From an optimization exercise on the open Yosys and OpenROAD flow, aimed at small area, a short achievable clock period and few clock cycles per item; shortcuts taken in it are not production practice. Where RTL was checked, it was by simulation tests only, not by an equivalence proof against the original. The series may have gaps, and a smaller design here may also do less where the tests do not look. Function not checked in runs 8 to 17: the RTL went through the layout flow alone. Power and IR drop assume default switching activity.

--- flow/flow/run.sh ---
#!/bin/bash
# Standard ORFS layout (standard.sh, unchanged synthesis), with the
# port buffers that global placement inserts made from buf_1 cells instead of
# the default delay buffers. Every input and output port still gets a buffer.
set -euo pipefail
export BUFFER_PORTS_ARGS="-buffer_cell sky130_fd_sc_hd__buf_1"
bash standard.sh > orfs_make.log 2>&1
--- flow/standard.sh ---
#!/bin/bash
# synth_recipe.tcl (not shown) runs the flow's synth.tcl, then flattens the netlist and writes it again
# the make line also repeats each setting of config.mk as NAME=value (left out here)
make -C /OpenROAD-flow-scripts/flow DESIGN_CONFIG=/design/flow/config.mk WORK_HOME=/design/flow/orfs CLKGATE_MAP_FILE= SYNTH_SCRIPT=/design/flow/synth_recipe.tcl "${@:-finish}"
--- flow/config.mk ---
export PLATFORM = sky130hd
export DESIGN_NAME = rsdp_tag
export DESIGN_NICKNAME = rsdp_tag
export VERILOG_FILES = /design/flow/design.v
export SDC_FILE = /design/flow/constraint.sdc
export NUM_CORES = 4
export LEC_CHECK = 0
export CAP_MARGIN = 20
export CORE_MARGIN = 2
export CORE_UTILIZATION = 35
export SETUP_SLACK_MARGIN = 5
export SLEW_MARGIN = 20
export SYNTH_HIERARCHICAL = 1
export SYNTH_MINIMUM_KEEP_SIZE = 0
--- flow/constraint.sdc ---
create_clock -name core_clock -period 8.0 [get_ports {clk}]
set_input_delay 1.6000 -clock core_clock [delete_from_list [all_inputs] [get_ports {clk}]]
set_output_delay 1.6000 -clock core_clock [all_outputs]
set_load 0.01 [all_outputs]
--- flow/design.v ---
module tag (
   input          clk,
   input          csel,
   input          ssel,
   input  [237:0] b,
   input  [237:0] a,
   input  [135:0] y,
   input  [135:0] x,
   input  [6:0]   e,
   output [6:0]   u
);
   reg q1_0_0;
   reg q1_0_1;
   reg q1_0_2;
   reg q1_0_3;
   reg q1_0_4;
   reg q1_0_5;
   reg q1_0_6;
   reg q1_0_7;
   reg q1_0_8;
   reg q1_0_9;
   reg q1_0_10;
   reg q1_0_11;
   reg q1_0_12;
   reg q1_0_13;
   reg q1_0_14;
   reg q1_0_15;
   reg q1_0_16;
   reg q1_0_17;
   reg q1_0_18;
   reg q1_0_19;
   reg q1_0_20;
   reg q1_0_21;
   reg q1_0_22;
   reg q1_0_23;
   reg q1_0_24;
   reg q1_0_25;
   reg q1_0_26;
   reg q1_0_27;
   reg q1_0_28;
   reg q1_0_29;
   reg q1_0_30;
   reg q1_0_31;
   reg q1_0_32;
   reg q1_0_33;
   reg q1_0_34;
   reg q1_1_0;
   reg q1_1_1;
   reg q1_1_2;
   reg q1_1_3;
   reg q1_1_4;
   reg q1_1_5;
   reg q1_1_6;
   reg q1_1_7;
   reg q1_1_8;
   reg q1_1_9;
   reg q1_1_10;
   reg q1_1_11;
   reg q1_1_12;
   reg q1_1_13;
   reg q1_1_14;
   reg q1_1_15;
   reg q1_1_16;
   reg q1_1_17;
   reg q1_1_18;
   reg q1_1_19;
   reg q1_1_20;
   reg q1_1_21;
   reg q1_1_22;
   reg q1_1_23;
   reg q1_1_24;
   reg q1_1_25;
   reg q1_1_26;
   reg q1_1_27;
   reg q1_1_28;
   reg q1_1_29;
   reg q1_1_30;
   reg q1_1_31;
   reg q1_1_32;
   reg q1_1_33;
   reg q1_1_34;
   reg q1_2_0;
   reg q1_2_1;
   reg q1_2_2;
   reg q1_2_3;
   reg q1_2_4;
   reg q1_2_5;
   reg q1_2_6;
   reg q1_2_7;
   reg q1_2_8;
   reg q1_2_9;
   reg q1_2_10;
   reg q1_2_11;
   reg q1_2_12;
   reg q1_2_13;
   reg q1_2_14;
   reg q1_2_15;
   reg q1_2_16;
   reg q1_2_17;
   reg q1_2_18;
   reg q1_2_19;
   reg q1_2_20;
   reg q1_2_21;
   reg q1_2_22;
   reg q1_2_23;
   reg q1_2_24;
   reg q1_2_25;
   reg q1_2_26;
   reg q1_2_27;
   reg q1_2_28;
   reg q1_2_29;
   reg q1_2_30;
   reg q1_2_31;
   reg q1_2_32;
   reg q1_2_33;
   reg q1_2_34;
   reg q1_3_0;
   reg q1_3_1;
   reg q1_3_2;
   reg q1_3_3;
   reg q1_3_4;
   reg q1_3_5;
   reg q1_3_6;
   reg q1_3_7;
   reg q1_3_8;
   reg q1_3_9;
   reg q1_3_10;
   reg q1_3_11;
   reg q1_3_12;
   reg q1_3_13;
   reg q1_3_14;
   reg q1_3_15;
   reg q1_3_16;
   reg q1_3_17;
   reg q1_3_18;
   reg q1_3_19;
   reg q1_3_20;
   reg q1_3_21;
   reg q1_3_22;
   reg q1_3_23;
   reg q1_3_24;
   reg q1_3_25;
   reg q1_3_26;
   reg q1_3_27;
   reg q1_3_28;
   reg q1_3_29;
   reg q1_3_30;
   reg q1_3_31;
   reg q1_3_32;
   reg q1_3_33;
   reg q1_3_34;
   reg q1_4_0;
   reg q1_4_1;
   reg q1_4_2;
   reg q1_4_3;
   reg q1_4_4;
   reg q1_4_5;
   reg q1_4_6;
   reg q1_4_7;
   reg q1_4_8;
   reg q1_4_9;
   reg q1_4_10;
   reg q1_4_11;
   reg q1_4_12;
   reg q1_4_13;
   reg q1_4_14;
   reg q1_4_15;
   reg q1_4_16;
   reg q1_4_17;
   reg q1_4_18;
   reg q1_4_19;
   reg q1_4_20;
   reg q1_4_21;
   reg q1_4_22;
   reg q1_4_23;
   reg q1_4_24;
   reg q1_4_25;
   reg q1_4_26;
   reg q1_4_27;
   reg q1_4_28;
   reg q1_4_29;
   reg q1_4_30;
   reg q1_4_31;
   reg q1_4_32;
   reg q1_4_33;
   reg q1_4_34;
   reg q1_5_0;
   reg q1_5_1;
   reg q1_5_2;
   reg q1_5_3;
   reg q1_5_4;
   reg q1_5_5;
   reg q1_5_6;
   reg q1_5_7;
   reg q1_5_8;
   reg q1_5_9;
   reg q1_5_10;
   reg q1_5_11;
   reg q1_5_12;
   reg q1_5_13;
   reg q1_5_14;
   reg q1_5_15;
   reg q1_5_16;
   reg q1_5_17;
   reg q1_5_18;
   reg q1_5_19;
   reg q1_5_20;
   reg q1_5_21;
   reg q1_5_22;
   reg q1_5_23;
   reg q1_5_24;
   reg q1_5_25;
   reg q1_5_26;
   reg q1_5_27;
   reg q1_5_28;
   reg q1_5_29;
   reg q1_5_30;
   reg q1_5_31;
   reg q1_5_32;
   reg q1_5_33;
   reg q1_5_34;
   reg q1_6_0;
   reg q1_6_1;
   reg q1_6_2;
   reg q1_6_3;
   reg q1_6_4;
   reg q1_6_5;
   reg q1_6_6;
   reg q1_6_7;
   reg q1_6_8;
   reg q1_6_9;
   reg q1_6_10;
   reg q1_6_11;
   reg q1_6_12;
   reg q1_6_13;
   reg q1_6_14;
   reg q1_6_15;
   reg q1_6_16;
   reg q1_6_17;
   reg q1_6_18;
   reg q1_6_19;
   reg q1_6_20;
   reg q1_6_21;
   reg q1_6_22;
   reg q1_6_23;
   reg q1_6_24;
   reg q1_6_25;
   reg q1_6_26;
   reg q1_6_27;
   reg q1_6_28;
   reg q1_6_29;
   reg q1_6_30;
   reg q1_6_31;
   reg q1_6_32;
   reg q1_6_33;
   reg q1_6_34;
   reg q2_0_0;
   reg q2_0_1;
   reg q2_0_2;
   reg q2_0_3;
   reg q2_0_4;
   reg q2_0_5;
   reg q2_1_0;
   reg q2_1_1;
   reg q2_1_2;
   reg q2_1_3;
   reg q2_1_4;
   reg q2_1_5;
   reg q2_2_0;
   reg q2_2_1;
   reg q2_2_2;
   reg q2_2_3;
   reg q2_2_4;
   reg q2_2_5;
   reg q2_3_0;
   reg q2_3_1;
   reg q2_3_2;
   reg q2_3_3;
   reg q2_3_4;
   reg q2_3_5;
   reg q2_4_0;
   reg q2_4_1;
   reg q2_4_2;
   reg q2_4_3;
   reg q2_4_4;
   reg q2_4_5;
   reg q2_5_0;
   reg q2_5_1;
   reg q2_5_2;
   reg q2_5_3;
   reg q2_5_4;
   reg q2_5_5;
   reg q2_6_0;
   reg q2_6_1;
   reg q2_6_2;
   reg q2_6_3;
   reg q2_6_4;
   reg q2_6_5;
   reg [6:0] ur;
   wire [6:0] c0 = csel ? a[6:0] : b[6:0];
   wire [3:0] k0 = ssel ? x[3:0] : y[3:0];
   wire [6:0] n0 = c0 ^ {7{k0[3]}};
   wire [6:0] r0a = k0[0] ? {n0[5:0], n0[6]} : n0;
   wire [6:0] r0b = k0[1] ? {r0a[4:0], r0a[6:5]} : r0a;
   wire [6:0] t0 = k0[2] ? {r0b[2:0], r0b[6:3]} : r0b;
   wire [6:0] c1 = csel ? a[13:7] : b[13:7];
   wire [3:0] k1 = ssel ? x[7:4] : y[7:4];
   wire [6:0] n1 = c1 ^ {7{k1[3]}};
   wire [6:0] r1a = k1[0] ? {n1[5:0], n1[6]} : n1;
   wire [6:0] r1b = k1[1] ? {r1a[4:0], r1a[6:5]} : r1a;
   wire [6:0] t1 = k1[2] ? {r1b[2:0], r1b[6:3]} : r1b;
   wire [6:0] c2 = csel ? a[20:14] : b[20:14];
   wire [3:0] k2 = ssel ? x[11:8] : y[11:8];
   wire [6:0] n2 = c2 ^ {7{k2[3]}};
   wire [6:0] r2a = k2[0] ? {n2[5:0], n2[6]} : n2;
   wire [6:0] r2b = k2[1] ? {r2a[4:0], r2a[6:5]} : r2a;
   wire [6:0] t2 = k2[2] ? {r2b[2:0], r2b[6:3]} : r2b;
   wire [6:0] c3 = csel ? a[27:21] : b[27:21];
   wire [3:0] k3 = ssel ? x[15:12] : y[15:12];
   wire [6:0] n3 = c3 ^ {7{k3[3]}};
   wire [6:0] r3a = k3[0] ? {n3[5:0], n3[6]} : n3;
   wire [6:0] r3b = k3[1] ? {r3a[4:0], r3a[6:5]} : r3a;
   wire [6:0] t3 = k3[2] ? {r3b[2:0], r3b[6:3]} : r3b;
   wire [6:0] c4 = csel ? a[34:28] : b[34:28];
   wire [3:0] k4 = ssel ? x[19:16] : y[19:16];
   wire [6:0] n4 = c4 ^ {7{k4[3]}};
   wire [6:0] r4a = k4[0] ? {n4[5:0], n4[6]} : n4;
   wire [6:0] r4b = k4[1] ? {r4a[4:0], r4a[6:5]} : r4a;
   wire [6:0] t4 = k4[2] ? {r4b[2:0], r4b[6:3]} : r4b;
   wire [6:0] c5 = csel ? a[41:35] : b[41:35];
   wire [3:0] k5 = ssel ? x[23:20] : y[23:20];
   wire [6:0] n5 = c5 ^ {7{k5[3]}};
   wire [6:0] r5a = k5[0] ? {n5[5:0], n5[6]} : n5;
   wire [6:0] r5b = k5[1] ? {r5a[4:0], r5a[6:5]} : r5a;
   wire [6:0] t5 = k5[2] ? {r5b[2:0], r5b[6:3]} : r5b;
   wire [6:0] c6 = csel ? a[48:42] : b[48:42];
   wire [3:0] k6 = ssel ? x[27:24] : y[27:24];
   wire [6:0] n6 = c6 ^ {7{k6[3]}};
   wire [6:0] r6a = k6[0] ? {n6[5:0], n6[6]} : n6;
   wire [6:0] r6b = k6[1] ? {r6a[4:0], r6a[6:5]} : r6a;
   wire [6:0] t6 = k6[2] ? {r6b[2:0], r6b[6:3]} : r6b;
   wire [6:0] c7 = csel ? a[55:49] : b[55:49];
   wire [3:0] k7 = ssel ? x[31:28] : y[31:28];
   wire [6:0] n7 = c7 ^ {7{k7[3]}};
   wire [6:0] r7a = k7[0] ? {n7[5:0], n7[6]} : n7;
   wire [6:0] r7b = k7[1] ? {r7a[4:0], r7a[6:5]} : r7a;
   wire [6:0] t7 = k7[2] ? {r7b[2:0], r7b[6:3]} : r7b;
   wire [6:0] c8 = csel ? a[62:56] : b[62:56];
   wire [3:0] k8 = ssel ? x[35:32] : y[35:32];
   wire [6:0] n8 = c8 ^ {7{k8[3]}};
   wire [6:0] r8a = k8[0] ? {n8[5:0], n8[6]} : n8;
   wire [6:0] r8b = k8[1] ? {r8a[4:0], r8a[6:5]} : r8a;
   wire [6:0] t8 = k8[2] ? {r8b[2:0], r8b[6:3]} : r8b;
   wire [6:0] c9 = csel ? a[69:63] : b[69:63];
   wire [3:0] k9 = ssel ? x[39:36] : y[39:36];
   wire [6:0] n9 = c9 ^ {7{k9[3]}};
   wire [6:0] r9a = k9[0] ? {n9[5:0], n9[6]} : n9;
   wire [6:0] r9b = k9[1] ? {r9a[4:0], r9a[6:5]} : r9a;
   wire [6:0] t9 = k9[2] ? {r9b[2:0], r9b[6:3]} : r9b;
   wire [6:0] c10 = csel ? a[76:70] : b[76:70];
   wire [3:0] k10 = ssel ? x[43:40] : y[43:40];
   wire [6:0] n10 = c10 ^ {7{k10[3]}};
   wire [6:0] r10a = k10[0] ? {n10[5:0], n10[6]} : n10;
   wire [6:0] r10b = k10[1] ? {r10a[4:0], r10a[6:5]} : r10a;
   wire [6:0] t10 = k10[2] ? {r10b[2:0], r10b[6:3]} : r10b;
   wire [6:0] c11 = csel ? a[83:77] : b[83:77];
   wire [3:0] k11 = ssel ? x[47:44] : y[47:44];
   wire [6:0] n11 = c11 ^ {7{k11[3]}};
   wire [6:0] r11a = k11[0] ? {n11[5:0], n11[6]} : n11;
   wire [6:0] r11b = k11[1] ? {r11a[4:0], r11a[6:5]} : r11a;
   wire [6:0] t11 = k11[2] ? {r11b[2:0], r11b[6:3]} : r11b;
   wire [6:0] c12 = csel ? a[90:84] : b[90:84];
   wire [3:0] k12 = ssel ? x[51:48] : y[51:48];
   wire [6:0] n12 = c12 ^ {7{k12[3]}};
   wire [6:0] r12a = k12[0] ? {n12[5:0], n12[6]} : n12;
   wire [6:0] r12b = k12[1] ? {r12a[4:0], r12a[6:5]} : r12a;
   wire [6:0] t12 = k12[2] ? {r12b[2:0], r12b[6:3]} : r12b;
   wire [6:0] c13 = csel ? a[97:91] : b[97:91];
   wire [3:0] k13 = ssel ? x[55:52] : y[55:52];
   wire [6:0] n13 = c13 ^ {7{k13[3]}};
   wire [6:0] r13a = k13[0] ? {n13[5:0], n13[6]} : n13;
   wire [6:0] r13b = k13[1] ? {r13a[4:0], r13a[6:5]} : r13a;
   wire [6:0] t13 = k13[2] ? {r13b[2:0], r13b[6:3]} : r13b;
   wire [6:0] c14 = csel ? a[104:98] : b[104:98];
   wire [3:0] k14 = ssel ? x[59:56] : y[59:56];
   wire [6:0] n14 = c14 ^ {7{k14[3]}};
   wire [6:0] r14a = k14[0] ? {n14[5:0], n14[6]} : n14;
   wire [6:0] r14b = k14[1] ? {r14a[4:0], r14a[6:5]} : r14a;
   wire [6:0] t14 = k14[2] ? {r14b[2:0], r14b[6:3]} : r14b;
   wire [6:0] c15 = csel ? a[111:105] : b[111:105];
   wire [3:0] k15 = ssel ? x[63:60] : y[63:60];
   wire [6:0] n15 = c15 ^ {7{k15[3]}};
   wire [6:0] r15a = k15[0] ? {n15[5:0], n15[6]} : n15;
   wire [6:0] r15b = k15[1] ? {r15a[4:0], r15a[6:5]} : r15a;
   wire [6:0] t15 = k15[2] ? {r15b[2:0], r15b[6:3]} : r15b;
   wire [6:0] c16 = csel ? a[118:112] : b[118:112];
   wire [3:0] k16 = ssel ? x[67:64] : y[67:64];
   wire [6:0] n16 = c16 ^ {7{k16[3]}};
   wire [6:0] r16a = k16[0] ? {n16[5:0], n16[6]} : n16;
   wire [6:0] r16b = k16[1] ? {r16a[4:0], r16a[6:5]} : r16a;
   wire [6:0] t16 = k16[2] ? {r16b[2:0], r16b[6:3]} : r16b;
   wire [6:0] c17 = csel ? a[125:119] : b[125:119];
   wire [3:0] k17 = ssel ? x[71:68] : y[71:68];
   wire [6:0] n17 = c17 ^ {7{k17[3]}};
   wire [6:0] r17a = k17[0] ? {n17[5:0], n17[6]} : n17;
   wire [6:0] r17b = k17[1] ? {r17a[4:0], r17a[6:5]} : r17a;
   wire [6:0] t17 = k17[2] ? {r17b[2:0], r17b[6:3]} : r17b;
   wire [6:0] c18 = csel ? a[132:126] : b[132:126];
   wire [3:0] k18 = ssel ? x[75:72] : y[75:72];
   wire [6:0] n18 = c18 ^ {7{k18[3]}};
   wire [6:0] r18a = k18[0] ? {n18[5:0], n18[6]} : n18;
   wire [6:0] r18b = k18[1] ? {r18a[4:0], r18a[6:5]} : r18a;
   wire [6:0] t18 = k18[2] ? {r18b[2:0], r18b[6:3]} : r18b;
   wire [6:0] c19 = csel ? a[139:133] : b[139:133];
   wire [3:0] k19 = ssel ? x[79:76] : y[79:76];
   wire [6:0] n19 = c19 ^ {7{k19[3]}};
   wire [6:0] r19a = k19[0] ? {n19[5:0], n19[6]} : n19;
   wire [6:0] r19b = k19[1] ? {r19a[4:0], r19a[6:5]} : r19a;
   wire [6:0] t19 = k19[2] ? {r19b[2:0], r19b[6:3]} : r19b;
   wire [6:0] c20 = csel ? a[146:140] : b[146:140];
   wire [3:0] k20 = ssel ? x[83:80] : y[83:80];
   wire [6:0] n20 = c20 ^ {7{k20[3]}};
   wire [6:0] r20a = k20[0] ? {n20[5:0], n20[6]} : n20;
   wire [6:0] r20b = k20[1] ? {r20a[4:0], r20a[6:5]} : r20a;
   wire [6:0] t20 = k20[2] ? {r20b[2:0], r20b[6:3]} : r20b;
   wire [6:0] c21 = csel ? a[153:147] : b[153:147];
   wire [3:0] k21 = ssel ? x[87:84] : y[87:84];
   wire [6:0] n21 = c21 ^ {7{k21[3]}};
   wire [6:0] r21a = k21[0] ? {n21[5:0], n21[6]} : n21;
   wire [6:0] r21b = k21[1] ? {r21a[4:0], r21a[6:5]} : r21a;
   wire [6:0] t21 = k21[2] ? {r21b[2:0], r21b[6:3]} : r21b;
   wire [6:0] c22 = csel ? a[160:154] : b[160:154];
   wire [3:0] k22 = ssel ? x[91:88] : y[91:88];
   wire [6:0] n22 = c22 ^ {7{k22[3]}};
   wire [6:0] r22a = k22[0] ? {n22[5:0], n22[6]} : n22;
   wire [6:0] r22b = k22[1] ? {r22a[4:0], r22a[6:5]} : r22a;
   wire [6:0] t22 = k22[2] ? {r22b[2:0], r22b[6:3]} : r22b;
   wire [6:0] c23 = csel ? a[167:161] : b[167:161];
   wire [3:0] k23 = ssel ? x[95:92] : y[95:92];
   wire [6:0] n23 = c23 ^ {7{k23[3]}};
   wire [6:0] r23a = k23[0] ? {n23[5:0], n23[6]} : n23;
   wire [6:0] r23b = k23[1] ? {r23a[4:0], r23a[6:5]} : r23a;
   wire [6:0] t23 = k23[2] ? {r23b[2:0], r23b[6:3]} : r23b;
   wire [6:0] c24 = csel ? a[174:168] : b[174:168];
   wire [3:0] k24 = ssel ? x[99:96] : y[99:96];
   wire [6:0] n24 = c24 ^ {7{k24[3]}};
   wire [6:0] r24a = k24[0] ? {n24[5:0], n24[6]} : n24;
   wire [6:0] r24b = k24[1] ? {r24a[4:0], r24a[6:5]} : r24a;
   wire [6:0] t24 = k24[2] ? {r24b[2:0], r24b[6:3]} : r24b;
   wire [6:0] c25 = csel ? a[181:175] : b[181:175];
   wire [3:0] k25 = ssel ? x[103:100] : y[103:100];
   wire [6:0] n25 = c25 ^ {7{k25[3]}};
   wire [6:0] r25a = k25[0] ? {n25[5:0], n25[6]} : n25;
   wire [6:0] r25b = k25[1] ? {r25a[4:0], r25a[6:5]} : r25a;
   wire [6:0] t25 = k25[2] ? {r25b[2:0], r25b[6:3]} : r25b;
   wire [6:0] c26 = csel ? a[188:182] : b[188:182];
   wire [3:0] k26 = ssel ? x[107:104] : y[107:104];
   wire [6:0] n26 = c26 ^ {7{k26[3]}};
   wire [6:0] r26a = k26[0] ? {n26[5:0], n26[6]} : n26;
   wire [6:0] r26b = k26[1] ? {r26a[4:0], r26a[6:5]} : r26a;
   wire [6:0] t26 = k26[2] ? {r26b[2:0], r26b[6:3]} : r26b;
   wire [6:0] c27 = csel ? a[195:189] : b[195:189];
   wire [3:0] k27 = ssel ? x[111:108] : y[111:108];
   wire [6:0] n27 = c27 ^ {7{k27[3]}};
   wire [6:0] r27a = k27[0] ? {n27[5:0], n27[6]} : n27;
   wire [6:0] r27b = k27[1] ? {r27a[4:0], r27a[6:5]} : r27a;
   wire [6:0] t27 = k27[2] ? {r27b[2:0], r27b[6:3]} : r27b;
   wire [6:0] c28 = csel ? a[202:196] : b[202:196];
   wire [3:0] k28 = ssel ? x[115:112] : y[115:112];
   wire [6:0] n28 = c28 ^ {7{k28[3]}};
   wire [6:0] r28a = k28[0] ? {n28[5:0], n28[6]} : n28;
   wire [6:0] r28b = k28[1] ? {r28a[4:0], r28a[6:5]} : r28a;
   wire [6:0] t28 = k28[2] ? {r28b[2:0], r28b[6:3]} : r28b;
   wire [6:0] c29 = csel ? a[209:203] : b[209:203];
   wire [3:0] k29 = ssel ? x[119:116] : y[119:116];
   wire [6:0] n29 = c29 ^ {7{k29[3]}};
   wire [6:0] r29a = k29[0] ? {n29[5:0], n29[6]} : n29;
   wire [6:0] r29b = k29[1] ? {r29a[4:0], r29a[6:5]} : r29a;
   wire [6:0] t29 = k29[2] ? {r29b[2:0], r29b[6:3]} : r29b;
   wire [6:0] c30 = csel ? a[216:210] : b[216:210];
   wire [3:0] k30 = ssel ? x[123:120] : y[123:120];
   wire [6:0] n30 = c30 ^ {7{k30[3]}};
   wire [6:0] r30a = k30[0] ? {n30[5:0], n30[6]} : n30;
   wire [6:0] r30b = k30[1] ? {r30a[4:0], r30a[6:5]} : r30a;
   wire [6:0] t30 = k30[2] ? {r30b[2:0], r30b[6:3]} : r30b;
   wire [6:0] c31 = csel ? a[223:217] : b[223:217];
   wire [3:0] k31 = ssel ? x[127:124] : y[127:124];
   wire [6:0] n31 = c31 ^ {7{k31[3]}};
   wire [6:0] r31a = k31[0] ? {n31[5:0], n31[6]} : n31;
   wire [6:0] r31b = k31[1] ? {r31a[4:0], r31a[6:5]} : r31a;
   wire [6:0] t31 = k31[2] ? {r31b[2:0], r31b[6:3]} : r31b;
   wire [6:0] c32 = csel ? a[230:224] : b[230:224];
   wire [3:0] k32 = ssel ? x[131:128] : y[131:128];
   wire [6:0] n32 = c32 ^ {7{k32[3]}};
   wire [6:0] r32a = k32[0] ? {n32[5:0], n32[6]} : n32;
   wire [6:0] r32b = k32[1] ? {r32a[4:0], r32a[6:5]} : r32a;
   wire [6:0] t32 = k32[2] ? {r32b[2:0], r32b[6:3]} : r32b;
   wire [6:0] c33 = csel ? a[237:231] : b[237:231];
   wire [3:0] k33 = ssel ? x[135:132] : y[135:132];
   wire [6:0] n33 = c33 ^ {7{k33[3]}};
   wire [6:0] r33a = k33[0] ? {n33[5:0], n33[6]} : n33;
   wire [6:0] r33b = k33[1] ? {r33a[4:0], r33a[6:5]} : r33a;
   wire [6:0] t33 = k33[2] ? {r33b[2:0], r33b[6:3]} : r33b;
   wire s1_0_0, o1_0_0;
   fa3 us1_0_0 (.x(q1_0_0), .y(q1_0_1), .z(q1_0_2), .s(s1_0_0), .c(o1_0_0));
   wire s1_0_1, o1_0_1;
   fa3 us1_0_1 (.x(q1_0_3), .y(q1_0_4), .z(q1_0_5), .s(s1_0_1), .c(o1_0_1));
   wire s1_0_2, o1_0_2;
   fa3 us1_0_2 (.x(q1_0_6), .y(q1_0_7), .z(q1_0_8), .s(s1_0_2), .c(o1_0_2));
   wire s1_0_3, o1_0_3;
   fa3 us1_0_3 (.x(q1_0_9), .y(q1_0_10), .z(q1_0_11), .s(s1_0_3), .c(o1_0_3));
   wire s1_0_4, o1_0_4;
   fa3 us1_0_4 (.x(q1_0_12), .y(q1_0_13), .z(q1_0_14), .s(s1_0_4), .c(o1_0_4));
   wire s1_0_5, o1_0_5;
   fa3 us1_0_5 (.x(q1_0_15), .y(q1_0_16), .z(q1_0_17), .s(s1_0_5), .c(o1_0_5));
   wire s1_0_6, o1_0_6;
   fa3 us1_0_6 (.x(q1_0_18), .y(q1_0_19), .z(q1_0_20), .s(s1_0_6), .c(o1_0_6));
   wire s1_0_7, o1_0_7;
   fa3 us1_0_7 (.x(q1_0_21), .y(q1_0_22), .z(q1_0_23), .s(s1_0_7), .c(o1_0_7));
   wire s1_0_8, o1_0_8;
   fa3 us1_0_8 (.x(q1_0_24), .y(q1_0_25), .z(q1_0_26), .s(s1_0_8), .c(o1_0_8));
   wire s1_0_9, o1_0_9;
   fa3 us1_0_9 (.x(q1_0_27), .y(q1_0_28), .z(q1_0_29), .s(s1_0_9), .c(o1_0_9));
   wire s1_0_10, o1_0_10;
   fa3 us1_0_10 (.x(q1_0_30), .y(q1_0_31), .z(q1_0_32), .s(s1_0_10), .c(o1_0_10));
   wire s1_1_0, o1_1_0;
   fa3 us1_1_0 (.x(q1_1_0), .y(q1_1_1), .z(q1_1_2), .s(s1_1_0), .c(o1_1_0));
   wire s1_1_1, o1_1_1;
   fa3 us1_1_1 (.x(q1_1_3), .y(q1_1_4), .z(q1_1_5), .s(s1_1_1), .c(o1_1_1));
   wire s1_1_2, o1_1_2;
   fa3 us1_1_2 (.x(q1_1_6), .y(q1_1_7), .z(q1_1_8), .s(s1_1_2), .c(o1_1_2));
   wire s1_1_3, o1_1_3;
   fa3 us1_1_3 (.x(q1_1_9), .y(q1_1_10), .z(q1_1_11), .s(s1_1_3), .c(o1_1_3));
   wire s1_1_4, o1_1_4;
   fa3 us1_1_4 (.x(q1_1_12), .y(q1_1_13), .z(q1_1_14), .s(s1_1_4), .c(o1_1_4));
   wire s1_1_5, o1_1_5;
   fa3 us1_1_5 (.x(q1_1_15), .y(q1_1_16), .z(q1_1_17), .s(s1_1_5), .c(o1_1_5));
   wire s1_1_6, o1_1_6;
   fa3 us1_1_6 (.x(q1_1_18), .y(q1_1_19), .z(q1_1_20), .s(s1_1_6), .c(o1_1_6));
   wire s1_1_7, o1_1_7;
   fa3 us1_1_7 (.x(q1_1_21), .y(q1_1_22), .z(q1_1_23), .s(s1_1_7), .c(o1_1_7));
   wire s1_1_8, o1_1_8;
   fa3 us1_1_8 (.x(q1_1_24), .y(q1_1_25), .z(q1_1_26), .s(s1_1_8), .c(o1_1_8));
   wire s1_1_9, o1_1_9;
   fa3 us1_1_9 (.x(q1_1_27), .y(q1_1_28), .z(q1_1_29), .s(s1_1_9), .c(o1_1_9));
   wire s1_1_10, o1_1_10;
   fa3 us1_1_10 (.x(q1_1_30), .y(q1_1_31), .z(q1_1_32), .s(s1_1_10), .c(o1_1_10));
   wire s1_2_0, o1_2_0;
   fa3 us1_2_0 (.x(q1_2_0), .y(q1_2_1), .z(q1_2_2), .s(s1_2_0), .c(o1_2_0));
   wire s1_2_1, o1_2_1;
   fa3 us1_2_1 (.x(q1_2_3), .y(q1_2_4), .z(q1_2_5), .s(s1_2_1), .c(o1_2_1));
   wire s1_2_2, o1_2_2;
   fa3 us1_2_2 (.x(q1_2_6), .y(q1_2_7), .z(q1_2_8), .s(s1_2_2), .c(o1_2_2));
   wire s1_2_3, o1_2_3;
   fa3 us1_2_3 (.x(q1_2_9), .y(q1_2_10), .z(q1_2_11), .s(s1_2_3), .c(o1_2_3));
   wire s1_2_4, o1_2_4;
   fa3 us1_2_4 (.x(q1_2_12), .y(q1_2_13), .z(q1_2_14), .s(s1_2_4), .c(o1_2_4));
   wire s1_2_5, o1_2_5;
   fa3 us1_2_5 (.x(q1_2_15), .y(q1_2_16), .z(q1_2_17), .s(s1_2_5), .c(o1_2_5));
   wire s1_2_6, o1_2_6;
   fa3 us1_2_6 (.x(q1_2_18), .y(q1_2_19), .z(q1_2_20), .s(s1_2_6), .c(o1_2_6));
   wire s1_2_7, o1_2_7;
   fa3 us1_2_7 (.x(q1_2_21), .y(q1_2_22), .z(q1_2_23), .s(s1_2_7), .c(o1_2_7));
   wire s1_2_8, o1_2_8;
   fa3 us1_2_8 (.x(q1_2_24), .y(q1_2_25), .z(q1_2_26), .s(s1_2_8), .c(o1_2_8));
   wire s1_2_9, o1_2_9;
   fa3 us1_2_9 (.x(q1_2_27), .y(q1_2_28), .z(q1_2_29), .s(s1_2_9), .c(o1_2_9));
   wire s1_2_10, o1_2_10;
   fa3 us1_2_10 (.x(q1_2_30), .y(q1_2_31), .z(q1_2_32), .s(s1_2_10), .c(o1_2_10));
   wire s1_3_0, o1_3_0;
   fa3 us1_3_0 (.x(q1_3_0), .y(q1_3_1), .z(q1_3_2), .s(s1_3_0), .c(o1_3_0));
   wire s1_3_1, o1_3_1;
   fa3 us1_3_1 (.x(q1_3_3), .y(q1_3_4), .z(q1_3_5), .s(s1_3_1), .c(o1_3_1));
   wire s1_3_2, o1_3_2;
   fa3 us1_3_2 (.x(q1_3_6), .y(q1_3_7), .z(q1_3_8), .s(s1_3_2), .c(o1_3_2));
   wire s1_3_3, o1_3_3;
   fa3 us1_3_3 (.x(q1_3_9), .y(q1_3_10), .z(q1_3_11), .s(s1_3_3), .c(o1_3_3));
   wire s1_3_4, o1_3_4;
   fa3 us1_3_4 (.x(q1_3_12), .y(q1_3_13), .z(q1_3_14), .s(s1_3_4), .c(o1_3_4));
   wire s1_3_5, o1_3_5;
   fa3 us1_3_5 (.x(q1_3_15), .y(q1_3_16), .z(q1_3_17), .s(s1_3_5), .c(o1_3_5));
   wire s1_3_6, o1_3_6;
   fa3 us1_3_6 (.x(q1_3_18), .y(q1_3_19), .z(q1_3_20), .s(s1_3_6), .c(o1_3_6));
   wire s1_3_7, o1_3_7;
   fa3 us1_3_7 (.x(q1_3_21), .y(q1_3_22), .z(q1_3_23), .s(s1_3_7), .c(o1_3_7));
   wire s1_3_8, o1_3_8;
   fa3 us1_3_8 (.x(q1_3_24), .y(q1_3_25), .z(q1_3_26), .s(s1_3_8), .c(o1_3_8));
   wire s1_3_9, o1_3_9;
   fa3 us1_3_9 (.x(q1_3_27), .y(q1_3_28), .z(q1_3_29), .s(s1_3_9), .c(o1_3_9));
   wire s1_3_10, o1_3_10;
   fa3 us1_3_10 (.x(q1_3_30), .y(q1_3_31), .z(q1_3_32), .s(s1_3_10), .c(o1_3_10));
   wire s1_4_0, o1_4_0;
   fa3 us1_4_0 (.x(q1_4_0), .y(q1_4_1), .z(q1_4_2), .s(s1_4_0), .c(o1_4_0));
   wire s1_4_1, o1_4_1;
   fa3 us1_4_1 (.x(q1_4_3), .y(q1_4_4), .z(q1_4_5), .s(s1_4_1), .c(o1_4_1));
   wire s1_4_2, o1_4_2;
   fa3 us1_4_2 (.x(q1_4_6), .y(q1_4_7), .z(q1_4_8), .s(s1_4_2), .c(o1_4_2));
   wire s1_4_3, o1_4_3;
   fa3 us1_4_3 (.x(q1_4_9), .y(q1_4_10), .z(q1_4_11), .s(s1_4_3), .c(o1_4_3));
   wire s1_4_4, o1_4_4;
   fa3 us1_4_4 (.x(q1_4_12), .y(q1_4_13), .z(q1_4_14), .s(s1_4_4), .c(o1_4_4));
   wire s1_4_5, o1_4_5;
   fa3 us1_4_5 (.x(q1_4_15), .y(q1_4_16), .z(q1_4_17), .s(s1_4_5), .c(o1_4_5));
   wire s1_4_6, o1_4_6;
   fa3 us1_4_6 (.x(q1_4_18), .y(q1_4_19), .z(q1_4_20), .s(s1_4_6), .c(o1_4_6));
   wire s1_4_7, o1_4_7;
   fa3 us1_4_7 (.x(q1_4_21), .y(q1_4_22), .z(q1_4_23), .s(s1_4_7), .c(o1_4_7));
   wire s1_4_8, o1_4_8;
   fa3 us1_4_8 (.x(q1_4_24), .y(q1_4_25), .z(q1_4_26), .s(s1_4_8), .c(o1_4_8));
   wire s1_4_9, o1_4_9;
   fa3 us1_4_9 (.x(q1_4_27), .y(q1_4_28), .z(q1_4_29), .s(s1_4_9), .c(o1_4_9));
   wire s1_4_10, o1_4_10;
   fa3 us1_4_10 (.x(q1_4_30), .y(q1_4_31), .z(q1_4_32), .s(s1_4_10), .c(o1_4_10));
   wire s1_5_0, o1_5_0;
   fa3 us1_5_0 (.x(q1_5_0), .y(q1_5_1), .z(q1_5_2), .s(s1_5_0), .c(o1_5_0));
   wire s1_5_1, o1_5_1;
   fa3 us1_5_1 (.x(q1_5_3), .y(q1_5_4), .z(q1_5_5), .s(s1_5_1), .c(o1_5_1));
   wire s1_5_2, o1_5_2;
   fa3 us1_5_2 (.x(q1_5_6), .y(q1_5_7), .z(q1_5_8), .s(s1_5_2), .c(o1_5_2));
   wire s1_5_3, o1_5_3;
   fa3 us1_5_3 (.x(q1_5_9), .y(q1_5_10), .z(q1_5_11), .s(s1_5_3), .c(o1_5_3));
   wire s1_5_4, o1_5_4;
   fa3 us1_5_4 (.x(q1_5_12), .y(q1_5_13), .z(q1_5_14), .s(s1_5_4), .c(o1_5_4));
   wire s1_5_5, o1_5_5;
   fa3 us1_5_5 (.x(q1_5_15), .y(q1_5_16), .z(q1_5_17), .s(s1_5_5), .c(o1_5_5));
   wire s1_5_6, o1_5_6;
   fa3 us1_5_6 (.x(q1_5_18), .y(q1_5_19), .z(q1_5_20), .s(s1_5_6), .c(o1_5_6));
   wire s1_5_7, o1_5_7;
   fa3 us1_5_7 (.x(q1_5_21), .y(q1_5_22), .z(q1_5_23), .s(s1_5_7), .c(o1_5_7));
   wire s1_5_8, o1_5_8;
   fa3 us1_5_8 (.x(q1_5_24), .y(q1_5_25), .z(q1_5_26), .s(s1_5_8), .c(o1_5_8));
   wire s1_5_9, o1_5_9;
   fa3 us1_5_9 (.x(q1_5_27), .y(q1_5_28), .z(q1_5_29), .s(s1_5_9), .c(o1_5_9));
   wire s1_5_10, o1_5_10;
   fa3 us1_5_10 (.x(q1_5_30), .y(q1_5_31), .z(q1_5_32), .s(s1_5_10), .c(o1_5_10));
   wire s1_6_0, o1_6_0;
   fa3 us1_6_0 (.x(q1_6_0), .y(q1_6_1), .z(q1_6_2), .s(s1_6_0), .c(o1_6_0));
   wire s1_6_1, o1_6_1;
   fa3 us1_6_1 (.x(q1_6_3), .y(q1_6_4), .z(q1_6_5), .s(s1_6_1), .c(o1_6_1));
   wire s1_6_2, o1_6_2;
   fa3 us1_6_2 (.x(q1_6_6), .y(q1_6_7), .z(q1_6_8), .s(s1_6_2), .c(o1_6_2));
   wire s1_6_3, o1_6_3;
   fa3 us1_6_3 (.x(q1_6_9), .y(q1_6_10), .z(q1_6_11), .s(s1_6_3), .c(o1_6_3));
   wire s1_6_4, o1_6_4;
   fa3 us1_6_4 (.x(q1_6_12), .y(q1_6_13), .z(q1_6_14), .s(s1_6_4), .c(o1_6_4));
   wire s1_6_5, o1_6_5;
   fa3 us1_6_5 (.x(q1_6_15), .y(q1_6_16), .z(q1_6_17), .s(s1_6_5), .c(o1_6_5));
   wire s1_6_6, o1_6_6;
   fa3 us1_6_6 (.x(q1_6_18), .y(q1_6_19), .z(q1_6_20), .s(s1_6_6), .c(o1_6_6));
   wire s1_6_7, o1_6_7;
   fa3 us1_6_7 (.x(q1_6_21), .y(q1_6_22), .z(q1_6_23), .s(s1_6_7), .c(o1_6_7));
   wire s1_6_8, o1_6_8;
   fa3 us1_6_8 (.x(q1_6_24), .y(q1_6_25), .z(q1_6_26), .s(s1_6_8), .c(o1_6_8));
   wire s1_6_9, o1_6_9;
   fa3 us1_6_9 (.x(q1_6_27), .y(q1_6_28), .z(q1_6_29), .s(s1_6_9), .c(o1_6_9));
   wire s1_6_10, o1_6_10;
   fa3 us1_6_10 (.x(q1_6_30), .y(q1_6_31), .z(q1_6_32), .s(s1_6_10), .c(o1_6_10));
   wire s2_0_0, o2_0_0;
   fa3 us2_0_0 (.x(s1_0_0), .y(s1_0_1), .z(s1_0_2), .s(s2_0_0), .c(o2_0_0));
   wire s2_0_1, o2_0_1;
   fa3 us2_0_1 (.x(s1_0_3), .y(s1_0_4), .z(s1_0_5), .s(s2_0_1), .c(o2_0_1));
   wire s2_0_2, o2_0_2;
   fa3 us2_0_2 (.x(s1_0_6), .y(s1_0_7), .z(s1_0_8), .s(s2_0_2), .c(o2_0_2));
   wire s2_0_3, o2_0_3;
   fa3 us2_0_3 (.x(s1_0_9), .y(s1_0_10), .z(q1_0_33), .s(s2_0_3), .c(o2_0_3));
   wire s2_0_4, o2_0_4;
   fa3 us2_0_4 (.x(q1_0_34), .y(o1_6_0), .z(o1_6_1), .s(s2_0_4), .c(o2_0_4));
   wire s2_0_5, o2_0_5;
   fa3 us2_0_5 (.x(o1_6_2), .y(o1_6_3), .z(o1_6_4), .s(s2_0_5), .c(o2_0_5));
   wire s2_0_6, o2_0_6;
   fa3 us2_0_6 (.x(o1_6_5), .y(o1_6_6), .z(o1_6_7), .s(s2_0_6), .c(o2_0_6));
   wire s2_0_7, o2_0_7;
   fa3 us2_0_7 (.x(o1_6_8), .y(o1_6_9), .z(o1_6_10), .s(s2_0_7), .c(o2_0_7));
   wire s2_1_0, o2_1_0;
   fa3 us2_1_0 (.x(o1_0_0), .y(o1_0_1), .z(o1_0_2), .s(s2_1_0), .c(o2_1_0));
   wire s2_1_1, o2_1_1;
   fa3 us2_1_1 (.x(o1_0_3), .y(o1_0_4), .z(o1_0_5), .s(s2_1_1), .c(o2_1_1));
   wire s2_1_2, o2_1_2;
   fa3 us2_1_2 (.x(o1_0_6), .y(o1_0_7), .z(o1_0_8), .s(s2_1_2), .c(o2_1_2));
   wire s2_1_3, o2_1_3;
   fa3 us2_1_3 (.x(o1_0_9), .y(o1_0_10), .z(s1_1_0), .s(s2_1_3), .c(o2_1_3));
   wire s2_1_4, o2_1_4;
   fa3 us2_1_4 (.x(s1_1_1), .y(s1_1_2), .z(s1_1_3), .s(s2_1_4), .c(o2_1_4));
   wire s2_1_5, o2_1_5;
   fa3 us2_1_5 (.x(s1_1_4), .y(s1_1_5), .z(s1_1_6), .s(s2_1_5), .c(o2_1_5));
   wire s2_1_6, o2_1_6;
   fa3 us2_1_6 (.x(s1_1_7), .y(s1_1_8), .z(s1_1_9), .s(s2_1_6), .c(o2_1_6));
   wire s2_1_7, o2_1_7;
   fa3 us2_1_7 (.x(s1_1_10), .y(q1_1_33), .z(q1_1_34), .s(s2_1_7), .c(o2_1_7));
   wire s2_2_0, o2_2_0;
   fa3 us2_2_0 (.x(o1_1_0), .y(o1_1_1), .z(o1_1_2), .s(s2_2_0), .c(o2_2_0));
   wire s2_2_1, o2_2_1;
   fa3 us2_2_1 (.x(o1_1_3), .y(o1_1_4), .z(o1_1_5), .s(s2_2_1), .c(o2_2_1));
   wire s2_2_2, o2_2_2;
   fa3 us2_2_2 (.x(o1_1_6), .y(o1_1_7), .z(o1_1_8), .s(s2_2_2), .c(o2_2_2));
   wire s2_2_3, o2_2_3;
   fa3 us2_2_3 (.x(o1_1_9), .y(o1_1_10), .z(s1_2_0), .s(s2_2_3), .c(o2_2_3));
   wire s2_2_4, o2_2_4;
   fa3 us2_2_4 (.x(s1_2_1), .y(s1_2_2), .z(s1_2_3), .s(s2_2_4), .c(o2_2_4));
   wire s2_2_5, o2_2_5;
   fa3 us2_2_5 (.x(s1_2_4), .y(s1_2_5), .z(s1_2_6), .s(s2_2_5), .c(o2_2_5));
   wire s2_2_6, o2_2_6;
   fa3 us2_2_6 (.x(s1_2_7), .y(s1_2_8), .z(s1_2_9), .s(s2_2_6), .c(o2_2_6));
   wire s2_2_7, o2_2_7;
   fa3 us2_2_7 (.x(s1_2_10), .y(q1_2_33), .z(q1_2_34), .s(s2_2_7), .c(o2_2_7));
   wire s2_3_0, o2_3_0;
   fa3 us2_3_0 (.x(o1_2_0), .y(o1_2_1), .z(o1_2_2), .s(s2_3_0), .c(o2_3_0));
   wire s2_3_1, o2_3_1;
   fa3 us2_3_1 (.x(o1_2_3), .y(o1_2_4), .z(o1_2_5), .s(s2_3_1), .c(o2_3_1));
   wire s2_3_2, o2_3_2;
   fa3 us2_3_2 (.x(o1_2_6), .y(o1_2_7), .z(o1_2_8), .s(s2_3_2), .c(o2_3_2));
   wire s2_3_3, o2_3_3;
   fa3 us2_3_3 (.x(o1_2_9), .y(o1_2_10), .z(s1_3_0), .s(s2_3_3), .c(o2_3_3));
   wire s2_3_4, o2_3_4;
   fa3 us2_3_4 (.x(s1_3_1), .y(s1_3_2), .z(s1_3_3), .s(s2_3_4), .c(o2_3_4));
   wire s2_3_5, o2_3_5;
   fa3 us2_3_5 (.x(s1_3_4), .y(s1_3_5), .z(s1_3_6), .s(s2_3_5), .c(o2_3_5));
   wire s2_3_6, o2_3_6;
   fa3 us2_3_6 (.x(s1_3_7), .y(s1_3_8), .z(s1_3_9), .s(s2_3_6), .c(o2_3_6));
   wire s2_3_7, o2_3_7;
   fa3 us2_3_7 (.x(s1_3_10), .y(q1_3_33), .z(q1_3_34), .s(s2_3_7), .c(o2_3_7));
   wire s2_4_0, o2_4_0;
   fa3 us2_4_0 (.x(o1_3_0), .y(o1_3_1), .z(o1_3_2), .s(s2_4_0), .c(o2_4_0));
   wire s2_4_1, o2_4_1;
   fa3 us2_4_1 (.x(o1_3_3), .y(o1_3_4), .z(o1_3_5), .s(s2_4_1), .c(o2_4_1));
   wire s2_4_2, o2_4_2;
   fa3 us2_4_2 (.x(o1_3_6), .y(o1_3_7), .z(o1_3_8), .s(s2_4_2), .c(o2_4_2));
   wire s2_4_3, o2_4_3;
   fa3 us2_4_3 (.x(o1_3_9), .y(o1_3_10), .z(s1_4_0), .s(s2_4_3), .c(o2_4_3));
   wire s2_4_4, o2_4_4;
   fa3 us2_4_4 (.x(s1_4_1), .y(s1_4_2), .z(s1_4_3), .s(s2_4_4), .c(o2_4_4));
   wire s2_4_5, o2_4_5;
   fa3 us2_4_5 (.x(s1_4_4), .y(s1_4_5), .z(s1_4_6), .s(s2_4_5), .c(o2_4_5));
   wire s2_4_6, o2_4_6;
   fa3 us2_4_6 (.x(s1_4_7), .y(s1_4_8), .z(s1_4_9), .s(s2_4_6), .c(o2_4_6));
   wire s2_4_7, o2_4_7;
   fa3 us2_4_7 (.x(s1_4_10), .y(q1_4_33), .z(q1_4_34), .s(s2_4_7), .c(o2_4_7));
   wire s2_5_0, o2_5_0;
   fa3 us2_5_0 (.x(o1_4_0), .y(o1_4_1), .z(o1_4_2), .s(s2_5_0), .c(o2_5_0));
   wire s2_5_1, o2_5_1;
   fa3 us2_5_1 (.x(o1_4_3), .y(o1_4_4), .z(o1_4_5), .s(s2_5_1), .c(o2_5_1));
   wire s2_5_2, o2_5_2;
   fa3 us2_5_2 (.x(o1_4_6), .y(o1_4_7), .z(o1_4_8), .s(s2_5_2), .c(o2_5_2));
   wire s2_5_3, o2_5_3;
   fa3 us2_5_3 (.x(o1_4_9), .y(o1_4_10), .z(s1_5_0), .s(s2_5_3), .c(o2_5_3));
   wire s2_5_4, o2_5_4;
   fa3 us2_5_4 (.x(s1_5_1), .y(s1_5_2), .z(s1_5_3), .s(s2_5_4), .c(o2_5_4));
   wire s2_5_5, o2_5_5;
   fa3 us2_5_5 (.x(s1_5_4), .y(s1_5_5), .z(s1_5_6), .s(s2_5_5), .c(o2_5_5));
   wire s2_5_6, o2_5_6;
   fa3 us2_5_6 (.x(s1_5_7), .y(s1_5_8), .z(s1_5_9), .s(s2_5_6), .c(o2_5_6));
   wire s2_5_7, o2_5_7;
   fa3 us2_5_7 (.x(s1_5_10), .y(q1_5_33), .z(q1_5_34), .s(s2_5_7), .c(o2_5_7));
   wire s2_6_0, o2_6_0;
   fa3 us2_6_0 (.x(o1_5_0), .y(o1_5_1), .z(o1_5_2), .s(s2_6_0), .c(o2_6_0));
   wire s2_6_1, o2_6_1;
   fa3 us2_6_1 (.x(o1_5_3), .y(o1_5_4), .z(o1_5_5), .s(s2_6_1), .c(o2_6_1));
   wire s2_6_2, o2_6_2;
   fa3 us2_6_2 (.x(o1_5_6), .y(o1_5_7), .z(o1_5_8), .s(s2_6_2), .c(o2_6_2));
   wire s2_6_3, o2_6_3;
   fa3 us2_6_3 (.x(o1_5_9), .y(o1_5_10), .z(s1_6_0), .s(s2_6_3), .c(o2_6_3));
   wire s2_6_4, o2_6_4;
   fa3 us2_6_4 (.x(s1_6_1), .y(s1_6_2), .z(s1_6_3), .s(s2_6_4), .c(o2_6_4));
   wire s2_6_5, o2_6_5;
   fa3 us2_6_5 (.x(s1_6_4), .y(s1_6_5), .z(s1_6_6), .s(s2_6_5), .c(o2_6_5));
   wire s2_6_6, o2_6_6;
   fa3 us2_6_6 (.x(s1_6_7), .y(s1_6_8), .z(s1_6_9), .s(s2_6_6), .c(o2_6_6));
   wire s2_6_7, o2_6_7;
   fa3 us2_6_7 (.x(s1_6_10), .y(q1_6_33), .z(q1_6_34), .s(s2_6_7), .c(o2_6_7));
   wire s3_0_0, o3_0_0;
   fa3 us3_0_0 (.x(s2_0_0), .y(s2_0_1), .z(s2_0_2), .s(s3_0_0), .c(o3_0_0));
   wire s3_0_1, o3_0_1;
   fa3 us3_0_1 (.x(s2_0_3), .y(s2_0_4), .z(s2_0_5), .s(s3_0_1), .c(o3_0_1));
   wire s3_0_2, o3_0_2;
   fa3 us3_0_2 (.x(s2_0_6), .y(s2_0_7), .z(o2_6_0), .s(s3_0_2), .c(o3_0_2));
   wire s3_0_3, o3_0_3;
   fa3 us3_0_3 (.x(o2_6_1), .y(o2_6_2), .z(o2_6_3), .s(s3_0_3), .c(o3_0_3));
   wire s3_0_4, o3_0_4;
   fa3 us3_0_4 (.x(o2_6_4), .y(o2_6_5), .z(o2_6_6), .s(s3_0_4), .c(o3_0_4));
   wire s3_1_0, o3_1_0;
   fa3 us3_1_0 (.x(o2_0_0), .y(o2_0_1), .z(o2_0_2), .s(s3_1_0), .c(o3_1_0));
   wire s3_1_1, o3_1_1;
   fa3 us3_1_1 (.x(o2_0_3), .y(o2_0_4), .z(o2_0_5), .s(s3_1_1), .c(o3_1_1));
   wire s3_1_2, o3_1_2;
   fa3 us3_1_2 (.x(o2_0_6), .y(o2_0_7), .z(s2_1_0), .s(s3_1_2), .c(o3_1_2));
   wire s3_1_3, o3_1_3;
   fa3 us3_1_3 (.x(s2_1_1), .y(s2_1_2), .z(s2_1_3), .s(s3_1_3), .c(o3_1_3));
   wire s3_1_4, o3_1_4;
   fa3 us3_1_4 (.x(s2_1_4), .y(s2_1_5), .z(s2_1_6), .s(s3_1_4), .c(o3_1_4));
   wire s3_2_0, o3_2_0;
   fa3 us3_2_0 (.x(o2_1_0), .y(o2_1_1), .z(o2_1_2), .s(s3_2_0), .c(o3_2_0));
   wire s3_2_1, o3_2_1;
   fa3 us3_2_1 (.x(o2_1_3), .y(o2_1_4), .z(o2_1_5), .s(s3_2_1), .c(o3_2_1));
   wire s3_2_2, o3_2_2;
   fa3 us3_2_2 (.x(o2_1_6), .y(o2_1_7), .z(s2_2_0), .s(s3_2_2), .c(o3_2_2));
   wire s3_2_3, o3_2_3;
   fa3 us3_2_3 (.x(s2_2_1), .y(s2_2_2), .z(s2_2_3), .s(s3_2_3), .c(o3_2_3));
   wire s3_2_4, o3_2_4;
   fa3 us3_2_4 (.x(s2_2_4), .y(s2_2_5), .z(s2_2_6), .s(s3_2_4), .c(o3_2_4));
   wire s3_3_0, o3_3_0;
   fa3 us3_3_0 (.x(o2_2_0), .y(o2_2_1), .z(o2_2_2), .s(s3_3_0), .c(o3_3_0));
   wire s3_3_1, o3_3_1;
   fa3 us3_3_1 (.x(o2_2_3), .y(o2_2_4), .z(o2_2_5), .s(s3_3_1), .c(o3_3_1));
   wire s3_3_2, o3_3_2;
   fa3 us3_3_2 (.x(o2_2_6), .y(o2_2_7), .z(s2_3_0), .s(s3_3_2), .c(o3_3_2));
   wire s3_3_3, o3_3_3;
   fa3 us3_3_3 (.x(s2_3_1), .y(s2_3_2), .z(s2_3_3), .s(s3_3_3), .c(o3_3_3));
   wire s3_3_4, o3_3_4;
   fa3 us3_3_4 (.x(s2_3_4), .y(s2_3_5), .z(s2_3_6), .s(s3_3_4), .c(o3_3_4));
   wire s3_4_0, o3_4_0;
   fa3 us3_4_0 (.x(o2_3_0), .y(o2_3_1), .z(o2_3_2), .s(s3_4_0), .c(o3_4_0));
   wire s3_4_1, o3_4_1;
   fa3 us3_4_1 (.x(o2_3_3), .y(o2_3_4), .z(o2_3_5), .s(s3_4_1), .c(o3_4_1));
   wire s3_4_2, o3_4_2;
   fa3 us3_4_2 (.x(o2_3_6), .y(o2_3_7), .z(s2_4_0), .s(s3_4_2), .c(o3_4_2));
   wire s3_4_3, o3_4_3;
   fa3 us3_4_3 (.x(s2_4_1), .y(s2_4_2), .z(s2_4_3), .s(s3_4_3), .c(o3_4_3));
   wire s3_4_4, o3_4_4;
   fa3 us3_4_4 (.x(s2_4_4), .y(s2_4_5), .z(s2_4_6), .s(s3_4_4), .c(o3_4_4));
   wire s3_5_0, o3_5_0;
   fa3 us3_5_0 (.x(o2_4_0), .y(o2_4_1), .z(o2_4_2), .s(s3_5_0), .c(o3_5_0));
   wire s3_5_1, o3_5_1;
   fa3 us3_5_1 (.x(o2_4_3), .y(o2_4_4), .z(o2_4_5), .s(s3_5_1), .c(o3_5_1));
   wire s3_5_2, o3_5_2;
   fa3 us3_5_2 (.x(o2_4_6), .y(o2_4_7), .z(s2_5_0), .s(s3_5_2), .c(o3_5_2));
   wire s3_5_3, o3_5_3;
   fa3 us3_5_3 (.x(s2_5_1), .y(s2_5_2), .z(s2_5_3), .s(s3_5_3), .c(o3_5_3));
   wire s3_5_4, o3_5_4;
   fa3 us3_5_4 (.x(s2_5_4), .y(s2_5_5), .z(s2_5_6), .s(s3_5_4), .c(o3_5_4));
   wire s3_6_0, o3_6_0;
   fa3 us3_6_0 (.x(o2_5_0), .y(o2_5_1), .z(o2_5_2), .s(s3_6_0), .c(o3_6_0));
   wire s3_6_1, o3_6_1;
   fa3 us3_6_1 (.x(o2_5_3), .y(o2_5_4), .z(o2_5_5), .s(s3_6_1), .c(o3_6_1));
   wire s3_6_2, o3_6_2;
   fa3 us3_6_2 (.x(o2_5_6), .y(o2_5_7), .z(s2_6_0), .s(s3_6_2), .c(o3_6_2));
   wire s3_6_3, o3_6_3;
   fa3 us3_6_3 (.x(s2_6_1), .y(s2_6_2), .z(s2_6_3), .s(s3_6_3), .c(o3_6_3));
   wire s3_6_4, o3_6_4;
   fa3 us3_6_4 (.x(s2_6_4), .y(s2_6_5), .z(s2_6_6), .s(s3_6_4), .c(o3_6_4));
   wire s4_0_0, o4_0_0;
   fa3 us4_0_0 (.x(s3_0_0), .y(s3_0_1), .z(s3_0_2), .s(s4_0_0), .c(o4_0_0));
   wire s4_0_1, o4_0_1;
   fa3 us4_0_1 (.x(s3_0_3), .y(s3_0_4), .z(o2_6_7), .s(s4_0_1), .c(o4_0_1));
   wire s4_0_2, o4_0_2;
   fa3 us4_0_2 (.x(o3_6_0), .y(o3_6_1), .z(o3_6_2), .s(s4_0_2), .c(o4_0_2));
   wire s4_1_0, o4_1_0;
   fa3 us4_1_0 (.x(o3_0_0), .y(o3_0_1), .z(o3_0_2), .s(s4_1_0), .c(o4_1_0));
   wire s4_1_1, o4_1_1;
   fa3 us4_1_1 (.x(o3_0_3), .y(o3_0_4), .z(s3_1_0), .s(s4_1_1), .c(o4_1_1));
   wire s4_1_2, o4_1_2;
   fa3 us4_1_2 (.x(s3_1_1), .y(s3_1_2), .z(s3_1_3), .s(s4_1_2), .c(o4_1_2));
   wire s4_2_0, o4_2_0;
   fa3 us4_2_0 (.x(o3_1_0), .y(o3_1_1), .z(o3_1_2), .s(s4_2_0), .c(o4_2_0));
   wire s4_2_1, o4_2_1;
   fa3 us4_2_1 (.x(o3_1_3), .y(o3_1_4), .z(s3_2_0), .s(s4_2_1), .c(o4_2_1));
   wire s4_2_2, o4_2_2;
   fa3 us4_2_2 (.x(s3_2_1), .y(s3_2_2), .z(s3_2_3), .s(s4_2_2), .c(o4_2_2));
   wire s4_3_0, o4_3_0;
   fa3 us4_3_0 (.x(o3_2_0), .y(o3_2_1), .z(o3_2_2), .s(s4_3_0), .c(o4_3_0));
   wire s4_3_1, o4_3_1;
   fa3 us4_3_1 (.x(o3_2_3), .y(o3_2_4), .z(s3_3_0), .s(s4_3_1), .c(o4_3_1));
   wire s4_3_2, o4_3_2;
   fa3 us4_3_2 (.x(s3_3_1), .y(s3_3_2), .z(s3_3_3), .s(s4_3_2), .c(o4_3_2));
   wire s4_4_0, o4_4_0;
   fa3 us4_4_0 (.x(o3_3_0), .y(o3_3_1), .z(o3_3_2), .s(s4_4_0), .c(o4_4_0));
   wire s4_4_1, o4_4_1;
   fa3 us4_4_1 (.x(o3_3_3), .y(o3_3_4), .z(s3_4_0), .s(s4_4_1), .c(o4_4_1));
   wire s4_4_2, o4_4_2;
   fa3 us4_4_2 (.x(s3_4_1), .y(s3_4_2), .z(s3_4_3), .s(s4_4_2), .c(o4_4_2));
   wire s4_5_0, o4_5_0;
   fa3 us4_5_0 (.x(o3_4_0), .y(o3_4_1), .z(o3_4_2), .s(s4_5_0), .c(o4_5_0));
   wire s4_5_1, o4_5_1;
   fa3 us4_5_1 (.x(o3_4_3), .y(o3_4_4), .z(s3_5_0), .s(s4_5_1), .c(o4_5_1));
   wire s4_5_2, o4_5_2;
   fa3 us4_5_2 (.x(s3_5_1), .y(s3_5_2), .z(s3_5_3), .s(s4_5_2), .c(o4_5_2));
   wire s4_6_0, o4_6_0;
   fa3 us4_6_0 (.x(o3_5_0), .y(o3_5_1), .z(o3_5_2), .s(s4_6_0), .c(o4_6_0));
   wire s4_6_1, o4_6_1;
   fa3 us4_6_1 (.x(o3_5_3), .y(o3_5_4), .z(s3_6_0), .s(s4_6_1), .c(o4_6_1));
   wire s4_6_2, o4_6_2;
   fa3 us4_6_2 (.x(s3_6_1), .y(s3_6_2), .z(s3_6_3), .s(s4_6_2), .c(o4_6_2));
   wire s5_0_0, o5_0_0;
   fa3 us5_0_0 (.x(s4_0_0), .y(s4_0_1), .z(s4_0_2), .s(s5_0_0), .c(o5_0_0));
   wire s5_0_1, o5_0_1;
   fa3 us5_0_1 (.x(o3_6_3), .y(o3_6_4), .z(o4_6_0), .s(s5_0_1), .c(o5_0_1));
   wire s5_1_0, o5_1_0;
   fa3 us5_1_0 (.x(o4_0_0), .y(o4_0_1), .z(o4_0_2), .s(s5_1_0), .c(o5_1_0));
   wire s5_1_1, o5_1_1;
   fa3 us5_1_1 (.x(s4_1_0), .y(s4_1_1), .z(s4_1_2), .s(s5_1_1), .c(o5_1_1));
   wire s5_2_0, o5_2_0;
   fa3 us5_2_0 (.x(o4_1_0), .y(o4_1_1), .z(o4_1_2), .s(s5_2_0), .c(o5_2_0));
   wire s5_2_1, o5_2_1;
   fa3 us5_2_1 (.x(s4_2_0), .y(s4_2_1), .z(s4_2_2), .s(s5_2_1), .c(o5_2_1));
   wire s5_3_0, o5_3_0;
   fa3 us5_3_0 (.x(o4_2_0), .y(o4_2_1), .z(o4_2_2), .s(s5_3_0), .c(o5_3_0));
   wire s5_3_1, o5_3_1;
   fa3 us5_3_1 (.x(s4_3_0), .y(s4_3_1), .z(s4_3_2), .s(s5_3_1), .c(o5_3_1));
   wire s5_4_0, o5_4_0;
   fa3 us5_4_0 (.x(o4_3_0), .y(o4_3_1), .z(o4_3_2), .s(s5_4_0), .c(o5_4_0));
   wire s5_4_1, o5_4_1;
   fa3 us5_4_1 (.x(s4_4_0), .y(s4_4_1), .z(s4_4_2), .s(s5_4_1), .c(o5_4_1));
   wire s5_5_0, o5_5_0;
   fa3 us5_5_0 (.x(o4_4_0), .y(o4_4_1), .z(o4_4_2), .s(s5_5_0), .c(o5_5_0));
   wire s5_5_1, o5_5_1;
   fa3 us5_5_1 (.x(s4_5_0), .y(s4_5_1), .z(s4_5_2), .s(s5_5_1), .c(o5_5_1));
   wire s5_6_0, o5_6_0;
   fa3 us5_6_0 (.x(o4_5_0), .y(o4_5_1), .z(o4_5_2), .s(s5_6_0), .c(o5_6_0));
   wire s5_6_1, o5_6_1;
   fa3 us5_6_1 (.x(s4_6_0), .y(s4_6_1), .z(s4_6_2), .s(s5_6_1), .c(o5_6_1));
   wire s6_0_0, o6_0_0;
   fa3 us6_0_0 (.x(q2_0_0), .y(q2_0_1), .z(q2_0_2), .s(s6_0_0), .c(o6_0_0));
   wire s6_0_1, o6_0_1;
   fa3 us6_0_1 (.x(q2_0_3), .y(q2_0_4), .z(q2_0_5), .s(s6_0_1), .c(o6_0_1));
   wire s6_1_0, o6_1_0;
   fa3 us6_1_0 (.x(q2_1_0), .y(q2_1_1), .z(q2_1_2), .s(s6_1_0), .c(o6_1_0));
   wire s6_1_1, o6_1_1;
   fa3 us6_1_1 (.x(q2_1_3), .y(q2_1_4), .z(q2_1_5), .s(s6_1_1), .c(o6_1_1));
   wire s6_2_0, o6_2_0;
   fa3 us6_2_0 (.x(q2_2_0), .y(q2_2_1), .z(q2_2_2), .s(s6_2_0), .c(o6_2_0));
   wire s6_2_1, o6_2_1;
   fa3 us6_2_1 (.x(q2_2_3), .y(q2_2_4), .z(q2_2_5), .s(s6_2_1), .c(o6_2_1));
   wire s6_3_0, o6_3_0;
   fa3 us6_3_0 (.x(q2_3_0), .y(q2_3_1), .z(q2_3_2), .s(s6_3_0), .c(o6_3_0));
   wire s6_3_1, o6_3_1;
   fa3 us6_3_1 (.x(q2_3_3), .y(q2_3_4), .z(q2_3_5), .s(s6_3_1), .c(o6_3_1));
   wire s6_4_0, o6_4_0;
   fa3 us6_4_0 (.x(q2_4_0), .y(q2_4_1), .z(q2_4_2), .s(s6_4_0), .c(o6_4_0));
   wire s6_4_1, o6_4_1;
   fa3 us6_4_1 (.x(q2_4_3), .y(q2_4_4), .z(q2_4_5), .s(s6_4_1), .c(o6_4_1));
   wire s6_5_0, o6_5_0;
   fa3 us6_5_0 (.x(q2_5_0), .y(q2_5_1), .z(q2_5_2), .s(s6_5_0), .c(o6_5_0));
   wire s6_5_1, o6_5_1;
   fa3 us6_5_1 (.x(q2_5_3), .y(q2_5_4), .z(q2_5_5), .s(s6_5_1), .c(o6_5_1));
   wire s6_6_0, o6_6_0;
   fa3 us6_6_0 (.x(q2_6_0), .y(q2_6_1), .z(q2_6_2), .s(s6_6_0), .c(o6_6_0));
   wire s6_6_1, o6_6_1;
   fa3 us6_6_1 (.x(q2_6_3), .y(q2_6_4), .z(q2_6_5), .s(s6_6_1), .c(o6_6_1));
   wire s7_0_0, o7_0_0;
   fa3 us7_0_0 (.x(s6_0_0), .y(s6_0_1), .z(o6_6_0), .s(s7_0_0), .c(o7_0_0));
   wire s7_1_0, o7_1_0;
   fa3 us7_1_0 (.x(o6_0_0), .y(o6_0_1), .z(s6_1_0), .s(s7_1_0), .c(o7_1_0));
   wire s7_2_0, o7_2_0;
   fa3 us7_2_0 (.x(o6_1_0), .y(o6_1_1), .z(s6_2_0), .s(s7_2_0), .c(o7_2_0));
   wire s7_3_0, o7_3_0;
   fa3 us7_3_0 (.x(o6_2_0), .y(o6_2_1), .z(s6_3_0), .s(s7_3_0), .c(o7_3_0));
   wire s7_4_0, o7_4_0;
   fa3 us7_4_0 (.x(o6_3_0), .y(o6_3_1), .z(s6_4_0), .s(s7_4_0), .c(o7_4_0));
   wire s7_5_0, o7_5_0;
   fa3 us7_5_0 (.x(o6_4_0), .y(o6_4_1), .z(s6_5_0), .s(s7_5_0), .c(o7_5_0));
   wire s7_6_0, o7_6_0;
   fa3 us7_6_0 (.x(o6_5_0), .y(o6_5_1), .z(s6_6_0), .s(s7_6_0), .c(o7_6_0));
   wire s8_0_0, o8_0_0;
   fa3 us8_0_0 (.x(s7_0_0), .y(o6_6_1), .z(o7_6_0), .s(s8_0_0), .c(o8_0_0));
   wire s8_1_0, o8_1_0;
   fa3 us8_1_0 (.x(o7_0_0), .y(s7_1_0), .z(s6_1_1), .s(s8_1_0), .c(o8_1_0));
   wire s8_2_0, o8_2_0;
   fa3 us8_2_0 (.x(o7_1_0), .y(s7_2_0), .z(s6_2_1), .s(s8_2_0), .c(o8_2_0));
   wire s8_3_0, o8_3_0;
   fa3 us8_3_0 (.x(o7_2_0), .y(s7_3_0), .z(s6_3_1), .s(s8_3_0), .c(o8_3_0));
   wire s8_4_0, o8_4_0;
   fa3 us8_4_0 (.x(o7_3_0), .y(s7_4_0), .z(s6_4_1), .s(s8_4_0), .c(o8_4_0));
   wire s8_5_0, o8_5_0;
   fa3 us8_5_0 (.x(o7_4_0), .y(s7_5_0), .z(s6_5_1), .s(s8_5_0), .c(o8_5_0));
   wire s8_6_0, o8_6_0;
   fa3 us8_6_0 (.x(o7_5_0), .y(s7_6_0), .z(s6_6_1), .s(s8_6_0), .c(o8_6_0));
   wire g0_ = s8_0_0 & o8_6_0;
   wire p0_ = s8_0_0 ^ o8_6_0;
   wire g1_ = o8_0_0 & s8_1_0;
   wire p1_ = o8_0_0 ^ s8_1_0;
   wire g2_ = o8_1_0 & s8_2_0;
   wire p2_ = o8_1_0 ^ s8_2_0;
   wire g3_ = o8_2_0 & s8_3_0;
   wire p3_ = o8_2_0 ^ s8_3_0;
   wire g4_ = o8_3_0 & s8_4_0;
   wire p4_ = o8_3_0 ^ s8_4_0;
   wire g5_ = o8_4_0 & s8_5_0;
   wire p5_ = o8_4_0 ^ s8_5_0;
   wire g6_ = o8_5_0 & s8_6_0;
   wire p6_ = o8_5_0 ^ s8_6_0;
   wire cy0_ = (g6_) | (p6_ & g5_) | (p6_ & p5_ & g4_) | (p6_ & p5_ & p4_ & g3_) | (p6_ & p5_ & p4_ & p3_ & g2_) | (p6_ & p5_ & p4_ & p3_ & p2_ & g1_) | (p6_ & p5_ & p4_ & p3_ & p2_ & p1_ & g0_);
   wire cy1_ = (g0_) | (p0_ & g6_) | (p0_ & p6_ & g5_) | (p0_ & p6_ & p5_ & g4_) | (p0_ & p6_ & p5_ & p4_ & g3_) | (p0_ & p6_ & p5_ & p4_ & p3_ & g2_) | (p0_ & p6_ & p5_ & p4_ & p3_ & p2_ & g1_);
   wire cy2_ = (g1_) | (p1_ & g0_) | (p1_ & p0_ & g6_) | (p1_ & p0_ & p6_ & g5_) | (p1_ & p0_ & p6_ & p5_ & g4_) | (p1_ & p0_ & p6_ & p5_ & p4_ & g3_) | (p1_ & p0_ & p6_ & p5_ & p4_ & p3_ & g2_);
   wire cy3_ = (g2_) | (p2_ & g1_) | (p2_ & p1_ & g0_) | (p2_ & p1_ & p0_ & g6_) | (p2_ & p1_ & p0_ & p6_ & g5_) | (p2_ & p1_ & p0_ & p6_ & p5_ & g4_) | (p2_ & p1_ & p0_ & p6_ & p5_ & p4_ & g3_);
   wire cy4_ = (g3_) | (p3_ & g2_) | (p3_ & p2_ & g1_) | (p3_ & p2_ & p1_ & g0_) | (p3_ & p2_ & p1_ & p0_ & g6_) | (p3_ & p2_ & p1_ & p0_ & p6_ & g5_) | (p3_ & p2_ & p1_ & p0_ & p6_ & p5_ & g4_);
   wire cy5_ = (g4_) | (p4_ & g3_) | (p4_ & p3_ & g2_) | (p4_ & p3_ & p2_ & g1_) | (p4_ & p3_ & p2_ & p1_ & g0_) | (p4_ & p3_ & p2_ & p1_ & p0_ & g6_) | (p4_ & p3_ & p2_ & p1_ & p0_ & p6_ & g5_);
   wire cy6_ = (g5_) | (p5_ & g4_) | (p5_ & p4_ & g3_) | (p5_ & p4_ & p3_ & g2_) | (p5_ & p4_ & p3_ & p2_ & g1_) | (p5_ & p4_ & p3_ & p2_ & p1_ & g0_) | (p5_ & p4_ & p3_ & p2_ & p1_ & p0_ & g6_);
   wire [6:0] u_sum = {p6_ ^ cy6_, p5_ ^ cy5_, p4_ ^ cy4_, p3_ ^ cy3_, p2_ ^ cy2_, p1_ ^ cy1_, p0_ ^ cy0_};
   assign u = ur;
   always @(posedge clk) begin
      q1_0_0 <= t0[0];
      q1_0_1 <= t1[0];
      q1_0_2 <= t2[0];
      q1_0_3 <= t3[0];
      q1_0_4 <= t4[0];
      q1_0_5 <= t5[0];
      q1_0_6 <= t6[0];
      q1_0_7 <= t7[0];
      q1_0_8 <= t8[0];
      q1_0_9 <= t9[0];
      q1_0_10 <= t10[0];
      q1_0_11 <= t11[0];
      q1_0_12 <= t12[0];
      q1_0_13 <= t13[0];
      q1_0_14 <= t14[0];
      q1_0_15 <= t15[0];
      q1_0_16 <= t16[0];
      q1_0_17 <= t17[0];
      q1_0_18 <= t18[0];
      q1_0_19 <= t19[0];
      q1_0_20 <= t20[0];
      q1_0_21 <= t21[0];
      q1_0_22 <= t22[0];
      q1_0_23 <= t23[0];
      q1_0_24 <= t24[0];
      q1_0_25 <= t25[0];
      q1_0_26 <= t26[0];
      q1_0_27 <= t27[0];
      q1_0_28 <= t28[0];
      q1_0_29 <= t29[0];
      q1_0_30 <= t30[0];
      q1_0_31 <= t31[0];
      q1_0_32 <= t32[0];
      q1_0_33 <= t33[0];
      q1_0_34 <= e[0];
      q1_1_0 <= t0[1];
      q1_1_1 <= t1[1];
      q1_1_2 <= t2[1];
      q1_1_3 <= t3[1];
      q1_1_4 <= t4[1];
      q1_1_5 <= t5[1];
      q1_1_6 <= t6[1];
      q1_1_7 <= t7[1];
      q1_1_8 <= t8[1];
      q1_1_9 <= t9[1];
      q1_1_10 <= t10[1];
      q1_1_11 <= t11[1];
      q1_1_12 <= t12[1];
      q1_1_13 <= t13[1];
      q1_1_14 <= t14[1];
      q1_1_15 <= t15[1];
      q1_1_16 <= t16[1];
      q1_1_17 <= t17[1];
      q1_1_18 <= t18[1];
      q1_1_19 <= t19[1];
      q1_1_20 <= t20[1];
      q1_1_21 <= t21[1];
      q1_1_22 <= t22[1];
      q1_1_23 <= t23[1];
      q1_1_24 <= t24[1];
      q1_1_25 <= t25[1];
      q1_1_26 <= t26[1];
      q1_1_27 <= t27[1];
      q1_1_28 <= t28[1];
      q1_1_29 <= t29[1];
      q1_1_30 <= t30[1];
      q1_1_31 <= t31[1];
      q1_1_32 <= t32[1];
      q1_1_33 <= t33[1];
      q1_1_34 <= e[1];
      q1_2_0 <= t0[2];
      q1_2_1 <= t1[2];
      q1_2_2 <= t2[2];
      q1_2_3 <= t3[2];
      q1_2_4 <= t4[2];
      q1_2_5 <= t5[2];
      q1_2_6 <= t6[2];
      q1_2_7 <= t7[2];
      q1_2_8 <= t8[2];
      q1_2_9 <= t9[2];
      q1_2_10 <= t10[2];
      q1_2_11 <= t11[2];
      q1_2_12 <= t12[2];
      q1_2_13 <= t13[2];
      q1_2_14 <= t14[2];
      q1_2_15 <= t15[2];
      q1_2_16 <= t16[2];
      q1_2_17 <= t17[2];
      q1_2_18 <= t18[2];
      q1_2_19 <= t19[2];
      q1_2_20 <= t20[2];
      q1_2_21 <= t21[2];
      q1_2_22 <= t22[2];
      q1_2_23 <= t23[2];
      q1_2_24 <= t24[2];
      q1_2_25 <= t25[2];
      q1_2_26 <= t26[2];
      q1_2_27 <= t27[2];
      q1_2_28 <= t28[2];
      q1_2_29 <= t29[2];
      q1_2_30 <= t30[2];
      q1_2_31 <= t31[2];
      q1_2_32 <= t32[2];
      q1_2_33 <= t33[2];
      q1_2_34 <= e[2];
      q1_3_0 <= t0[3];
      q1_3_1 <= t1[3];
      q1_3_2 <= t2[3];
      q1_3_3 <= t3[3];
      q1_3_4 <= t4[3];
      q1_3_5 <= t5[3];
      q1_3_6 <= t6[3];
      q1_3_7 <= t7[3];
      q1_3_8 <= t8[3];
      q1_3_9 <= t9[3];
      q1_3_10 <= t10[3];
      q1_3_11 <= t11[3];
      q1_3_12 <= t12[3];
      q1_3_13 <= t13[3];
      q1_3_14 <= t14[3];
      q1_3_15 <= t15[3];
      q1_3_16 <= t16[3];
      q1_3_17 <= t17[3];
      q1_3_18 <= t18[3];
      q1_3_19 <= t19[3];
      q1_3_20 <= t20[3];
      q1_3_21 <= t21[3];
      q1_3_22 <= t22[3];
      q1_3_23 <= t23[3];
      q1_3_24 <= t24[3];
      q1_3_25 <= t25[3];
      q1_3_26 <= t26[3];
      q1_3_27 <= t27[3];
      q1_3_28 <= t28[3];
      q1_3_29 <= t29[3];
      q1_3_30 <= t30[3];
      q1_3_31 <= t31[3];
      q1_3_32 <= t32[3];
      q1_3_33 <= t33[3];
      q1_3_34 <= e[3];
      q1_4_0 <= t0[4];
      q1_4_1 <= t1[4];
      q1_4_2 <= t2[4];
      q1_4_3 <= t3[4];
      q1_4_4 <= t4[4];
      q1_4_5 <= t5[4];
      q1_4_6 <= t6[4];
      q1_4_7 <= t7[4];
      q1_4_8 <= t8[4];
      q1_4_9 <= t9[4];
      q1_4_10 <= t10[4];
      q1_4_11 <= t11[4];
      q1_4_12 <= t12[4];
      q1_4_13 <= t13[4];
      q1_4_14 <= t14[4];
      q1_4_15 <= t15[4];
      q1_4_16 <= t16[4];
      q1_4_17 <= t17[4];
      q1_4_18 <= t18[4];
      q1_4_19 <= t19[4];
      q1_4_20 <= t20[4];
      q1_4_21 <= t21[4];
      q1_4_22 <= t22[4];
      q1_4_23 <= t23[4];
      q1_4_24 <= t24[4];
      q1_4_25 <= t25[4];
      q1_4_26 <= t26[4];
      q1_4_27 <= t27[4];
      q1_4_28 <= t28[4];
      q1_4_29 <= t29[4];
      q1_4_30 <= t30[4];
      q1_4_31 <= t31[4];
      q1_4_32 <= t32[4];
      q1_4_33 <= t33[4];
      q1_4_34 <= e[4];
      q1_5_0 <= t0[5];
      q1_5_1 <= t1[5];
      q1_5_2 <= t2[5];
      q1_5_3 <= t3[5];
      q1_5_4 <= t4[5];
      q1_5_5 <= t5[5];
      q1_5_6 <= t6[5];
      q1_5_7 <= t7[5];
      q1_5_8 <= t8[5];
      q1_5_9 <= t9[5];
      q1_5_10 <= t10[5];
      q1_5_11 <= t11[5];
      q1_5_12 <= t12[5];
      q1_5_13 <= t13[5];
      q1_5_14 <= t14[5];
      q1_5_15 <= t15[5];
      q1_5_16 <= t16[5];
      q1_5_17 <= t17[5];
      q1_5_18 <= t18[5];
      q1_5_19 <= t19[5];
      q1_5_20 <= t20[5];
      q1_5_21 <= t21[5];
      q1_5_22 <= t22[5];
      q1_5_23 <= t23[5];
      q1_5_24 <= t24[5];
      q1_5_25 <= t25[5];
      q1_5_26 <= t26[5];
      q1_5_27 <= t27[5];
      q1_5_28 <= t28[5];
      q1_5_29 <= t29[5];
      q1_5_30 <= t30[5];
      q1_5_31 <= t31[5];
      q1_5_32 <= t32[5];
      q1_5_33 <= t33[5];
      q1_5_34 <= e[5];
      q1_6_0 <= t0[6];
      q1_6_1 <= t1[6];
      q1_6_2 <= t2[6];
      q1_6_3 <= t3[6];
      q1_6_4 <= t4[6];
      q1_6_5 <= t5[6];
      q1_6_6 <= t6[6];
      q1_6_7 <= t7[6];
      q1_6_8 <= t8[6];
      q1_6_9 <= t9[6];
      q1_6_10 <= t10[6];
      q1_6_11 <= t11[6];
      q1_6_12 <= t12[6];
      q1_6_13 <= t13[6];
      q1_6_14 <= t14[6];
      q1_6_15 <= t15[6];
      q1_6_16 <= t16[6];
      q1_6_17 <= t17[6];
      q1_6_18 <= t18[6];
      q1_6_19 <= t19[6];
      q1_6_20 <= t20[6];
      q1_6_21 <= t21[6];
      q1_6_22 <= t22[6];
      q1_6_23 <= t23[6];
      q1_6_24 <= t24[6];
      q1_6_25 <= t25[6];
      q1_6_26 <= t26[6];
      q1_6_27 <= t27[6];
      q1_6_28 <= t28[6];
      q1_6_29 <= t29[6];
      q1_6_30 <= t30[6];
      q1_6_31 <= t31[6];
      q1_6_32 <= t32[6];
      q1_6_33 <= t33[6];
      q1_6_34 <= e[6];
      q2_0_0 <= s5_0_0;
      q2_0_1 <= s5_0_1;
      q2_0_2 <= o4_6_1;
      q2_0_3 <= o4_6_2;
      q2_0_4 <= o5_6_0;
      q2_0_5 <= o5_6_1;
      q2_1_0 <= o5_0_0;
      q2_1_1 <= o5_0_1;
      q2_1_2 <= s5_1_0;
      q2_1_3 <= s5_1_1;
      q2_1_4 <= s3_1_4;
      q2_1_5 <= s2_1_7;
      q2_2_0 <= o5_1_0;
      q2_2_1 <= o5_1_1;
      q2_2_2 <= s5_2_0;
      q2_2_3 <= s5_2_1;
      q2_2_4 <= s3_2_4;
      q2_2_5 <= s2_2_7;
      q2_3_0 <= o5_2_0;
      q2_3_1 <= o5_2_1;
      q2_3_2 <= s5_3_0;
      q2_3_3 <= s5_3_1;
      q2_3_4 <= s3_3_4;
      q2_3_5 <= s2_3_7;
      q2_4_0 <= o5_3_0;
      q2_4_1 <= o5_3_1;
      q2_4_2 <= s5_4_0;
      q2_4_3 <= s5_4_1;
      q2_4_4 <= s3_4_4;
      q2_4_5 <= s2_4_7;
      q2_5_0 <= o5_4_0;
      q2_5_1 <= o5_4_1;
      q2_5_2 <= s5_5_0;
      q2_5_3 <= s5_5_1;
      q2_5_4 <= s3_5_4;
      q2_5_5 <= s2_5_7;
      q2_6_0 <= o5_5_0;
      q2_6_1 <= o5_5_1;
      q2_6_2 <= s5_6_0;
      q2_6_3 <= s5_6_1;
      q2_6_4 <= s3_6_4;
      q2_6_5 <= s2_6_7;
      ur[0] <= u_sum[0];
      ur[1] <= u_sum[1];
      ur[2] <= u_sum[2];
      ur[3] <= u_sum[3];
      ur[4] <= u_sum[4];
      ur[5] <= u_sum[5];
      ur[6] <= u_sum[6];
   end
endmodule
module fa3 (input x, input y, input z, output s, output c);
   assign s = x ^ y ^ z;
   assign c = (x & y) | (x & z) | (y & z);
endmodule
module rsdp_tag (
   input          clk,
   input          rst,
   input          start,
   input          csel,
   input          ssel,
   input  [237:0] b,
   input  [237:0] a,
   input  [135:0] y,
   input  [135:0] x,
   input  [6:0]   e,
   output         ready,
   output         done,
   output [6:0]   u
);
   reg [2:0] vld;
   assign ready = 1'b1;
   assign done  = vld[2];
   tag core (
      .clk(clk), .csel(csel), .ssel(ssel),
      .b(b), .a(a), .y(y), .x(x), .e(e), .u(u)
   );
   always @(posedge clk) begin
      if (rst)
         vld <= 3'd0;
      else
         vld <= {vld[1:0], start};
   end
endmodule
Run 1, the clock tree on the layout:
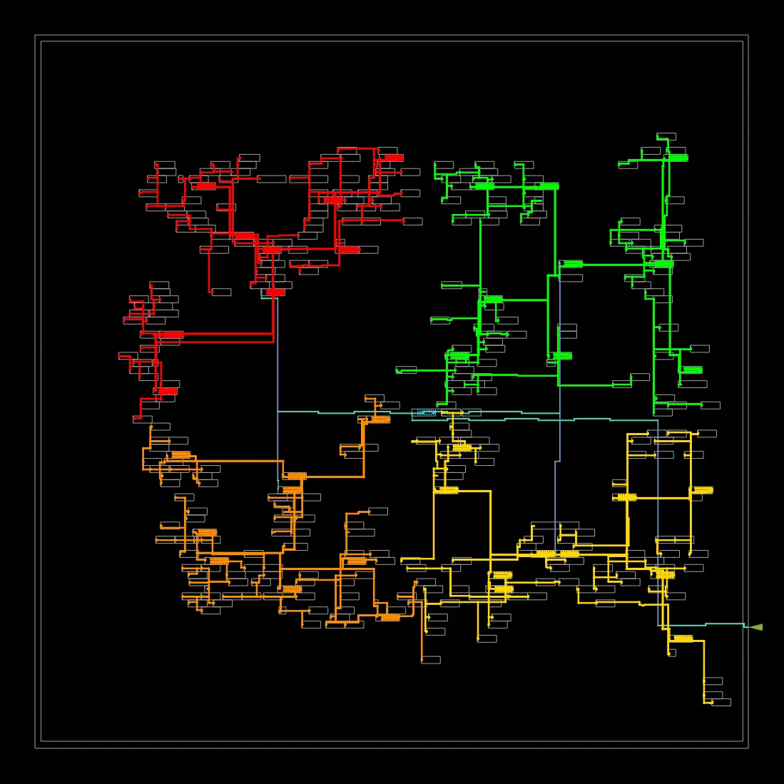
clock sink count: 297
Root Driver: clkbuf_16

Run 1, power grid:
Drawn at 1.5 px/um. Pins as bars on the die edge. Tap cells in gray.
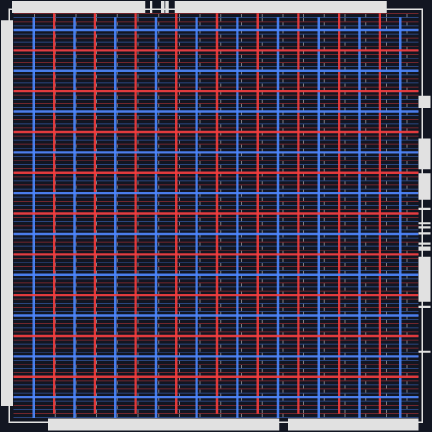
net	color
VSS	blue
VDD	red
signal pins	769
met5 straps	19
tap cells	959
rows	99

Run 1, cell sizes after repair:
Drawn at 1.5 px/um.
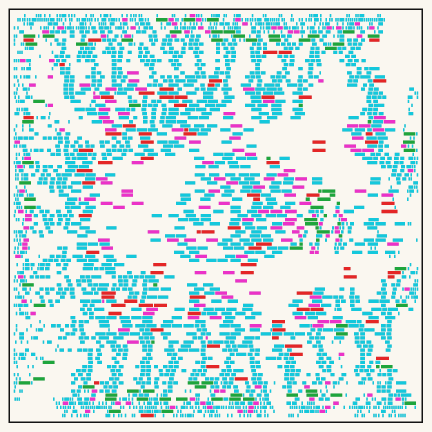
size	color	cells	share	most used
x2	magenta	188	6.8%	fa_2
x6 and larger	red	79	2.8%	clkbuf_16
x1 and smaller	cyan	2,430	87%	mux2i_1
x3 and x4	green	87	3.1%	mux2i_4

==> flow_summary_export.csv, run 1 <==
group,metric,value,unit
grt,met1_usage,0.277,
timing,fin_crit,3160,ps
timing,worstMarginPinSlew,610,ps
power_and_ir_drop,p_sw,8.26,mW
clock_network,cts_tree,"yes",
placement,dp_hpwl,73300,um
clock_network,post-cts-setup-buffer-count,9,
clock_network,clock_path_buffers,3,
drt,drt-total-wl,88400,um
setup_path,path_max_fanout,1,
drt,vias_per_cell,4.87,
power_and_ir_drop,p_seq,2.58,mW
synthesis,synth_area_leaders,"mux2i_1 37%, dfxtp_1 23%, fa_1 18%",
layout,seq_area,5960,sq um
floorplan,start_util,0.352,
synthesis,synth_warnings,8,
setup_path,cp-start-kind,"flop",
synthesis,synthArstFlopShare,0,
synthesis,avgSynthCellArea,12.6,sq um
layout,nFillCells,6850,
hold_path,hold_start,"vld[0]",
grt,antenna_found_initial,2,
hold_path,holdPathStages,1,
hold_path,hold-path-endpoint,"vld[1]",
synthesis,synth.net_count,3038,
synthesis,ys_types,31,
drt,wl_met1,37800,um
layout,largest_register,"core.ur",
grt,grt_usage,0.220,
drt,ant_nets,0,
drt,dr.pass1.iters,5,
floorplan,fp.dieW,274,um
synthesis,yosys.area.top_type_share,0.372,
setup_path,r2r-end,"core.q2_5_3",
layout,drive_gt1_frac,0.127,
power_and_ir_drop,clkPwrFrac,0.105,
outcome,status,"finished clean",
layout,area_growth,22.8,%
hold_path,min_path_type,"flop to flop",
placement,routabilityCongestion,0.964,
setup_path,reg2reg_depth,5,
timing,fin_crit_sh,0.395,
setup_path,cp-end-kind,"flop",
layout,largest_register_ffs,7,
placement,io_buffers,767,
power_and_ir_drop,cellLeakagePower,13.0,nW
power_and_ir_drop,powerDensity,588,nW/um^2
grt,use_met2,0.391,
floorplan,io_pins,769,
setup_path,worstReg2RegStart,"core.q1_5_2",
synthesis,synth_commonest_cells,"952 x mux2i_1, 297 x dfxtp_1, 242 x xnor2_1, 231 x fa_1, 84 x buf_2",
power_and_ir_drop,top_power_group,"combinational cells",
power_and_ir_drop,combinationalPowerShare,0.755,
synthesis,ys_ff_latch,297,
synthesis,synth-edff-count,0,
timing,slew_violations,0,
setup_path,critical_path.endpoint,"core.q2_5_3",
floorplan,dieArea,75300,sq um
placement,place_area,29100,sq um
layout,final_common_cell,"mux2i_1",
grt,first_global_vias,20000,
timing,slew_headroom,0.585,
setup_path,required,8390,ps
Testbench counts for the RTL of run 1, summed over its fixed seeds: cycles 536, tags 512.
[run 1: critical path, stage by stage (launching register included)]
cell,delay [ps]
dfxtp_1,370
fa_2,500
fa_2,620
fa_1,490
fa_1,550
fa_2,470
[run 1: metrics by stage]
step	util	setup slack, ps
global route	0.432	4810
finish	0.432	4840
global placement	0.401	3810
floorplan	-	4990
detailed placement	0.401	3730
CTS	0.428	4830
[run 1: cells by family (layout without fill, tap and decap cells)]
group | after synthesis | in the layout | synth area share
mux | 1088 | 1088 | 0.461
flops | 297 | 297 | 0.232
xor+xnor | 245 | 245 | 0.0838
fa+ha+maj | 244 | 244 | 0.187
buf+inv | 117 | 867 | 0.0262
compound gates | 31 | 31 | 0.00743
simple gates | 11 | 11 | 0.00235
other cells | 1 | 3 | 0.000147
[run 1: final cells by class]
| cell class | instances | share of cell area |
|---|---|---|
| clock buffer | 49 | 0.0355 |
| sequential | 297 | 0.190 |
| multi-input combinational | 1620 | 0.615 |
| antenna | 2 | 0.000159 |
| timing repair buffer | 795 | 0.110 |
| clock inverter | 21 | 0.0107 |
| inverter | 2 | 0.000239 |
| tap | 959 | 0.0382 |
Run 1, placement by cell class:
Drawn at 1.5 px/um.
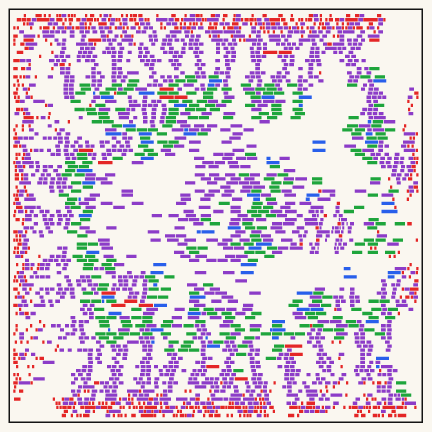

==> run 2: changes to the inputs <==
--- a/flow/config.mk
+++ b/flow/config.mk
@@ -8,6 +8,9 @@
 export CAP_MARGIN = 20
 export CORE_MARGIN = 2
 export CORE_UTILIZATION = 35
+export CTS_BUF_LIST = sky130_fd_sc_hd__clkbuf_8 sky130_fd_sc_hd__clkbuf_16
+export CTS_CLUSTER_DIAMETER = 60
+export CTS_CLUSTER_SIZE = 20
 export SETUP_SLACK_MARGIN = 5
 export SLEW_MARGIN = 20
 export SYNTH_HIERARCHICAL = 1
Run 2, placement by cell class:
Drawn at 1.5 px/um.
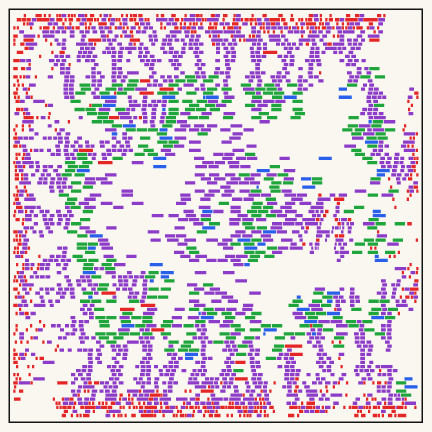
class	color	cells	share of their area
sequential cells	green	297	20%
remaining buffers and delay cells	red	818	12%
remaining logic cells	purple	1,622	64%
clock drivers and dummy loads	blue	61	4.0%

Run 2, the clock tree on the layout:
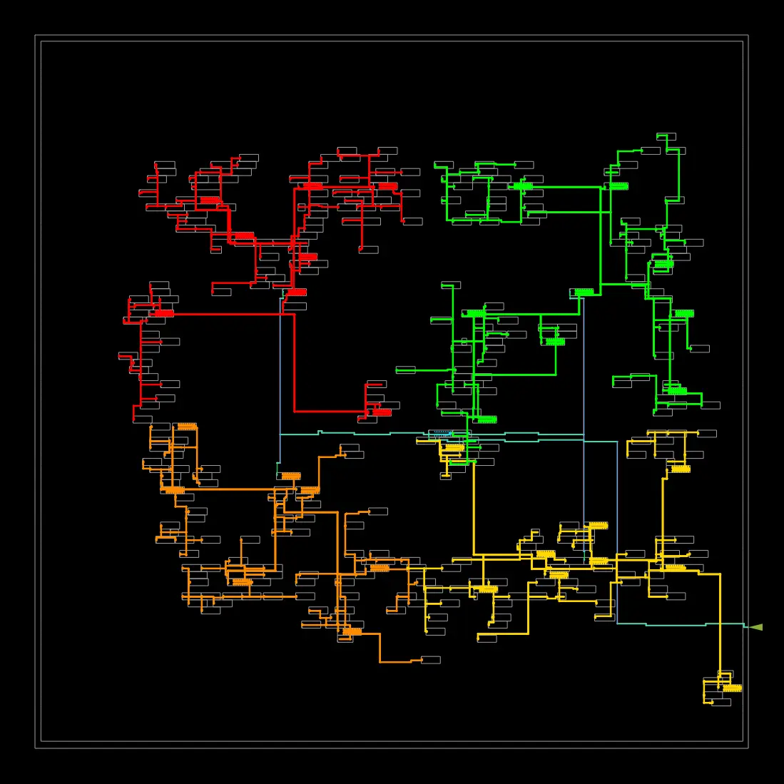
cts bufs inserted: 34
sequential cells: 297

Run 2, ports around the boundary:
Drawn at 1.5 px/um. Pins as bars across the die edge, other pins in gray.
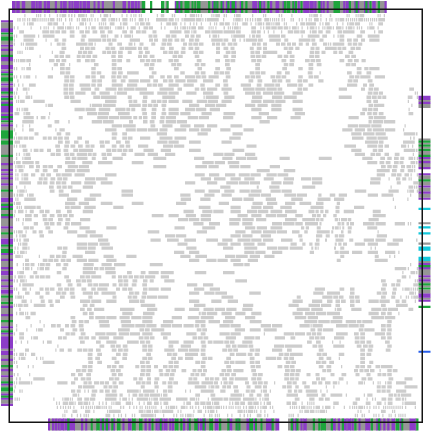
port	color	pins	direction	edge
a	purple	238	input	81 north, 78 south, 62 west, 17 east
clk	blue	1	input	east
u	cyan	7	output	east
y	green	136	input	49 south, 42 north, 36 west, 9 east
all pins by edge	261 south, 254 north, 189 west, 65 east

==> run 2 against run 1 <==
Compared with the run above: largest cell class unchanged; global-route usage down 0.14 points; die area unchanged; still clean on timing, DRC and antenna; wire length is 1.0% lower; clock skew shrank 6.2 ps; sequential cell count unchanged; sequential share of layout area is essentially flat; largest power group unchanged; critical path type unchanged; critical path depth unchanged; worst hold slack hardly changed; first-iteration DRC count increased by 1.9%; utilization rose by 0.062 points.
==> flow_summary_export.csv, run 2 <==
group,metric,value,unit
layout,area_growth,23.0,%
synthesis,avgSynthCellArea,12.6,sq um
clock_network,post-cts-setup-buffer-count,10,
synthesis,synth_warnings,8,
synthesis,synth_xor_area_frac,0.0838,
setup_path,reg2reg_depth,5,
setup_path,required,8480,ps
layout,nFillCells,6859,
hold_path,hold_start,"vld[0]",
placement,place_ws,3730,ps
setup_path,path_depth,5,
hold_path,min_path_type,"flop to flop",
layout,seq_area,5960,sq um
outcome,status,"finished clean",
layout,drive_gt1_frac,0.137,
layout,largest_register,"core.ur",
synthesis,synth_top_family_by_area,"multiplexers",
timing,worstMarginPinSlew,612,ps
synthesis,synth.net_count,3038,
floorplan,start_util,0.352,
setup_path,path_max_fanout,1,
placement,dp_hpwl,73300,um
hold_path,hold-path-endpoint,"vld[1]",
setup_path,cp-start-kind,"flop",
timing,slew_violations,0,
timing,fin_crit_sh,0.393,
setup_path,cp_top_family,"adder cells",
setup_path,cp_num_buf_inv,0,
setup_path,cp_common_cell,"fa_2",
placement,io_buffers,767,
hold_path,holdPathStages,1,
floorplan,fp.dieW,274,um
synthesis,synth_mux_area_frac,0.461,
drt,drt-total-wl,87500,um
clock_network,root_buffer,"clkbuf_16",
setup_path,cp-end-kind,"flop",
timing,finalWorstSetupSlack,4860,ps
synthesis,yosys.area.top_type_share,0.372,
timing,fin_crit,3140,ps
setup_path,critical_path.endpoint,"core.q2_0_0",
grt,antenna_found_initial,2,
drt,dr.pass1.iters,4,
synthesis,synthArstFlopShare,0,
synthesis,synth_compound_area_frac,0.00743,
clock_network,clock_sinks,297,
power_and_ir_drop,cellLeakagePower,13.0,nW
setup_path,r2r-end,"core.q2_0_0",
drt,ant_nets,0,
synthesis,synth_area_leaders,"mux2i_1 37%, dfxtp_1 23%, fa_1 18%",
grt,first_global_vias,19900,
layout,post-route-util,0.433,
placement,routabilityCongestion,0.964,
clock_network,cts_tree,"yes",
timing,slew_headroom,0.584,
synthesis,synth-edff-count,0,
-- run 2: logic make-up after synthesis --
family | after synthesis
multiplexers | 1088
flip-flops | 297
XOR/XNOR | 245
adder cells (fa/ha/maj) | 244
buffers and inverters | 117
AO/OA/AOI/OAI | 31
AND/OR/NAND/NOR | 11
other | 1
-- run 2: Yosys stat by module (local to each module, per instance) --
module | cell area, sq um | times used
rsdp_tag | 90.1 | 1
fa3 | 20.0 | 231
tag | 20900 | 1
-- run 2: cell type report --
class / instances / area share
Multi-Input combinational cell: 1620 / 0.616
Sequential cell: 297 / 0.189
Timing Repair Buffer: 818 / 0.118
Tap cell: 959 / 0.0381
Clock buffer: 35 / 0.0278
Clock inverter: 26 / 0.0104
Inverter: 2 / 0.000318
Antenna cell: 2 / 0.000159
-- run 2: power breakdown --
group | switching (mW) | internal (mW) | leakage, nW
Sequential | 0.318 | 2.26 | 2.51
Clock | 0.752 | 0.896 | 0.588
Combinational | 7.52 | 7.24 | 9.93
-- run 2: layer usage --
metal,routed length (um),vias to the layer above,global-route usage
li1,-,8692,-
met1,37000,9067,0.273
met2,44600,469,0.389
met3,3690,100,0.0362
met4,2150,2,0.0568
met5,13,-,0
Run 2, cell sizes after repair:
Drawn at 1.5 px/um.
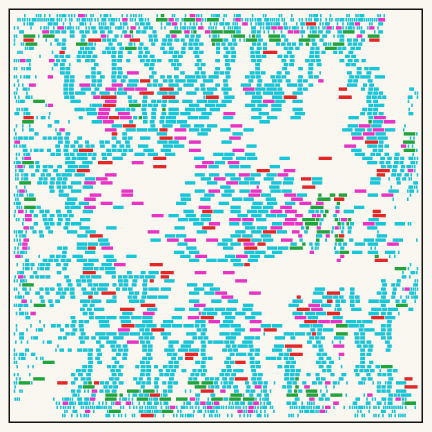

==> run 3: changes to the inputs <==
==> flow/flow/run.sh (replaced) <==
#!/bin/bash
# Standard ORFS layout (standard.sh, unchanged synthesis), except:
# - the port buffers that global placement inserts are buf_1 cells instead of
#   the default delay buffers (every input and output port still gets one);
# - clock tree synthesis uses clkbuf_8 leaf buffers, clusters of up to 24
#   sinks and no dummy loads, which makes a smaller clock tree.
set -euo pipefail
export BUFFER_PORTS_ARGS="-buffer_cell sky130_fd_sc_hd__buf_1"
export CTS_ARGS="-sink_clustering_enable -repair_clock_nets -dont_use_dummy_load -buf_list {sky130_fd_sc_hd__clkbuf_8} -sink_clustering_size 24 -sink_clustering_max_diameter 50"
bash standard.sh > orfs_make.log 2>&1
--- a/flow/config.mk
+++ b/flow/config.mk
@@ -8,9 +8,6 @@
 export CAP_MARGIN = 20
 export CORE_MARGIN = 2
 export CORE_UTILIZATION = 35
-export CTS_BUF_LIST = sky130_fd_sc_hd__clkbuf_8 sky130_fd_sc_hd__clkbuf_16
-export CTS_CLUSTER_DIAMETER = 60
-export CTS_CLUSTER_SIZE = 20
 export SETUP_SLACK_MARGIN = 5
 export SLEW_MARGIN = 20
 export SYNTH_HIERARCHICAL = 1
Run 3, cell sizes after repair:
Drawn at 1.5 px/um.
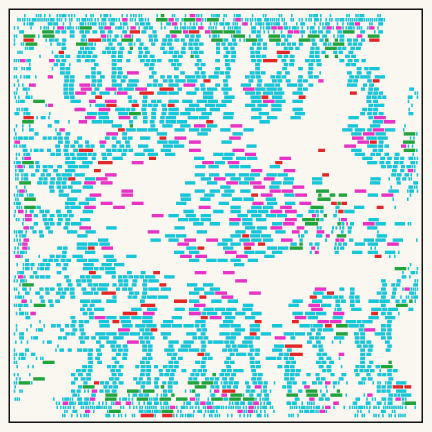
size	color	cells	share	most used
x3 and x4	green	96	3.5%	mux2i_4
x6 and larger	red	70	2.5%	clkbuf_8
x1 and smaller	cyan	2,412	87%	mux2i_1
x2	magenta	197	7.1%	fa_2

Run 3, placement by cell class:
Drawn at 1.5 px/um.
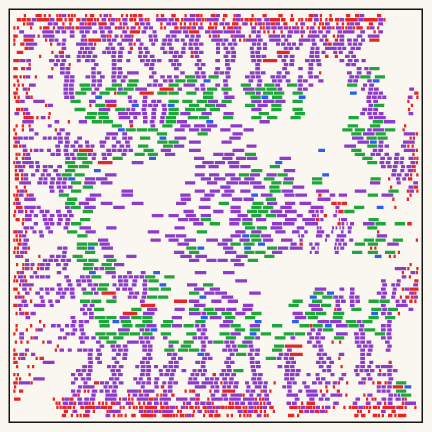
Core Util, Final: 0.424
core footprint: 72,700 sq um
sequential cell area share: 0.194

==> run 3 against run 2 <==
Compared with the run above: still clean; worst hold slack got worse by 4.2 ps; sequential cell count did not move; global-route usage barely moved; wire length barely moved; via count fell by 0.27%.
==> flow_summary_export.csv, run 3 <==
group,metric,value,unit
timing,fin_crit_sh,0.389,
clock_network,post-cts-setup-buffer-count,16,
synthesis,synth_adder_area_share,0.187,
synthesis,avgSynthCellArea,12.6,sq um
setup_path,cp_num_buf_inv,0,
floorplan,io_pins,769,
clock_network,clock_sinks,297,
setup_path,cp_common_cell,"fa_2",
drt,dr.pass1.iters,5,
timing,finalWorstSetupSlack,4890,ps
setup_path,cp-start-kind,"flop",
drt,vias_per_cell,4.89,
setup_path,cp_top_family,"adder cells",
clock_network,clock_path_buffers,3,
setup_path,r2r-end,"core.q2_0_0",
synthesis,synth.net_count,3038,
setup_path,crit_slowest_cell,"fa_2",
drt,ant_nets,0,
synthesis,synth_area_leaders,"mux2i_1 37%, dfxtp_1 23%, fa_1 18%",
setup_path,required,8460,ps
synthesis,ys_ff_latch,297,
timing,fin_crit,3110,ps
floorplan,start_util,0.352,
outcome,status,"finished clean",
clock_network,root_buffer,"clkbuf_8",
layout,largest_register,"core.ur",
clock_network,cts_tree,"yes",
floorplan,dieArea,75300,sq um
synthesis,synth_warnings,8,
hold_path,holdPathStages,1,
layout,area_growth,20.4,%
grt,first_global_vias,19900,
setup_path,path_max_fanout,1,
hold_path,hold_start,"vld[0]",
setup_path,worstReg2RegStart,"core.q1_0_16",
placement,dp_hpwl,73300,um
setup_path,crit_path_max_incr_delay,620,ps
grt,met1_usage,0.272,
grt,met3_usage,0.0356,
placement,routabilityCongestion,0.964,
synthesis,yosys.area.top_type_share,0.372,
setup_path,reg2reg_depth,5,
setup_path,cp-end-kind,"flop",
grt,antenna_found_initial,2,
layout,nFillCells,6937,
floorplan,fp.dieW,274,um
synthesis,synth_compound_area_frac,0.00743,
synthesis,synth_top_family_by_area,"multiplexers",
layout,final_common_cell,"mux2i_1",
layout,largest_register_ffs,7,
layout,drive_gt1_frac,0.131,
placement,place_ws,3730,ps
timing,slew_headroom,0.588,
synthesis,synth_commonest_cells,"952 x mux2i_1, 297 x dfxtp_1, 242 x xnor2_1, 231 x fa_1, 84 x buf_2",
hold_path,min_path_type,"flop to flop",
hold_path,hold-path-endpoint,"vld[1]",
power_and_ir_drop,cellLeakagePower,12.7,nW
grt,use_met2,0.388,
synthesis,yosysSeqAreaShare,0.232,
synthesis,synth_simple_gate_area_frac,0.00235,
Run 3, ports around the boundary:
Drawn at 1.5 px/um. Pins as bars across the die edge, other pins in gray.
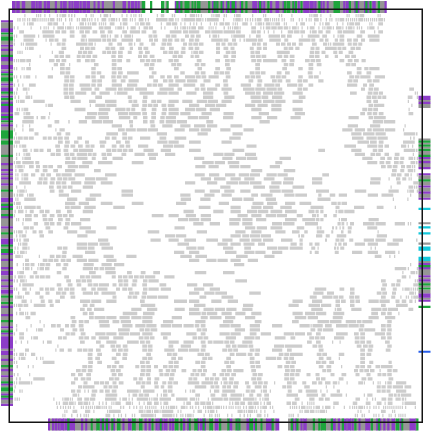
port	color	pins	direction	edge
clk	blue	1	input	east
a	purple	238	input	81 north, 78 south, 62 west, 17 east
y	green	136	input	49 south, 42 north, 36 west, 9 east
u	cyan	7	output	east
all pins by edge	261 south, 254 north, 189 west, 65 east

-- run 3: metrics by stage --
stage / instances / utilization / power, mW / instance area (sq um) / hold WS, ps
floorplan: 2034 / - / 10.7 / 25700 / 414
global placement: 3649 / 0.401 / 14.5 / 29100 / 432
detailed placement: 3649 / 0.401 / 14.7 / 29100 / 437
CTS: 3712 / 0.417 / 17.2 / 30400 / 442
global route: 3735 / 0.424 / 19.2 / 30800 / 456
finish: 3737 / 0.424 / 17.7 / 30800 / 445
-- run 3: where the power goes --
part / switching [mW] / internal, mW / leakage (nW)
clock network: 0.523 / 0.462 / 0.302
registers: 0.320 / 2.27 / 2.51
logic: 7.28 / 6.80 / 9.90
-- run 3: final cells by class --
cell class,count,area (sq um),area share
inverters,2,7.51,0.000244
multi-input cells,1620,19400,0.630
flip-flops and latches,297,5970,0.194
well taps,959,1200,0.0390
clock buffers,42,578,0.0188
diodes,3,7.51,0.000244
repair buffers,814,3650,0.118
-- run 3: per-layer routing --
layer,vias up,share of wire
met4,2,0.025
met3,104,0.044
met2,488,0.51
met1,9013,0.42
li1,8673,-
met5,-,0.00015
Run 3, the clock tree on the layout:
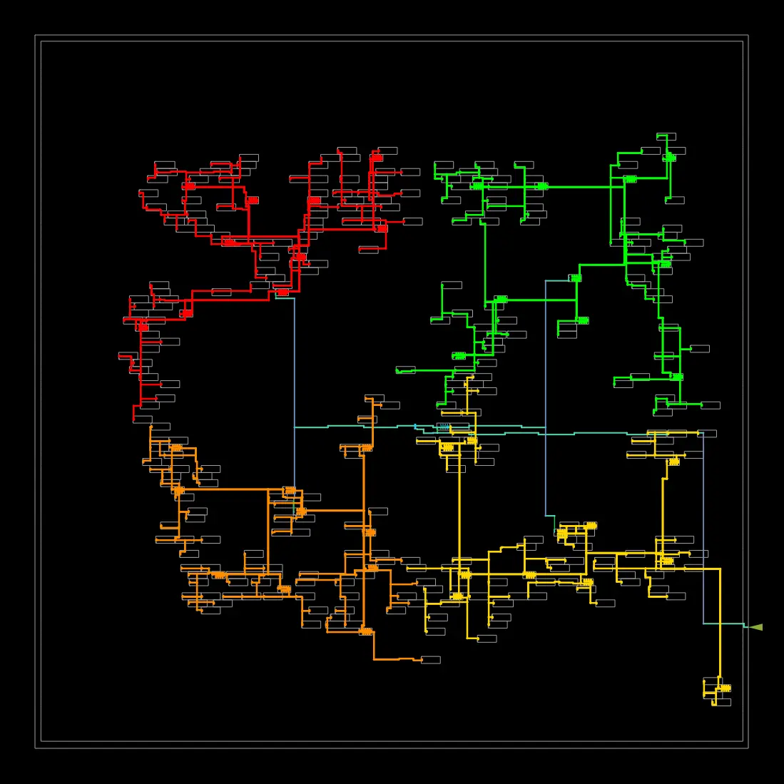

==> run 4: changes to the inputs <==
==> flow/flow/run.sh (replaced) <==
#!/bin/bash
# Standard ORFS layout (standard.sh, unchanged synthesis), except:
# - the port buffers that global placement inserts are buf_1 cells instead of
#   the default delay buffers (every input and output port still gets one);
# - clock tree synthesis uses clkbuf_8 leaf buffers, clusters of up to 16
#   sinks and no dummy loads, which makes a smaller clock tree.
set -euo pipefail
export BUFFER_PORTS_ARGS="-buffer_cell sky130_fd_sc_hd__buf_1"
export CTS_ARGS="-sink_clustering_enable -repair_clock_nets -dont_use_dummy_load -buf_list {sky130_fd_sc_hd__clkbuf_8} -sink_clustering_size 16 -sink_clustering_max_diameter 100"
bash standard.sh > orfs_make.log 2>&1
Run 4, the clock tree on the layout:
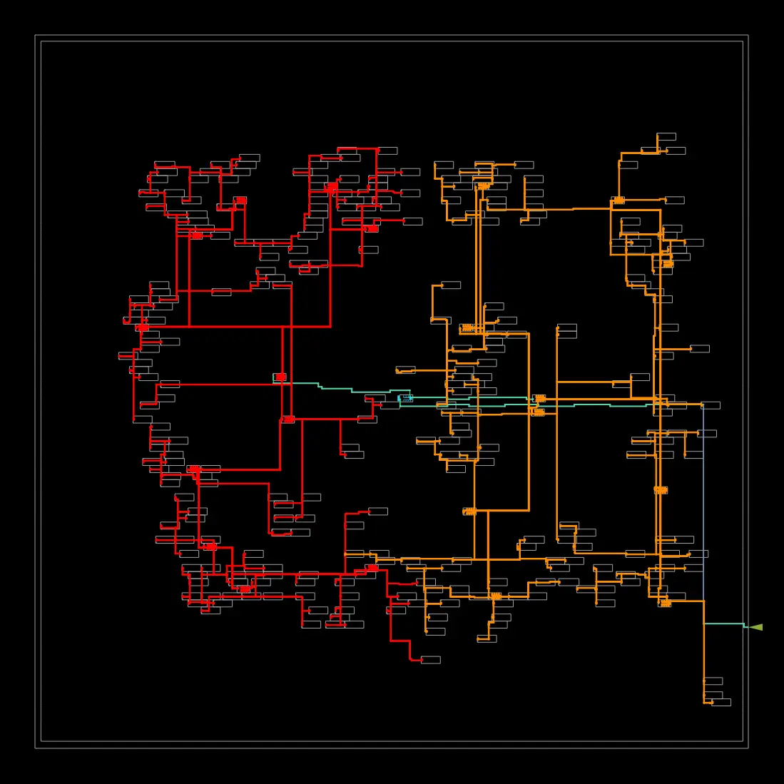
Root Driver: clkbuf_8
cts bufs inserted: 22

Run 4, placement by cell class:
Drawn at 1.5 px/um.
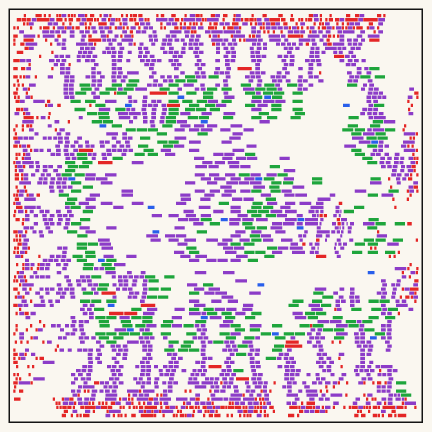
Rows: 99
Core Util, Final: 0.419
Final Cell Area: 30,400 sq um
sequential cell area share: 0.196

==> run 4 against run 3 <==
Compared with the run above: highest routed layer unchanged; sequential share of layout area up 0.25 points; maximum frequency increased by 0.76%; setup slack gained 23 ps; clock skew fell by 48 ps; clock power is 25% lower; synthesized area stayed put; design area shrank 1.2%; worst hold slack better by 14 ps; clock-buffer cell count down 20; critical path depth unchanged; combinational power about the same; largest power group unchanged; wire length about the same.
==> flow_summary_export.csv, run 4 <==
group,metric,value,unit
layout,clockNetworkAreaShare,0.00995,
outcome,status,"finished clean",
synthesis,synth_compound_area_frac,0.00743,
layout,area_growth,18.9,%
layout,dominant_cells,"multi-input gates",
drt,ant_nets,0,
synthesis,synth_warnings,8,
power_and_ir_drop,cellLeakagePower,12.5,nW
setup_path,reg2reg_depth,5,
hold_path,hold-path-endpoint,"vld[1]",
synthesis,avgSynthCellArea,12.6,sq um
drt,drt-total-wl,87600,um
power_and_ir_drop,clkPwrFrac,0.042,
setup_path,crit_slowest_cell,"fa_2",
power_and_ir_drop,p_int,9.41,mW
timing,fin_crit_sh,0.386,
power_and_ir_drop,combinationalPowerShare,0.811,
grt,grt_usage,0.217,
layout,nClkBuffers,22,
timing,worstMarginPinSlew,609,ps
layout,num-multi-input-gates,1620,
floorplan,dieArea,75300,sq um
grt,first_global_vias,19700,
setup_path,required,8480,ps
layout,final_common_cell,"mux2i_1",
synthesis,synth_xor_area_frac,0.0838,
hold_path,hold_start,"vld[0]",
drt,dr.pass1.iters,4,
layout,inverters,2,
synthesis,ys_ff_latch,297,
synthesis,synth_commonest_cells,"952 x mux2i_1, 297 x dfxtp_1, 242 x xnor2_1, 231 x fa_1, 84 x buf_2",
power_and_ir_drop,p_comb,14.2,mW
placement,io_buffers,767,
power_and_ir_drop,p_total,17.6,mW
synthesis,synthArstFlopShare,0,
synthesis,yosysSeqAreaShare,0.232,
power_and_ir_drop,top_power_group,"combinational cells",
grt,antenna_found_initial,3,
synthesis,synth-edff-count,0,
clock_network,clock_sinks,297,
grt,grt-busiest-layer,"met2",
setup_path,cp_num_buf_inv,0,
timing,finalWorstSetupSlack,4910,ps
layout,largest_register,"core.ur",
floorplan,io_pins,769,
layout,largest_register_ffs,7,
setup_path,crit_path_max_incr_delay,620,ps
clock_network,post-cts-setup-buffer-count,8,
Run 4, cell sizes after repair:
Drawn at 1.5 px/um.
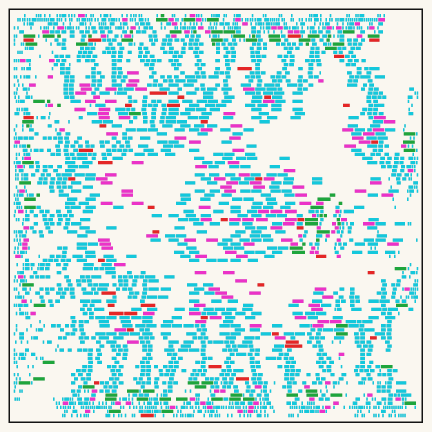
size	color	cells	share	most used
x1 and smaller	cyan	2,411	88%	mux2i_1
x3 and x4	green	94	3.4%	mux2i_4
x2	magenta	201	7.3%	fa_2
x6 and larger	red	44	1.6%	clkbuf_8

-- run 4: cell count changes in the layout (fill, tap and decap cells not counted), moves of 3 or more --
| cell | before | now |
|---|---|---|
| o21ai_2 | 1 | 4 |
| dfxtp_1 | 280 | 276 |
| dfxtp_2 | 17 | 21 |
| mux2i_1 | 944 | 947 |
| fa_1 | 141 | 144 |
| a21oi_1 | 7 | 4 |
| fa_2 | 90 | 87 |
| a21oi_2 | 5 | 9 |
| clkbuf_8 | 42 | 22 |
| buf_6 | 5 | 1 |
| buf_12 | 8 | 5 |
-- run 4: routing by layer --
metal | vias up | share of wire
met1 | 8955 | 0.43
met5 | - | 0.00015
met4 | 2 | 0.023
met2 | 504 | 0.51
li1 | 8611 | -
met3 | 84 | 0.042
-- run 4: stage by stage --
step	cell area [sq um]	hold slack [ps]	utilization	instances
2_1_floorplan	25700	414	-	2034
3_3_place_gp	29100	432	0.401	3649
3_5_place_dp	29100	437	0.401	3649
4_1_cts	30000	457	0.412	3683
5_1_grt	30400	468	0.419	3711
6_report	30400	459	0.419	3712
-- run 4: worst register-to-register path, delay by kind of cell (launching register included) --
family | cells | cell delay, ps
DFF | 1 | 390
adders and majority gates | 5 | 2590
Run 4, ports around the boundary:
Drawn at 1.5 px/um. Pins as bars across the die edge, other pins in gray.
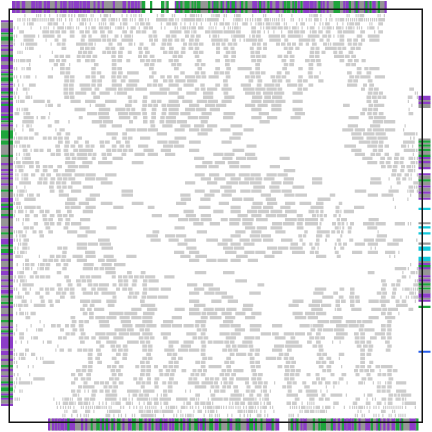

==> run 5: changes to the inputs <==
--- a/flow/flow/run.sh
+++ b/flow/flow/run.sh
@@ -5,6 +5,7 @@
 # - clock tree synthesis uses clkbuf_8 leaf buffers, clusters of up to 16
 #   sinks and no dummy loads, which makes a smaller clock tree.
 set -euo pipefail
+export SETUP_SLACK_MARGIN=5.4
 export BUFFER_PORTS_ARGS="-buffer_cell sky130_fd_sc_hd__buf_1"
 export CTS_ARGS="-sink_clustering_enable -repair_clock_nets -dont_use_dummy_load -buf_list {sky130_fd_sc_hd__clkbuf_8} -sink_clustering_size 16 -sink_clustering_max_diameter 100"
 bash standard.sh > orfs_make.log 2>&1
--- a/flow/config.mk
+++ b/flow/config.mk
@@ -8,7 +8,6 @@
 export CAP_MARGIN = 20
 export CORE_MARGIN = 2
 export CORE_UTILIZATION = 35
-export SETUP_SLACK_MARGIN = 5
 export SLEW_MARGIN = 20
 export SYNTH_HIERARCHICAL = 1
 export SYNTH_MINIMUM_KEEP_SIZE = 0
Run 5, ports around the boundary:
Drawn at 1.5 px/um. Pins as bars across the die edge, other pins in gray.
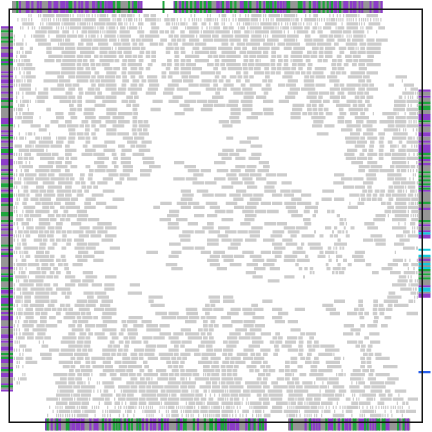
port	color	pins	direction	edge
a	purple	238	input	78 north, 78 south, 56 west, 26 east
u	cyan	7	output	east
clk	blue	1	input	east
y	green	136	input	44 south, 43 north, 33 west, 16 east
all pins by edge	248 south, 246 north, 179 west, 96 east

Run 5, power grid:
Drawn at 1.5 px/um. Pins as bars on the die edge. Tap cells in gray.
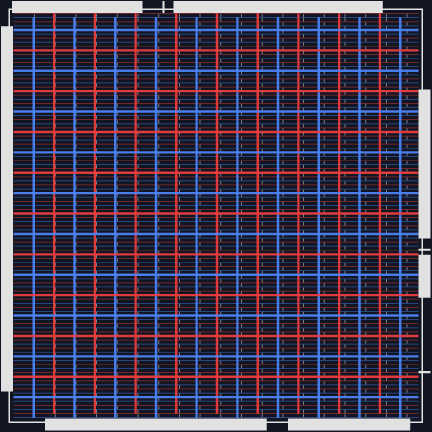
Die W: 274 um
die height: 274 um
worst vdd ir: 821 uV

==> run 5 against run 4 <==
Compared with the run above: still clean; design area is 28% higher; global-route usage is 2.5 points higher; via count is 6.6% higher; maximum frequency is 1.2% lower; critical endpoint is now core.ur[0]; highest routed layer unchanged.
==> flow_summary_export.csv, run 5 <==
group,metric,value,unit
synthesis,synthArstFlopShare,0,
drt,dr.pass1.iters,5,
outcome,status,"finished clean",
layout,reg_top3,"core.ur: 7 flops, vld: 3 flops",
placement,routabilityCongestion,0.945,
power_and_ir_drop,clkPwrFrac,0.041,
setup_path,critical_path.endpoint,"core.ur[0]",
layout,largest_register_ffs,7,
power_and_ir_drop,p_sw_frac,0.457,
synthesis,synth_adder_area_share,0.187,
floorplan,num_rows,99,
timing,slew_violations,0,
synthesis,synth_top_family_by_area,"multiplexers",
clock_network,cts_tree,"yes",
hold_path,hold-path-endpoint,"vld[1]",
layout,nFillCells,5876,
grt,grt_usage,0.242,
setup_path,r2r-end,"core.ur[0]",
placement,dp.cells,3650,
synthesis,avgSynthCellArea,12.6,sq um
clock_network,clock_sinks,297,
setup_path,required,8460,ps
layout,largest_register,"core.ur",
timing,fin_hold_ws,456,ps
floorplan,start_util,0.352,
power_and_ir_drop,p_sw,8.48,mW
power_and_ir_drop,cellLeakagePower,14.7,nW
clock_network,post-cts-setup-buffer-count,88,
drt,ant_nets,0,
clock_network,clock_path_buffers,3,
synthesis,synth_simple_gate_area_frac,0.00235,
synthesis,synth_mux_area_frac,0.461,
timing,slew_headroom,0.616,
layout,post-route-util,0.535,
hold_path,holdPathStages,1,
grt,antenna_found_initial,4,
timing,worstMarginPinSlew,560,ps
synthesis,yosys.area.top_type_share,0.372,
power_and_ir_drop,p_total,18.5,mW
setup_path,cp-end-kind,"flop",
placement,dp_hpwl,71400,um
power_and_ir_drop,p_int,10.1,mW
synthesis,synth_area_leaders,"mux2i_1 37%, dfxtp_1 23%, fa_1 18%",
hold_path,hold_start,"vld[0]",
synthesis,synth_xor_area_frac,0.0838,
hold_path,min_path_type,"flop to flop",
drt,vias_per_cell,5.06,
synthesis,synth_warnings,8,
placement,place_ws,3490,ps
synthesis,ys_types,31,
power_and_ir_drop,seq_power_share,0.141,
setup_path,crit_path_max_incr_delay,610,ps
synthesis,yosysSeqAreaShare,0.232,
power_and_ir_drop,powerDensity,476,nW/um^2
layout,drive_gt1_frac,0.403,
synthesis,synth.net_count,3038,
grt,first_global_vias,20500,
floorplan,core_area,72700,sq um
setup_path,worstReg2RegStart,"core.q2_2_0",
power_and_ir_drop,combinationalPowerShare,0.818,
layout,area_growth,52.1,%
setup_path,reg2reg_depth,9,
placement,io_buffers,767,
setup_path,cp-start-kind,"flop",
synthesis,ys_ff_latch,297,
synthesis,syn_inst,2034,
placement,place_area,29400,sq um
power_and_ir_drop,top_power_group,"combinational cells",
synthesis,synth_compound_area_frac,0.00743,
timing,fin_crit,3130,ps
layout,final_common_cell,"buf_1",
setup_path,cp_num_buf_inv,0,
power_and_ir_drop,p_seq,2.61,mW
floorplan,io_pins,769,
setup_path,path_cells,"fa_2, fa_2, fa_2, ha_4, a21o_1, a21o_1, a21oi_2, o21ai_1, xor2_1",
power_and_ir_drop,powerClk,0.760,mW
timing,fin_crit_sh,0.391,
layout,instances_no_fill,3829,
timing,finalWorstSetupSlack,4870,ps
floorplan,dieArea,75300,sq um
setup_path,path_max_fanout,4,
synthesis,synth_commonest_cells,"952 x mux2i_1, 297 x dfxtp_1, 242 x xnor2_1, 231 x fa_1, 84 x buf_2",
setup_path,path_depth,9,
power_and_ir_drop,p_comb,15.2,mW
drt,route.detailed.drc,0,
layout,design_area,38900,sq um
Run 5, the clock tree on the layout:
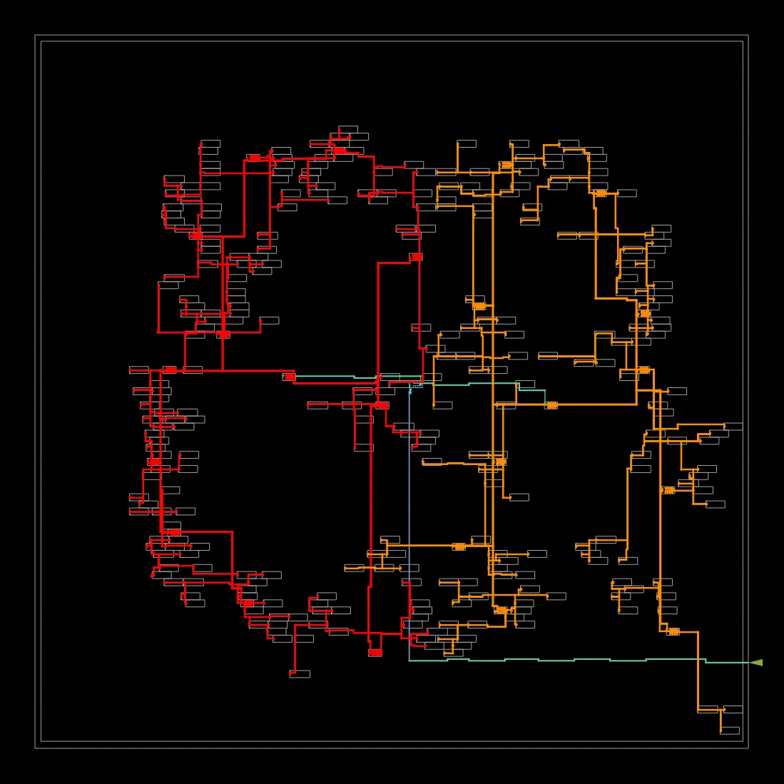
H-tree Lvls: 1
cts bufs inserted: 24

[run 5: cell count changes in the layout (fill, tap and decap cells not counted), moves of 74 or more]
| cell | delta |
|---|---|
| mux2i_1 | -375 |
| mux2i_2 | +264 |
| xnor2_1 | -234 |
| xnor2_4 | +160 |
| mux2i_4 | +111 |
| xnor2_2 | +74 |
[run 5: modules after synthesis, one instance, submodules excluded]
| module | area [sq um] | cells | flops+latches |
|---|---|---|---|
| rsdp_tag | 90.1 | 8 | 3 |
| fa3 | 20.0 | 1 | 0 |
| tag | 20900 | 1795 | 294 |
[run 5: metal layers]
| metal | vias to the layer above | global-route usage | routed length [um] |
|---|---|---|---|
| li1 | 8917 | - | - |
| met1 | 9734 | 0.312 | 40900 |
| met2 | 595 | 0.441 | 50500 |
| met3 | 112 | 0.0240 | 4060 |
| met4 | 2 | 0.0410 | 2080 |
| met5 | - | 0 | 14 |
[run 5: final cells by class]
type                    instances  area [sq um]  share of cell area
diodes                          3          7.51            0.000193
clock buffers                  24           330             0.00849
inverters                       2          10.0            0.000257
multi-input cells            1620         25600               0.658
flip-flops and latches        297          5990               0.154
well taps                     959          1200              0.0308
repair buffers                924          5760               0.148
Run 5, cell sizes after repair:
Drawn at 1.5 px/um.
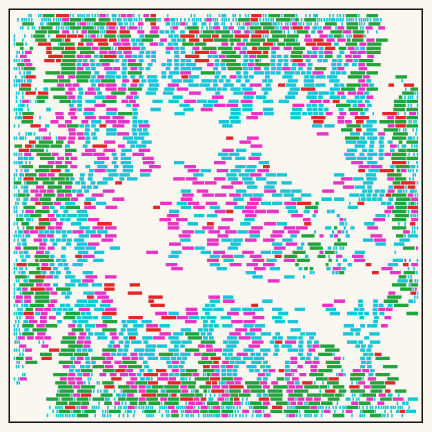

==> run 6: changes to the inputs <==
--- a/flow/flow/run.sh
+++ b/flow/flow/run.sh
@@ -5,7 +5,6 @@
 # - clock tree synthesis uses clkbuf_8 leaf buffers, clusters of up to 16
 #   sinks and no dummy loads, which makes a smaller clock tree.
 set -euo pipefail
-export SETUP_SLACK_MARGIN=5.4
 export BUFFER_PORTS_ARGS="-buffer_cell sky130_fd_sc_hd__buf_1"
 export CTS_ARGS="-sink_clustering_enable -repair_clock_nets -dont_use_dummy_load -buf_list {sky130_fd_sc_hd__clkbuf_8} -sink_clustering_size 16 -sink_clustering_max_diameter 100"
 bash standard.sh > orfs_make.log 2>&1
--- a/flow/config.mk
+++ b/flow/config.mk
@@ -6,8 +6,9 @@
 export NUM_CORES = 4
 export LEC_CHECK = 0
 export CAP_MARGIN = 20
-export CORE_MARGIN = 2
-export CORE_UTILIZATION = 35
+export CORE_AREA = 2 2 378 148
+export DIE_AREA = 0 0 380 150
+export SETUP_SLACK_MARGIN = 5
 export SLEW_MARGIN = 20
 export SYNTH_HIERARCHICAL = 1
 export SYNTH_MINIMUM_KEEP_SIZE = 0
Run 6, cell sizes after repair:
Drawn at 1.5 px/um.
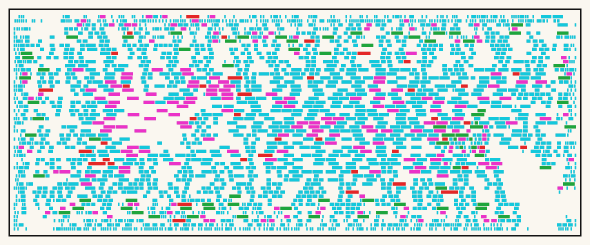
size	color	cells	share	most used
x1 and smaller	cyan	2,406	88%	mux2i_1
x2	magenta	204	7.5%	fa_2
x6 and larger	red	40	1.5%	clkbuf_8
x3 and x4	green	78	2.9%	mux2i_4

Run 6, power grid:
Drawn at 1.5 px/um. Pins as bars on the die edge. Tap cells in gray.
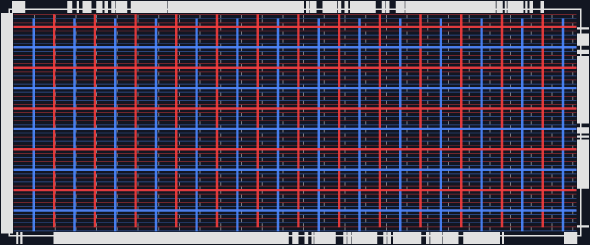
net	color
VSS	blue
VDD	red
rows	53
tap cells	742

Run 6, placement by cell class:
Drawn at 1.5 px/um.
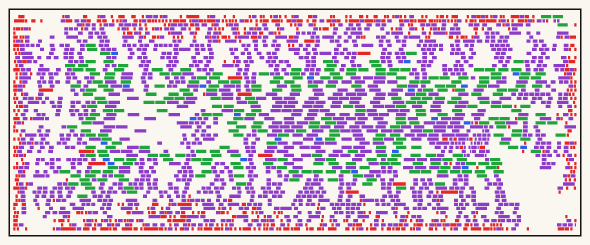
Core Util, Final: 0.553
core footprint: 54,100 sq um

==> run 6 against run 5 <==
Compared with the run above: still clean on timing, DRC and antenna; die area shrank 24%; clock power shrank 3.4%; sequential share of layout area grew 4.6 points; design area shrank 23%; synthesized cell count is the same; combinational power shrank 3%; setup slack lost 32 ps; synthesized area is the same; worst hold slack lost 2.3 ps; non-clock buffer count shrank 137; maximum frequency shrank 1.0%; utilization grew 1.7 points; largest power group unchanged.
==> flow_summary_export.csv, run 6 <==
group,metric,value,unit
power_and_ir_drop,p_total,18.0,mW
layout,nFillCells,4793,
drt,met2_length,30200,um
floorplan,dieArea,57000,sq um
layout,instances_no_fill,3472,
layout,final_common_cell,"mux2i_1",
timing,slew_violations,0,
clock_network,root_buffer,"clkbuf_8",
layout,largest_register,"core.ur",
grt,met1_usage,0.322,
synthesis,synth_commonest_cells,"952 x mux2i_1, 297 x dfxtp_1, 242 x xnor2_1, 231 x fa_1, 84 x buf_2",
drt,wl_met1,33100,um
grt,met3_usage,0.0915,
floorplan,fp.dieW,380,um
drt,wl_met3,6470,um
floorplan,start_util,0.473,
floorplan,io_pins,769,
setup_path,cp-start-kind,"flop",
placement,io_buffers,767,
clock_network,htreeDepth,1,
synthesis,synthArstFlopShare,0,
synthesis,avgSynthCellArea,12.6,sq um
grt,use_met2,0.354,
layout,largest_register_ffs,7,
layout,reg_top3,"core.ur: 7 flops, vld: 3 flops",
synthesis,ys_types,31,
timing,worstMarginPinSlew,659,ps
synthesis,syn_inst,2034,
layout,area_growth,16.9,%
layout,drive_gt1_frac,0.118,
synthesis,ys.flop_type,"dfxtp_1",
hold_path,hold-path-endpoint,"vld[1]",
placement,place_area,28900,sq um
hold_path,holdPathStages,1,
synthesis,ys_ff_latch,297,
clock_network,clock_sinks,297,
setup_path,r2r-end,"core.q2_0_0",
synthesis,synth_warnings,8,
drt,drt-total-wl,70800,um
drt,ant_nets,0,
timing,fin_hold_ws,454,ps
placement,dp.cells,3435,
synthesis,yosysSeqAreaShare,0.232,
setup_path,crit_type,"flop to flop",
setup_path,worstReg2RegStart,"core.q1_0_11",
floorplan,die_h,150,um
setup_path,path_cells,"fa_2, fa_2, fa_2, fa_1, fa_2",
timing,fin_crit,3160,ps
layout,design_area,29900,sq um
grt,grt-busiest-layer,"met2",
grt,first_global_vias,18100,
timing,slew_headroom,0.552,
hold_path,min_path_type,"flop to flop",
synthesis,synth_area_leaders,"mux2i_1 37%, dfxtp_1 23%, fa_1 18%",
layout,multi_input_area,19400,sq um
placement,dp_hpwl,59600,um
floorplan,num_rows,53,
power_and_ir_drop,irDropWorstVdd,1210,uV
clock_network,post-cts-setup-buffer-count,6,
synthesis,yosys.area.top_type_share,0.372,
setup_path,crit_slowest_cell,"fa_2",
drt,drtIter0Drc,737,
setup_path,path_max_fanout,1,
clock_network,clk_latency,620,ps
setup_path,crit_path_max_incr_delay,640,ps
hold_path,hold_start,"vld[0]",
clock_network,cts_made_buffers,22,
drt,wl_per_cell,20.4,um
drt,num_vias,17500,
clock_network,clock_path_buffers,3,
synthesis,synth.net_count,3038,
drt,top_layer_used,"met5",
grt,grt_usage,0.235,
drt,dr.pass1.iters,5,
placement,place_ws,3730,ps
grt,antenna_found_initial,1,
layout,seq_area,5980,sq um
setup_path,cp_common_cell,"fa_2",
setup_path,critical_path.endpoint,"core.q2_0_0",
drt,route.detailed.drc,0,
setup_path,cp-end-kind,"flop",
setup_path,reg2reg_depth,5,
power_and_ir_drop,powerDensity,603,nW/um^2
power_and_ir_drop,cellLeakagePower,12.4,nW
synthesis,synth-edff-count,0,
outcome,status,"finished clean",
timing,fin_crit_sh,0.395,
placement,routabilityCongestion,0.903,
setup_path,required,8460,ps
clock_network,cts_tree,"yes",
timing,finalWorstSetupSlack,4840,ps
drt,vias_per_cell,5.04,
run 6: cell families (layout without fill, tap and decap cells):
family	count (synthesis)	after routing	share of synthesized area
simple gates	11	11	0.00235
buf+inv	117	811	0.0262
other cells	1	3	0.000147
fa+ha+maj	244	244	0.187
compound gates	31	31	0.00743
xor+xnor	245	245	0.0838
flops	297	297	0.232
mux	1088	1088	0.461
run 6: where the power goes:
group / leakage, nW / switching (mW) / internal (mW)
logic: 9.74 / 7.72 / 6.98
clock network: 0.158 / 0.485 / 0.248
registers: 2.51 / 0.325 / 2.27
run 6: critical path, delay by kind of cell, from the launching register on:
family                     cells  cell delay (ps)
adders and majority gates      5             2670
DFF                            1              330
run 6: Yosys stat by module (local to each module, per instance):
module | cell area, sq um | flip-flops and latches
fa3 | 20.0 | 0
rsdp_tag | 90.1 | 3
tag | 20900 | 294
run 6: area by class of cell:
| type | instances | share of cell area |
|---|---|---|
| Antenna cell | 2 | 0.000167 |
| Clock buffer | 22 | 0.0101 |
| Inverter | 2 | 0.000251 |
| Multi-Input combinational cell | 1620 | 0.647 |
| Sequential cell | 297 | 0.200 |
| Tap cell | 742 | 0.0310 |
| Timing Repair Buffer | 787 | 0.111 |
Run 6, ports around the boundary:
Drawn at 1.5 px/um. Pins as bars across the die edge, other pins in gray.
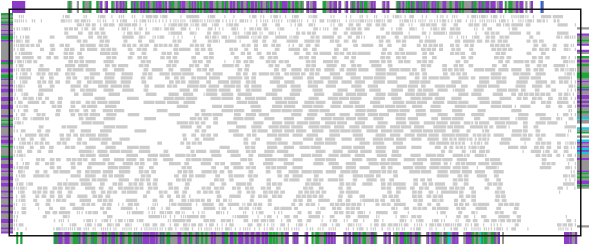

==> run 7: changes to the inputs <==
==> flow/flow/run.sh (replaced) <==
#!/bin/bash
# Standard ORFS layout (standard.sh, unchanged synthesis), except:
# - the port buffers that global placement inserts are buf_1 cells instead of
#   the default delay buffers (every input and output port still gets one);
# - clock tree synthesis uses clkbuf_8 leaf buffers, clusters of up to 20
#   sinks and no dummy loads, which makes a smaller clock tree.
set -euo pipefail
export BUFFER_PORTS_ARGS="-buffer_cell sky130_fd_sc_hd__buf_1"
export CTS_ARGS="-sink_clustering_enable -repair_clock_nets -dont_use_dummy_load -buf_list {sky130_fd_sc_hd__clkbuf_8 sky130_fd_sc_hd__clkbuf_16} -sink_clustering_size 20 -sink_clustering_max_diameter 60"
bash standard.sh > orfs_make.log 2>&1
--- a/flow/config.mk
+++ b/flow/config.mk
@@ -6,8 +6,8 @@
 export NUM_CORES = 4
 export LEC_CHECK = 0
 export CAP_MARGIN = 20
-export CORE_AREA = 2 2 378 148
-export DIE_AREA = 0 0 380 150
+export CORE_MARGIN = 2
+export CORE_UTILIZATION = 35
 export SETUP_SLACK_MARGIN = 5
 export SLEW_MARGIN = 20
 export SYNTH_HIERARCHICAL = 1
Run 7, ports around the boundary:
Drawn at 1.5 px/um. Pins as bars across the die edge, other pins in gray.
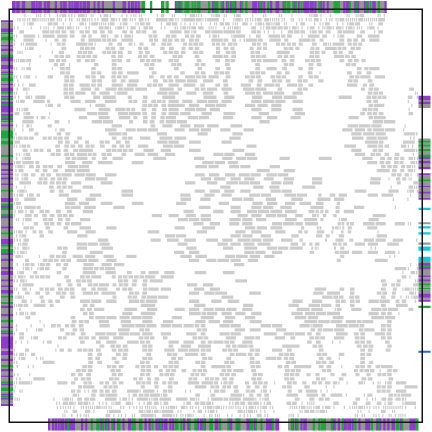
port	color	pins	direction	edge
u	cyan	7	output	east
y	green	136	input	49 south, 42 north, 36 west, 9 east
clk	blue	1	input	east
a	purple	238	input	81 north, 78 south, 62 west, 17 east

Run 7, cell sizes after repair:
Drawn at 1.5 px/um.
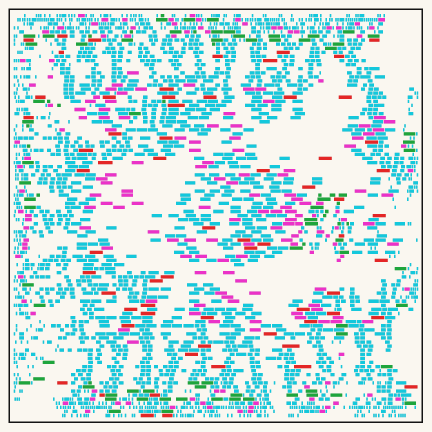
size	color	cells	share	most used
x2	magenta	199	7.2%	fa_2
x6 and larger	red	64	2.3%	clkbuf_16
x1 and smaller	cyan	2,411	87%	mux2i_1
x3 and x4	green	92	3.3%	mux2i_4

==> run 7 against run 6 <==
Compared with the run above: critical path type unchanged; utilization decreased by 12 points; first-iteration DRC count decreased by 6.4%; largest cell class unchanged; total power grew 0.73%; still clean; combinational power decreased by 3%; setup slack better by 39 ps; synthesized cell count unchanged; critical path depth is the same.
==> flow_summary_export.csv, run 7 <==
group,metric,value,unit
drt,wl_met1,37300,um
drt,vias_per_cell,4.91,
timing,fin_hold_ws,445,ps
floorplan,die_h,274,um
layout,largest_register,"core.ur",
synthesis,yosysSeqAreaShare,0.232,
floorplan,io_pins,769,
synthesis,synthArstFlopShare,0,
synthesis,avgSynthCellArea,12.6,sq um
layout,reg_top3,"core.ur: 7 flops, vld: 3 flops",
drt,wl_per_cell,23.6,um
synthesis,ys.flop_type,"dfxtp_1",
synthesis,synth_simple_gate_area_frac,0.00235,
synthesis,synth_compound_area_frac,0.00743,
timing,fin_crit,3120,ps
placement,dp_hpwl,73300,um
clock_network,cts_made_buffers,34,
power_and_ir_drop,powerDensity,583,nW/um^2
setup_path,crit_slowest_cell,"fa_2",
power_and_ir_drop,irDropWorstVdd,890,uV
setup_path,cp-start-kind,"flop",
drt,dr.pass1.iters,4,
timing,slew_headroom,0.588,
setup_path,crit_path_max_incr_delay,630,ps
grt,use_met2,0.392,
layout,area_growth,21.6,%
floorplan,num_rows,99,
power_and_ir_drop,combinationalPowerShare,0.786,
placement,io_buffers,767,
power_and_ir_drop,p_sw_frac,0.455,
synthesis,synth_mux_area_frac,0.461,
layout,final_common_cell,"mux2i_1",
power_and_ir_drop,p_sw,8.26,mW
grt,met1_usage,0.278,
power_and_ir_drop,clkPwrFrac,0.072,
floorplan,fp.dieW,274,um
synthesis,synth-edff-count,0,
drt,num_vias,18300,
outcome,status,"finished clean",
clock_network,clock_path_buffers,3,
grt,grt_usage,0.221,
setup_path,cp-end-kind,"flop",
grt,first_global_vias,19800,
clock_network,cts_tree,"yes",
timing,worstMarginPinSlew,606,ps
layout,drive_gt1_frac,0.128,
synthesis,ys_ff_latch,297,
drt,wl_met3,3690,um
clock_network,htreeDepth,2,
layout,post-route-util,0.428,
placement,routabilityCongestion,0.964,
setup_path,crit_type,"flop to flop",
clock_network,clk_latency,540,ps
power_and_ir_drop,powerClk,1.30,mW
Run 7, placement by cell class:
Drawn at 1.5 px/um.
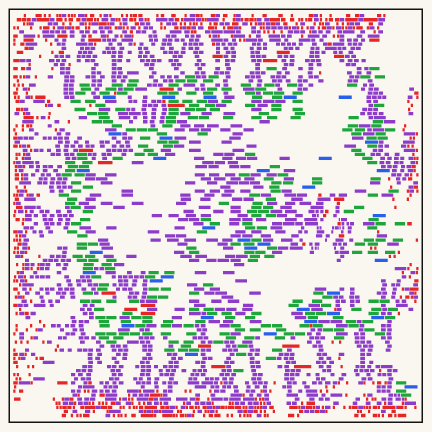
class	color	cells	share of their area
remaining logic cells	purple	1,622	65%
remaining buffers and delay cells	red	813	12%
sequential cells	green	297	20%
clock-net drivers	blue	34	2.8%

==> run 7: cell counts after synthesis <==
No cell type changed its count.
==> run 7: area by class of cell <==
type | count | area [sq um] | area share
diodes | 2 | 5.00 | 0.000161
inverters | 2 | 10.0 | 0.000322
clock buffers | 34 | 851 | 0.0273
repair buffers | 813 | 3700 | 0.119
flip-flops and latches | 297 | 5960 | 0.192
well taps | 959 | 1200 | 0.0386
multi-input cells | 1620 | 19400 | 0.623
==> run 7: what timing repair did <==
item / CTS / global route
pin swaps: 72 / 62
resized for setup: 99 / 58
buffers inserted: 13 / 17
endpoints found under the setup margin: 270 / 238
cloned: 7 / 5
hold endpoints to repair: 0 / 0
hold buffers: 0 / 0
==> run 7: Yosys stat by module, one instance, submodules excluded <==
| module | cells inside | cell area, sq um |
|---|---|---|
| rsdp_tag | 8 | 90.1 |
| fa3 | 1 | 20.0 |
| tag | 1795 | 20900 |
==> run 7: worst paths after layout <==
check | endpoint | depth (start not counted) | startpoint
max | core.q2_5_3 | 5 | core.q1_5_0
min | vld[1] | 1 | vld[0]
min reg2reg | vld[1] | 1 | vld[0]
max reg2reg | core.q2_5_3 | 5 | core.q1_5_0
Run 7, the clock tree on the layout:
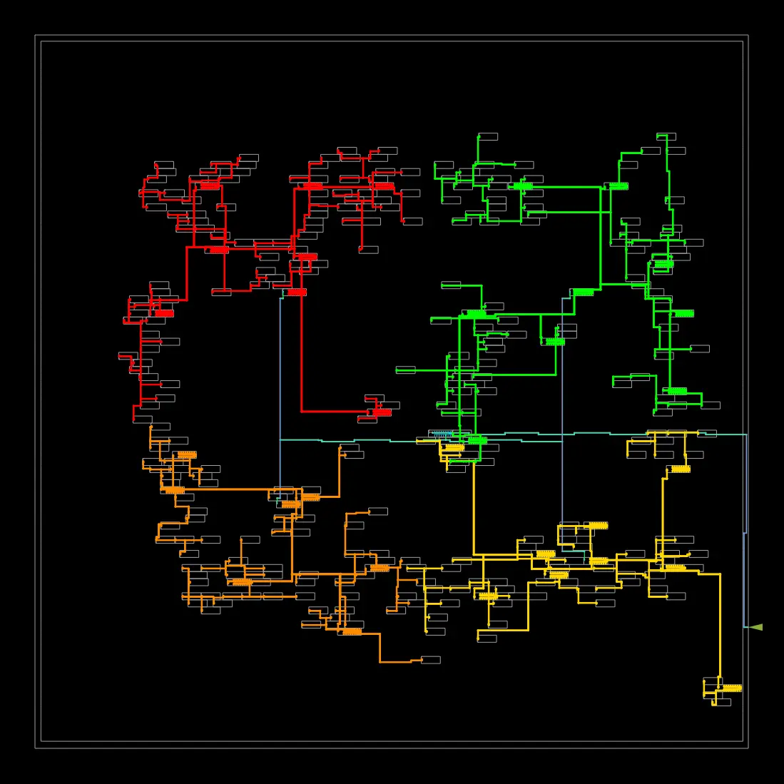

==> run 8: changes to the inputs <==
--- a/flow/design.v
+++ b/flow/design.v
@@ -258,44 +258,30 @@
    reg q2_0_1;
    reg q2_0_2;
    reg q2_0_3;
-   reg q2_0_4;
-   reg q2_0_5;
    reg q2_1_0;
    reg q2_1_1;
    reg q2_1_2;
    reg q2_1_3;
-   reg q2_1_4;
-   reg q2_1_5;
    reg q2_2_0;
    reg q2_2_1;
    reg q2_2_2;
    reg q2_2_3;
-   reg q2_2_4;
-   reg q2_2_5;
    reg q2_3_0;
    reg q2_3_1;
    reg q2_3_2;
    reg q2_3_3;
-   reg q2_3_4;
-   reg q2_3_5;
    reg q2_4_0;
    reg q2_4_1;
    reg q2_4_2;
    reg q2_4_3;
-   reg q2_4_4;
-   reg q2_4_5;
    reg q2_5_0;
    reg q2_5_1;
    reg q2_5_2;
    reg q2_5_3;
-   reg q2_5_4;
-   reg q2_5_5;
    reg q2_6_0;
    reg q2_6_1;
    reg q2_6_2;
    reg q2_6_3;
-   reg q2_6_4;
-   reg q2_6_5;
    reg [6:0] ur;
    wire [6:0] c0 = csel ? a[6:0] : b[6:0];
    wire [3:0] k0 = ssel ? x[3:0] : y[3:0];
@@ -908,61 +894,61 @@
    wire s5_6_1, o5_6_1;
    fa3 us5_6_1 (.x(s4_6_0), .y(s4_6_1), .z(s4_6_2), .s(s5_6_1), .c(o5_6_1));
    wire s6_0_0, o6_0_0;
-   fa3 us6_0_0 (.x(q2_0_0), .y(q2_0_1), .z(q2_0_2), .s(s6_0_0), .c(o6_0_0));
+   fa3 us6_0_0 (.x(s5_0_0), .y(s5_0_1), .z(o4_6_1), .s(s6_0_0), .c(o6_0_0));
    wire s6_0_1, o6_0_1;
-   fa3 us6_0_1 (.x(q2_0_3), .y(q2_0_4), .z(q2_0_5), .s(s6_0_1), .c(o6_0_1));
+   fa3 us6_0_1 (.x(o4_6_2), .y(o5_6_0), .z(o5_6_1), .s(s6_0_1), .c(o6_0_1));
    wire s6_1_0, o6_1_0;
-   fa3 us6_1_0 (.x(q2_1_0), .y(q2_1_1), .z(q2_1_2), .s(s6_1_0), .c(o6_1_0));
+   fa3 us6_1_0 (.x(o5_0_0), .y(o5_0_1), .z(s5_1_0), .s(s6_1_0), .c(o6_1_0));
    wire s6_1_1, o6_1_1;
-   fa3 us6_1_1 (.x(q2_1_3), .y(q2_1_4), .z(q2_1_5), .s(s6_1_1), .c(o6_1_1));
+   fa3 us6_1_1 (.x(s5_1_1), .y(s3_1_4), .z(s2_1_7), .s(s6_1_1), .c(o6_1_1));
    wire s6_2_0, o6_2_0;
-   fa3 us6_2_0 (.x(q2_2_0), .y(q2_2_1), .z(q2_2_2), .s(s6_2_0), .c(o6_2_0));
+   fa3 us6_2_0 (.x(o5_1_0), .y(o5_1_1), .z(s5_2_0), .s(s6_2_0), .c(o6_2_0));
    wire s6_2_1, o6_2_1;
-   fa3 us6_2_1 (.x(q2_2_3), .y(q2_2_4), .z(q2_2_5), .s(s6_2_1), .c(o6_2_1));
+   fa3 us6_2_1 (.x(s5_2_1), .y(s3_2_4), .z(s2_2_7), .s(s6_2_1), .c(o6_2_1));
    wire s6_3_0, o6_3_0;
-   fa3 us6_3_0 (.x(q2_3_0), .y(q2_3_1), .z(q2_3_2), .s(s6_3_0), .c(o6_3_0));
+   fa3 us6_3_0 (.x(o5_2_0), .y(o5_2_1), .z(s5_3_0), .s(s6_3_0), .c(o6_3_0));
    wire s6_3_1, o6_3_1;
-   fa3 us6_3_1 (.x(q2_3_3), .y(q2_3_4), .z(q2_3_5), .s(s6_3_1), .c(o6_3_1));
+   fa3 us6_3_1 (.x(s5_3_1), .y(s3_3_4), .z(s2_3_7), .s(s6_3_1), .c(o6_3_1));
    wire s6_4_0, o6_4_0;
-   fa3 us6_4_0 (.x(q2_4_0), .y(q2_4_1), .z(q2_4_2), .s(s6_4_0), .c(o6_4_0));
+   fa3 us6_4_0 (.x(o5_3_0), .y(o5_3_1), .z(s5_4_0), .s(s6_4_0), .c(o6_4_0));
    wire s6_4_1, o6_4_1;
-   fa3 us6_4_1 (.x(q2_4_3), .y(q2_4_4), .z(q2_4_5), .s(s6_4_1), .c(o6_4_1));
+   fa3 us6_4_1 (.x(s5_4_1), .y(s3_4_4), .z(s2_4_7), .s(s6_4_1), .c(o6_4_1));
    wire s6_5_0, o6_5_0;
-   fa3 us6_5_0 (.x(q2_5_0), .y(q2_5_1), .z(q2_5_2), .s(s6_5_0), .c(o6_5_0));
+   fa3 us6_5_0 (.x(o5_4_0), .y(o5_4_1), .z(s5_5_0), .s(s6_5_0), .c(o6_5_0));
    wire s6_5_1, o6_5_1;
-   fa3 us6_5_1 (.x(q2_5_3), .y(q2_5_4), .z(q2_5_5), .s(s6_5_1), .c(o6_5_1));
+   fa3 us6_5_1 (.x(s5_5_1), .y(s3_5_4), .z(s2_5_7), .s(s6_5_1), .c(o6_5_1));
    wire s6_6_0, o6_6_0;
-   fa3 us6_6_0 (.x(q2_6_0), .y(q2_6_1), .z(q2_6_2), .s(s6_6_0), .c(o6_6_0));
+   fa3 us6_6_0 (.x(o5_5_0), .y(o5_5_1), .z(s5_6_0), .s(s6_6_0), .c(o6_6_0));
    wire s6_6_1, o6_6_1;
-   fa3 us6_6_1 (.x(q2_6_3), .y(q2_6_4), .z(q2_6_5), .s(s6_6_1), .c(o6_6_1));
+   fa3 us6_6_1 (.x(s5_6_1), .y(s3_6_4), .z(s2_6_7), .s(s6_6_1), .c(o6_6_1));
    wire s7_0_0, o7_0_0;
-   fa3 us7_0_0 (.x(s6_0_0), .y(s6_0_1), .z(o6_6_0), .s(s7_0_0), .c(o7_0_0));
+   fa3 us7_0_0 (.x(q2_0_0), .y(q2_0_1), .z(q2_0_2), .s(s7_0_0), .c(o7_0_0));
    wire s7_1_0, o7_1_0;
-   fa3 us7_1_0 (.x(o6_0_0), .y(o6_0_1), .z(s6_1_0), .s(s7_1_0), .c(o7_1_0));
+   fa3 us7_1_0 (.x(q2_1_0), .y(q2_1_1), .z(q2_1_2), .s(s7_1_0), .c(o7_1_0));
    wire s7_2_0, o7_2_0;
-   fa3 us7_2_0 (.x(o6_1_0), .y(o6_1_1), .z(s6_2_0), .s(s7_2_0), .c(o7_2_0));
+   fa3 us7_2_0 (.x(q2_2_0), .y(q2_2_1), .z(q2_2_2), .s(s7_2_0), .c(o7_2_0));
    wire s7_3_0, o7_3_0;
-   fa3 us7_3_0 (.x(o6_2_0), .y(o6_2_1), .z(s6_3_0), .s(s7_3_0), .c(o7_3_0));
+   fa3 us7_3_0 (.x(q2_3_0), .y(q2_3_1), .z(q2_3_2), .s(s7_3_0), .c(o7_3_0));
    wire s7_4_0, o7_4_0;
-   fa3 us7_4_0 (.x(o6_3_0), .y(o6_3_1), .z(s6_4_0), .s(s7_4_0), .c(o7_4_0));
+   fa3 us7_4_0 (.x(q2_4_0), .y(q2_4_1), .z(q2_4_2), .s(s7_4_0), .c(o7_4_0));
    wire s7_5_0, o7_5_0;
-   fa3 us7_5_0 (.x(o6_4_0), .y(o6_4_1), .z(s6_5_0), .s(s7_5_0), .c(o7_5_0));
+   fa3 us7_5_0 (.x(q2_5_0), .y(q2_5_1), .z(q2_5_2), .s(s7_5_0), .c(o7_5_0));
    wire s7_6_0, o7_6_0;
-   fa3 us7_6_0 (.x(o6_5_0), .y(o6_5_1), .z(s6_6_0), .s(s7_6_0), .c(o7_6_0));
+   fa3 us7_6_0 (.x(q2_6_0), .y(q2_6_1), .z(q2_6_2), .s(s7_6_0), .c(o7_6_0));
    wire s8_0_0, o8_0_0;
-   fa3 us8_0_0 (.x(s7_0_0), .y(o6_6_1), .z(o7_6_0), .s(s8_0_0), .c(o8_0_0));
+   fa3 us8_0_0 (.x(s7_0_0), .y(q2_0_3), .z(o7_6_0), .s(s8_0_0), .c(o8_0_0));
    wire s8_1_0, o8_1_0;
-   fa3 us8_1_0 (.x(o7_0_0), .y(s7_1_0), .z(s6_1_1), .s(s8_1_0), .c(o8_1_0));
+   fa3 us8_1_0 (.x(o7_0_0), .y(s7_1_0), .z(q2_1_3), .s(s8_1_0), .c(o8_1_0));
    wire s8_2_0, o8_2_0;
-   fa3 us8_2_0 (.x(o7_1_0), .y(s7_2_0), .z(s6_2_1), .s(s8_2_0), .c(o8_2_0));
+   fa3 us8_2_0 (.x(o7_1_0), .y(s7_2_0), .z(q2_2_3), .s(s8_2_0), .c(o8_2_0));
    wire s8_3_0, o8_3_0;
-   fa3 us8_3_0 (.x(o7_2_0), .y(s7_3_0), .z(s6_3_1), .s(s8_3_0), .c(o8_3_0));
+   fa3 us8_3_0 (.x(o7_2_0), .y(s7_3_0), .z(q2_3_3), .s(s8_3_0), .c(o8_3_0));
    wire s8_4_0, o8_4_0;
-   fa3 us8_4_0 (.x(o7_3_0), .y(s7_4_0), .z(s6_4_1), .s(s8_4_0), .c(o8_4_0));
+   fa3 us8_4_0 (.x(o7_3_0), .y(s7_4_0), .z(q2_4_3), .s(s8_4_0), .c(o8_4_0));
    wire s8_5_0, o8_5_0;
-   fa3 us8_5_0 (.x(o7_4_0), .y(s7_5_0), .z(s6_5_1), .s(s8_5_0), .c(o8_5_0));
+   fa3 us8_5_0 (.x(o7_4_0), .y(s7_5_0), .z(q2_5_3), .s(s8_5_0), .c(o8_5_0));
    wire s8_6_0, o8_6_0;
-   fa3 us8_6_0 (.x(o7_5_0), .y(s7_6_0), .z(s6_6_1), .s(s8_6_0), .c(o8_6_0));
+   fa3 us8_6_0 (.x(o7_5_0), .y(s7_6_0), .z(q2_6_3), .s(s8_6_0), .c(o8_6_0));
    wire g0_ = s8_0_0 & o8_6_0;
    wire p0_ = s8_0_0 ^ o8_6_0;
    wire g1_ = o8_0_0 & s8_1_0;
@@ -1232,48 +1218,34 @@
       q1_6_32 <= t32[6];
       q1_6_33 <= t33[6];
       q1_6_34 <= e[6];
-      q2_0_0 <= s5_0_0;
-      q2_0_1 <= s5_0_1;
-      q2_0_2 <= o4_6_1;
-      q2_0_3 <= o4_6_2;
-      q2_0_4 <= o5_6_0;
-      q2_0_5 <= o5_6_1;
-      q2_1_0 <= o5_0_0;
-      q2_1_1 <= o5_0_1;
-      q2_1_2 <= s5_1_0;
-      q2_1_3 <= s5_1_1;
-      q2_1_4 <= s3_1_4;
-      q2_1_5 <= s2_1_7;
-      q2_2_0 <= o5_1_0;
-      q2_2_1 <= o5_1_1;
-      q2_2_2 <= s5_2_0;
-      q2_2_3 <= s5_2_1;
-      q2_2_4 <= s3_2_4;
-      q2_2_5 <= s2_2_7;
-      q2_3_0 <= o5_2_0;
-      q2_3_1 <= o5_2_1;
-      q2_3_2 <= s5_3_0;
-      q2_3_3 <= s5_3_1;
-      q2_3_4 <= s3_3_4;
-      q2_3_5 <= s2_3_7;
-      q2_4_0 <= o5_3_0;
-      q2_4_1 <= o5_3_1;
-      q2_4_2 <= s5_4_0;
-      q2_4_3 <= s5_4_1;
-      q2_4_4 <= s3_4_4;
-      q2_4_5 <= s2_4_7;
-      q2_5_0 <= o5_4_0;
-      q2_5_1 <= o5_4_1;
-      q2_5_2 <= s5_5_0;
-      q2_5_3 <= s5_5_1;
-      q2_5_4 <= s3_5_4;
-      q2_5_5 <= s2_5_7;
-      q2_6_0 <= o5_5_0;
-      q2_6_1 <= o5_5_1;
-      q2_6_2 <= s5_6_0;
-      q2_6_3 <= s5_6_1;
-      q2_6_4 <= s3_6_4;
-      q2_6_5 <= s2_6_7;
+      q2_0_0 <= s6_0_0;
+      q2_0_1 <= s6_0_1;
+      q2_0_2 <= o6_6_0;
+      q2_0_3 <= o6_6_1;
+      q2_1_0 <= o6_0_0;
+      q2_1_1 <= o6_0_1;
+      q2_1_2 <= s6_1_0;
+      q2_1_3 <= s6_1_1;
+      q2_2_0 <= o6_1_0;
+      q2_2_1 <= o6_1_1;
+      q2_2_2 <= s6_2_0;
+      q2_2_3 <= s6_2_1;
+      q2_3_0 <= o6_2_0;
+      q2_3_1 <= o6_2_1;
+      q2_3_2 <= s6_3_0;
+      q2_3_3 <= s6_3_1;
+      q2_4_0 <= o6_3_0;
+      q2_4_1 <= o6_3_1;
+      q2_4_2 <= s6_4_0;
+      q2_4_3 <= s6_4_1;
+      q2_5_0 <= o6_4_0;
+      q2_5_1 <= o6_4_1;
+      q2_5_2 <= s6_5_0;
+      q2_5_3 <= s6_5_1;
+      q2_6_0 <= o6_5_0;
+      q2_6_1 <= o6_5_1;
+      q2_6_2 <= s6_6_0;
+      q2_6_3 <= s6_6_1;
       ur[0] <= u_sum[0];
       ur[1] <= u_sum[1];
       ur[2] <= u_sum[2];
==> flow/flow/run.sh (replaced) <==
#!/bin/bash
# Standard ORFS layout (standard.sh, unchanged synthesis), with the
# port buffers that global placement inserts made from buf_1 cells instead of
# the default delay buffers. Every input and output port still gets a buffer.
set -euo pipefail
export BUFFER_PORTS_ARGS="-buffer_cell sky130_fd_sc_hd__buf_1"
bash standard.sh > orfs_make.log 2>&1
Run 8, the clock tree on the layout:
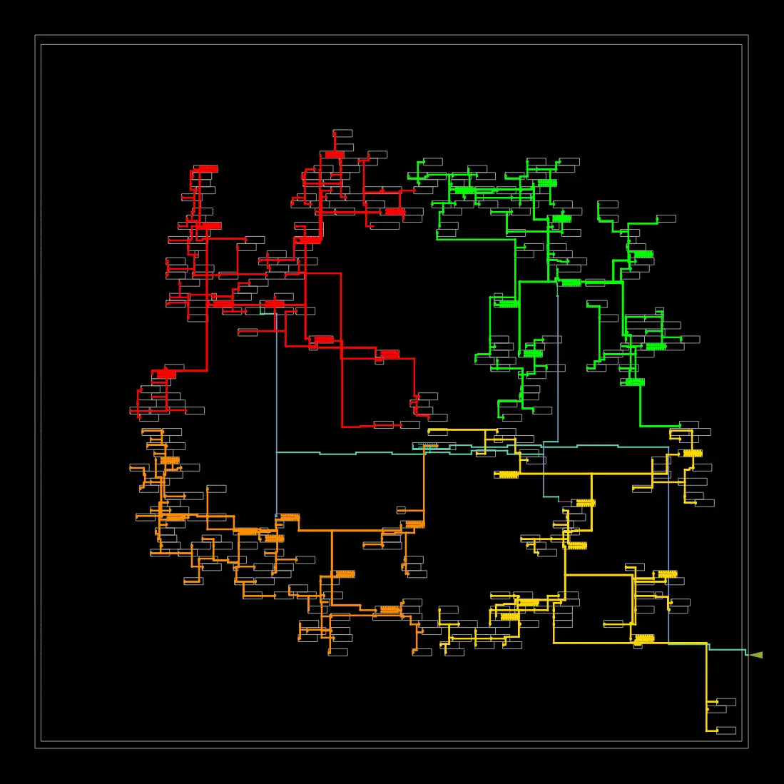
clock sink count: 283
Root Driver: clkbuf_16

Run 8, power grid:
Drawn at 1.5 px/um. Pins as bars on the die edge. Tap cells in gray.
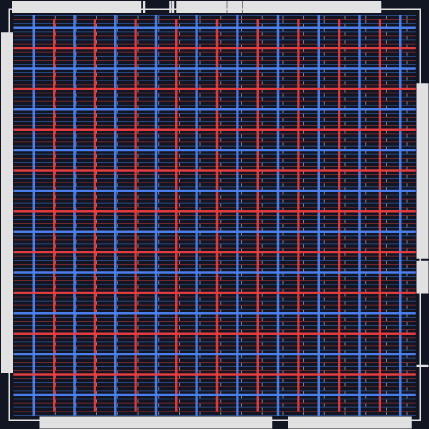
net	color
VSS	blue
VDD	red
met5 straps	19
rows	98

==> run 8 against run 7 <==
Compared with the run above: sequential share of layout area fell by 0.96 points; utilization rose by 0.90 points; first-iteration DRC count rose by 8.6%; via count fell by 0.87%; non-clock buffer count rose by 3; synthesized cell count fell by 0.69%; setup slack got worse by 480 ps; clock-buffer cell count rose by 6; clock skew fell by 28 ps; wire length fell by 0.93%; worst hold slack improved by 7.5 ps; final cell count rose by 0.27%; largest cell class unchanged; largest power group unchanged; highest routed layer unchanged.
==> flow_summary_export.csv, run 8 <==
group,metric,value,unit
placement,routabilityCongestion,0.919,
placement,place_ws,3370,ps
timing,finalWorstSetupSlack,4400,ps
synthesis,ys_ff_latch,283,
floorplan,num_rows,98,
floorplan,core_area,71500,sq um
hold_path,hold_start,"vld[0]",
power_and_ir_drop,p_int,9.68,mW
outcome,status,"finished clean",
layout,largest_register_ffs,7,
setup_path,cp_num_buf_inv,0,
power_and_ir_drop,irDropWorstVdd,710,uV
layout,design_area,31200,sq um
layout,seq_area,5690,sq um
setup_path,path_depth,6,
setup_path,reg2reg_depth,6,
synthesis,synth-edff-count,0,
placement,dp_hpwl,72400,um
power_and_ir_drop,powerDensity,562,nW/um^2
setup_path,crit_path_max_incr_delay,640,ps
placement,place_area,29000,sq um
power_and_ir_drop,top_power_group,"combinational cells",
synthesis,synth.net_count,3024,
clock_network,post-cts-setup-buffer-count,17,
grt,grt_usage,0.221,
power_and_ir_drop,clkPwrFrac,0.098,
grt,antenna_found_initial,1,
power_and_ir_drop,powerClk,1.72,mW
layout,final_common_cell,"mux2i_1",
drt,vias_per_cell,4.85,
setup_path,r2r-end,"core.q2_3_3",
setup_path,critical_path.endpoint,"core.q2_3_3",
clock_network,clock_path_buffers,3,
setup_path,setup.worst_path.start,"core.q1_3_2",
timing,slew_headroom,0.502,
clock_network,hold_buffers,0,
synthesis,yosys.area.top_type_share,0.376,
drt,route.detailed.drc,0,
clock_network,clk_latency,540,ps
drt,wl_per_cell,23.3,um
hold_path,min_path_type,"flop to flop",
hold_path,hold-path-endpoint,"vld[1]",
setup_path,crit_slowest_cell,"fa_2",
floorplan,dieArea,74500,sq um
setup_path,worstReg2RegStart,"core.q1_3_2",
setup_path,cp_common_cell,"fa_2",
layout,multi_input_area,19300,sq um
power_and_ir_drop,p_comb,13.3,mW
synthesis,synth_warnings,8,
synthesis,ys_types,31,
setup_path,cp-start-kind,"flop",
timing,fin_crit,3600,ps
clock_network,cts_tree,"yes",
timing,slew_violations,0,
setup_path,path_cells,"fa_2, fa_2, fa_1, fa_2, fa_2, fa_1",
power_and_ir_drop,combinationalPowerShare,0.758,
setup_path,cp_top_family,"adder cells",
power_and_ir_drop,p_seq,2.53,mW
floorplan,start_util,0.354,
setup_path,crit_type,"flop to flop",
synthesis,synth_commonest_cells,"952 x mux2i_1, 283 x dfxtp_1, 242 x xnor2_1, 231 x fa_1, 84 x buf_2",
synthesis,ys.flop_type,"dfxtp_1",
timing,fin_crit_sh,0.450,
setup_path,path_max_fanout,1,
layout,post-route-util,0.437,
drt,ant_nets,0,
power_and_ir_drop,seq_power_share,0.144,
clock_network,cts_resized,66,
synthesis,synthArstFlopShare,0,
layout,reg_top3,"core.ur: 7 flops, vld: 3 flops",
timing,worstMarginPinSlew,733,ps
hold_path,holdPathStages,1,
setup_path,required,8410,ps
Run 8, ports around the boundary:
Drawn at 1.5 px/um. Pins as bars across the die edge, other pins in gray.
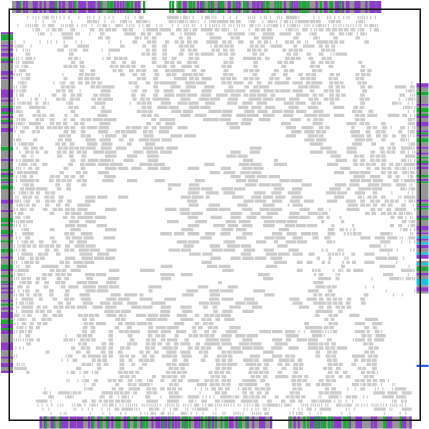
Die W: 273 um
die height: 273 um
Port Buffers: 767

run 8: cell type report:
type	count	area share
Clock buffer	40	0.0306
Clock inverter	26	0.0103
Inverter	2	0.000240
Multi-Input combinational cell	1620	0.618
Sequential cell	283	0.182
Tap cell	950	0.0380
Timing Repair Buffer	816	0.120
run 8: routing by layer:
| metal | vias to the layer above | wire length, um | global-route usage |
|---|---|---|---|
| li1 | 8653 | - | - |
| met1 | 8983 | 38200 | 0.281 |
| met2 | 422 | 45200 | 0.408 |
| met3 | 65 | 2880 | 0.0257 |
| met4 | 2 | 855 | 0.0286 |
| met5 | - | 13 | 0 |
run 8: cells by family after synthesis:
kind of cell	synth area share
compound gates	0.00751
fa+ha+maj	0.189
xor+xnor	0.0848
buf+inv	0.0264
simple gates	0.00237
mux	0.466
other cells	0.000148
flops	0.224
run 8: per-stage QoR:
step           hold slack [ps]  power (mW)
6_report                   452        17.5
2_1_floorplan              414        11.1
3_3_place_gp               425        15.4
4_1_cts                    455        17.8
3_5_place_dp               441        15.6
5_1_grt                    469        19.4
run 8: modules after synthesis, one instance, submodules excluded:
module,cells,flip-flops and latches,cell area (sq um)
fa3,1,0,20.0
rsdp_tag,8,3,90.1
tag,1781,280,20600
Run 8, cell sizes after repair:
Drawn at 1.5 px/um.
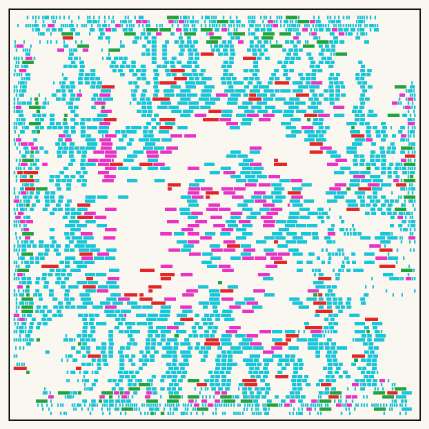

==> run 9: too many edits to list; what changed since run 8 <==
flow/design.v: 1290 -> 834 lines; modules unchanged: 0
  tag: edited, 1257 -> 805 lines
  rsdp_tag: edited, 29 -> 29 lines
  removed: fa3
==> module rsdp_tag as of run 9 <==
module rsdp_tag (
   input          clk,
   input          rst,
   input          start,
   input          csel,
   input          ssel,
   input  [237:0] b,
   input  [237:0] a,
   input  [135:0] y,
   input  [135:0] x,
   input  [6:0]   e,
   output         ready,
   output         done,
   output [6:0]   u
);
   reg [1:0] vld;
   assign ready = 1'b1;
   assign done  = vld[1];
   tag core (
      .clk(clk), .csel(csel), .ssel(ssel),
      .b(b), .a(a), .y(y), .x(x), .e(e), .u(u)
   );
   always @(posedge clk) begin
      if (rst)
         vld <= 2'd0;
      else
         vld <= {vld[0:0], start};
   end
endmodule
==> flow/run.sh (new file) <==
#!/bin/bash
# synth_recipe.tcl (not shown) runs the flow's synth.tcl, then flattens the netlist and writes it again
# the make line also repeats each setting of config.mk as NAME=value (left out here)
make -C /OpenROAD-flow-scripts/flow DESIGN_CONFIG=/design/flow/config.mk WORK_HOME=/design/flow/orfs CLKGATE_MAP_FILE= SYNTH_SCRIPT=/design/flow/synth_recipe.tcl finish
--- a/flow/config.mk
+++ b/flow/config.mk
@@ -9,6 +9,3 @@
 export CORE_MARGIN = 2
 export CORE_UTILIZATION = 35
-export SETUP_SLACK_MARGIN = 5
 export SLEW_MARGIN = 20
-export SYNTH_HIERARCHICAL = 1
-export SYNTH_MINIMUM_KEEP_SIZE = 0
removed: flow/flow/run.sh
removed: flow/standard.sh
Run 9, cell sizes after repair:
Drawn at 1.5 px/um.
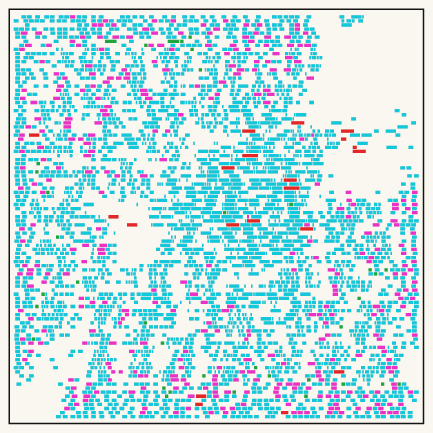
size	color	cells	share	most used
x2	magenta	350	9.8%	mux2_2
x6 and larger	red	20	0.56%	clkbuf_16
x1 and smaller	cyan	3,165	89%	clkdlybuf4s50_1
x3 and x4	green	36	1.0%	buf_4

Run 9, placement by cell class:
Drawn at 1.5 px/um.
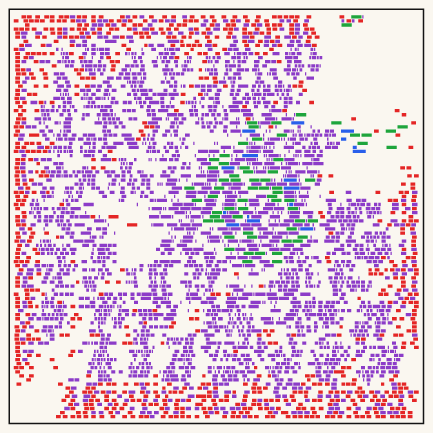
Core Util, Final: 0.476
Final Cell Area: 34,700 sq um

Run 9, power grid:
Drawn at 1.5 px/um. Pins as bars on the die edge. Tap cells in gray.
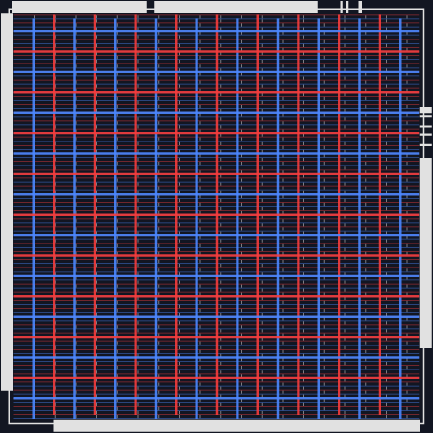
net	color
VDD	red
VSS	blue
tap cells	959
signal pins	769
met4 straps	19
met1 rails	100
rows	99

==> run 9 against run 8 <==
Compared with the run above: still clean on timing, DRC and antenna; die area up 1.7%; total power down 20%; clock skew down 13 ps; sequential power down 66%; combinational power down 5%; global-route usage up 5.0 points; clock power down 74%; non-clock buffer count down 12; clock-buffer cell count down 31; sequential share of layout area down 14 points; sequential cell count down 218; critical endpoint is now core.q1_4_5; highest routed layer unchanged.
==> flow_summary_export.csv, run 9 <==
group,metric,value,unit
outcome,status,"finished clean",
synthesis,ys_types,60,
floorplan,fp.dieW,275,um
drt,vias_per_cell,5.67,
synthesis,synth_adder_area_share,0.185,
synthesis,synth.net_count,3855,
power_and_ir_drop,powerDensity,405,nW/um^2
hold_path,min_path_type,"flop to flop",
clock_network,cts_resized,0,
synthesis,ys.flop_type,"dfxtp_1",
synthesis,synth_simple_gate_area_frac,0.0797,
drt,route.detailed.drc,0,
setup_path,path_cells,"buf_8, buf_4, buf_4, nand2_1, o2bb2ai_1, a221oi_1, o221ai_1, xor2_1, fa_1, fa_1, fa_1, inv_1, fa_1",
clock_network,cts_made_buffers,9,
setup_path,crit_path_max_incr_delay,650,ps
layout,largest_register_ffs,7,
grt,grt_usage,0.271,
setup_path,reg2reg_depth,20,
drt,wl_met3,6870,um
power_and_ir_drop,top_power_group,"combinational cells",
setup_path,worstPathArrival,6660,ps
clock_network,clk_latency,360,ps
clock_network,root_buffer,"clkbuf_16",
setup_path,cp-end-kind,"flop",
drt,met2_length,53200,um
power_and_ir_drop,p_comb,12.7,mW
drt,drtIter0Drc,2071,
hold_path,holdPathStages,1,
setup_path,crit_type,"input pin to flop",
setup_path,r2r-end,"core.ur[6]",
synthesis,synth_warnings,2,
drt,top_layer_used,"met5",
floorplan,die_h,275,um
power_and_ir_drop,seq_power_share,0.061,
timing,slew_headroom,0.304,
clock_network,clock_path_buffers,2,
power_and_ir_drop,p_seq,0.859,mW
clock_network,htreeDepth,3,
timing,fin_crit_sh,0.803,
synthesis,yosysSeqAreaShare,0.0506,
synthesis,synthArstFlopShare,0,
synthesis,synth_area_leaders,"fa_1 18%, mux2i_1 14%, mux2_2 10%",
setup_path,path_max_fanout,105,
synthesis,synth-edff-count,0,
synthesis,synth_top_family_by_area,"multiplexers",
synthesis,synth_compound_area_frac,0.254,
grt,use_met2,0.478,
setup_path,cp_common_cell,"fa_1",
setup_path,required,8240,ps
setup_path,path_depth,13,
layout,area_growth,34.7,%
floorplan,dieArea,75700,sq um
floorplan,start_util,0.353,
power_and_ir_drop,powerClk,0.444,mW
drt,num_vias,25700,
drt,dr.pass1.iters,6,
setup_path,cp_num_buf_inv,4,
drt,wl_per_cell,23.6,um
grt,grt-busiest-layer,"met2",
setup_path,cp_top_family,"adder cells",
clock_network,clock_sinks,65,
floorplan,core_area,72800,sq um
grt,antenna_found_initial,21,
layout,final_common_cell,"clkdlybuf4s50_1",
layout,largest_register,"core.ur",
clock_network,post-cts-setup-buffer-count,0,
synthesis,ys_ff_latch,65,
setup_path,worstReg2RegStart,"core.q1_2_2",
hold_path,hold_start,"vld[0]",
timing,worstMarginPinSlew,1010,ps
floorplan,num_rows,99,
power_and_ir_drop,clkPwrFrac,0.032,
placement,io_buffers,767,
drt,ant_nets,0,
power_and_ir_drop,p_int,6.58,mW
power_and_ir_drop,cellLeakagePower,13.9,nW
synthesis,synth_xor_area_frac,0.0834,
layout,drive_gt1_frac,0.114,
synthesis,avgSynthCellArea,9.02,sq um
power_and_ir_drop,p_sw,7.45,mW
power_and_ir_drop,combinationalPowerShare,0.907,
placement,routabilityCongestion,0.973,
drt,drt-total-wl,107000,um
power_and_ir_drop,p_sw_frac,0.531,
synthesis,yosys.area.top_type_share,0.180,
placement,place_area,34300,sq um
setup_path,cp-start-kind,"input pin",
[run 9: cell types whose count changed after synthesis, moves of 95 or more]
cell       previous run  this run
o2bb2ai_1             0        95
mux2_2               68       230
a221oi_1              0       117
dfxtp_1             283        65
mux2i_1             952       358
o22ai_1               0       126
nor2_1                1       108
inv_1                 2       356
[run 9: cell type report]
| type | instances | area, sq um |
|---|---|---|
| Timing Repair Buffer | 804 | 8030 |
| Antenna cell | 10 | 25.0 |
| Fill cell | 6986 | 38200 |
| Multi-Input combinational cell | 2330 | 22400 |
| Clock inverter | 7 | 101 |
| Sequential cell | 65 | 1300 |
| Clock buffer | 9 | 225 |
| Tap cell | 959 | 1200 |
| Inverter | 356 | 1340 |
[run 9: through the flow]
| step | hold slack [ps] | cells | setup slack [ps] |
|---|---|---|---|
| final | 435 | 4540 | 1580 |
| after global routing | 465 | 4538 | 1220 |
| after CTS | 443 | 4529 | 1600 |
| after detailed placement | 428 | 4513 | 1240 |
| after global placement | 416 | 4513 | 1310 |
| after floorplan | 414 | 2854 | 2510 |
Run 9, the clock tree on the layout:
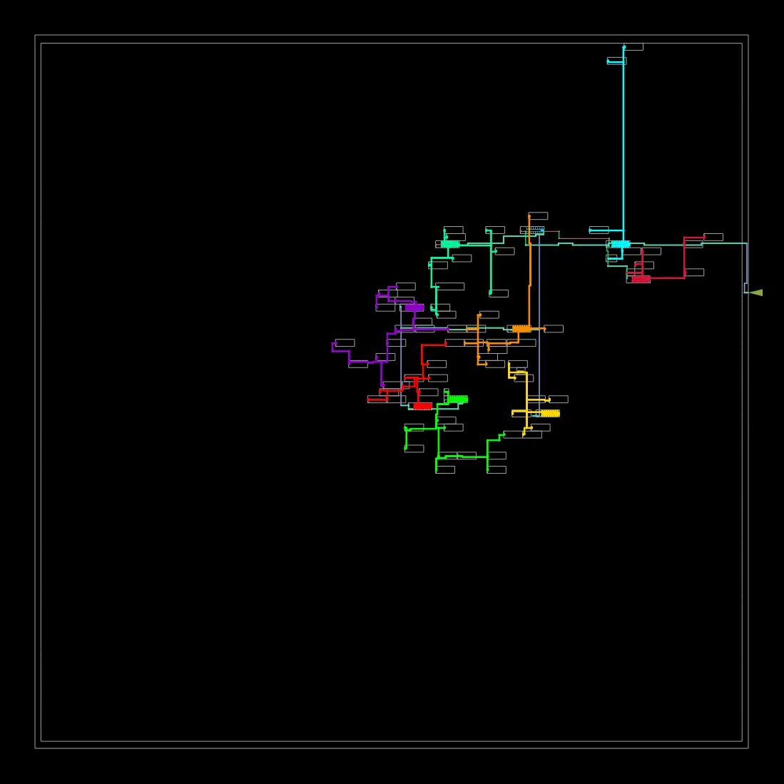

==> run 10: too many edits to list; what changed since run 9 <==
flow/design.v: 834 -> 932 lines; modules unchanged: 0
  tag: edited, 805 -> 903 lines
  rsdp_tag: edited, 29 -> 29 lines
==> module rsdp_tag as of run 10 <==
module rsdp_tag (
   input          clk,
   input          rst,
   input          start,
   input          csel,
   input          ssel,
   input  [237:0] b,
   input  [237:0] a,
   input  [135:0] y,
   input  [135:0] x,
   input  [6:0]   e,
   output         ready,
   output         done,
   output [6:0]   u
);
   reg [2:0] vld;
   assign ready = 1'b1;
   assign done  = vld[2];
   tag core (
      .clk(clk), .csel(csel), .ssel(ssel),
      .b(b), .a(a), .y(y), .x(x), .e(e), .u(u)
   );
   always @(posedge clk) begin
      if (rst)
         vld <= 3'd0;
      else
         vld <= {vld[1:0], start};
   end
endmodule
Run 10, the clock tree on the layout:
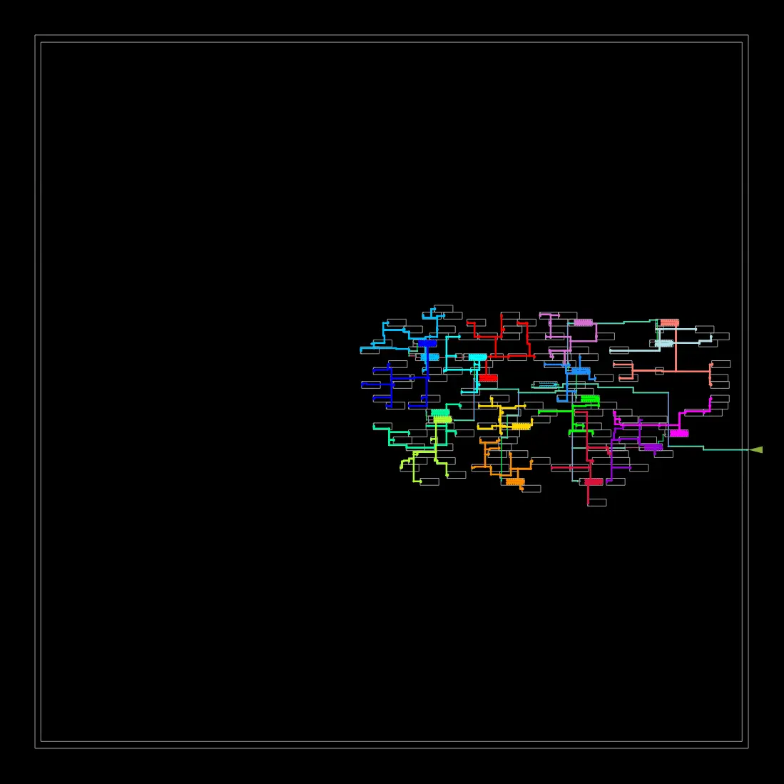
sequential cells: 115
H-tree Lvls: 4
clock sink count: 115
cts bufs inserted: 17

Run 10, power grid:
Drawn at 1.5 px/um. Pins as bars on the die edge. Tap cells in gray.
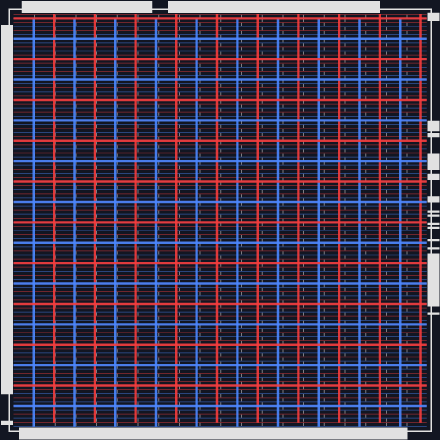
net	color
VSS	blue
VDD	red
met4 straps	20
signal pins	769
tap cells	978
met5 straps	20

==> run 10 against run 9 <==
Compared with the run above: synthesized area grew 3.8%; utilization shrank 0.16 points; clock power grew 76%; design area grew 3.6%; critical endpoint is now core.q1_1_9; maximum frequency grew 7.9%; still clean on timing, DRC and antenna; final cell count grew 3.0%; synthesized cell count grew 3.6%; register-to-register slack gained 1100 ps; global-route usage grew 0.15 points.
==> flow_summary_export.csv, run 10 <==
group,metric,value,unit
synthesis,ys.flop_type,"dfxtp_1",
placement,place_area,35200,sq um
drt,vias_per_cell,5.68,
placement,dp.cells,4628,
grt,use_met2,0.481,
grt,grt-busiest-layer,"met2",
setup_path,setup.worst_path.start,"ssel",
grt,met3_usage,0.0292,
placement,dp_hpwl,98400,um
timing,fin_crit,5950,ps
synthesis,synth-edff-count,0,
setup_path,crit_slowest_cell,"mux2i_2",
timing,slew_headroom,0.253,
setup_path,r2r-end,"core.ur[6]",
drt,drt-total-wl,112000,um
drt,top_layer_used,"met5",
synthesis,synthArstFlopShare,0,
synthesis,synth_top_family_by_area,"multiplexers",
clock_network,clock_path_buffers,2,
grt,grt_usage,0.273,
synthesis,synth_area_leaders,"fa_1 17%, mux2i_1 13%, mux2_2 8.9%",
clock_network,root_buffer,"clkbuf_16",
floorplan,die_h,280,um
drt,wl_met3,5540,um
drt,ant_nets,0,
drt,num_vias,26600,
floorplan,start_util,0.353,
layout,instances_no_fill,4676,
drt,met2_length,56000,um
power_and_ir_drop,p_total,9.55,mW
synthesis,syn_inst,2957,
floorplan,fp.dieW,280,um
outcome,status,"finished clean",
placement,routabilityCongestion,0.976,
layout,nFillCells,7286,
hold_path,hold-path-endpoint,"vld[2]",
setup_path,required,8290,ps
synthesis,synth_compound_area_frac,0.233,
power_and_ir_drop,irDropWorstVdd,319,uV
layout,drive_gt1_frac,0.112,
floorplan,dieArea,78600,sq um
synthesis,yosys.area.top_type_share,0.174,
clock_network,cts_resized,0,
grt,met1_usage,0.362,
floorplan,num_rows,101,
setup_path,path_cells,"buf_8, buf_4, mux2i_2, mux2i_1, o22ai_1, a221oi_1, xnor2_1, fa_1, inv_1, fa_1, fa_1",
layout,largest_register_ffs,7,
hold_path,holdPathStages,1,
drt,wl_per_cell,23.9,um
timing,finalWorstSetupSlack,2050,ps
floorplan,io_pins,769,
drt,wl_met1,48600,um
Run 10, cell sizes after repair:
Drawn at 1.5 px/um.
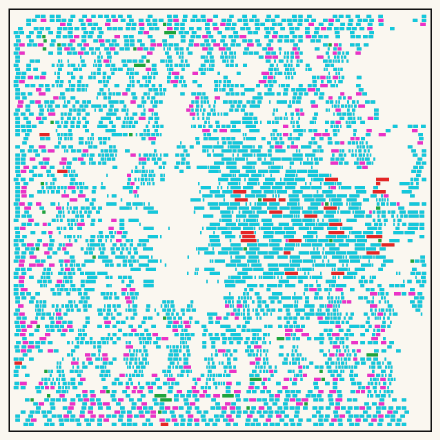
size	color	cells	share	most used
x2	magenta	347	9.4%	mux2_2
x1 and smaller	cyan	3,268	89%	clkdlybuf4s50_1
x6 and larger	red	27	0.73%	clkbuf_16
x3 and x4	green	40	1.1%	buf_4

==> run 10: cells by family (layout without fill, tap and decap cells) <==
kind of cell / after synthesis / in the layout
adders and majority gates: 241 / 241
and+or+nand+nor: 555 / 555
xor gates and xnor gates: 245 / 245
AOI/OAI and AO/OA: 822 / 822
buffers and inverters: 376 / 1101
muxes: 602 / 602
DFF: 115 / 115
other: 1 / 17
==> run 10: layout make-up <==
class,count,area (sq um),area share
clock buffer,20,457,0.0127
inverter,274,1030,0.0286
sequential,115,2300,0.0641
tap,978,1220,0.0341
multi-input combinational,2466,22800,0.634
clock inverter,12,155,0.00432
antenna,16,40.0,0.00112
timing repair buffer,795,7920,0.221
==> run 10: worst max path at each step <==
stage	endpoint	slack, ps
2_1_floorplan	core.q1_3_9	3010
3_5_place_dp	core.q1_1_9	1620
5_1_grt	core.q1_4_9	1760
3_3_place_gp	core.q1_3_9	1700
6_report	core.q1_1_9	2050
4_1_cts	core.q1_1_9	2060
==> run 10: where the power goes <==
part | internal (mW) | total (mW) | switching (mW)
registers | 1.07 | 1.23 | 0.163
logic | 3.29 | 7.54 | 4.26
clock network | 0.506 | 0.780 | 0.274
total | 4.86 | 9.55 | 4.69
Run 10, placement by cell class:
Drawn at 1.5 px/um.
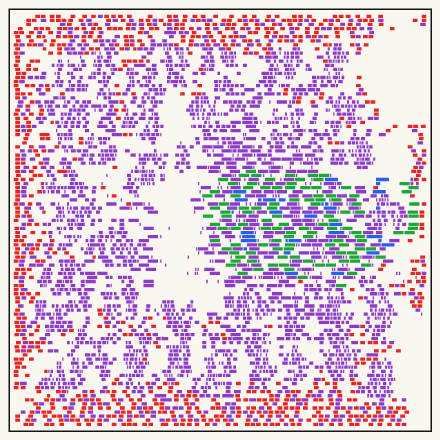

==> run 11: changes to the inputs <==
--- a/flow/design.v
+++ b/flow/design.v
@@ -86,34 +86,6 @@
    reg q1_6_8;
    reg q1_6_9;
    reg q1_6_10;
-   reg q2_0_0;
-   reg q2_0_1;
-   reg q2_0_2;
-   reg q2_0_3;
-   reg q2_1_0;
-   reg q2_1_1;
-   reg q2_1_2;
-   reg q2_1_3;
-   reg q2_2_0;
-   reg q2_2_1;
-   reg q2_2_2;
-   reg q2_2_3;
-   reg q2_3_0;
-   reg q2_3_1;
-   reg q2_3_2;
-   reg q2_3_3;
-   reg q2_4_0;
-   reg q2_4_1;
-   reg q2_4_2;
-   reg q2_4_3;
-   reg q2_5_0;
-   reg q2_5_1;
-   reg q2_5_2;
-   reg q2_5_3;
-   reg q2_6_0;
-   reg q2_6_1;
-   reg q2_6_2;
-   reg q2_6_3;
    reg [6:0] ur;
    wire [6:0] c0 = csel ? a[6:0] : b[6:0];
    wire [3:0] k0 = ssel ? x[3:0] : y[3:0];
@@ -753,38 +725,56 @@
    wire o6_6_0 = (o5_5_0 & o5_5_1) | (o5_5_0 & s5_6_0) | (o5_5_1 & s5_6_0);
    wire s6_6_1 = s5_6_1 ^ q1_6_9 ^ q1_6_10;
    wire o6_6_1 = (s5_6_1 & q1_6_9) | (s5_6_1 & q1_6_10) | (q1_6_9 & q1_6_10);
-   wire s7_0_0 = q2_0_0 ^ q2_0_1 ^ q2_0_2;
-   wire o7_0_0 = (q2_0_0 & q2_0_1) | (q2_0_0 & q2_0_2) | (q2_0_1 & q2_0_2);
-   wire s7_1_0 = q2_1_0 ^ q2_1_1 ^ q2_1_2;
-   wire o7_1_0 = (q2_1_0 & q2_1_1) | (q2_1_0 & q2_1_2) | (q2_1_1 & q2_1_2);
-   wire s7_2_0 = q2_2_0 ^ q2_2_1 ^ q2_2_2;
-   wire o7_2_0 = (q2_2_0 & q2_2_1) | (q2_2_0 & q2_2_2) | (q2_2_1 & q2_2_2);
-   wire s7_3_0 = q2_3_0 ^ q2_3_1 ^ q2_3_2;
-   wire o7_3_0 = (q2_3_0 & q2_3_1) | (q2_3_0 & q2_3_2) | (q2_3_1 & q2_3_2);
-   wire s7_4_0 = q2_4_0 ^ q2_4_1 ^ q2_4_2;
-   wire o7_4_0 = (q2_4_0 & q2_4_1) | (q2_4_0 & q2_4_2) | (q2_4_1 & q2_4_2);
-   wire s7_5_0 = q2_5_0 ^ q2_5_1 ^ q2_5_2;
-   wire o7_5_0 = (q2_5_0 & q2_5_1) | (q2_5_0 & q2_5_2) | (q2_5_1 & q2_5_2);
-   wire s7_6_0 = q2_6_0 ^ q2_6_1 ^ q2_6_2;
-   wire o7_6_0 = (q2_6_0 & q2_6_1) | (q2_6_0 & q2_6_2) | (q2_6_1 & q2_6_2);
-   wire s8_0_0 = s7_0_0 ^ q2_0_3 ^ o7_6_0;
-   wire o8_0_0 = (s7_0_0 & q2_0_3) | (s7_0_0 & o7_6_0) | (q2_0_3 & o7_6_0);
-   wire s8_1_0 = o7_0_0 ^ s7_1_0 ^ q2_1_3;
-   wire o8_1_0 = (o7_0_0 & s7_1_0) | (o7_0_0 & q2_1_3) | (s7_1_0 & q2_1_3);
-   wire s8_2_0 = o7_1_0 ^ s7_2_0 ^ q2_2_3;
-   wire o8_2_0 = (o7_1_0 & s7_2_0) | (o7_1_0 & q2_2_3) | (s7_2_0 & q2_2_3);
-   wire s8_3_0 = o7_2_0 ^ s7_3_0 ^ q2_3_3;
-   wire o8_3_0 = (o7_2_0 & s7_3_0) | (o7_2_0 & q2_3_3) | (s7_3_0 & q2_3_3);
-   wire s8_4_0 = o7_3_0 ^ s7_4_0 ^ q2_4_3;
-   wire o8_4_0 = (o7_3_0 & s7_4_0) | (o7_3_0 & q2_4_3) | (s7_4_0 & q2_4_3);
-   wire s8_5_0 = o7_4_0 ^ s7_5_0 ^ q2_5_3;
-   wire o8_5_0 = (o7_4_0 & s7_5_0) | (o7_4_0 & q2_5_3) | (s7_5_0 & q2_5_3);
-   wire s8_6_0 = o7_5_0 ^ s7_6_0 ^ q2_6_3;
-   wire o8_6_0 = (o7_5_0 & s7_6_0) | (o7_5_0 & q2_6_3) | (s7_6_0 & q2_6_3);
-   wire [6:0] fa_ = {o8_5_0, o8_4_0, o8_3_0, o8_2_0, o8_1_0, o8_0_0, s8_0_0};
-   wire [6:0] fb_ = {s8_6_0, s8_5_0, s8_4_0, s8_3_0, s8_2_0, s8_1_0, o8_6_0};
-   wire [7:0] fs_ = {1'b0, fa_} + {1'b0, fb_};
-   wire [6:0] u_sum = fs_[6:0] + {6'd0, fs_[7]};
+   wire s7_0_0 = s6_0_0 ^ s6_0_1 ^ o6_6_0;
+   wire o7_0_0 = (s6_0_0 & s6_0_1) | (s6_0_0 & o6_6_0) | (s6_0_1 & o6_6_0);
+   wire s7_1_0 = o6_0_0 ^ o6_0_1 ^ s6_1_0;
+   wire o7_1_0 = (o6_0_0 & o6_0_1) | (o6_0_0 & s6_1_0) | (o6_0_1 & s6_1_0);
+   wire s7_2_0 = o6_1_0 ^ o6_1_1 ^ s6_2_0;
+   wire o7_2_0 = (o6_1_0 & o6_1_1) | (o6_1_0 & s6_2_0) | (o6_1_1 & s6_2_0);
+   wire s7_3_0 = o6_2_0 ^ o6_2_1 ^ s6_3_0;
+   wire o7_3_0 = (o6_2_0 & o6_2_1) | (o6_2_0 & s6_3_0) | (o6_2_1 & s6_3_0);
+   wire s7_4_0 = o6_3_0 ^ o6_3_1 ^ s6_4_0;
+   wire o7_4_0 = (o6_3_0 & o6_3_1) | (o6_3_0 & s6_4_0) | (o6_3_1 & s6_4_0);
+   wire s7_5_0 = o6_4_0 ^ o6_4_1 ^ s6_5_0;
+   wire o7_5_0 = (o6_4_0 & o6_4_1) | (o6_4_0 & s6_5_0) | (o6_4_1 & s6_5_0);
+   wire s7_6_0 = o6_5_0 ^ o6_5_1 ^ s6_6_0;
+   wire o7_6_0 = (o6_5_0 & o6_5_1) | (o6_5_0 & s6_6_0) | (o6_5_1 & s6_6_0);
+   wire s8_0_0 = s7_0_0 ^ o6_6_1 ^ o7_6_0;
+   wire o8_0_0 = (s7_0_0 & o6_6_1) | (s7_0_0 & o7_6_0) | (o6_6_1 & o7_6_0);
+   wire s8_1_0 = o7_0_0 ^ s7_1_0 ^ s6_1_1;
+   wire o8_1_0 = (o7_0_0 & s7_1_0) | (o7_0_0 & s6_1_1) | (s7_1_0 & s6_1_1);
+   wire s8_2_0 = o7_1_0 ^ s7_2_0 ^ s6_2_1;
+   wire o8_2_0 = (o7_1_0 & s7_2_0) | (o7_1_0 & s6_2_1) | (s7_2_0 & s6_2_1);
+   wire s8_3_0 = o7_2_0 ^ s7_3_0 ^ s6_3_1;
+   wire o8_3_0 = (o7_2_0 & s7_3_0) | (o7_2_0 & s6_3_1) | (s7_3_0 & s6_3_1);
+   wire s8_4_0 = o7_3_0 ^ s7_4_0 ^ s6_4_1;
+   wire o8_4_0 = (o7_3_0 & s7_4_0) | (o7_3_0 & s6_4_1) | (s7_4_0 & s6_4_1);
+   wire s8_5_0 = o7_4_0 ^ s7_5_0 ^ s6_5_1;
+   wire o8_5_0 = (o7_4_0 & s7_5_0) | (o7_4_0 & s6_5_1) | (s7_5_0 & s6_5_1);
+   wire s8_6_0 = o7_5_0 ^ s7_6_0 ^ s6_6_1;
+   wire o8_6_0 = (o7_5_0 & s7_6_0) | (o7_5_0 & s6_6_1) | (s7_6_0 & s6_6_1);
+   wire g0_ = s8_0_0 & o8_6_0;
+   wire p0_ = s8_0_0 ^ o8_6_0;
+   wire g1_ = o8_0_0 & s8_1_0;
+   wire p1_ = o8_0_0 ^ s8_1_0;
+   wire g2_ = o8_1_0 & s8_2_0;
+   wire p2_ = o8_1_0 ^ s8_2_0;
+   wire g3_ = o8_2_0 & s8_3_0;
+   wire p3_ = o8_2_0 ^ s8_3_0;
+   wire g4_ = o8_3_0 & s8_4_0;
+   wire p4_ = o8_3_0 ^ s8_4_0;
+   wire g5_ = o8_4_0 & s8_5_0;
+   wire p5_ = o8_4_0 ^ s8_5_0;
+   wire g6_ = o8_5_0 & s8_6_0;
+   wire p6_ = o8_5_0 ^ s8_6_0;
+   wire cy0_ = (g6_) | (p6_ & g5_) | (p6_ & p5_ & g4_) | (p6_ & p5_ & p4_ & g3_) | (p6_ & p5_ & p4_ & p3_ & g2_) | (p6_ & p5_ & p4_ & p3_ & p2_ & g1_) | (p6_ & p5_ & p4_ & p3_ & p2_ & p1_ & g0_);
+   wire cy1_ = (g0_) | (p0_ & g6_) | (p0_ & p6_ & g5_) | (p0_ & p6_ & p5_ & g4_) | (p0_ & p6_ & p5_ & p4_ & g3_) | (p0_ & p6_ & p5_ & p4_ & p3_ & g2_) | (p0_ & p6_ & p5_ & p4_ & p3_ & p2_ & g1_);
+   wire cy2_ = (g1_) | (p1_ & g0_) | (p1_ & p0_ & g6_) | (p1_ & p0_ & p6_ & g5_) | (p1_ & p0_ & p6_ & p5_ & g4_) | (p1_ & p0_ & p6_ & p5_ & p4_ & g3_) | (p1_ & p0_ & p6_ & p5_ & p4_ & p3_ & g2_);
+   wire cy3_ = (g2_) | (p2_ & g1_) | (p2_ & p1_ & g0_) | (p2_ & p1_ & p0_ & g6_) | (p2_ & p1_ & p0_ & p6_ & g5_) | (p2_ & p1_ & p0_ & p6_ & p5_ & g4_) | (p2_ & p1_ & p0_ & p6_ & p5_ & p4_ & g3_);
+   wire cy4_ = (g3_) | (p3_ & g2_) | (p3_ & p2_ & g1_) | (p3_ & p2_ & p1_ & g0_) | (p3_ & p2_ & p1_ & p0_ & g6_) | (p3_ & p2_ & p1_ & p0_ & p6_ & g5_) | (p3_ & p2_ & p1_ & p0_ & p6_ & p5_ & g4_);
+   wire cy5_ = (g4_) | (p4_ & g3_) | (p4_ & p3_ & g2_) | (p4_ & p3_ & p2_ & g1_) | (p4_ & p3_ & p2_ & p1_ & g0_) | (p4_ & p3_ & p2_ & p1_ & p0_ & g6_) | (p4_ & p3_ & p2_ & p1_ & p0_ & p6_ & g5_);
+   wire cy6_ = (g5_) | (p5_ & g4_) | (p5_ & p4_ & g3_) | (p5_ & p4_ & p3_ & g2_) | (p5_ & p4_ & p3_ & p2_ & g1_) | (p5_ & p4_ & p3_ & p2_ & p1_ & g0_) | (p5_ & p4_ & p3_ & p2_ & p1_ & p0_ & g6_);
+   wire [6:0] u_sum = {p6_ ^ cy6_, p5_ ^ cy5_, p4_ ^ cy4_, p3_ ^ cy3_, p2_ ^ cy2_, p1_ ^ cy1_, p0_ ^ cy0_};
    assign u = ur;
    always @(posedge clk) begin
       q1_0_0 <= s3_0_0;
@@ -864,34 +854,6 @@
       q1_6_8 <= s3_6_3;
       q1_6_9 <= s3_6_4;
       q1_6_10 <= s2_6_7;
-      q2_0_0 <= s6_0_0;
-      q2_0_1 <= s6_0_1;
-      q2_0_2 <= o6_6_0;
-      q2_0_3 <= o6_6_1;
-      q2_1_0 <= o6_0_0;
-      q2_1_1 <= o6_0_1;
-      q2_1_2 <= s6_1_0;
-      q2_1_3 <= s6_1_1;
-      q2_2_0 <= o6_1_0;
-      q2_2_1 <= o6_1_1;
-      q2_2_2 <= s6_2_0;
-      q2_2_3 <= s6_2_1;
-      q2_3_0 <= o6_2_0;
-      q2_3_1 <= o6_2_1;
-      q2_3_2 <= s6_3_0;
-      q2_3_3 <= s6_3_1;
-      q2_4_0 <= o6_3_0;
-      q2_4_1 <= o6_3_1;
-      q2_4_2 <= s6_4_0;
-      q2_4_3 <= s6_4_1;
-      q2_5_0 <= o6_4_0;
-      q2_5_1 <= o6_4_1;
-      q2_5_2 <= s6_5_0;
-      q2_5_3 <= s6_5_1;
-      q2_6_0 <= o6_5_0;
-      q2_6_1 <= o6_5_1;
-      q2_6_2 <= s6_6_0;
-      q2_6_3 <= s6_6_1;
       ur[0] <= u_sum[0];
       ur[1] <= u_sum[1];
       ur[2] <= u_sum[2];
@@ -916,17 +878,17 @@
    output         done,
    output [6:0]   u
 );
-   reg [2:0] vld;
+   reg [1:0] vld;
    assign ready = 1'b1;
-   assign done  = vld[2];
+   assign done  = vld[1];
    tag core (
       .clk(clk), .csel(csel), .ssel(ssel),
       .b(b), .a(a), .y(y), .x(x), .e(e), .u(u)
    );
    always @(posedge clk) begin
       if (rst)
-         vld <= 3'd0;
+         vld <= 2'd0;
       else
-         vld <= {vld[1:0], start};
+         vld <= {vld[0:0], start};
    end
 endmodule
==> flow/flow/run.sh (new file) <==
#!/bin/bash
# Standard ORFS layout (standard.sh, unchanged synthesis), with the
# port buffers that global placement inserts made from buf_1 cells instead of
# the default delay buffers. Every input and output port still gets a buffer.
set -euo pipefail
export BUFFER_PORTS_ARGS="-buffer_cell sky130_fd_sc_hd__buf_1"
bash standard.sh > orfs_make.log 2>&1
==> flow/standard.sh (new file) <==
#!/bin/bash
# synth_recipe.tcl (not shown) runs the flow's synth.tcl, then flattens the netlist and writes it again
# the make line also repeats each setting of config.mk as NAME=value (left out here)
make -C /OpenROAD-flow-scripts/flow DESIGN_CONFIG=/design/flow/config.mk WORK_HOME=/design/flow/orfs CLKGATE_MAP_FILE= SYNTH_SCRIPT=/design/flow/synth_recipe.tcl "${@:-finish}"
removed: flow/run.sh
Run 11, placement by cell class:
Drawn at 1.5 px/um.
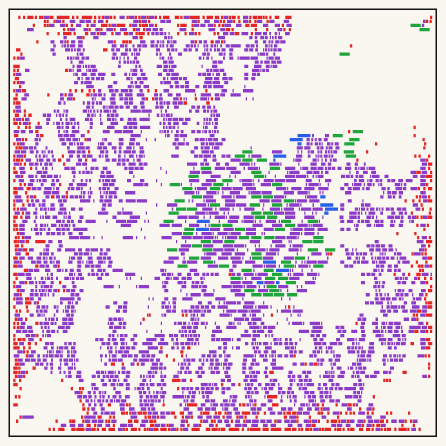
Rows: 102
Core Util, Final: 0.407
core footprint: 77,500 sq um
sequential cell area share: 0.0546
Final Cell Area: 31,500 sq um

Run 11, the clock tree on the layout:
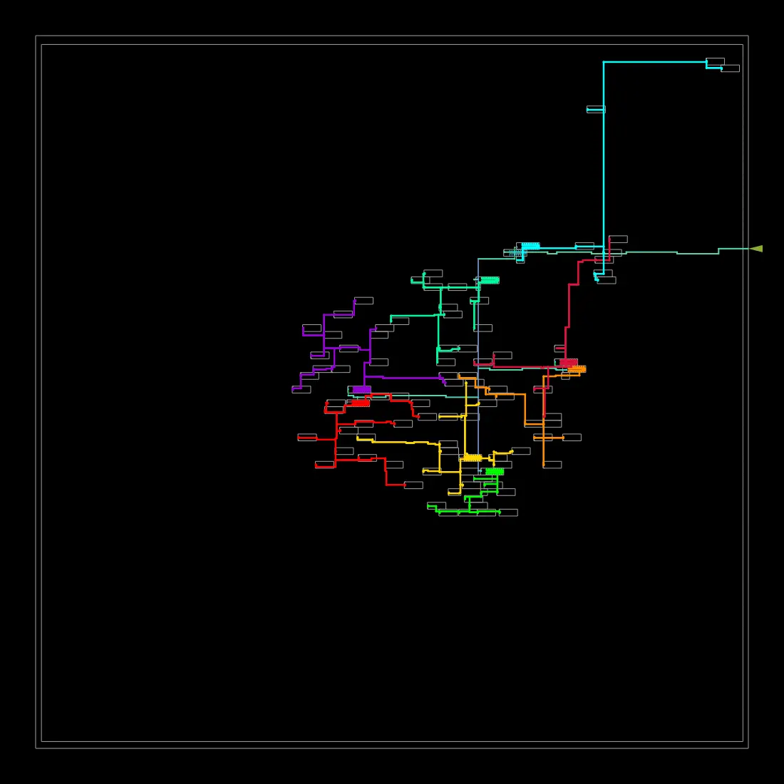
H-tree Lvls: 3
cts bufs inserted: 9

Run 11, power grid:
Drawn at 1.5 px/um. Pins as bars on the die edge. Tap cells in gray.
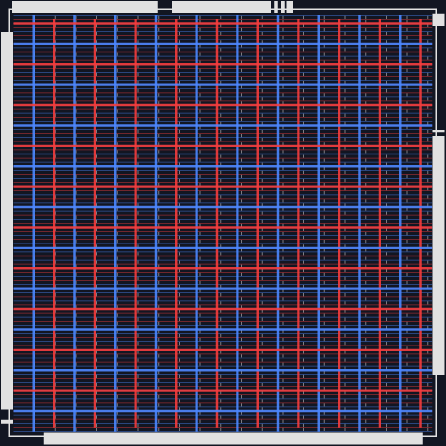
net	color
VDD	red
VSS	blue
signal pins	769
met1 rails	103
met5 straps	20

==> run 11 against run 10 <==
Compared with the run above: die area increased by 2.4%; first-iteration DRC count increased by 1.3%; total power grew 100%; sequential cell count decreased by 29; via count increased by 3.7%; wire length up 1.8%; non-clock buffer count is 7 higher; sequential share of layout area decreased by 0.95 points.
==> flow_summary_export.csv, run 11 <==
group,metric,value,unit
setup_path,path_cells,"clkbuf_4, buf_12, mux2i_2, mux2i_1, o22ai_1, a221oi_1, xnor2_1, fa_1, inv_1, fa_1, fa_1",
power_and_ir_drop,clkPwrFrac,0.022,
layout,area_growth,15.2,%
setup_path,crit_path_max_incr_delay,670,ps
drt,num_vias,27500,
synthesis,synth-edff-count,0,
synthesis,synth_area_leaders,"fa_1 17%, mux2_2 12%, mux2i_1 9.5%",
timing,slew_headroom,0.297,
setup_path,required,8230,ps
hold_path,min_path_type,"flop to flop",
drt,wl_met1,49200,um
hold_path,hold_start,"vld[0]",
synthesis,yosysSeqAreaShare,0.0629,
drt,drtIter0Drc,2196,
drt,dr.pass1.iters,5,
setup_path,cp_common_cell,"fa_1",
setup_path,worstReg2RegStart,"core.q1_0_2",
synthesis,synth_top_family_by_area,"multiplexers",
power_and_ir_drop,combinationalPowerShare,0.923,
synthesis,avgSynthCellArea,8.97,sq um
power_and_ir_drop,powerClk,0.426,mW
layout,drive_gt1_frac,0.137,
synthesis,synth.net_count,4056,
drt,wl_met3,7110,um
outcome,status,"finished clean",
placement,dp_hpwl,100000,um
setup_path,cp_top_family,"adder cells",
layout,largest_register,"core.ur",
layout,final_common_cell,"buf_1",
grt,use_met2,0.465,
setup_path,path_max_fanout,106,
synthesis,synth_xor_area_frac,0.0784,
grt,grt-busiest-layer,"met2",
clock_network,cts_tree,"yes",
grt,met3_usage,0.0342,
grt,grt_usage,0.270,
layout,largest_register_ffs,7,
floorplan,die_h,284,um
setup_path,cp-start-kind,"input pin",
setup_path,crit_slowest_cell,"clkbuf_4",
setup_path,setup.worst_path.start,"ssel",
-- run 11: changes by cell type after synthesis, sizes merged, moves of 73 or more --
cell and delta:
a21oi -109, nor2 +109, o21ai +107, mux2 +84, nand2 -77, mux2i -73
-- run 11: stage by stage --
step / std cells / area (sq um) / power, mW
floorplan: 3052 / 27400 / 14.6
global placement: 4782 / 31200 / 18.5
detailed placement: 4782 / 31200 / 18.7
CTS: 4797 / 31500 / 19.2
global route: 4804 / 31500 / 20.9
finish: 4812 / 31500 / 19.1
-- run 11: path summary, 6_finish.rpt --
check | end | slack (ps) | cells after the start
max | core.q1_3_9 | 2160 | 11
min | vld[1] | 440 | 1
min reg2reg | vld[1] | 440 | 1
max reg2reg | core.ur[3] | 3480 | 13
-- run 11: area by class of cell --
cell class / count / area, sq um / share of cell area
multi-input combinational: 2577 / 24000 / 0.760
timing repair buffer: 802 / 3190 / 0.101
sequential: 86 / 1720 / 0.0546
tap: 1040 / 1300 / 0.0413
inverter: 277 / 1040 / 0.0330
clock buffer: 10 / 239 / 0.00758
clock inverter: 5 / 41.3 / 0.00131
antenna: 15 / 37.5 / 0.00119
Run 11, cell sizes after repair:
Drawn at 1.5 px/um.
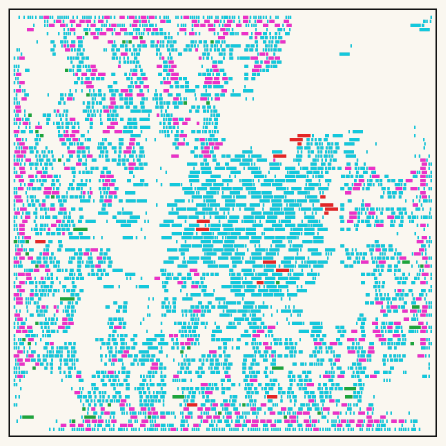

--- run 12: outline of the changes from run 11 ---
flow/design.v: 894 -> 1160 lines; modules unchanged: 0
  tag: edited, 865 -> 1131 lines
  rsdp_tag: edited, 29 -> 29 lines
==> module rsdp_tag as of run 12 <==
module rsdp_tag (
   input          clk,
   input          rst,
   input          start,
   input          csel,
   input          ssel,
   input  [237:0] b,
   input  [237:0] a,
   input  [135:0] y,
   input  [135:0] x,
   input  [6:0]   e,
   output         ready,
   output         done,
   output [6:0]   u
);
   reg [2:0] vld;
   assign ready = 1'b1;
   assign done  = vld[2];
   tag core (
      .clk(clk), .csel(csel), .ssel(ssel),
      .b(b), .a(a), .y(y), .x(x), .e(e), .u(u)
   );
   always @(posedge clk) begin
      if (rst)
         vld <= 3'd0;
      else
         vld <= {vld[1:0], start};
   end
endmodule
Run 12, cell sizes after repair:
Drawn at 1.5 px/um.
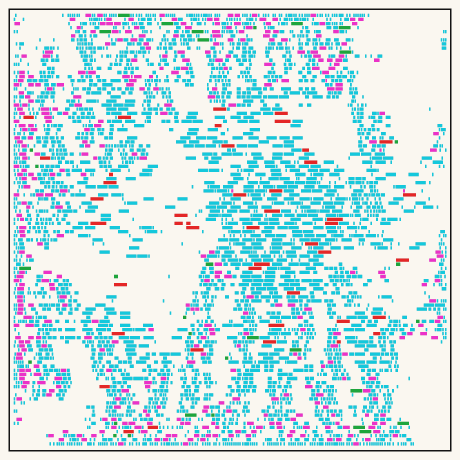
Repair and plain buffers: 782
Final Cell Area: 34,000 sq um
Layout area overhead: 16.1%
Setup WS post-layout: 3100 ps

Run 12, power grid:
Drawn at 1.5 px/um. Pins as bars on the die edge. Tap cells in gray.
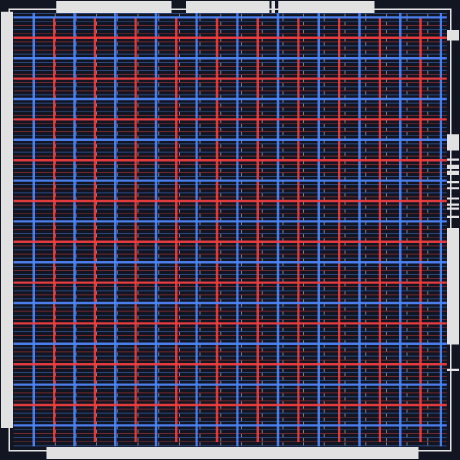
net	color
VSS	blue
VDD	red
rows	106
met4 straps	21
met5 straps	21

Run 12, ports around the boundary:
Drawn at 1.5 px/um. Pins as bars across the die edge, other pins in gray.
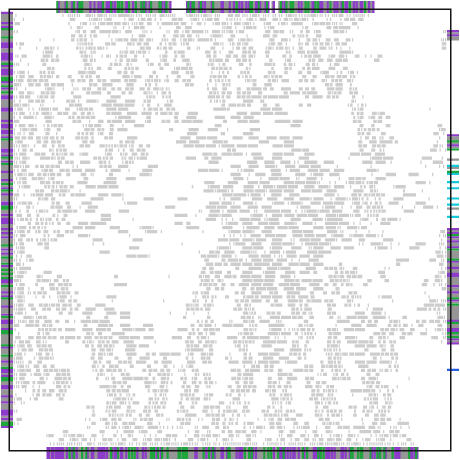
port	color	pins	direction	edge
clk	blue	1	input	east
y	green	136	input	51 south, 42 north, 32 west, 11 east
a	purple	238	input	84 south, 69 west, 64 north, 21 east
u	cyan	7	output	east
all pins by edge	269 south, 214 north, 204 west, 82 east

==> run 12 against run 11 <==
Compared with the run above: critical path type unchanged; utilization up 0.12 points; worst hold slack better by 1.8 ps; wire length fell by 0.52%; total power is 29% lower; register-to-register slack better by 1000 ps; design area increased by 7.8%; first-iteration DRC count decreased by 5.5%; non-clock buffer count shrank 20; critical endpoint is now core.q1_0_4; die area is 6.9% higher; setup slack improved by 940 ps.
==> flow_summary_export.csv, run 12 <==
group,metric,value,unit
clock_network,root_buffer,"clkbuf_16",
floorplan,start_util,0.352,
floorplan,core_area,83300,sq um
synthesis,synth_commonest_cells,"324 x mux2i_1, 265 x inv_1, 231 x fa_1, 222 x mux2_2, 220 x dfxtp_1",
setup_path,worstReg2RegStart,"core.q2_0_2",
outcome,status,"finished clean",
clock_network,cts_tree,"yes",
setup_path,required,8430,ps
layout,final_common_cell,"buf_1",
synthesis,synth-edff-count,0,
clock_network,clock_sinks,220,
setup_path,cp-start-kind,"input pin",
power_and_ir_drop,cellLeakagePower,13.2,nW
timing,worstMarginPinSlew,948,ps
drt,drtIter0Drc,2075,
synthesis,yosysSeqAreaShare,0.150,
synthesis,synth_top_family_by_area,"multiplexers",
clock_network,cts_made_buffers,26,
power_and_ir_drop,p_total,13.6,mW
placement,place_ws,2580,ps
placement,dp_hpwl,97200,um
setup_path,path_cells,"clkbuf_4, buf_12, mux2i_4, mux2i_1, o2bb2ai_1, a221oi_2, xor2_1, fa_1",
clock_network,post-cts-setup-buffer-count,0,
layout,drive_gt1_frac,0.120,
synthesis,synth_compound_area_frac,0.226,
floorplan,num_rows,106,
grt,first_global_vias,26400,
synthesis,synth_area_leaders,"fa_1 16%, dfxtp_1 15%, mux2i_1 11%",
synthesis,avgSynthCellArea,9.60,sq um
floorplan,io_pins,769,
hold_path,hold_start,"vld[1]",
clock_network,htreeDepth,1,
power_and_ir_drop,irDropWorstVdd,804,uV
layout,reg_top3,"core.ur: 7 flops, vld: 3 flops",
synthesis,synth_mux_area_frac,0.230,
grt,antenna_found_initial,15,
synthesis,ys.flop_type,"dfxtp_1",
placement,io_buffers,767,
timing,fin_hold_ws,440,ps
synthesis,synth.net_count,4055,
synthesis,synth_warnings,2,
floorplan,dieArea,86000,sq um
drt,route.detailed.drc,0,
timing,fin_crit,4900,ps
clock_network,clk_latency,570,ps
drt,dr.pass1.iters,8,
layout,largest_register,"core.ur",
synthesis,synthArstFlopShare,0,
synthesis,syn_inst,3051,
layout,post-route-util,0.408,
synthesis,synth_simple_gate_area_frac,0.0975,
timing,slew_violations,0,
## run 12: final timing paths
kind	to	slack, ps	cells after the start
hold reg to reg	vld[2]	440	1
setup reg to reg	core.ur[4]	4510	11
hold / removal	vld[2]	440	1
setup / recovery	core.q1_0_4	3100	8
## run 12: report_power, final
group	switching, mW	internal [mW]	total (mW)
sequential	0.421	1.85	2.27
clock	0.534	0.823	1.36
combinational	5.71	4.22	9.93
## run 12: cells by family (layout without fill, tap and decap cells)
group | count (synthesis) | after routing
AO/OA/AOI/OAI | 841 | 841
multiplexers | 609 | 609
AND/OR/NAND/NOR | 521 | 521
buffers and inverters | 370 | 1097
XOR/XNOR | 245 | 245
adder cells (fa/ha/maj) | 244 | 244
flip-flops | 220 | 220
other | 1 | 15
## run 12: layer usage
metal  part of all wire  up-vias  GRT usage
li1                   -    12900          -
met1               0.43    13200      0.328
met2               0.49     1109      0.438
met3              0.055      142     0.0293
met4              0.025        6     0.0586
met5            0.00033        -          0
## run 12: final cells by class
type                       count  share of cell area
antenna                       14             0.00103
timing repair buffer         782              0.0900
tap                         1080              0.0397
sequential                   220               0.129
clock inverter                16             0.00773
multi-input combinational   2461               0.682
inverter                     268              0.0296
clock buffer                  31              0.0206
Run 12, placement by cell class:
Drawn at 1.5 px/um.
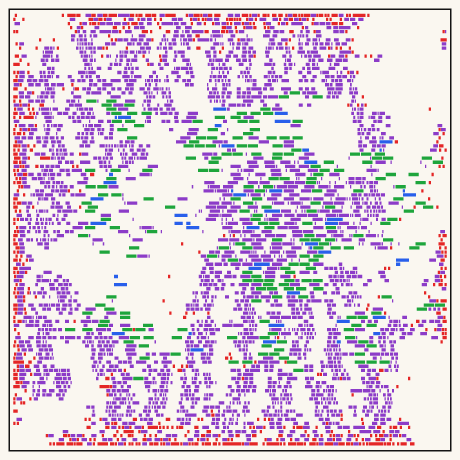

## Run 13: large edit since run 12, in outline
flow/design.v: 1160 -> 1160 lines; modules unchanged: 1
  tag: edited, 1131 -> 1131 lines
--- a/flow/config.mk
+++ b/flow/config.mk
@@ -8,4 +8,4 @@
 export CAP_MARGIN = 20
 export CORE_MARGIN = 2
-export CORE_UTILIZATION = 35
+export CORE_UTILIZATION = 55
 export SLEW_MARGIN = 20
Run 13, placement by cell class:
Drawn at 2 px/um.
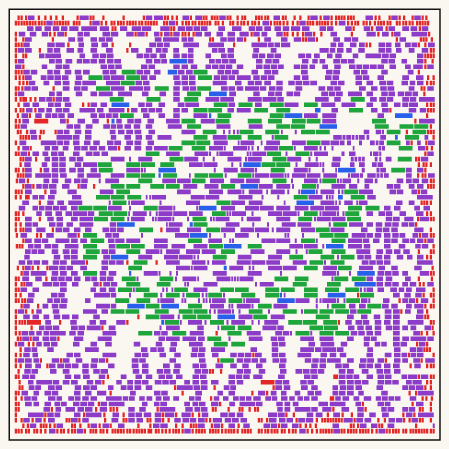
class	color	cells	share of their area
sequential cells	green	220	16%
clock drivers and dummy loads	blue	37	2.5%
remaining logic cells	purple	1,808	71%
remaining buffers and delay cells	red	773	11%

Run 13, cell sizes after repair:
Drawn at 2 px/um.
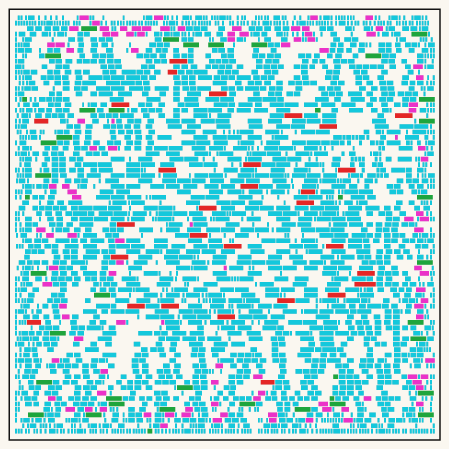
size	color	cells	share	most used
x3 and x4	green	41	1.4%	mux2i_4
x2	magenta	107	3.8%	mux2_2
x6 and larger	red	29	1.0%	clkbuf_16
x1 and smaller	cyan	2,661	94%	mux2i_1

==> run 13 against run 12 <==
Compared with the run above: still clean; first-iteration DRC count down 61%; synthesized cell count down 30%; wire length down 34%; highest routed layer unchanged.
==> flow_summary_export.csv, run 13 <==
group,metric,value,unit
outcome,status,"finished clean",
synthesis,ys.flop_type,"dfxtp_1",
power_and_ir_drop,powerClk,1.02,mW
clock_network,cts_resized,0,
layout,seq_area,4400,sq um
layout,nFillCells,3690,
setup_path,path_cells,"clkbuf_4, buf_12, mux2i_4, xnor2_1, mux2i_1, mux2i_1, mux2i_1, fa_1",
setup_path,crit_type,"input pin to flop",
layout,largest_register,"core.ur",
hold_path,holdPathStages,1,
synthesis,synth_commonest_cells,"952 x mux2i_1, 243 x xnor2_1, 231 x fa_1, 220 x dfxtp_1, 193 x inv_1",
setup_path,cp-start-kind,"input pin",
timing,timing.fmax,234,MHz
layout,design_area,28300,sq um
clock_network,clock_path_buffers,3,
hold_path,hold_start,"vld[0]",
power_and_ir_drop,p_total,13.1,mW
setup_path,cp-end-kind,"flop",
synthesis,synth_compound_area_frac,0.00687,
layout,area_growth,15.8,%
drt,vias_per_cell,5.29,
clock_network,root_buffer,"clkbuf_16",
placement,routabilityCongestion,0.937,
grt,grt_usage,0.317,
clock_network,htreeDepth,1,
grt,first_global_vias,19600,
placement,place_area,27600,sq um
drt,dr.pass1.iters,5,
placement,dp_hpwl,66800,um
synthesis,synth-edff-count,0,
timing,slew_violations,0,
synthesis,synth_area_leaders,"mux2i_1 39%, fa_1 19%, dfxtp_1 18%",
synthesis,syn_inst,2129,
power_and_ir_drop,p_sw,6.36,mW
timing,fin_crit_sh,0.534,
layout,instances_no_fill,3442,
setup_path,crit_slowest_cell,"mux2i_4",
setup_path,worstPathArrival,4680,ps
hold_path,min_path_type,"flop to flop",
synthesis,yosysSeqAreaShare,0.180,
setup_path,reg2reg_slack,4440,ps
setup_path,path_max_fanout,75,
drt,drt-total-wl,74400,um
floorplan,core_area,44000,sq um
floorplan,io_pins,769,
floorplan,start_util,0.554,
synthesis,yosysMostFrequentCell,"mux2i_1",
setup_path,setup.worst_path.start,"ssel",
drt,drtIter0Drc,804,
synthesis,synth_xor_area_frac,0.0879,
timing,fin_hold_ws,450,ps
placement,place_ws,3270,ps
synthesis,ys_types,30,
power_and_ir_drop,irDropWorstVdd,686,uV
clock_network,hold_buffers,0,
synthesis,ys_ff_latch,220,
synthesis,synth_adder_area_share,0.196,
layout,multi_input_area,18700,sq um
timing,finalWorstSetupSlack,3730,ps
setup_path,worstReg2RegStart,"core.q2_0_4",
timing,worstMarginPinSlew,919,ps
timing,fin_crit,4270,ps
drt,ant_nets,0,
power_and_ir_drop,p_seq,2.28,mW
power_and_ir_drop,powerDensity,463,nW/um^2
synthesis,synth_mux_area_frac,0.473,
clock_network,clk_latency,530,ps
power_and_ir_drop,p_int,6.74,mW
layout,post-route-util,0.642,
synthesis,synth.net_count,3133,
synthesis,yosys.area.top_type_share,0.390,
hold_path,hold-path-endpoint,"vld[1]",
synthesis,avgSynthCellArea,11.5,sq um
drt,route.detailed.drc,0,
grt,antenna_found_initial,25,
clock_network,cts_made_buffers,23,
power_and_ir_drop,combinationalPowerShare,0.748,
clock_network,cts_tree,"yes",
timing,slew_headroom,0.387,
setup_path,crit_path_max_incr_delay,510,ps
setup_path,reg2reg_depth,11,
drt,num_vias,18200,
setup_path,cp_top_family,"multiplexers",
power_and_ir_drop,p_comb,9.80,mW
layout,largest_register_ffs,7,
clock_network,post-cts-setup-buffer-count,0,
power_and_ir_drop,clkPwrFrac,0.077,
synthesis,synth_warnings,2,
power_and_ir_drop,top_power_group,"combinational cells",
floorplan,num_rows,77,
synthesis,synthArstFlopShare,0,
drt,wl_per_cell,21.6,um
synthesis,synth_simple_gate_area_frac,0.00215,
power_and_ir_drop,cellLeakagePower,12.8,nW
Run 13, ports around the boundary:
Drawn at 2 px/um. Pins as bars across the die edge, other pins in gray.
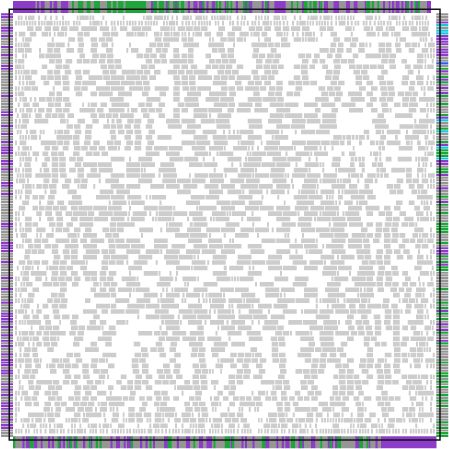
die height: 215 um
Die W: 215 um

==> run 13: final cells by class <==
class / instances / area share
Multi-Input combinational cell: 1615 / 0.662
Sequential cell: 220 / 0.156
Timing Repair Buffer: 773 / 0.105
Tap cell: 592 / 0.0262
Inverter: 193 / 0.0256
Clock buffer: 28 / 0.0214
Clock inverter: 9 / 0.00323
Antenna cell: 12 / 0.00106
==> run 13: logic make-up after synthesis <==
group,after synthesis
mux,1088
buf+inv,294
xor+xnor,245
fa+ha+maj,244
flops,220
compound gates,27
simple gates,10
other cells,1
==> run 13: worst max path at each step <==
stage	to	slack, ps	cells past startpoint
finish	core.q1_5_18	3730	8
global route	core.q1_2_18	3600	8
CTS	core.q1_5_18	3830	8
detailed placement	core.q1_5_18	3270	8
global placement	core.q1_2_16	3350	8
floorplan	core.q1_0_10	4360	6
==> run 13: layer usage <==
metal / vias to the layer above / global-route usage / routed length, um
met1: 8848 / 0.419 / 32200
met2: 559 / 0.561 / 36400
li1: 8702 / - / -
met5: - / 0 / 49
met3: 78 / 0.0431 / 4250
met4: 8 / 0.0537 / 1480
Run 13, the clock tree on the layout:
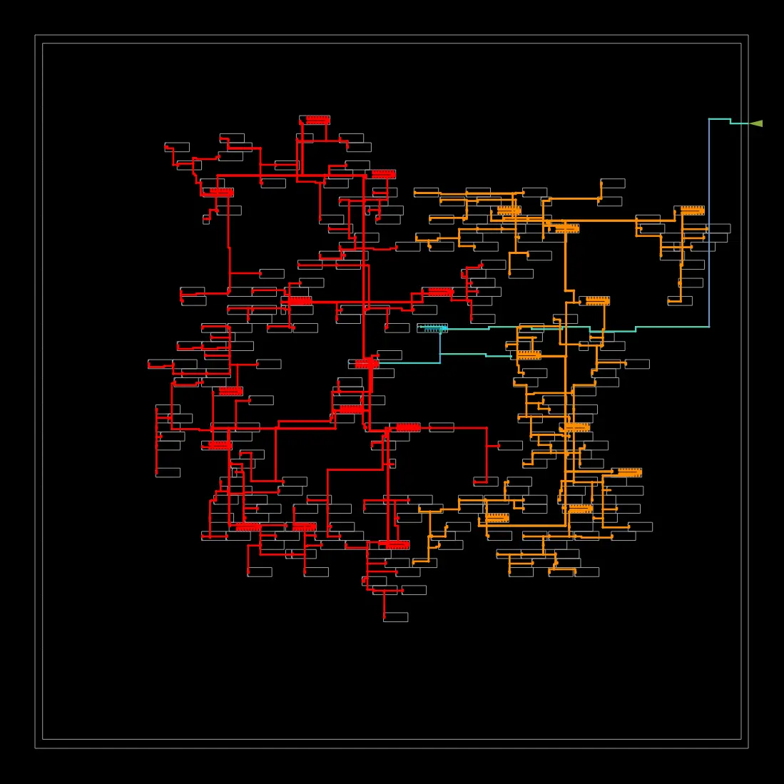

==> run 14: too many edits to list; what changed since run 13 <==
flow/design.v: 1160 -> 1286 lines; modules unchanged: 1
  tag: edited, 1131 -> 1257 lines
--- a/flow/config.mk
+++ b/flow/config.mk
@@ -8,4 +8,4 @@
 export CAP_MARGIN = 20
 export CORE_MARGIN = 2
-export CORE_UTILIZATION = 55
+export CORE_UTILIZATION = 35
 export SLEW_MARGIN = 20
Run 14, the clock tree on the layout:
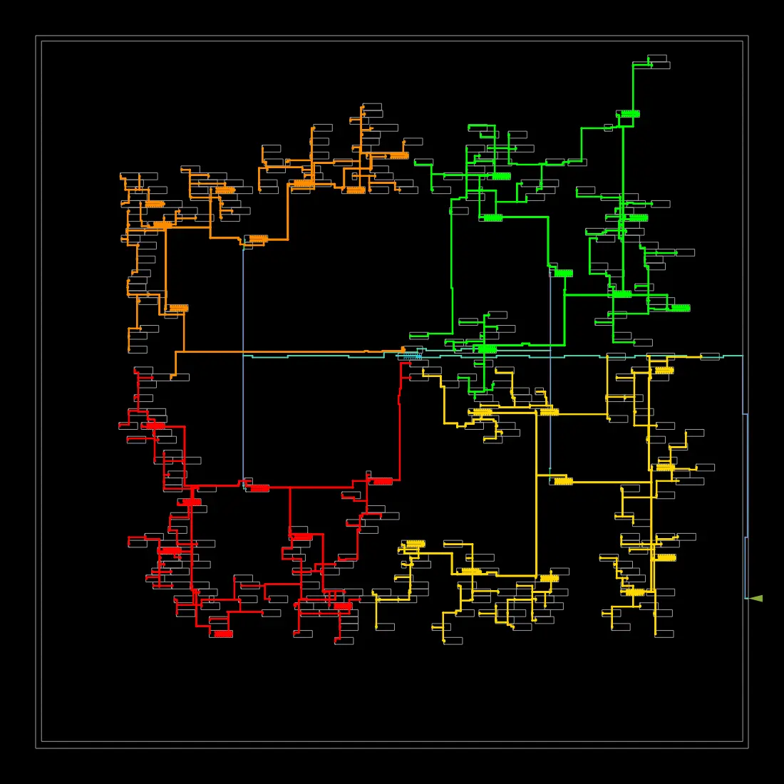
sequential cells: 283
clock sink count: 283
cts bufs inserted: 35
H-tree Lvls: 2

Run 14, power grid:
Drawn at 1.5 px/um. Pins as bars on the die edge. Tap cells in gray.
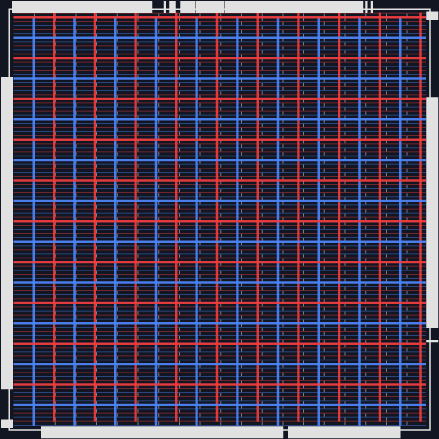
core footprint: 75,600 sq um
die height: 280 um
worst vdd ir: 729 uV
Die W: 280 um

==> run 14 against run 13 <==
Compared with the run above: worst hold slack got worse by 10 ps; sequential power increased by 6%; clock power up 67%; largest cell class unchanged; utilization decreased by 23 points; register-to-register slack got worse by 300 ps; synthesized cell count grew 12%; via count is 1.5% higher; synthesized area grew 8.9%; total power rose by 25%; non-clock buffer count is 1 lower.
==> flow_summary_export.csv, run 14 <==
group,metric,value,unit
floorplan,io_pins,769,
grt,met1_usage,0.235,
synthesis,ys_types,30,
grt,first_global_vias,19700,
drt,met2_length,37600,um
synthesis,synthArstFlopShare,0,
floorplan,num_rows,101,
synthesis,synth_xor_area_frac,0.0807,
placement,dp.cells,4011,
layout,clockNetworkAreaShare,0.0395,
synthesis,synth_area_leaders,"mux2i_1 36%, dfxtp_1 21%, fa_1 17%",
layout,inverters,371,
layout,reg_top3,"core.ur: 7 flops, vld: 3 flops",
power_and_ir_drop,p_total,16.4,mW
setup_path,crit_type,"flop to flop",
drt,wl_per_cell,18.3,um
synthesis,synth_mux_area_frac,0.444,
grt,use_met2,0.334,
setup_path,cp_common_cell,"fa_1",
timing,fin_hold_ws,440,ps
hold_path,holdPathStages,1,
hold_path,min_path_type,"flop to flop",
layout,dominant_cells,"multi-input gates",
setup_path,reg2reg_depth,8,
hold_path,hold-path-endpoint,"vld[1]",
layout,post-route-util,0.415,
synthesis,ys_ff_latch,283,
grt,grt_usage,0.186,
timing,finalWorstSetupSlack,4140,ps
grt,met3_usage,0.0238,
synthesis,synth_simple_gate_area_frac,0.00315,
timing,slew_headroom,0.414,
synthesis,yosysSeqAreaShare,0.213,
layout,seq_area,5670,sq um
clock_network,hold_buffers,0,
setup_path,setup.worst_path.start,"core.q1_0_26",
hold_path,hold_start,"vld[0]",
synthesis,synth_warnings,2,
drt,wl_met3,3100,um
placement,dp_hpwl,66300,um
setup_path,required,8410,ps
drt,ant_nets,0,
layout,multi_input_area,18900,sq um
layout,nets,4068,
setup_path,cp-end-kind,"flop",
timing,worstMarginPinSlew,880,ps
layout,n_antenna_cell,2,
outcome,status,"finished clean",
setup_path,r2r-end,"core.q2_0_0",
drt,drt-total-wl,74600,um
floorplan,dieArea,78200,sq um
layout,num-multi-input-gates,1607,
synthesis,synth_compound_area_frac,0.00480,
layout,signal_buffers,772,
setup_path,worstReg2RegStart,"core.q1_0_26",
synthesis,ys.flop_type,"dfxtp_1",
setup_path,path_cells,"fa_1, inv_1, fa_1, fa_1, inv_1, fa_1, fa_1, fa_1",
synthesis,synth_top_family_by_area,"multiplexers",
synthesis,synth_commonest_cells,"952 x mux2i_1, 371 x inv_1, 283 x dfxtp_1, 243 x xnor2_1, 231 x fa_1",
layout,design_area,31400,sq um
clock_network,clock_path_buffers,3,
layout,largest_register,"core.ur",
floorplan,start_util,0.352,
clock_network,clk_latency,540,ps
power_and_ir_drop,cellLeakagePower,14.5,nW
setup_path,critical_path.endpoint,"core.q2_0_0",
layout,area_growth,18.0,%
clock_network,root_buffer,"clkbuf_16",
clock_network,cts_tree,"yes",
drt,vias_per_cell,4.53,
synthesis,avgSynthCellArea,11.2,sq um
drt,route.detailed.drc,0,
timing,timing.fmax,259,MHz
timing,slew_violations,0,
setup_path,crit_path_max_incr_delay,650,ps
drt,dr.pass1.iters,4,
setup_path,crit_slowest_cell,"fa_1",
synthesis,syn_inst,2375,
layout,drive_gt1_frac,0.0653,
setup_path,path_depth,8,
clock_network,cts_resized,0,
setup_path,reg2reg_slack,4140,ps
synthesis,synth-edff-count,0,
placement,io_buffers,767,
grt,antenna_found_initial,2,
synthesis,yosysMostFrequentCell,"mux2i_1",
drt,num_vias,18500,
setup_path,cp_num_buf_inv,2,
layout,largest_register_ffs,7,
timing,fin_crit_sh,0.482,
placement,place_area,30100,sq um
layout,multi_input_area_share,0.601,
setup_path,cp_top_family,"adder cells",
layout,seq_area_frac,0.181,
layout,final_common_cell,"mux2i_1",
clock_network,post-cts-setup-buffer-count,0,
drt,drtIter0Drc,540,
grt,grt-busiest-layer,"met2",
Run 14, ports around the boundary:
Drawn at 1.5 px/um. Pins as bars across the die edge, other pins in gray.
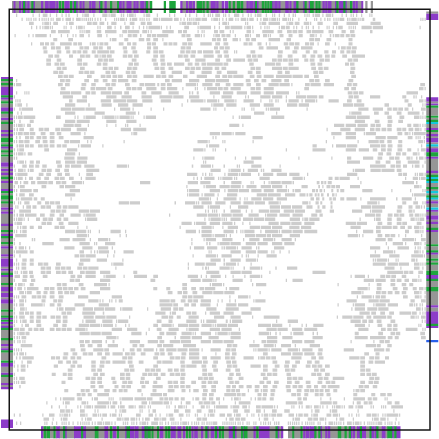
port	color	pins	direction	edge
clk	blue	1	input	east
a	purple	238	input	80 south, 77 north, 50 west, 31 east
y	green	136	input	46 south, 40 north, 29 west, 21 east
u	cyan	7	output	east
all pins by edge	256 south, 238 north, 157 west, 118 east

-- run 14: cell types whose count changed in the layout (fill, tap and decap cells not counted), moves of 5 or more --
cell / before / now
diode_2: 12 / 2
mux2_2: 57 / 68
ha_1: 13 / 7
mux2i_4: 34 / 64
mux2i_2: 45 / 4
clkbuf_16: 23 / 35
inv_1: 193 / 371
dfxtp_1: 220 / 283
bufinv_16: 1 / 7
a21oi_1: 13 / 8
-- run 14: kinds of logic after synthesis --
| group | count (synthesis) |
|---|---|
| flops | 283 |
| compound gates | 20 |
| other cells | 1 |
| fa+ha+maj | 238 |
| buf+inv | 485 |
| mux | 1088 |
| xor+xnor | 245 |
| simple gates | 15 |
-- run 14: power breakdown --
| group | leakage [nW] | internal (mW) | switching (mW) | total, mW |
|---|---|---|---|---|
| Clock | 0.608 | 1.06 | 0.642 | 1.70 |
| Sequential | 2.39 | 2.22 | 0.202 | 2.42 |
| Combinational | 11.5 | 5.14 | 7.14 | 12.3 |
Run 14, placement by cell class:
Drawn at 1.5 px/um.
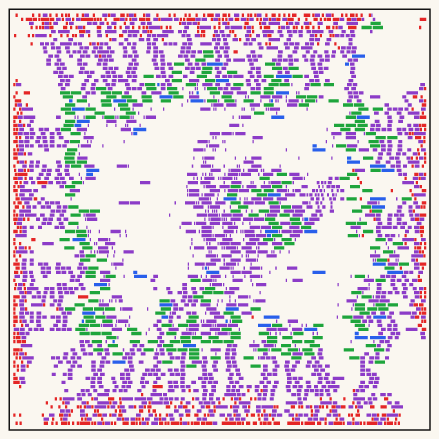

==> run 15: changes to the inputs <==
--- a/flow/config.mk
+++ b/flow/config.mk
@@ -8,4 +8,5 @@
 export CAP_MARGIN = 20
 export CORE_MARGIN = 2
 export CORE_UTILIZATION = 35
+export SETUP_SLACK_MARGIN = 4.5
 export SLEW_MARGIN = 20
Run 15, placement by cell class:
Drawn at 1.5 px/um.
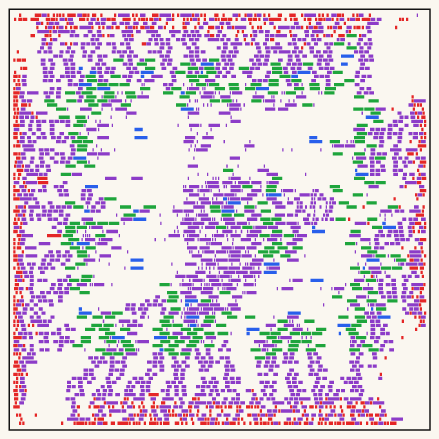
class	color	cells	share of their area
remaining buffers and delay cells	red	772	9.9%
remaining logic cells	purple	1,978	68%
sequential cells	green	283	19%
clock drivers and dummy loads	blue	61	3.7%

Run 15, the clock tree on the layout:
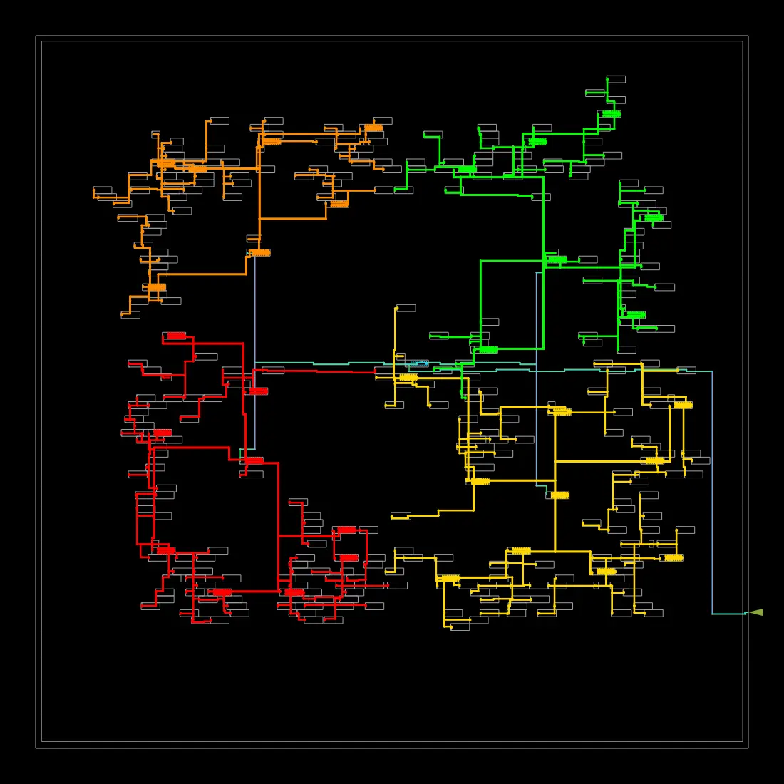
cts bufs inserted: 34

==> run 15 against run 14 <==
Compared with the run above: still clean on timing, DRC and antenna; clock skew increased by 3.5 ps; combinational power grew 9%; register-to-register slack improved by 160 ps; worst hold slack got worse by 0.94 ps; sequential power about the same; synthesized cell count unchanged; non-clock buffer count is the same; clock-buffer cell count rose by 2; sequential cell count did not move; final cell count is essentially flat; first-iteration DRC count increased by 5.9%; largest cell class unchanged; highest routed layer is now met4.
==> flow_summary_export.csv, run 15 <==
group,metric,value,unit
power_and_ir_drop,cellLeakagePower,14.3,nW
layout,inverters,371,
setup_path,path_cells,"fa_2, inv_2, fa_2, inv_2, fa_2, fa_1, inv_2, fa_2, inv_2, fa_2",
synthesis,synth.net_count,3373,
timing,slew_headroom,0.330,
drt,route.detailed.drc,0,
grt,antenna_found_initial,4,
synthesis,yosysMostFrequentCell,"mux2i_1",
layout,nets,4067,
layout,drive_gt1_frac,0.124,
layout,design_area,31500,sq um
synthesis,synth_commonest_cells,"952 x mux2i_1, 371 x inv_1, 283 x dfxtp_1, 243 x xnor2_1, 231 x fa_1",
floorplan,die_h,280,um
synthesis,synth_area_leaders,"mux2i_1 36%, dfxtp_1 21%, fa_1 17%",
layout,multi_input_area,19100,sq um
clock_network,clk_latency,550,ps
timing,slew_violations,0,
drt,top_layer_used,"met4",
drt,met2_length,37100,um
clock_network,root_buffer,"clkbuf_16",
synthesis,yosysSeqAreaShare,0.213,
setup_path,cp_top_family,"adder cells",
synthesis,synth_compound_area_frac,0.00480,
timing,fin_crit_sh,0.462,
drt,drtIter0Drc,572,
drt,ant_nets,0,
clock_network,clock_sinks,283,
placement,place_ws,3760,ps
clock_network,post-cts-setup-buffer-count,0,
synthesis,synth_top_family_by_area,"multiplexers",
outcome,status,"finished clean",
placement,routabilityCongestion,0.872,
layout,seq_area_frac,0.181,
drt,wl_met1,32600,um
drt,drt-total-wl,74300,um
layout,signal_buffers,772,
floorplan,num_rows,101,
synthesis,ys_ff_latch,283,
setup_path,cp-end-kind,"flop",
synthesis,synth_mux_area_frac,0.444,
drt,vias_per_cell,4.53,
layout,seq_cells,283,
layout,largest_register,"core.ur",
timing,worstMarginPinSlew,1000,ps
layout,nClkBuffers,42,
placement,io_buffers,767,
setup_path,cp_common_cell,"fa_2",
clock_network,htreeDepth,2,
grt,grt_usage,0.185,
layout,clockNetworkAreaShare,0.0358,
synthesis,synth_simple_gate_area_frac,0.00315,
layout,nFillCells,7470,
hold_path,min_path_type,"flop to flop",
timing,finalWorstSetupSlack,4310,ps
synthesis,synthArstFlopShare,0,
placement,dp_hpwl,65900,um
layout,num-multi-input-gates,1607,
setup_path,crit_path_max_incr_delay,620,ps
grt,grt-busiest-layer,"met2",
clock_network,clock_path_buffers,3,
Run 15, ports around the boundary:
Drawn at 1.5 px/um. Pins as bars across the die edge, other pins in gray.
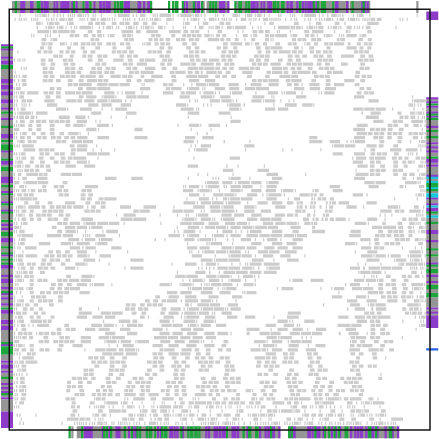
port	color	pins	direction	edge
clk	blue	1	input	east
a	purple	238	input	73 north, 67 south, 63 west, 35 east
u	cyan	7	output	east
y	green	136	input	44 south, 40 north, 32 west, 20 east

## run 15: cell counts after synthesis
No cell type changed its count.
## run 15: path summary, 6_finish.rpt
check | slack [ps] | cells after the start | end
max | 4310 | 10 | core.q2_3_3
min | 440 | 1 | vld[1]
max reg2reg | 4310 | 10 | core.q2_3_3
min reg2reg | 440 | 1 | vld[1]
## run 15: timing repair
item / CTS / global route
gates resized for setup: 108 / 76
pin swaps: 42 / 51
endpoints found under the setup margin: 45 / 28
gates cloned: 0 / 0
hold buffers: 0 / 0
## run 15: per-stage QoR
step	util	instances
global placement	0.399	4011
global route	0.417	4076
CTS	0.416	4072
finish	0.417	4076
floorplan	-	2375
detailed placement	0.399	4011
## run 15: where the power goes
| group | internal [mW] | total [mW] | switching [mW] |
|---|---|---|---|
| logic | 5.88 | 13.4 | 7.55 |
| clock network | 0.888 | 1.55 | 0.658 |
| registers | 2.23 | 2.45 | 0.218 |
## run 15: logic make-up after synthesis
family,Yosys count
AO/OA/AOI/OAI,20
buffers and inverters,485
AND/OR/NAND/NOR,15
other,1
XOR/XNOR,245
flip-flops,283
multiplexers,1088
adder cells (fa/ha/maj),238
Run 15, power grid:
Drawn at 1.5 px/um. Pins as bars on the die edge. Tap cells in gray.
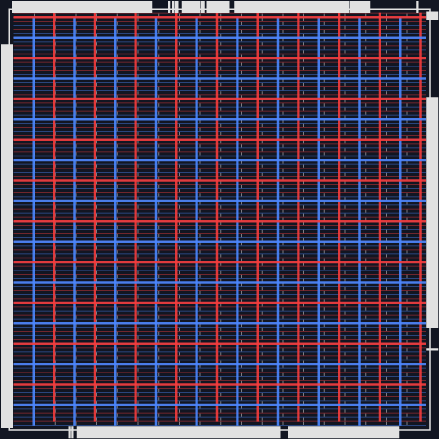

==> run 16: changes to the inputs <==
--- a/flow/design.v
+++ b/flow/design.v
@@ -258,30 +258,44 @@
    reg q2_0_1;
    reg q2_0_2;
    reg q2_0_3;
+   reg q2_0_4;
+   reg q2_0_5;
    reg q2_1_0;
    reg q2_1_1;
    reg q2_1_2;
    reg q2_1_3;
+   reg q2_1_4;
+   reg q2_1_5;
    reg q2_2_0;
    reg q2_2_1;
    reg q2_2_2;
    reg q2_2_3;
+   reg q2_2_4;
+   reg q2_2_5;
    reg q2_3_0;
    reg q2_3_1;
    reg q2_3_2;
    reg q2_3_3;
+   reg q2_3_4;
+   reg q2_3_5;
    reg q2_4_0;
    reg q2_4_1;
    reg q2_4_2;
    reg q2_4_3;
+   reg q2_4_4;
+   reg q2_4_5;
    reg q2_5_0;
    reg q2_5_1;
    reg q2_5_2;
    reg q2_5_3;
+   reg q2_5_4;
+   reg q2_5_5;
    reg q2_6_0;
    reg q2_6_1;
    reg q2_6_2;
    reg q2_6_3;
+   reg q2_6_4;
+   reg q2_6_5;
    reg [6:0] ur;
    wire [6:0] c0 = csel ? a[6:0] : b[6:0];
    wire [3:0] k0 = ssel ? x[3:0] : y[3:0];
@@ -893,62 +907,62 @@
    wire o5_6_0 = (o4_5_0 & o4_5_1) | (o4_5_0 & o4_5_2) | (o4_5_1 & o4_5_2);
    wire s5_6_1 = s4_6_0 ^ s4_6_1 ^ s4_6_2;
    wire o5_6_1 = (s4_6_0 & s4_6_1) | (s4_6_0 & s4_6_2) | (s4_6_1 & s4_6_2);
-   wire s6_0_0 = s5_0_0 ^ s5_0_1 ^ o4_6_1;
-   wire o6_0_0 = (s5_0_0 & s5_0_1) | (s5_0_0 & o4_6_1) | (s5_0_1 & o4_6_1);
-   wire s6_0_1 = o4_6_2 ^ o5_6_0 ^ o5_6_1;
-   wire o6_0_1 = (o4_6_2 & o5_6_0) | (o4_6_2 & o5_6_1) | (o5_6_0 & o5_6_1);
-   wire s6_1_0 = o5_0_0 ^ o5_0_1 ^ s5_1_0;
-   wire o6_1_0 = (o5_0_0 & o5_0_1) | (o5_0_0 & s5_1_0) | (o5_0_1 & s5_1_0);
-   wire s6_1_1 = s5_1_1 ^ s3_1_4 ^ s2_1_7;
-   wire o6_1_1 = (s5_1_1 & s3_1_4) | (s5_1_1 & s2_1_7) | (s3_1_4 & s2_1_7);
-   wire s6_2_0 = o5_1_0 ^ o5_1_1 ^ s5_2_0;
-   wire o6_2_0 = (o5_1_0 & o5_1_1) | (o5_1_0 & s5_2_0) | (o5_1_1 & s5_2_0);
-   wire s6_2_1 = s5_2_1 ^ s3_2_4 ^ s2_2_7;
-   wire o6_2_1 = (s5_2_1 & s3_2_4) | (s5_2_1 & s2_2_7) | (s3_2_4 & s2_2_7);
-   wire s6_3_0 = o5_2_0 ^ o5_2_1 ^ s5_3_0;
-   wire o6_3_0 = (o5_2_0 & o5_2_1) | (o5_2_0 & s5_3_0) | (o5_2_1 & s5_3_0);
-   wire s6_3_1 = s5_3_1 ^ s3_3_4 ^ s2_3_7;
-   wire o6_3_1 = (s5_3_1 & s3_3_4) | (s5_3_1 & s2_3_7) | (s3_3_4 & s2_3_7);
-   wire s6_4_0 = o5_3_0 ^ o5_3_1 ^ s5_4_0;
-   wire o6_4_0 = (o5_3_0 & o5_3_1) | (o5_3_0 & s5_4_0) | (o5_3_1 & s5_4_0);
-   wire s6_4_1 = s5_4_1 ^ s3_4_4 ^ s2_4_7;
-   wire o6_4_1 = (s5_4_1 & s3_4_4) | (s5_4_1 & s2_4_7) | (s3_4_4 & s2_4_7);
-   wire s6_5_0 = o5_4_0 ^ o5_4_1 ^ s5_5_0;
-   wire o6_5_0 = (o5_4_0 & o5_4_1) | (o5_4_0 & s5_5_0) | (o5_4_1 & s5_5_0);
-   wire s6_5_1 = s5_5_1 ^ s3_5_4 ^ s2_5_7;
-   wire o6_5_1 = (s5_5_1 & s3_5_4) | (s5_5_1 & s2_5_7) | (s3_5_4 & s2_5_7);
-   wire s6_6_0 = o5_5_0 ^ o5_5_1 ^ s5_6_0;
-   wire o6_6_0 = (o5_5_0 & o5_5_1) | (o5_5_0 & s5_6_0) | (o5_5_1 & s5_6_0);
-   wire s6_6_1 = s5_6_1 ^ s3_6_4 ^ s2_6_7;
-   wire o6_6_1 = (s5_6_1 & s3_6_4) | (s5_6_1 & s2_6_7) | (s3_6_4 & s2_6_7);
-   wire s7_0_0 = q2_0_0 ^ q2_0_1 ^ q2_0_2;
-   wire o7_0_0 = (q2_0_0 & q2_0_1) | (q2_0_0 & q2_0_2) | (q2_0_1 & q2_0_2);
-   wire s7_1_0 = q2_1_0 ^ q2_1_1 ^ q2_1_2;
-   wire o7_1_0 = (q2_1_0 & q2_1_1) | (q2_1_0 & q2_1_2) | (q2_1_1 & q2_1_2);
-   wire s7_2_0 = q2_2_0 ^ q2_2_1 ^ q2_2_2;
-   wire o7_2_0 = (q2_2_0 & q2_2_1) | (q2_2_0 & q2_2_2) | (q2_2_1 & q2_2_2);
-   wire s7_3_0 = q2_3_0 ^ q2_3_1 ^ q2_3_2;
-   wire o7_3_0 = (q2_3_0 & q2_3_1) | (q2_3_0 & q2_3_2) | (q2_3_1 & q2_3_2);
-   wire s7_4_0 = q2_4_0 ^ q2_4_1 ^ q2_4_2;
-   wire o7_4_0 = (q2_4_0 & q2_4_1) | (q2_4_0 & q2_4_2) | (q2_4_1 & q2_4_2);
-   wire s7_5_0 = q2_5_0 ^ q2_5_1 ^ q2_5_2;
-   wire o7_5_0 = (q2_5_0 & q2_5_1) | (q2_5_0 & q2_5_2) | (q2_5_1 & q2_5_2);
-   wire s7_6_0 = q2_6_0 ^ q2_6_1 ^ q2_6_2;
-   wire o7_6_0 = (q2_6_0 & q2_6_1) | (q2_6_0 & q2_6_2) | (q2_6_1 & q2_6_2);
-   wire s8_0_0 = s7_0_0 ^ q2_0_3 ^ o7_6_0;
-   wire o8_0_0 = (s7_0_0 & q2_0_3) | (s7_0_0 & o7_6_0) | (q2_0_3 & o7_6_0);
-   wire s8_1_0 = o7_0_0 ^ s7_1_0 ^ q2_1_3;
-   wire o8_1_0 = (o7_0_0 & s7_1_0) | (o7_0_0 & q2_1_3) | (s7_1_0 & q2_1_3);
-   wire s8_2_0 = o7_1_0 ^ s7_2_0 ^ q2_2_3;
-   wire o8_2_0 = (o7_1_0 & s7_2_0) | (o7_1_0 & q2_2_3) | (s7_2_0 & q2_2_3);
-   wire s8_3_0 = o7_2_0 ^ s7_3_0 ^ q2_3_3;
-   wire o8_3_0 = (o7_2_0 & s7_3_0) | (o7_2_0 & q2_3_3) | (s7_3_0 & q2_3_3);
-   wire s8_4_0 = o7_3_0 ^ s7_4_0 ^ q2_4_3;
-   wire o8_4_0 = (o7_3_0 & s7_4_0) | (o7_3_0 & q2_4_3) | (s7_4_0 & q2_4_3);
-   wire s8_5_0 = o7_4_0 ^ s7_5_0 ^ q2_5_3;
-   wire o8_5_0 = (o7_4_0 & s7_5_0) | (o7_4_0 & q2_5_3) | (s7_5_0 & q2_5_3);
-   wire s8_6_0 = o7_5_0 ^ s7_6_0 ^ q2_6_3;
-   wire o8_6_0 = (o7_5_0 & s7_6_0) | (o7_5_0 & q2_6_3) | (s7_6_0 & q2_6_3);
+   wire s6_0_0 = q2_0_0 ^ q2_0_1 ^ q2_0_2;
+   wire o6_0_0 = (q2_0_0 & q2_0_1) | (q2_0_0 & q2_0_2) | (q2_0_1 & q2_0_2);
+   wire s6_0_1 = q2_0_3 ^ q2_0_4 ^ q2_0_5;
+   wire o6_0_1 = (q2_0_3 & q2_0_4) | (q2_0_3 & q2_0_5) | (q2_0_4 & q2_0_5);
+   wire s6_1_0 = q2_1_0 ^ q2_1_1 ^ q2_1_2;
+   wire o6_1_0 = (q2_1_0 & q2_1_1) | (q2_1_0 & q2_1_2) | (q2_1_1 & q2_1_2);
+   wire s6_1_1 = q2_1_3 ^ q2_1_4 ^ q2_1_5;
+   wire o6_1_1 = (q2_1_3 & q2_1_4) | (q2_1_3 & q2_1_5) | (q2_1_4 & q2_1_5);
+   wire s6_2_0 = q2_2_0 ^ q2_2_1 ^ q2_2_2;
+   wire o6_2_0 = (q2_2_0 & q2_2_1) | (q2_2_0 & q2_2_2) | (q2_2_1 & q2_2_2);
+   wire s6_2_1 = q2_2_3 ^ q2_2_4 ^ q2_2_5;
+   wire o6_2_1 = (q2_2_3 & q2_2_4) | (q2_2_3 & q2_2_5) | (q2_2_4 & q2_2_5);
+   wire s6_3_0 = q2_3_0 ^ q2_3_1 ^ q2_3_2;
+   wire o6_3_0 = (q2_3_0 & q2_3_1) | (q2_3_0 & q2_3_2) | (q2_3_1 & q2_3_2);
+   wire s6_3_1 = q2_3_3 ^ q2_3_4 ^ q2_3_5;
+   wire o6_3_1 = (q2_3_3 & q2_3_4) | (q2_3_3 & q2_3_5) | (q2_3_4 & q2_3_5);
+   wire s6_4_0 = q2_4_0 ^ q2_4_1 ^ q2_4_2;
+   wire o6_4_0 = (q2_4_0 & q2_4_1) | (q2_4_0 & q2_4_2) | (q2_4_1 & q2_4_2);
+   wire s6_4_1 = q2_4_3 ^ q2_4_4 ^ q2_4_5;
+   wire o6_4_1 = (q2_4_3 & q2_4_4) | (q2_4_3 & q2_4_5) | (q2_4_4 & q2_4_5);
+   wire s6_5_0 = q2_5_0 ^ q2_5_1 ^ q2_5_2;
+   wire o6_5_0 = (q2_5_0 & q2_5_1) | (q2_5_0 & q2_5_2) | (q2_5_1 & q2_5_2);
+   wire s6_5_1 = q2_5_3 ^ q2_5_4 ^ q2_5_5;
+   wire o6_5_1 = (q2_5_3 & q2_5_4) | (q2_5_3 & q2_5_5) | (q2_5_4 & q2_5_5);
+   wire s6_6_0 = q2_6_0 ^ q2_6_1 ^ q2_6_2;
+   wire o6_6_0 = (q2_6_0 & q2_6_1) | (q2_6_0 & q2_6_2) | (q2_6_1 & q2_6_2);
+   wire s6_6_1 = q2_6_3 ^ q2_6_4 ^ q2_6_5;
+   wire o6_6_1 = (q2_6_3 & q2_6_4) | (q2_6_3 & q2_6_5) | (q2_6_4 & q2_6_5);
+   wire s7_0_0 = s6_0_0 ^ s6_0_1 ^ o6_6_0;
+   wire o7_0_0 = (s6_0_0 & s6_0_1) | (s6_0_0 & o6_6_0) | (s6_0_1 & o6_6_0);
+   wire s7_1_0 = o6_0_0 ^ o6_0_1 ^ s6_1_0;
+   wire o7_1_0 = (o6_0_0 & o6_0_1) | (o6_0_0 & s6_1_0) | (o6_0_1 & s6_1_0);
+   wire s7_2_0 = o6_1_0 ^ o6_1_1 ^ s6_2_0;
+   wire o7_2_0 = (o6_1_0 & o6_1_1) | (o6_1_0 & s6_2_0) | (o6_1_1 & s6_2_0);
+   wire s7_3_0 = o6_2_0 ^ o6_2_1 ^ s6_3_0;
+   wire o7_3_0 = (o6_2_0 & o6_2_1) | (o6_2_0 & s6_3_0) | (o6_2_1 & s6_3_0);
+   wire s7_4_0 = o6_3_0 ^ o6_3_1 ^ s6_4_0;
+   wire o7_4_0 = (o6_3_0 & o6_3_1) | (o6_3_0 & s6_4_0) | (o6_3_1 & s6_4_0);
+   wire s7_5_0 = o6_4_0 ^ o6_4_1 ^ s6_5_0;
+   wire o7_5_0 = (o6_4_0 & o6_4_1) | (o6_4_0 & s6_5_0) | (o6_4_1 & s6_5_0);
+   wire s7_6_0 = o6_5_0 ^ o6_5_1 ^ s6_6_0;
+   wire o7_6_0 = (o6_5_0 & o6_5_1) | (o6_5_0 & s6_6_0) | (o6_5_1 & s6_6_0);
+   wire s8_0_0 = s7_0_0 ^ o6_6_1 ^ o7_6_0;
+   wire o8_0_0 = (s7_0_0 & o6_6_1) | (s7_0_0 & o7_6_0) | (o6_6_1 & o7_6_0);
+   wire s8_1_0 = o7_0_0 ^ s7_1_0 ^ s6_1_1;
+   wire o8_1_0 = (o7_0_0 & s7_1_0) | (o7_0_0 & s6_1_1) | (s7_1_0 & s6_1_1);
+   wire s8_2_0 = o7_1_0 ^ s7_2_0 ^ s6_2_1;
+   wire o8_2_0 = (o7_1_0 & s7_2_0) | (o7_1_0 & s6_2_1) | (s7_2_0 & s6_2_1);
+   wire s8_3_0 = o7_2_0 ^ s7_3_0 ^ s6_3_1;
+   wire o8_3_0 = (o7_2_0 & s7_3_0) | (o7_2_0 & s6_3_1) | (s7_3_0 & s6_3_1);
+   wire s8_4_0 = o7_3_0 ^ s7_4_0 ^ s6_4_1;
+   wire o8_4_0 = (o7_3_0 & s7_4_0) | (o7_3_0 & s6_4_1) | (s7_4_0 & s6_4_1);
+   wire s8_5_0 = o7_4_0 ^ s7_5_0 ^ s6_5_1;
+   wire o8_5_0 = (o7_4_0 & s7_5_0) | (o7_4_0 & s6_5_1) | (s7_5_0 & s6_5_1);
+   wire s8_6_0 = o7_5_0 ^ s7_6_0 ^ s6_6_1;
+   wire o8_6_0 = (o7_5_0 & s7_6_0) | (o7_5_0 & s6_6_1) | (s7_6_0 & s6_6_1);
    wire g0_ = s8_0_0 & o8_6_0;
    wire p0_ = s8_0_0 ^ o8_6_0;
    wire g1_ = o8_0_0 & s8_1_0;
@@ -1218,34 +1232,48 @@
       q1_6_32 <= t32[6];
       q1_6_33 <= t33[6];
       q1_6_34 <= e[6];
-      q2_0_0 <= s6_0_0;
-      q2_0_1 <= s6_0_1;
-      q2_0_2 <= o6_6_0;
-      q2_0_3 <= o6_6_1;
-      q2_1_0 <= o6_0_0;
-      q2_1_1 <= o6_0_1;
-      q2_1_2 <= s6_1_0;
-      q2_1_3 <= s6_1_1;
-      q2_2_0 <= o6_1_0;
-      q2_2_1 <= o6_1_1;
-      q2_2_2 <= s6_2_0;
-      q2_2_3 <= s6_2_1;
-      q2_3_0 <= o6_2_0;
-      q2_3_1 <= o6_2_1;
-      q2_3_2 <= s6_3_0;
-      q2_3_3 <= s6_3_1;
-      q2_4_0 <= o6_3_0;
-      q2_4_1 <= o6_3_1;
-      q2_4_2 <= s6_4_0;
-      q2_4_3 <= s6_4_1;
-      q2_5_0 <= o6_4_0;
-      q2_5_1 <= o6_4_1;
-      q2_5_2 <= s6_5_0;
-      q2_5_3 <= s6_5_1;
-      q2_6_0 <= o6_5_0;
-      q2_6_1 <= o6_5_1;
-      q2_6_2 <= s6_6_0;
-      q2_6_3 <= s6_6_1;
+      q2_0_0 <= s5_0_0;
+      q2_0_1 <= s5_0_1;
+      q2_0_2 <= o4_6_1;
+      q2_0_3 <= o4_6_2;
+      q2_0_4 <= o5_6_0;
+      q2_0_5 <= o5_6_1;
+      q2_1_0 <= o5_0_0;
+      q2_1_1 <= o5_0_1;
+      q2_1_2 <= s5_1_0;
+      q2_1_3 <= s5_1_1;
+      q2_1_4 <= s3_1_4;
+      q2_1_5 <= s2_1_7;
+      q2_2_0 <= o5_1_0;
+      q2_2_1 <= o5_1_1;
+      q2_2_2 <= s5_2_0;
+      q2_2_3 <= s5_2_1;
+      q2_2_4 <= s3_2_4;
+      q2_2_5 <= s2_2_7;
+      q2_3_0 <= o5_2_0;
+      q2_3_1 <= o5_2_1;
+      q2_3_2 <= s5_3_0;
+      q2_3_3 <= s5_3_1;
+      q2_3_4 <= s3_3_4;
+      q2_3_5 <= s2_3_7;
+      q2_4_0 <= o5_3_0;
+      q2_4_1 <= o5_3_1;
+      q2_4_2 <= s5_4_0;
+      q2_4_3 <= s5_4_1;
+      q2_4_4 <= s3_4_4;
+      q2_4_5 <= s2_4_7;
+      q2_5_0 <= o5_4_0;
+      q2_5_1 <= o5_4_1;
+      q2_5_2 <= s5_5_0;
+      q2_5_3 <= s5_5_1;
+      q2_5_4 <= s3_5_4;
+      q2_5_5 <= s2_5_7;
+      q2_6_0 <= o5_5_0;
+      q2_6_1 <= o5_5_1;
+      q2_6_2 <= s5_6_0;
+      q2_6_3 <= s5_6_1;
+      q2_6_4 <= s3_6_4;
+      q2_6_5 <= s2_6_7;
       ur[0] <= u_sum[0];
       ur[1] <= u_sum[1];
       ur[2] <= u_sum[2];
Run 16, power grid:
Drawn at 1.5 px/um. Pins as bars on the die edge. Tap cells in gray.
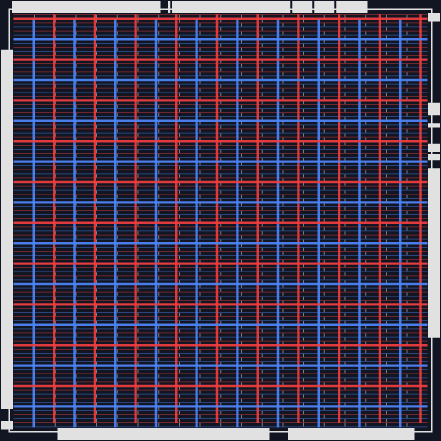
net	color
VSS	blue
VDD	red
met5 straps	20
met4 straps	20
signal pins	769

Run 16, ports around the boundary:
Drawn at 1.5 px/um. Pins as bars across the die edge, other pins in gray.
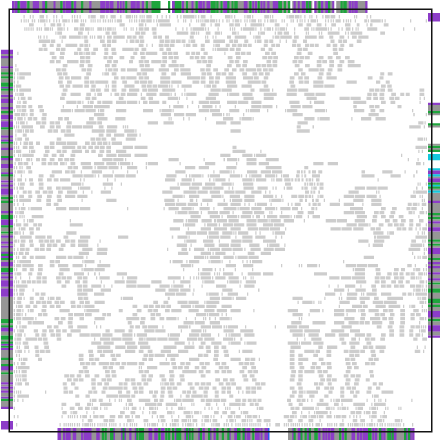
port	color	pins	direction	edge
a	purple	238	input	75 north, 75 south, 61 west, 27 east
y	green	136	input	44 south, 43 north, 31 west, 18 east
clk	blue	1	input	south
u	cyan	7	output	east
all pins by edge	244 south, 243 north, 180 west, 102 east

Run 16, the clock tree on the layout:
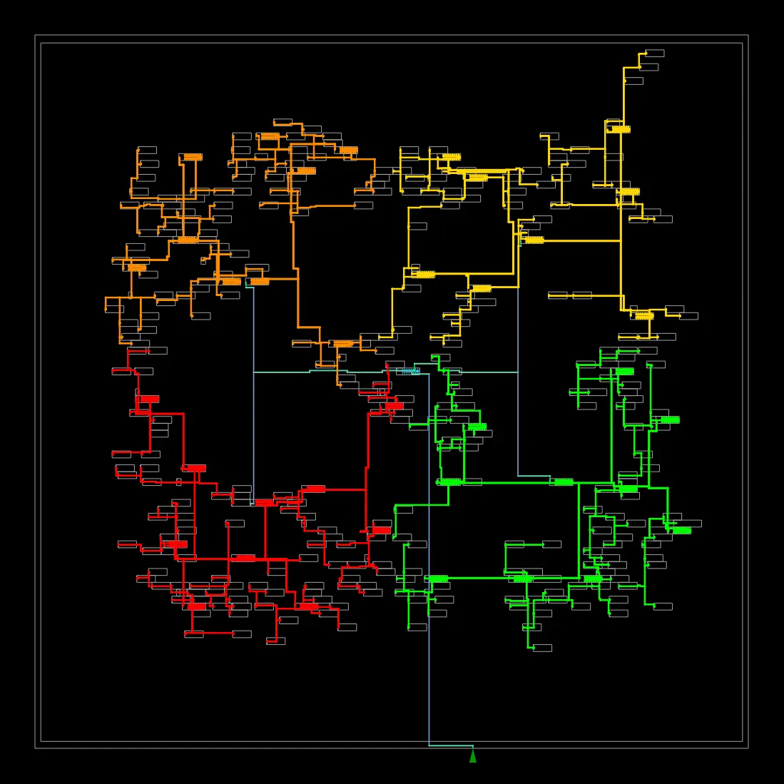
sequential cells: 297
clock sink count: 297
cts bufs inserted: 38

==> run 16 against run 15 <==
Compared with the run above: sequential cell count increased by 14; largest power group unchanged; setup slack improved by 210 ps; clock-buffer cell count increased by 6; still clean; sequential power increased by 2%; design area increased by 0.40%; largest cell class unchanged; total power decreased by 7.9%.
==> flow_summary_export.csv, run 16 <==
group,metric,value,unit
outcome,status,"finished clean",
setup_path,reg2reg_depth,11,
clock_network,cts_tree,"yes",
setup_path,critical_path.endpoint,"core.q1_2_26",
layout,area_growth,18.2,%
timing,slew_violations,0,
timing,slew_headroom,0.361,
layout,drive_gt1_frac,0.0673,
synthesis,synth-edff-count,0,
grt,grt_usage,0.193,
placement,io_buffers,767,
setup_path,worstPathArrival,3890,ps
drt,drtIter0Drc,578,
placement,dp_hpwl,69100,um
synthesis,synth_simple_gate_area_frac,0.00252,
synthesis,synth_top_family_by_area,"multiplexers",
setup_path,cp_top_family,"multiplexers",
synthesis,synth_area_leaders,"mux2i_1 36%, dfxtp_1 22%, fa_1 17%",
drt,drt-total-wl,79100,um
clock_network,clock_path_buffers,3,
hold_path,min_path_type,"flop to flop",
setup_path,crit_type,"input pin to flop",
power_and_ir_drop,p_comb,11.8,mW
setup_path,path_max_fanout,72,
grt,first_global_vias,19900,
setup_path,cp-start-kind,"input pin",
power_and_ir_drop,cellLeakagePower,14.4,nW
floorplan,num_rows,101,
synthesis,synthArstFlopShare,0,
drt,num_vias,18700,
setup_path,crit_slowest_cell,"mux2i_4",
synthesis,synth.net_count,3354,
synthesis,ys.flop_type,"dfxtp_1",
grt,antenna_found_initial,5,
layout,nFillCells,7458,
timing,fin_hold_ws,440,ps
floorplan,die_h,281,um
setup_path,path_cells,"clkbuf_4, buf_12, mux2i_4, xnor2_1, mux2i_1, mux2i_1, mux2i_1",
power_and_ir_drop,seq_power_share,0.157,
synthesis,syn_inst,2350,
synthesis,synth_commonest_cells,"952 x mux2i_1, 322 x inv_1, 297 x dfxtp_1, 244 x xnor2_1, 231 x fa_1",
placement,routabilityCongestion,0.890,
setup_path,crit_path_max_incr_delay,520,ps
setup_path,setup.worst_path.start,"ssel",
clock_network,post-cts-setup-buffer-count,0,
setup_path,path_depth,7,
power_and_ir_drop,p_sw,7.65,mW
floorplan,io_pins,769,
drt,ant_nets,0,
timing,fin_crit,3490,ps
setup_path,cp-end-kind,"flop",
power_and_ir_drop,powerDensity,507,nW/um^2
layout,largest_register_ffs,7,
drt,route.detailed.drc,0,
timing,timing.fmax,287,MHz
setup_path,cp_num_buf_inv,2,
timing,worstMarginPinSlew,958,ps
drt,wl_per_cell,19.5,um
power_and_ir_drop,clkPwrFrac,0.109,
synthesis,yosysMostFrequentCell,"mux2i_1",
synthesis,synth_mux_area_frac,0.440,
setup_path,reg2reg_slack,4600,ps
drt,dr.pass1.iters,5,
synthesis,synth_xor_area_frac,0.0801,
clock_network,hold_buffers,0,
synthesis,ys_ff_latch,297,
power_and_ir_drop,irDropWorstVdd,806,uV
setup_path,r2r-end,"core.ur[4]",
power_and_ir_drop,top_power_group,"combinational cells",
power_and_ir_drop,p_int,8.40,mW
setup_path,required,8400,ps
synthesis,yosysSeqAreaShare,0.222,
power_and_ir_drop,combinationalPowerShare,0.735,
clock_network,clk_latency,550,ps
clock_network,htreeDepth,2,
hold_path,holdPathStages,1,
synthesis,synth_adder_area_share,0.179,
power_and_ir_drop,p_sw_frac,0.477,
synthesis,synth_compound_area_frac,0.00640,
floorplan,start_util,0.353,
floorplan,fp.dieW,281,um
layout,largest_register,"core.ur",
hold_path,hold_start,"vld[1]",
power_and_ir_drop,p_seq,2.51,mW
drt,vias_per_cell,4.61,
setup_path,cp_common_cell,"mux2i_1",
run 16: metrics by stage:
step / util / setup slack (ps) / instance area [sq um] / cells / total power [mW]
final: 0.417 / 4510 / 31600 / 4055 / 16.0
after global routing: 0.417 / 4460 / 31600 / 4055 / 17.9
after CTS: 0.417 / 4510 / 31600 / 4052 / 16.2
after detailed placement: 0.400 / 3940 / 30300 / 3986 / 14.3
after floorplan: - / 4790 / 26800 / 2350 / 10.7
after global placement: 0.400 / 3950 / 30300 / 3986 / 14.2
run 16: metal layers:
metal / GRT usage / vias to the layer above / wire length, um
li1: - / 9239 / -
met1: 0.247 / 8932 / 34400
met2: 0.349 / 436 / 40300
met3: 0.0197 / 66 / 2900
met4: 0.0433 / 2 / 1440
met5: 0 / - / 13
run 16: cell type report:
| type | instances | area, sq um | area share |
|---|---|---|---|
| clock buffers | 48 | 1060 | 0.0335 |
| inverters | 322 | 1210 | 0.0382 |
| well taps | 978 | 1220 | 0.0387 |
| multi-input cells | 1618 | 19000 | 0.600 |
| repair buffers | 772 | 3010 | 0.0951 |
| clock inverters | 18 | 216 | 0.00684 |
| diodes | 2 | 5.00 | 0.000158 |
| flip-flops and latches | 297 | 5950 | 0.188 |
Run 16, placement by cell class:
Drawn at 1.5 px/um.
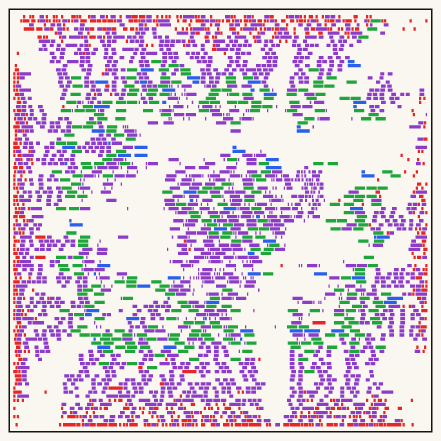

==> run 17: changes to the inputs <==
--- a/flow/config.mk
+++ b/flow/config.mk
@@ -8,5 +8,5 @@
 export CAP_MARGIN = 20
 export CORE_MARGIN = 2
 export CORE_UTILIZATION = 35
-export SETUP_SLACK_MARGIN = 4.5
+export SETUP_SLACK_MARGIN = 5
 export SLEW_MARGIN = 20
Run 17, placement by cell class:
Drawn at 1.5 px/um.
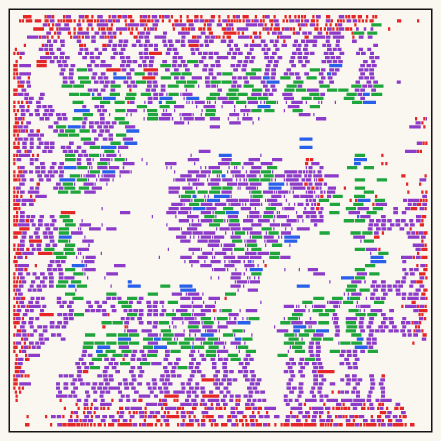
class	color	cells	share of their area
clock drivers and dummy loads	blue	67	4.5%
remaining logic cells	purple	1,940	65%
sequential cells	green	297	19%
remaining buffers and delay cells	red	807	11%

Run 17, cell sizes after repair:
Drawn at 1.5 px/um.
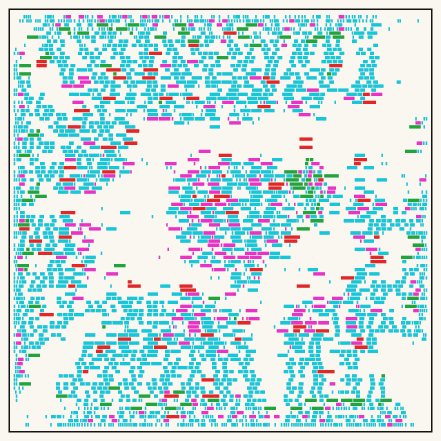
size	color	cells	share	most used
x2	magenta	271	8.7%	fa_2
x1 and smaller	cyan	2,658	85%	mux2i_1
x6 and larger	red	80	2.6%	clkbuf_16
x3 and x4	green	102	3.3%	mux2i_4

==> run 17 against run 16 <==
Compared with the run above: total power grew 21%; sequential power is essentially flat; non-clock buffer count grew 35; setup slack better by 250 ps; sequential cell count is the same; critical path depth is 4 higher; combinational power is 27% higher; sequential share of layout area decreased by 0.51 points; maximum frequency grew 7.8%; design area rose by 3.5%; still clean.
==> flow_summary_export.csv, run 17 <==
group,metric,value,unit
clock_network,cts_resized,149,
timing,slew_headroom,0.535,
clock_network,clock_path_buffers,3,
clock_network,root_buffer,"clkbuf_16",
setup_path,crit_path_max_incr_delay,570,ps
synthesis,ys_types,32,
power_and_ir_drop,irDropWorstVdd,1050,uV
hold_path,hold-path-endpoint,"vld[2]",
clock_network,clock_sinks,297,
synthesis,synth_area_leaders,"mux2i_1 36%, dfxtp_1 22%, fa_1 17%",
setup_path,worstReg2RegStart,"core.q2_5_0",
setup_path,path_cells,"inv_1, fa_1, fa_2, fa_1, inv_1, ha_4, a21o_1, a21oi_2, nor2_1, or3_4, xnor2_2",
placement,io_buffers,767,
power_and_ir_drop,p_total,19.4,mW
setup_path,setup.worst_path.start,"core.q2_5_0",
synthesis,yosys.area.top_type_share,0.356,
drt,num_vias,18800,
layout,area_growth,22.3,%
layout,largest_register_ffs,7,
drt,top_layer_used,"met5",
hold_path,hold_start,"vld[1]",
synthesis,synth_commonest_cells,"952 x mux2i_1, 322 x inv_1, 297 x dfxtp_1, 244 x xnor2_1, 231 x fa_1",
power_and_ir_drop,cellLeakagePower,14.7,nW
drt,vias_per_cell,4.60,
grt,grt-busiest-layer,"met2",
timing,finalWorstSetupSlack,4760,ps
layout,reg_top3,"core.ur: 7 flops, vld: 3 flops",
setup_path,reg2reg_slack,4760,ps
grt,first_global_vias,19600,
drt,wl_per_cell,20.0,um
setup_path,cp_num_buf_inv,2,
layout,final_common_cell,"mux2i_1",
placement,place_area,30300,sq um
drt,met2_length,40500,um
layout,nets,4087,
layout,instances_no_fill,4091,
synthesis,ys_ff_latch,297,
setup_path,cp-start-kind,"flop",
setup_path,crit_type,"flop to flop",
timing,worstMarginPinSlew,684,ps
floorplan,core_area,75800,sq um
setup_path,worstPathArrival,3670,ps
placement,routabilityCongestion,0.857,
outcome,status,"finished clean",
floorplan,start_util,0.353,
setup_path,cp_top_family,"adder cells",
timing,fin_crit,3240,ps
placement,dp.cells,3988,
floorplan,fp.dieW,281,um
floorplan,num_rows,101,
drt,dr.pass1.iters,4,
grt,met1_usage,0.253,
floorplan,io_pins,769,
setup_path,reg2reg_depth,11,
drt,drtIter0Drc,720,
power_and_ir_drop,powerDensity,592,nW/um^2
drt,wl_met3,3600,um
timing,fin_crit_sh,0.404,
floorplan,dieArea,78700,sq um
Run 17, the clock tree on the layout:
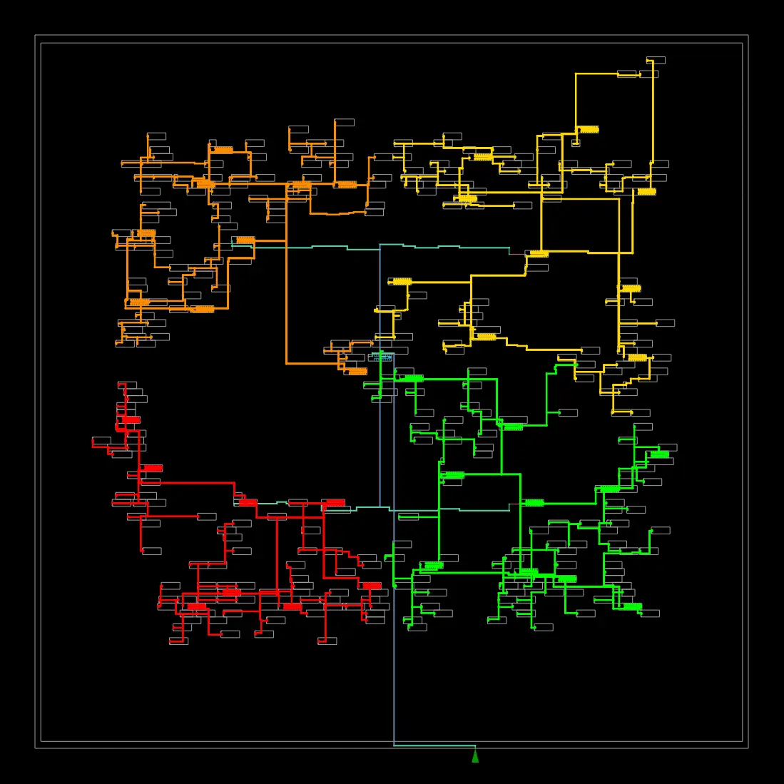
cts bufs inserted: 37

-- run 17: cell counts after synthesis --
Identical to the previous run, type by type.
-- run 17: where the power goes --
group | leakage, nW | internal (mW) | switching, mW
Combinational | 11.5 | 7.01 | 7.94
Sequential | 2.51 | 2.27 | 0.258
Clock | 0.682 | 1.23 | 0.672
-- run 17: logic make-up (layout without fill, tap and decap cells) --
family	count (synthesis)	after routing	share of synthesized area
xor gates and xnor gates	245	245	0.0801
AOI/OAI and AO/OA	28	28	0.00640
adders and majority gates	244	244	0.179
other	1	3	0.000140
buffers and inverters	435	1196	0.0696
DFF	297	297	0.222
muxes	1088	1088	0.440
and+or+nand+nor	12	12	0.00252
-- run 17: cell type report --
| cell class | count | area (sq um) | share of cell area |
|---|---|---|---|
| multi-input combinational | 1618 | 19400 | 0.592 |
| sequential | 297 | 5990 | 0.183 |
| timing repair buffer | 807 | 3520 | 0.108 |
| tap | 978 | 1220 | 0.0374 |
| inverter | 322 | 1210 | 0.0370 |
| clock buffer | 53 | 1120 | 0.0342 |
| clock inverter | 14 | 290 | 0.00886 |
| antenna | 2 | 5.00 | 0.000153 |

re-timing with driven ports:
How much do the figures lean on ideal ports? The routed layouts below were timed once more, with nothing changed but the port constraints. Step 1, drivers: a clkbuf_16 drives clk and a buf_2 each remaining input, both assumed. Step 2, shift: input delay + t, output delay - t, t = (earliest + latest rising clock arrival at the registers) / 2. This alone moves slack from input paths to output paths. Three values: no drivers, after step 1, after step 2; two values: the first two.
| run | shift t [ns] | setup WS [ns] | worst hold slack (ns) | worst data-port slew with drivers (ns) | pins driven straight from the clock port |
|---|---|---|---|---|---|
| run 1 | 0.588 | 4.844 / 4.844 / 4.421 | 0.449 / 0.449 / 0.449 | 0.12 | 1 |
| run 2 | 0.591 | 4.855 / 4.855 / 4.393 | 0.449 / 0.449 / 0.449 | 0.11 | 1 |
| run 3 | 0.623 | 4.887 / 4.887 / 4.394 | 0.445 / 0.445 / 0.445 | 0.11 | 1 |
| run 4 | 0.640 | 4.910 / 4.910 / 4.359 | 0.459 / 0.459 / 0.459 | 0.12 | 1 |
| run 5 | 0.645 | 4.873 / 4.873 / 4.360 | 0.456 / 0.456 / 0.456 | 0.17 | 1 |
| run 6 | 0.656 | 4.841 / 4.841 / 4.399 | 0.454 / 0.454 / 0.454 | 0.11 | 1 |
| run 7 | 0.573 | 4.880 / 4.880 / 4.451 | 0.445 / 0.445 / 0.445 | 0.11 | 1 |
| run 8 | 0.588 | 4.400 / 4.400 / 4.400 | 0.452 / 0.452 / 0.452 | 0.11 | 1 |
| run 9 | 0.390 | 1.579 / 1.562 / 1.172 | 0.435 / 0.435 / 0.435 | 0.15 | 1 |
| run 10 | 0.452 | 2.047 / 2.043 / 1.591 | 0.446 / 0.446 / 0.446 | 0.13 | 1 |
| run 11 | 0.386 | 2.157 / 2.165 / 1.779 | 0.438 / 0.438 / 0.438 | 0.17 | 1 |
| run 12 | 0.623 | 3.100 / 3.131 / 2.508 | 0.440 / 0.440 / 0.440 | 0.14 | 1 |
| run 13 | 0.572 | 3.728 / 3.753 / 3.181 | 0.450 / 0.450 / 0.450 | 0.20 | 1 |
| run 14 | 0.595 | 4.141 / 4.141 / 3.723 | 0.440 / 0.440 / 0.440 | 0.12 | 1 |
| run 15 | 0.599 | 4.306 / 4.306 / 4.076 | 0.439 / 0.439 / 0.439 | 0.11 | 1 |
| run 16 | 0.592 | 4.512 / 4.546 / 3.954 | 0.440 / 0.440 / 0.440 | 0.15 | 1 |
| run 17 | 0.603 | 4.764 / 4.764 / 4.268 | 0.439 / 0.439 / 0.439 | 0.27 | 1 |
After both steps every run listed still meets setup and hold. The setup slack of run 12, which loses most, moves by +0.031 ns with the drivers and by -0.592 ns with both steps.
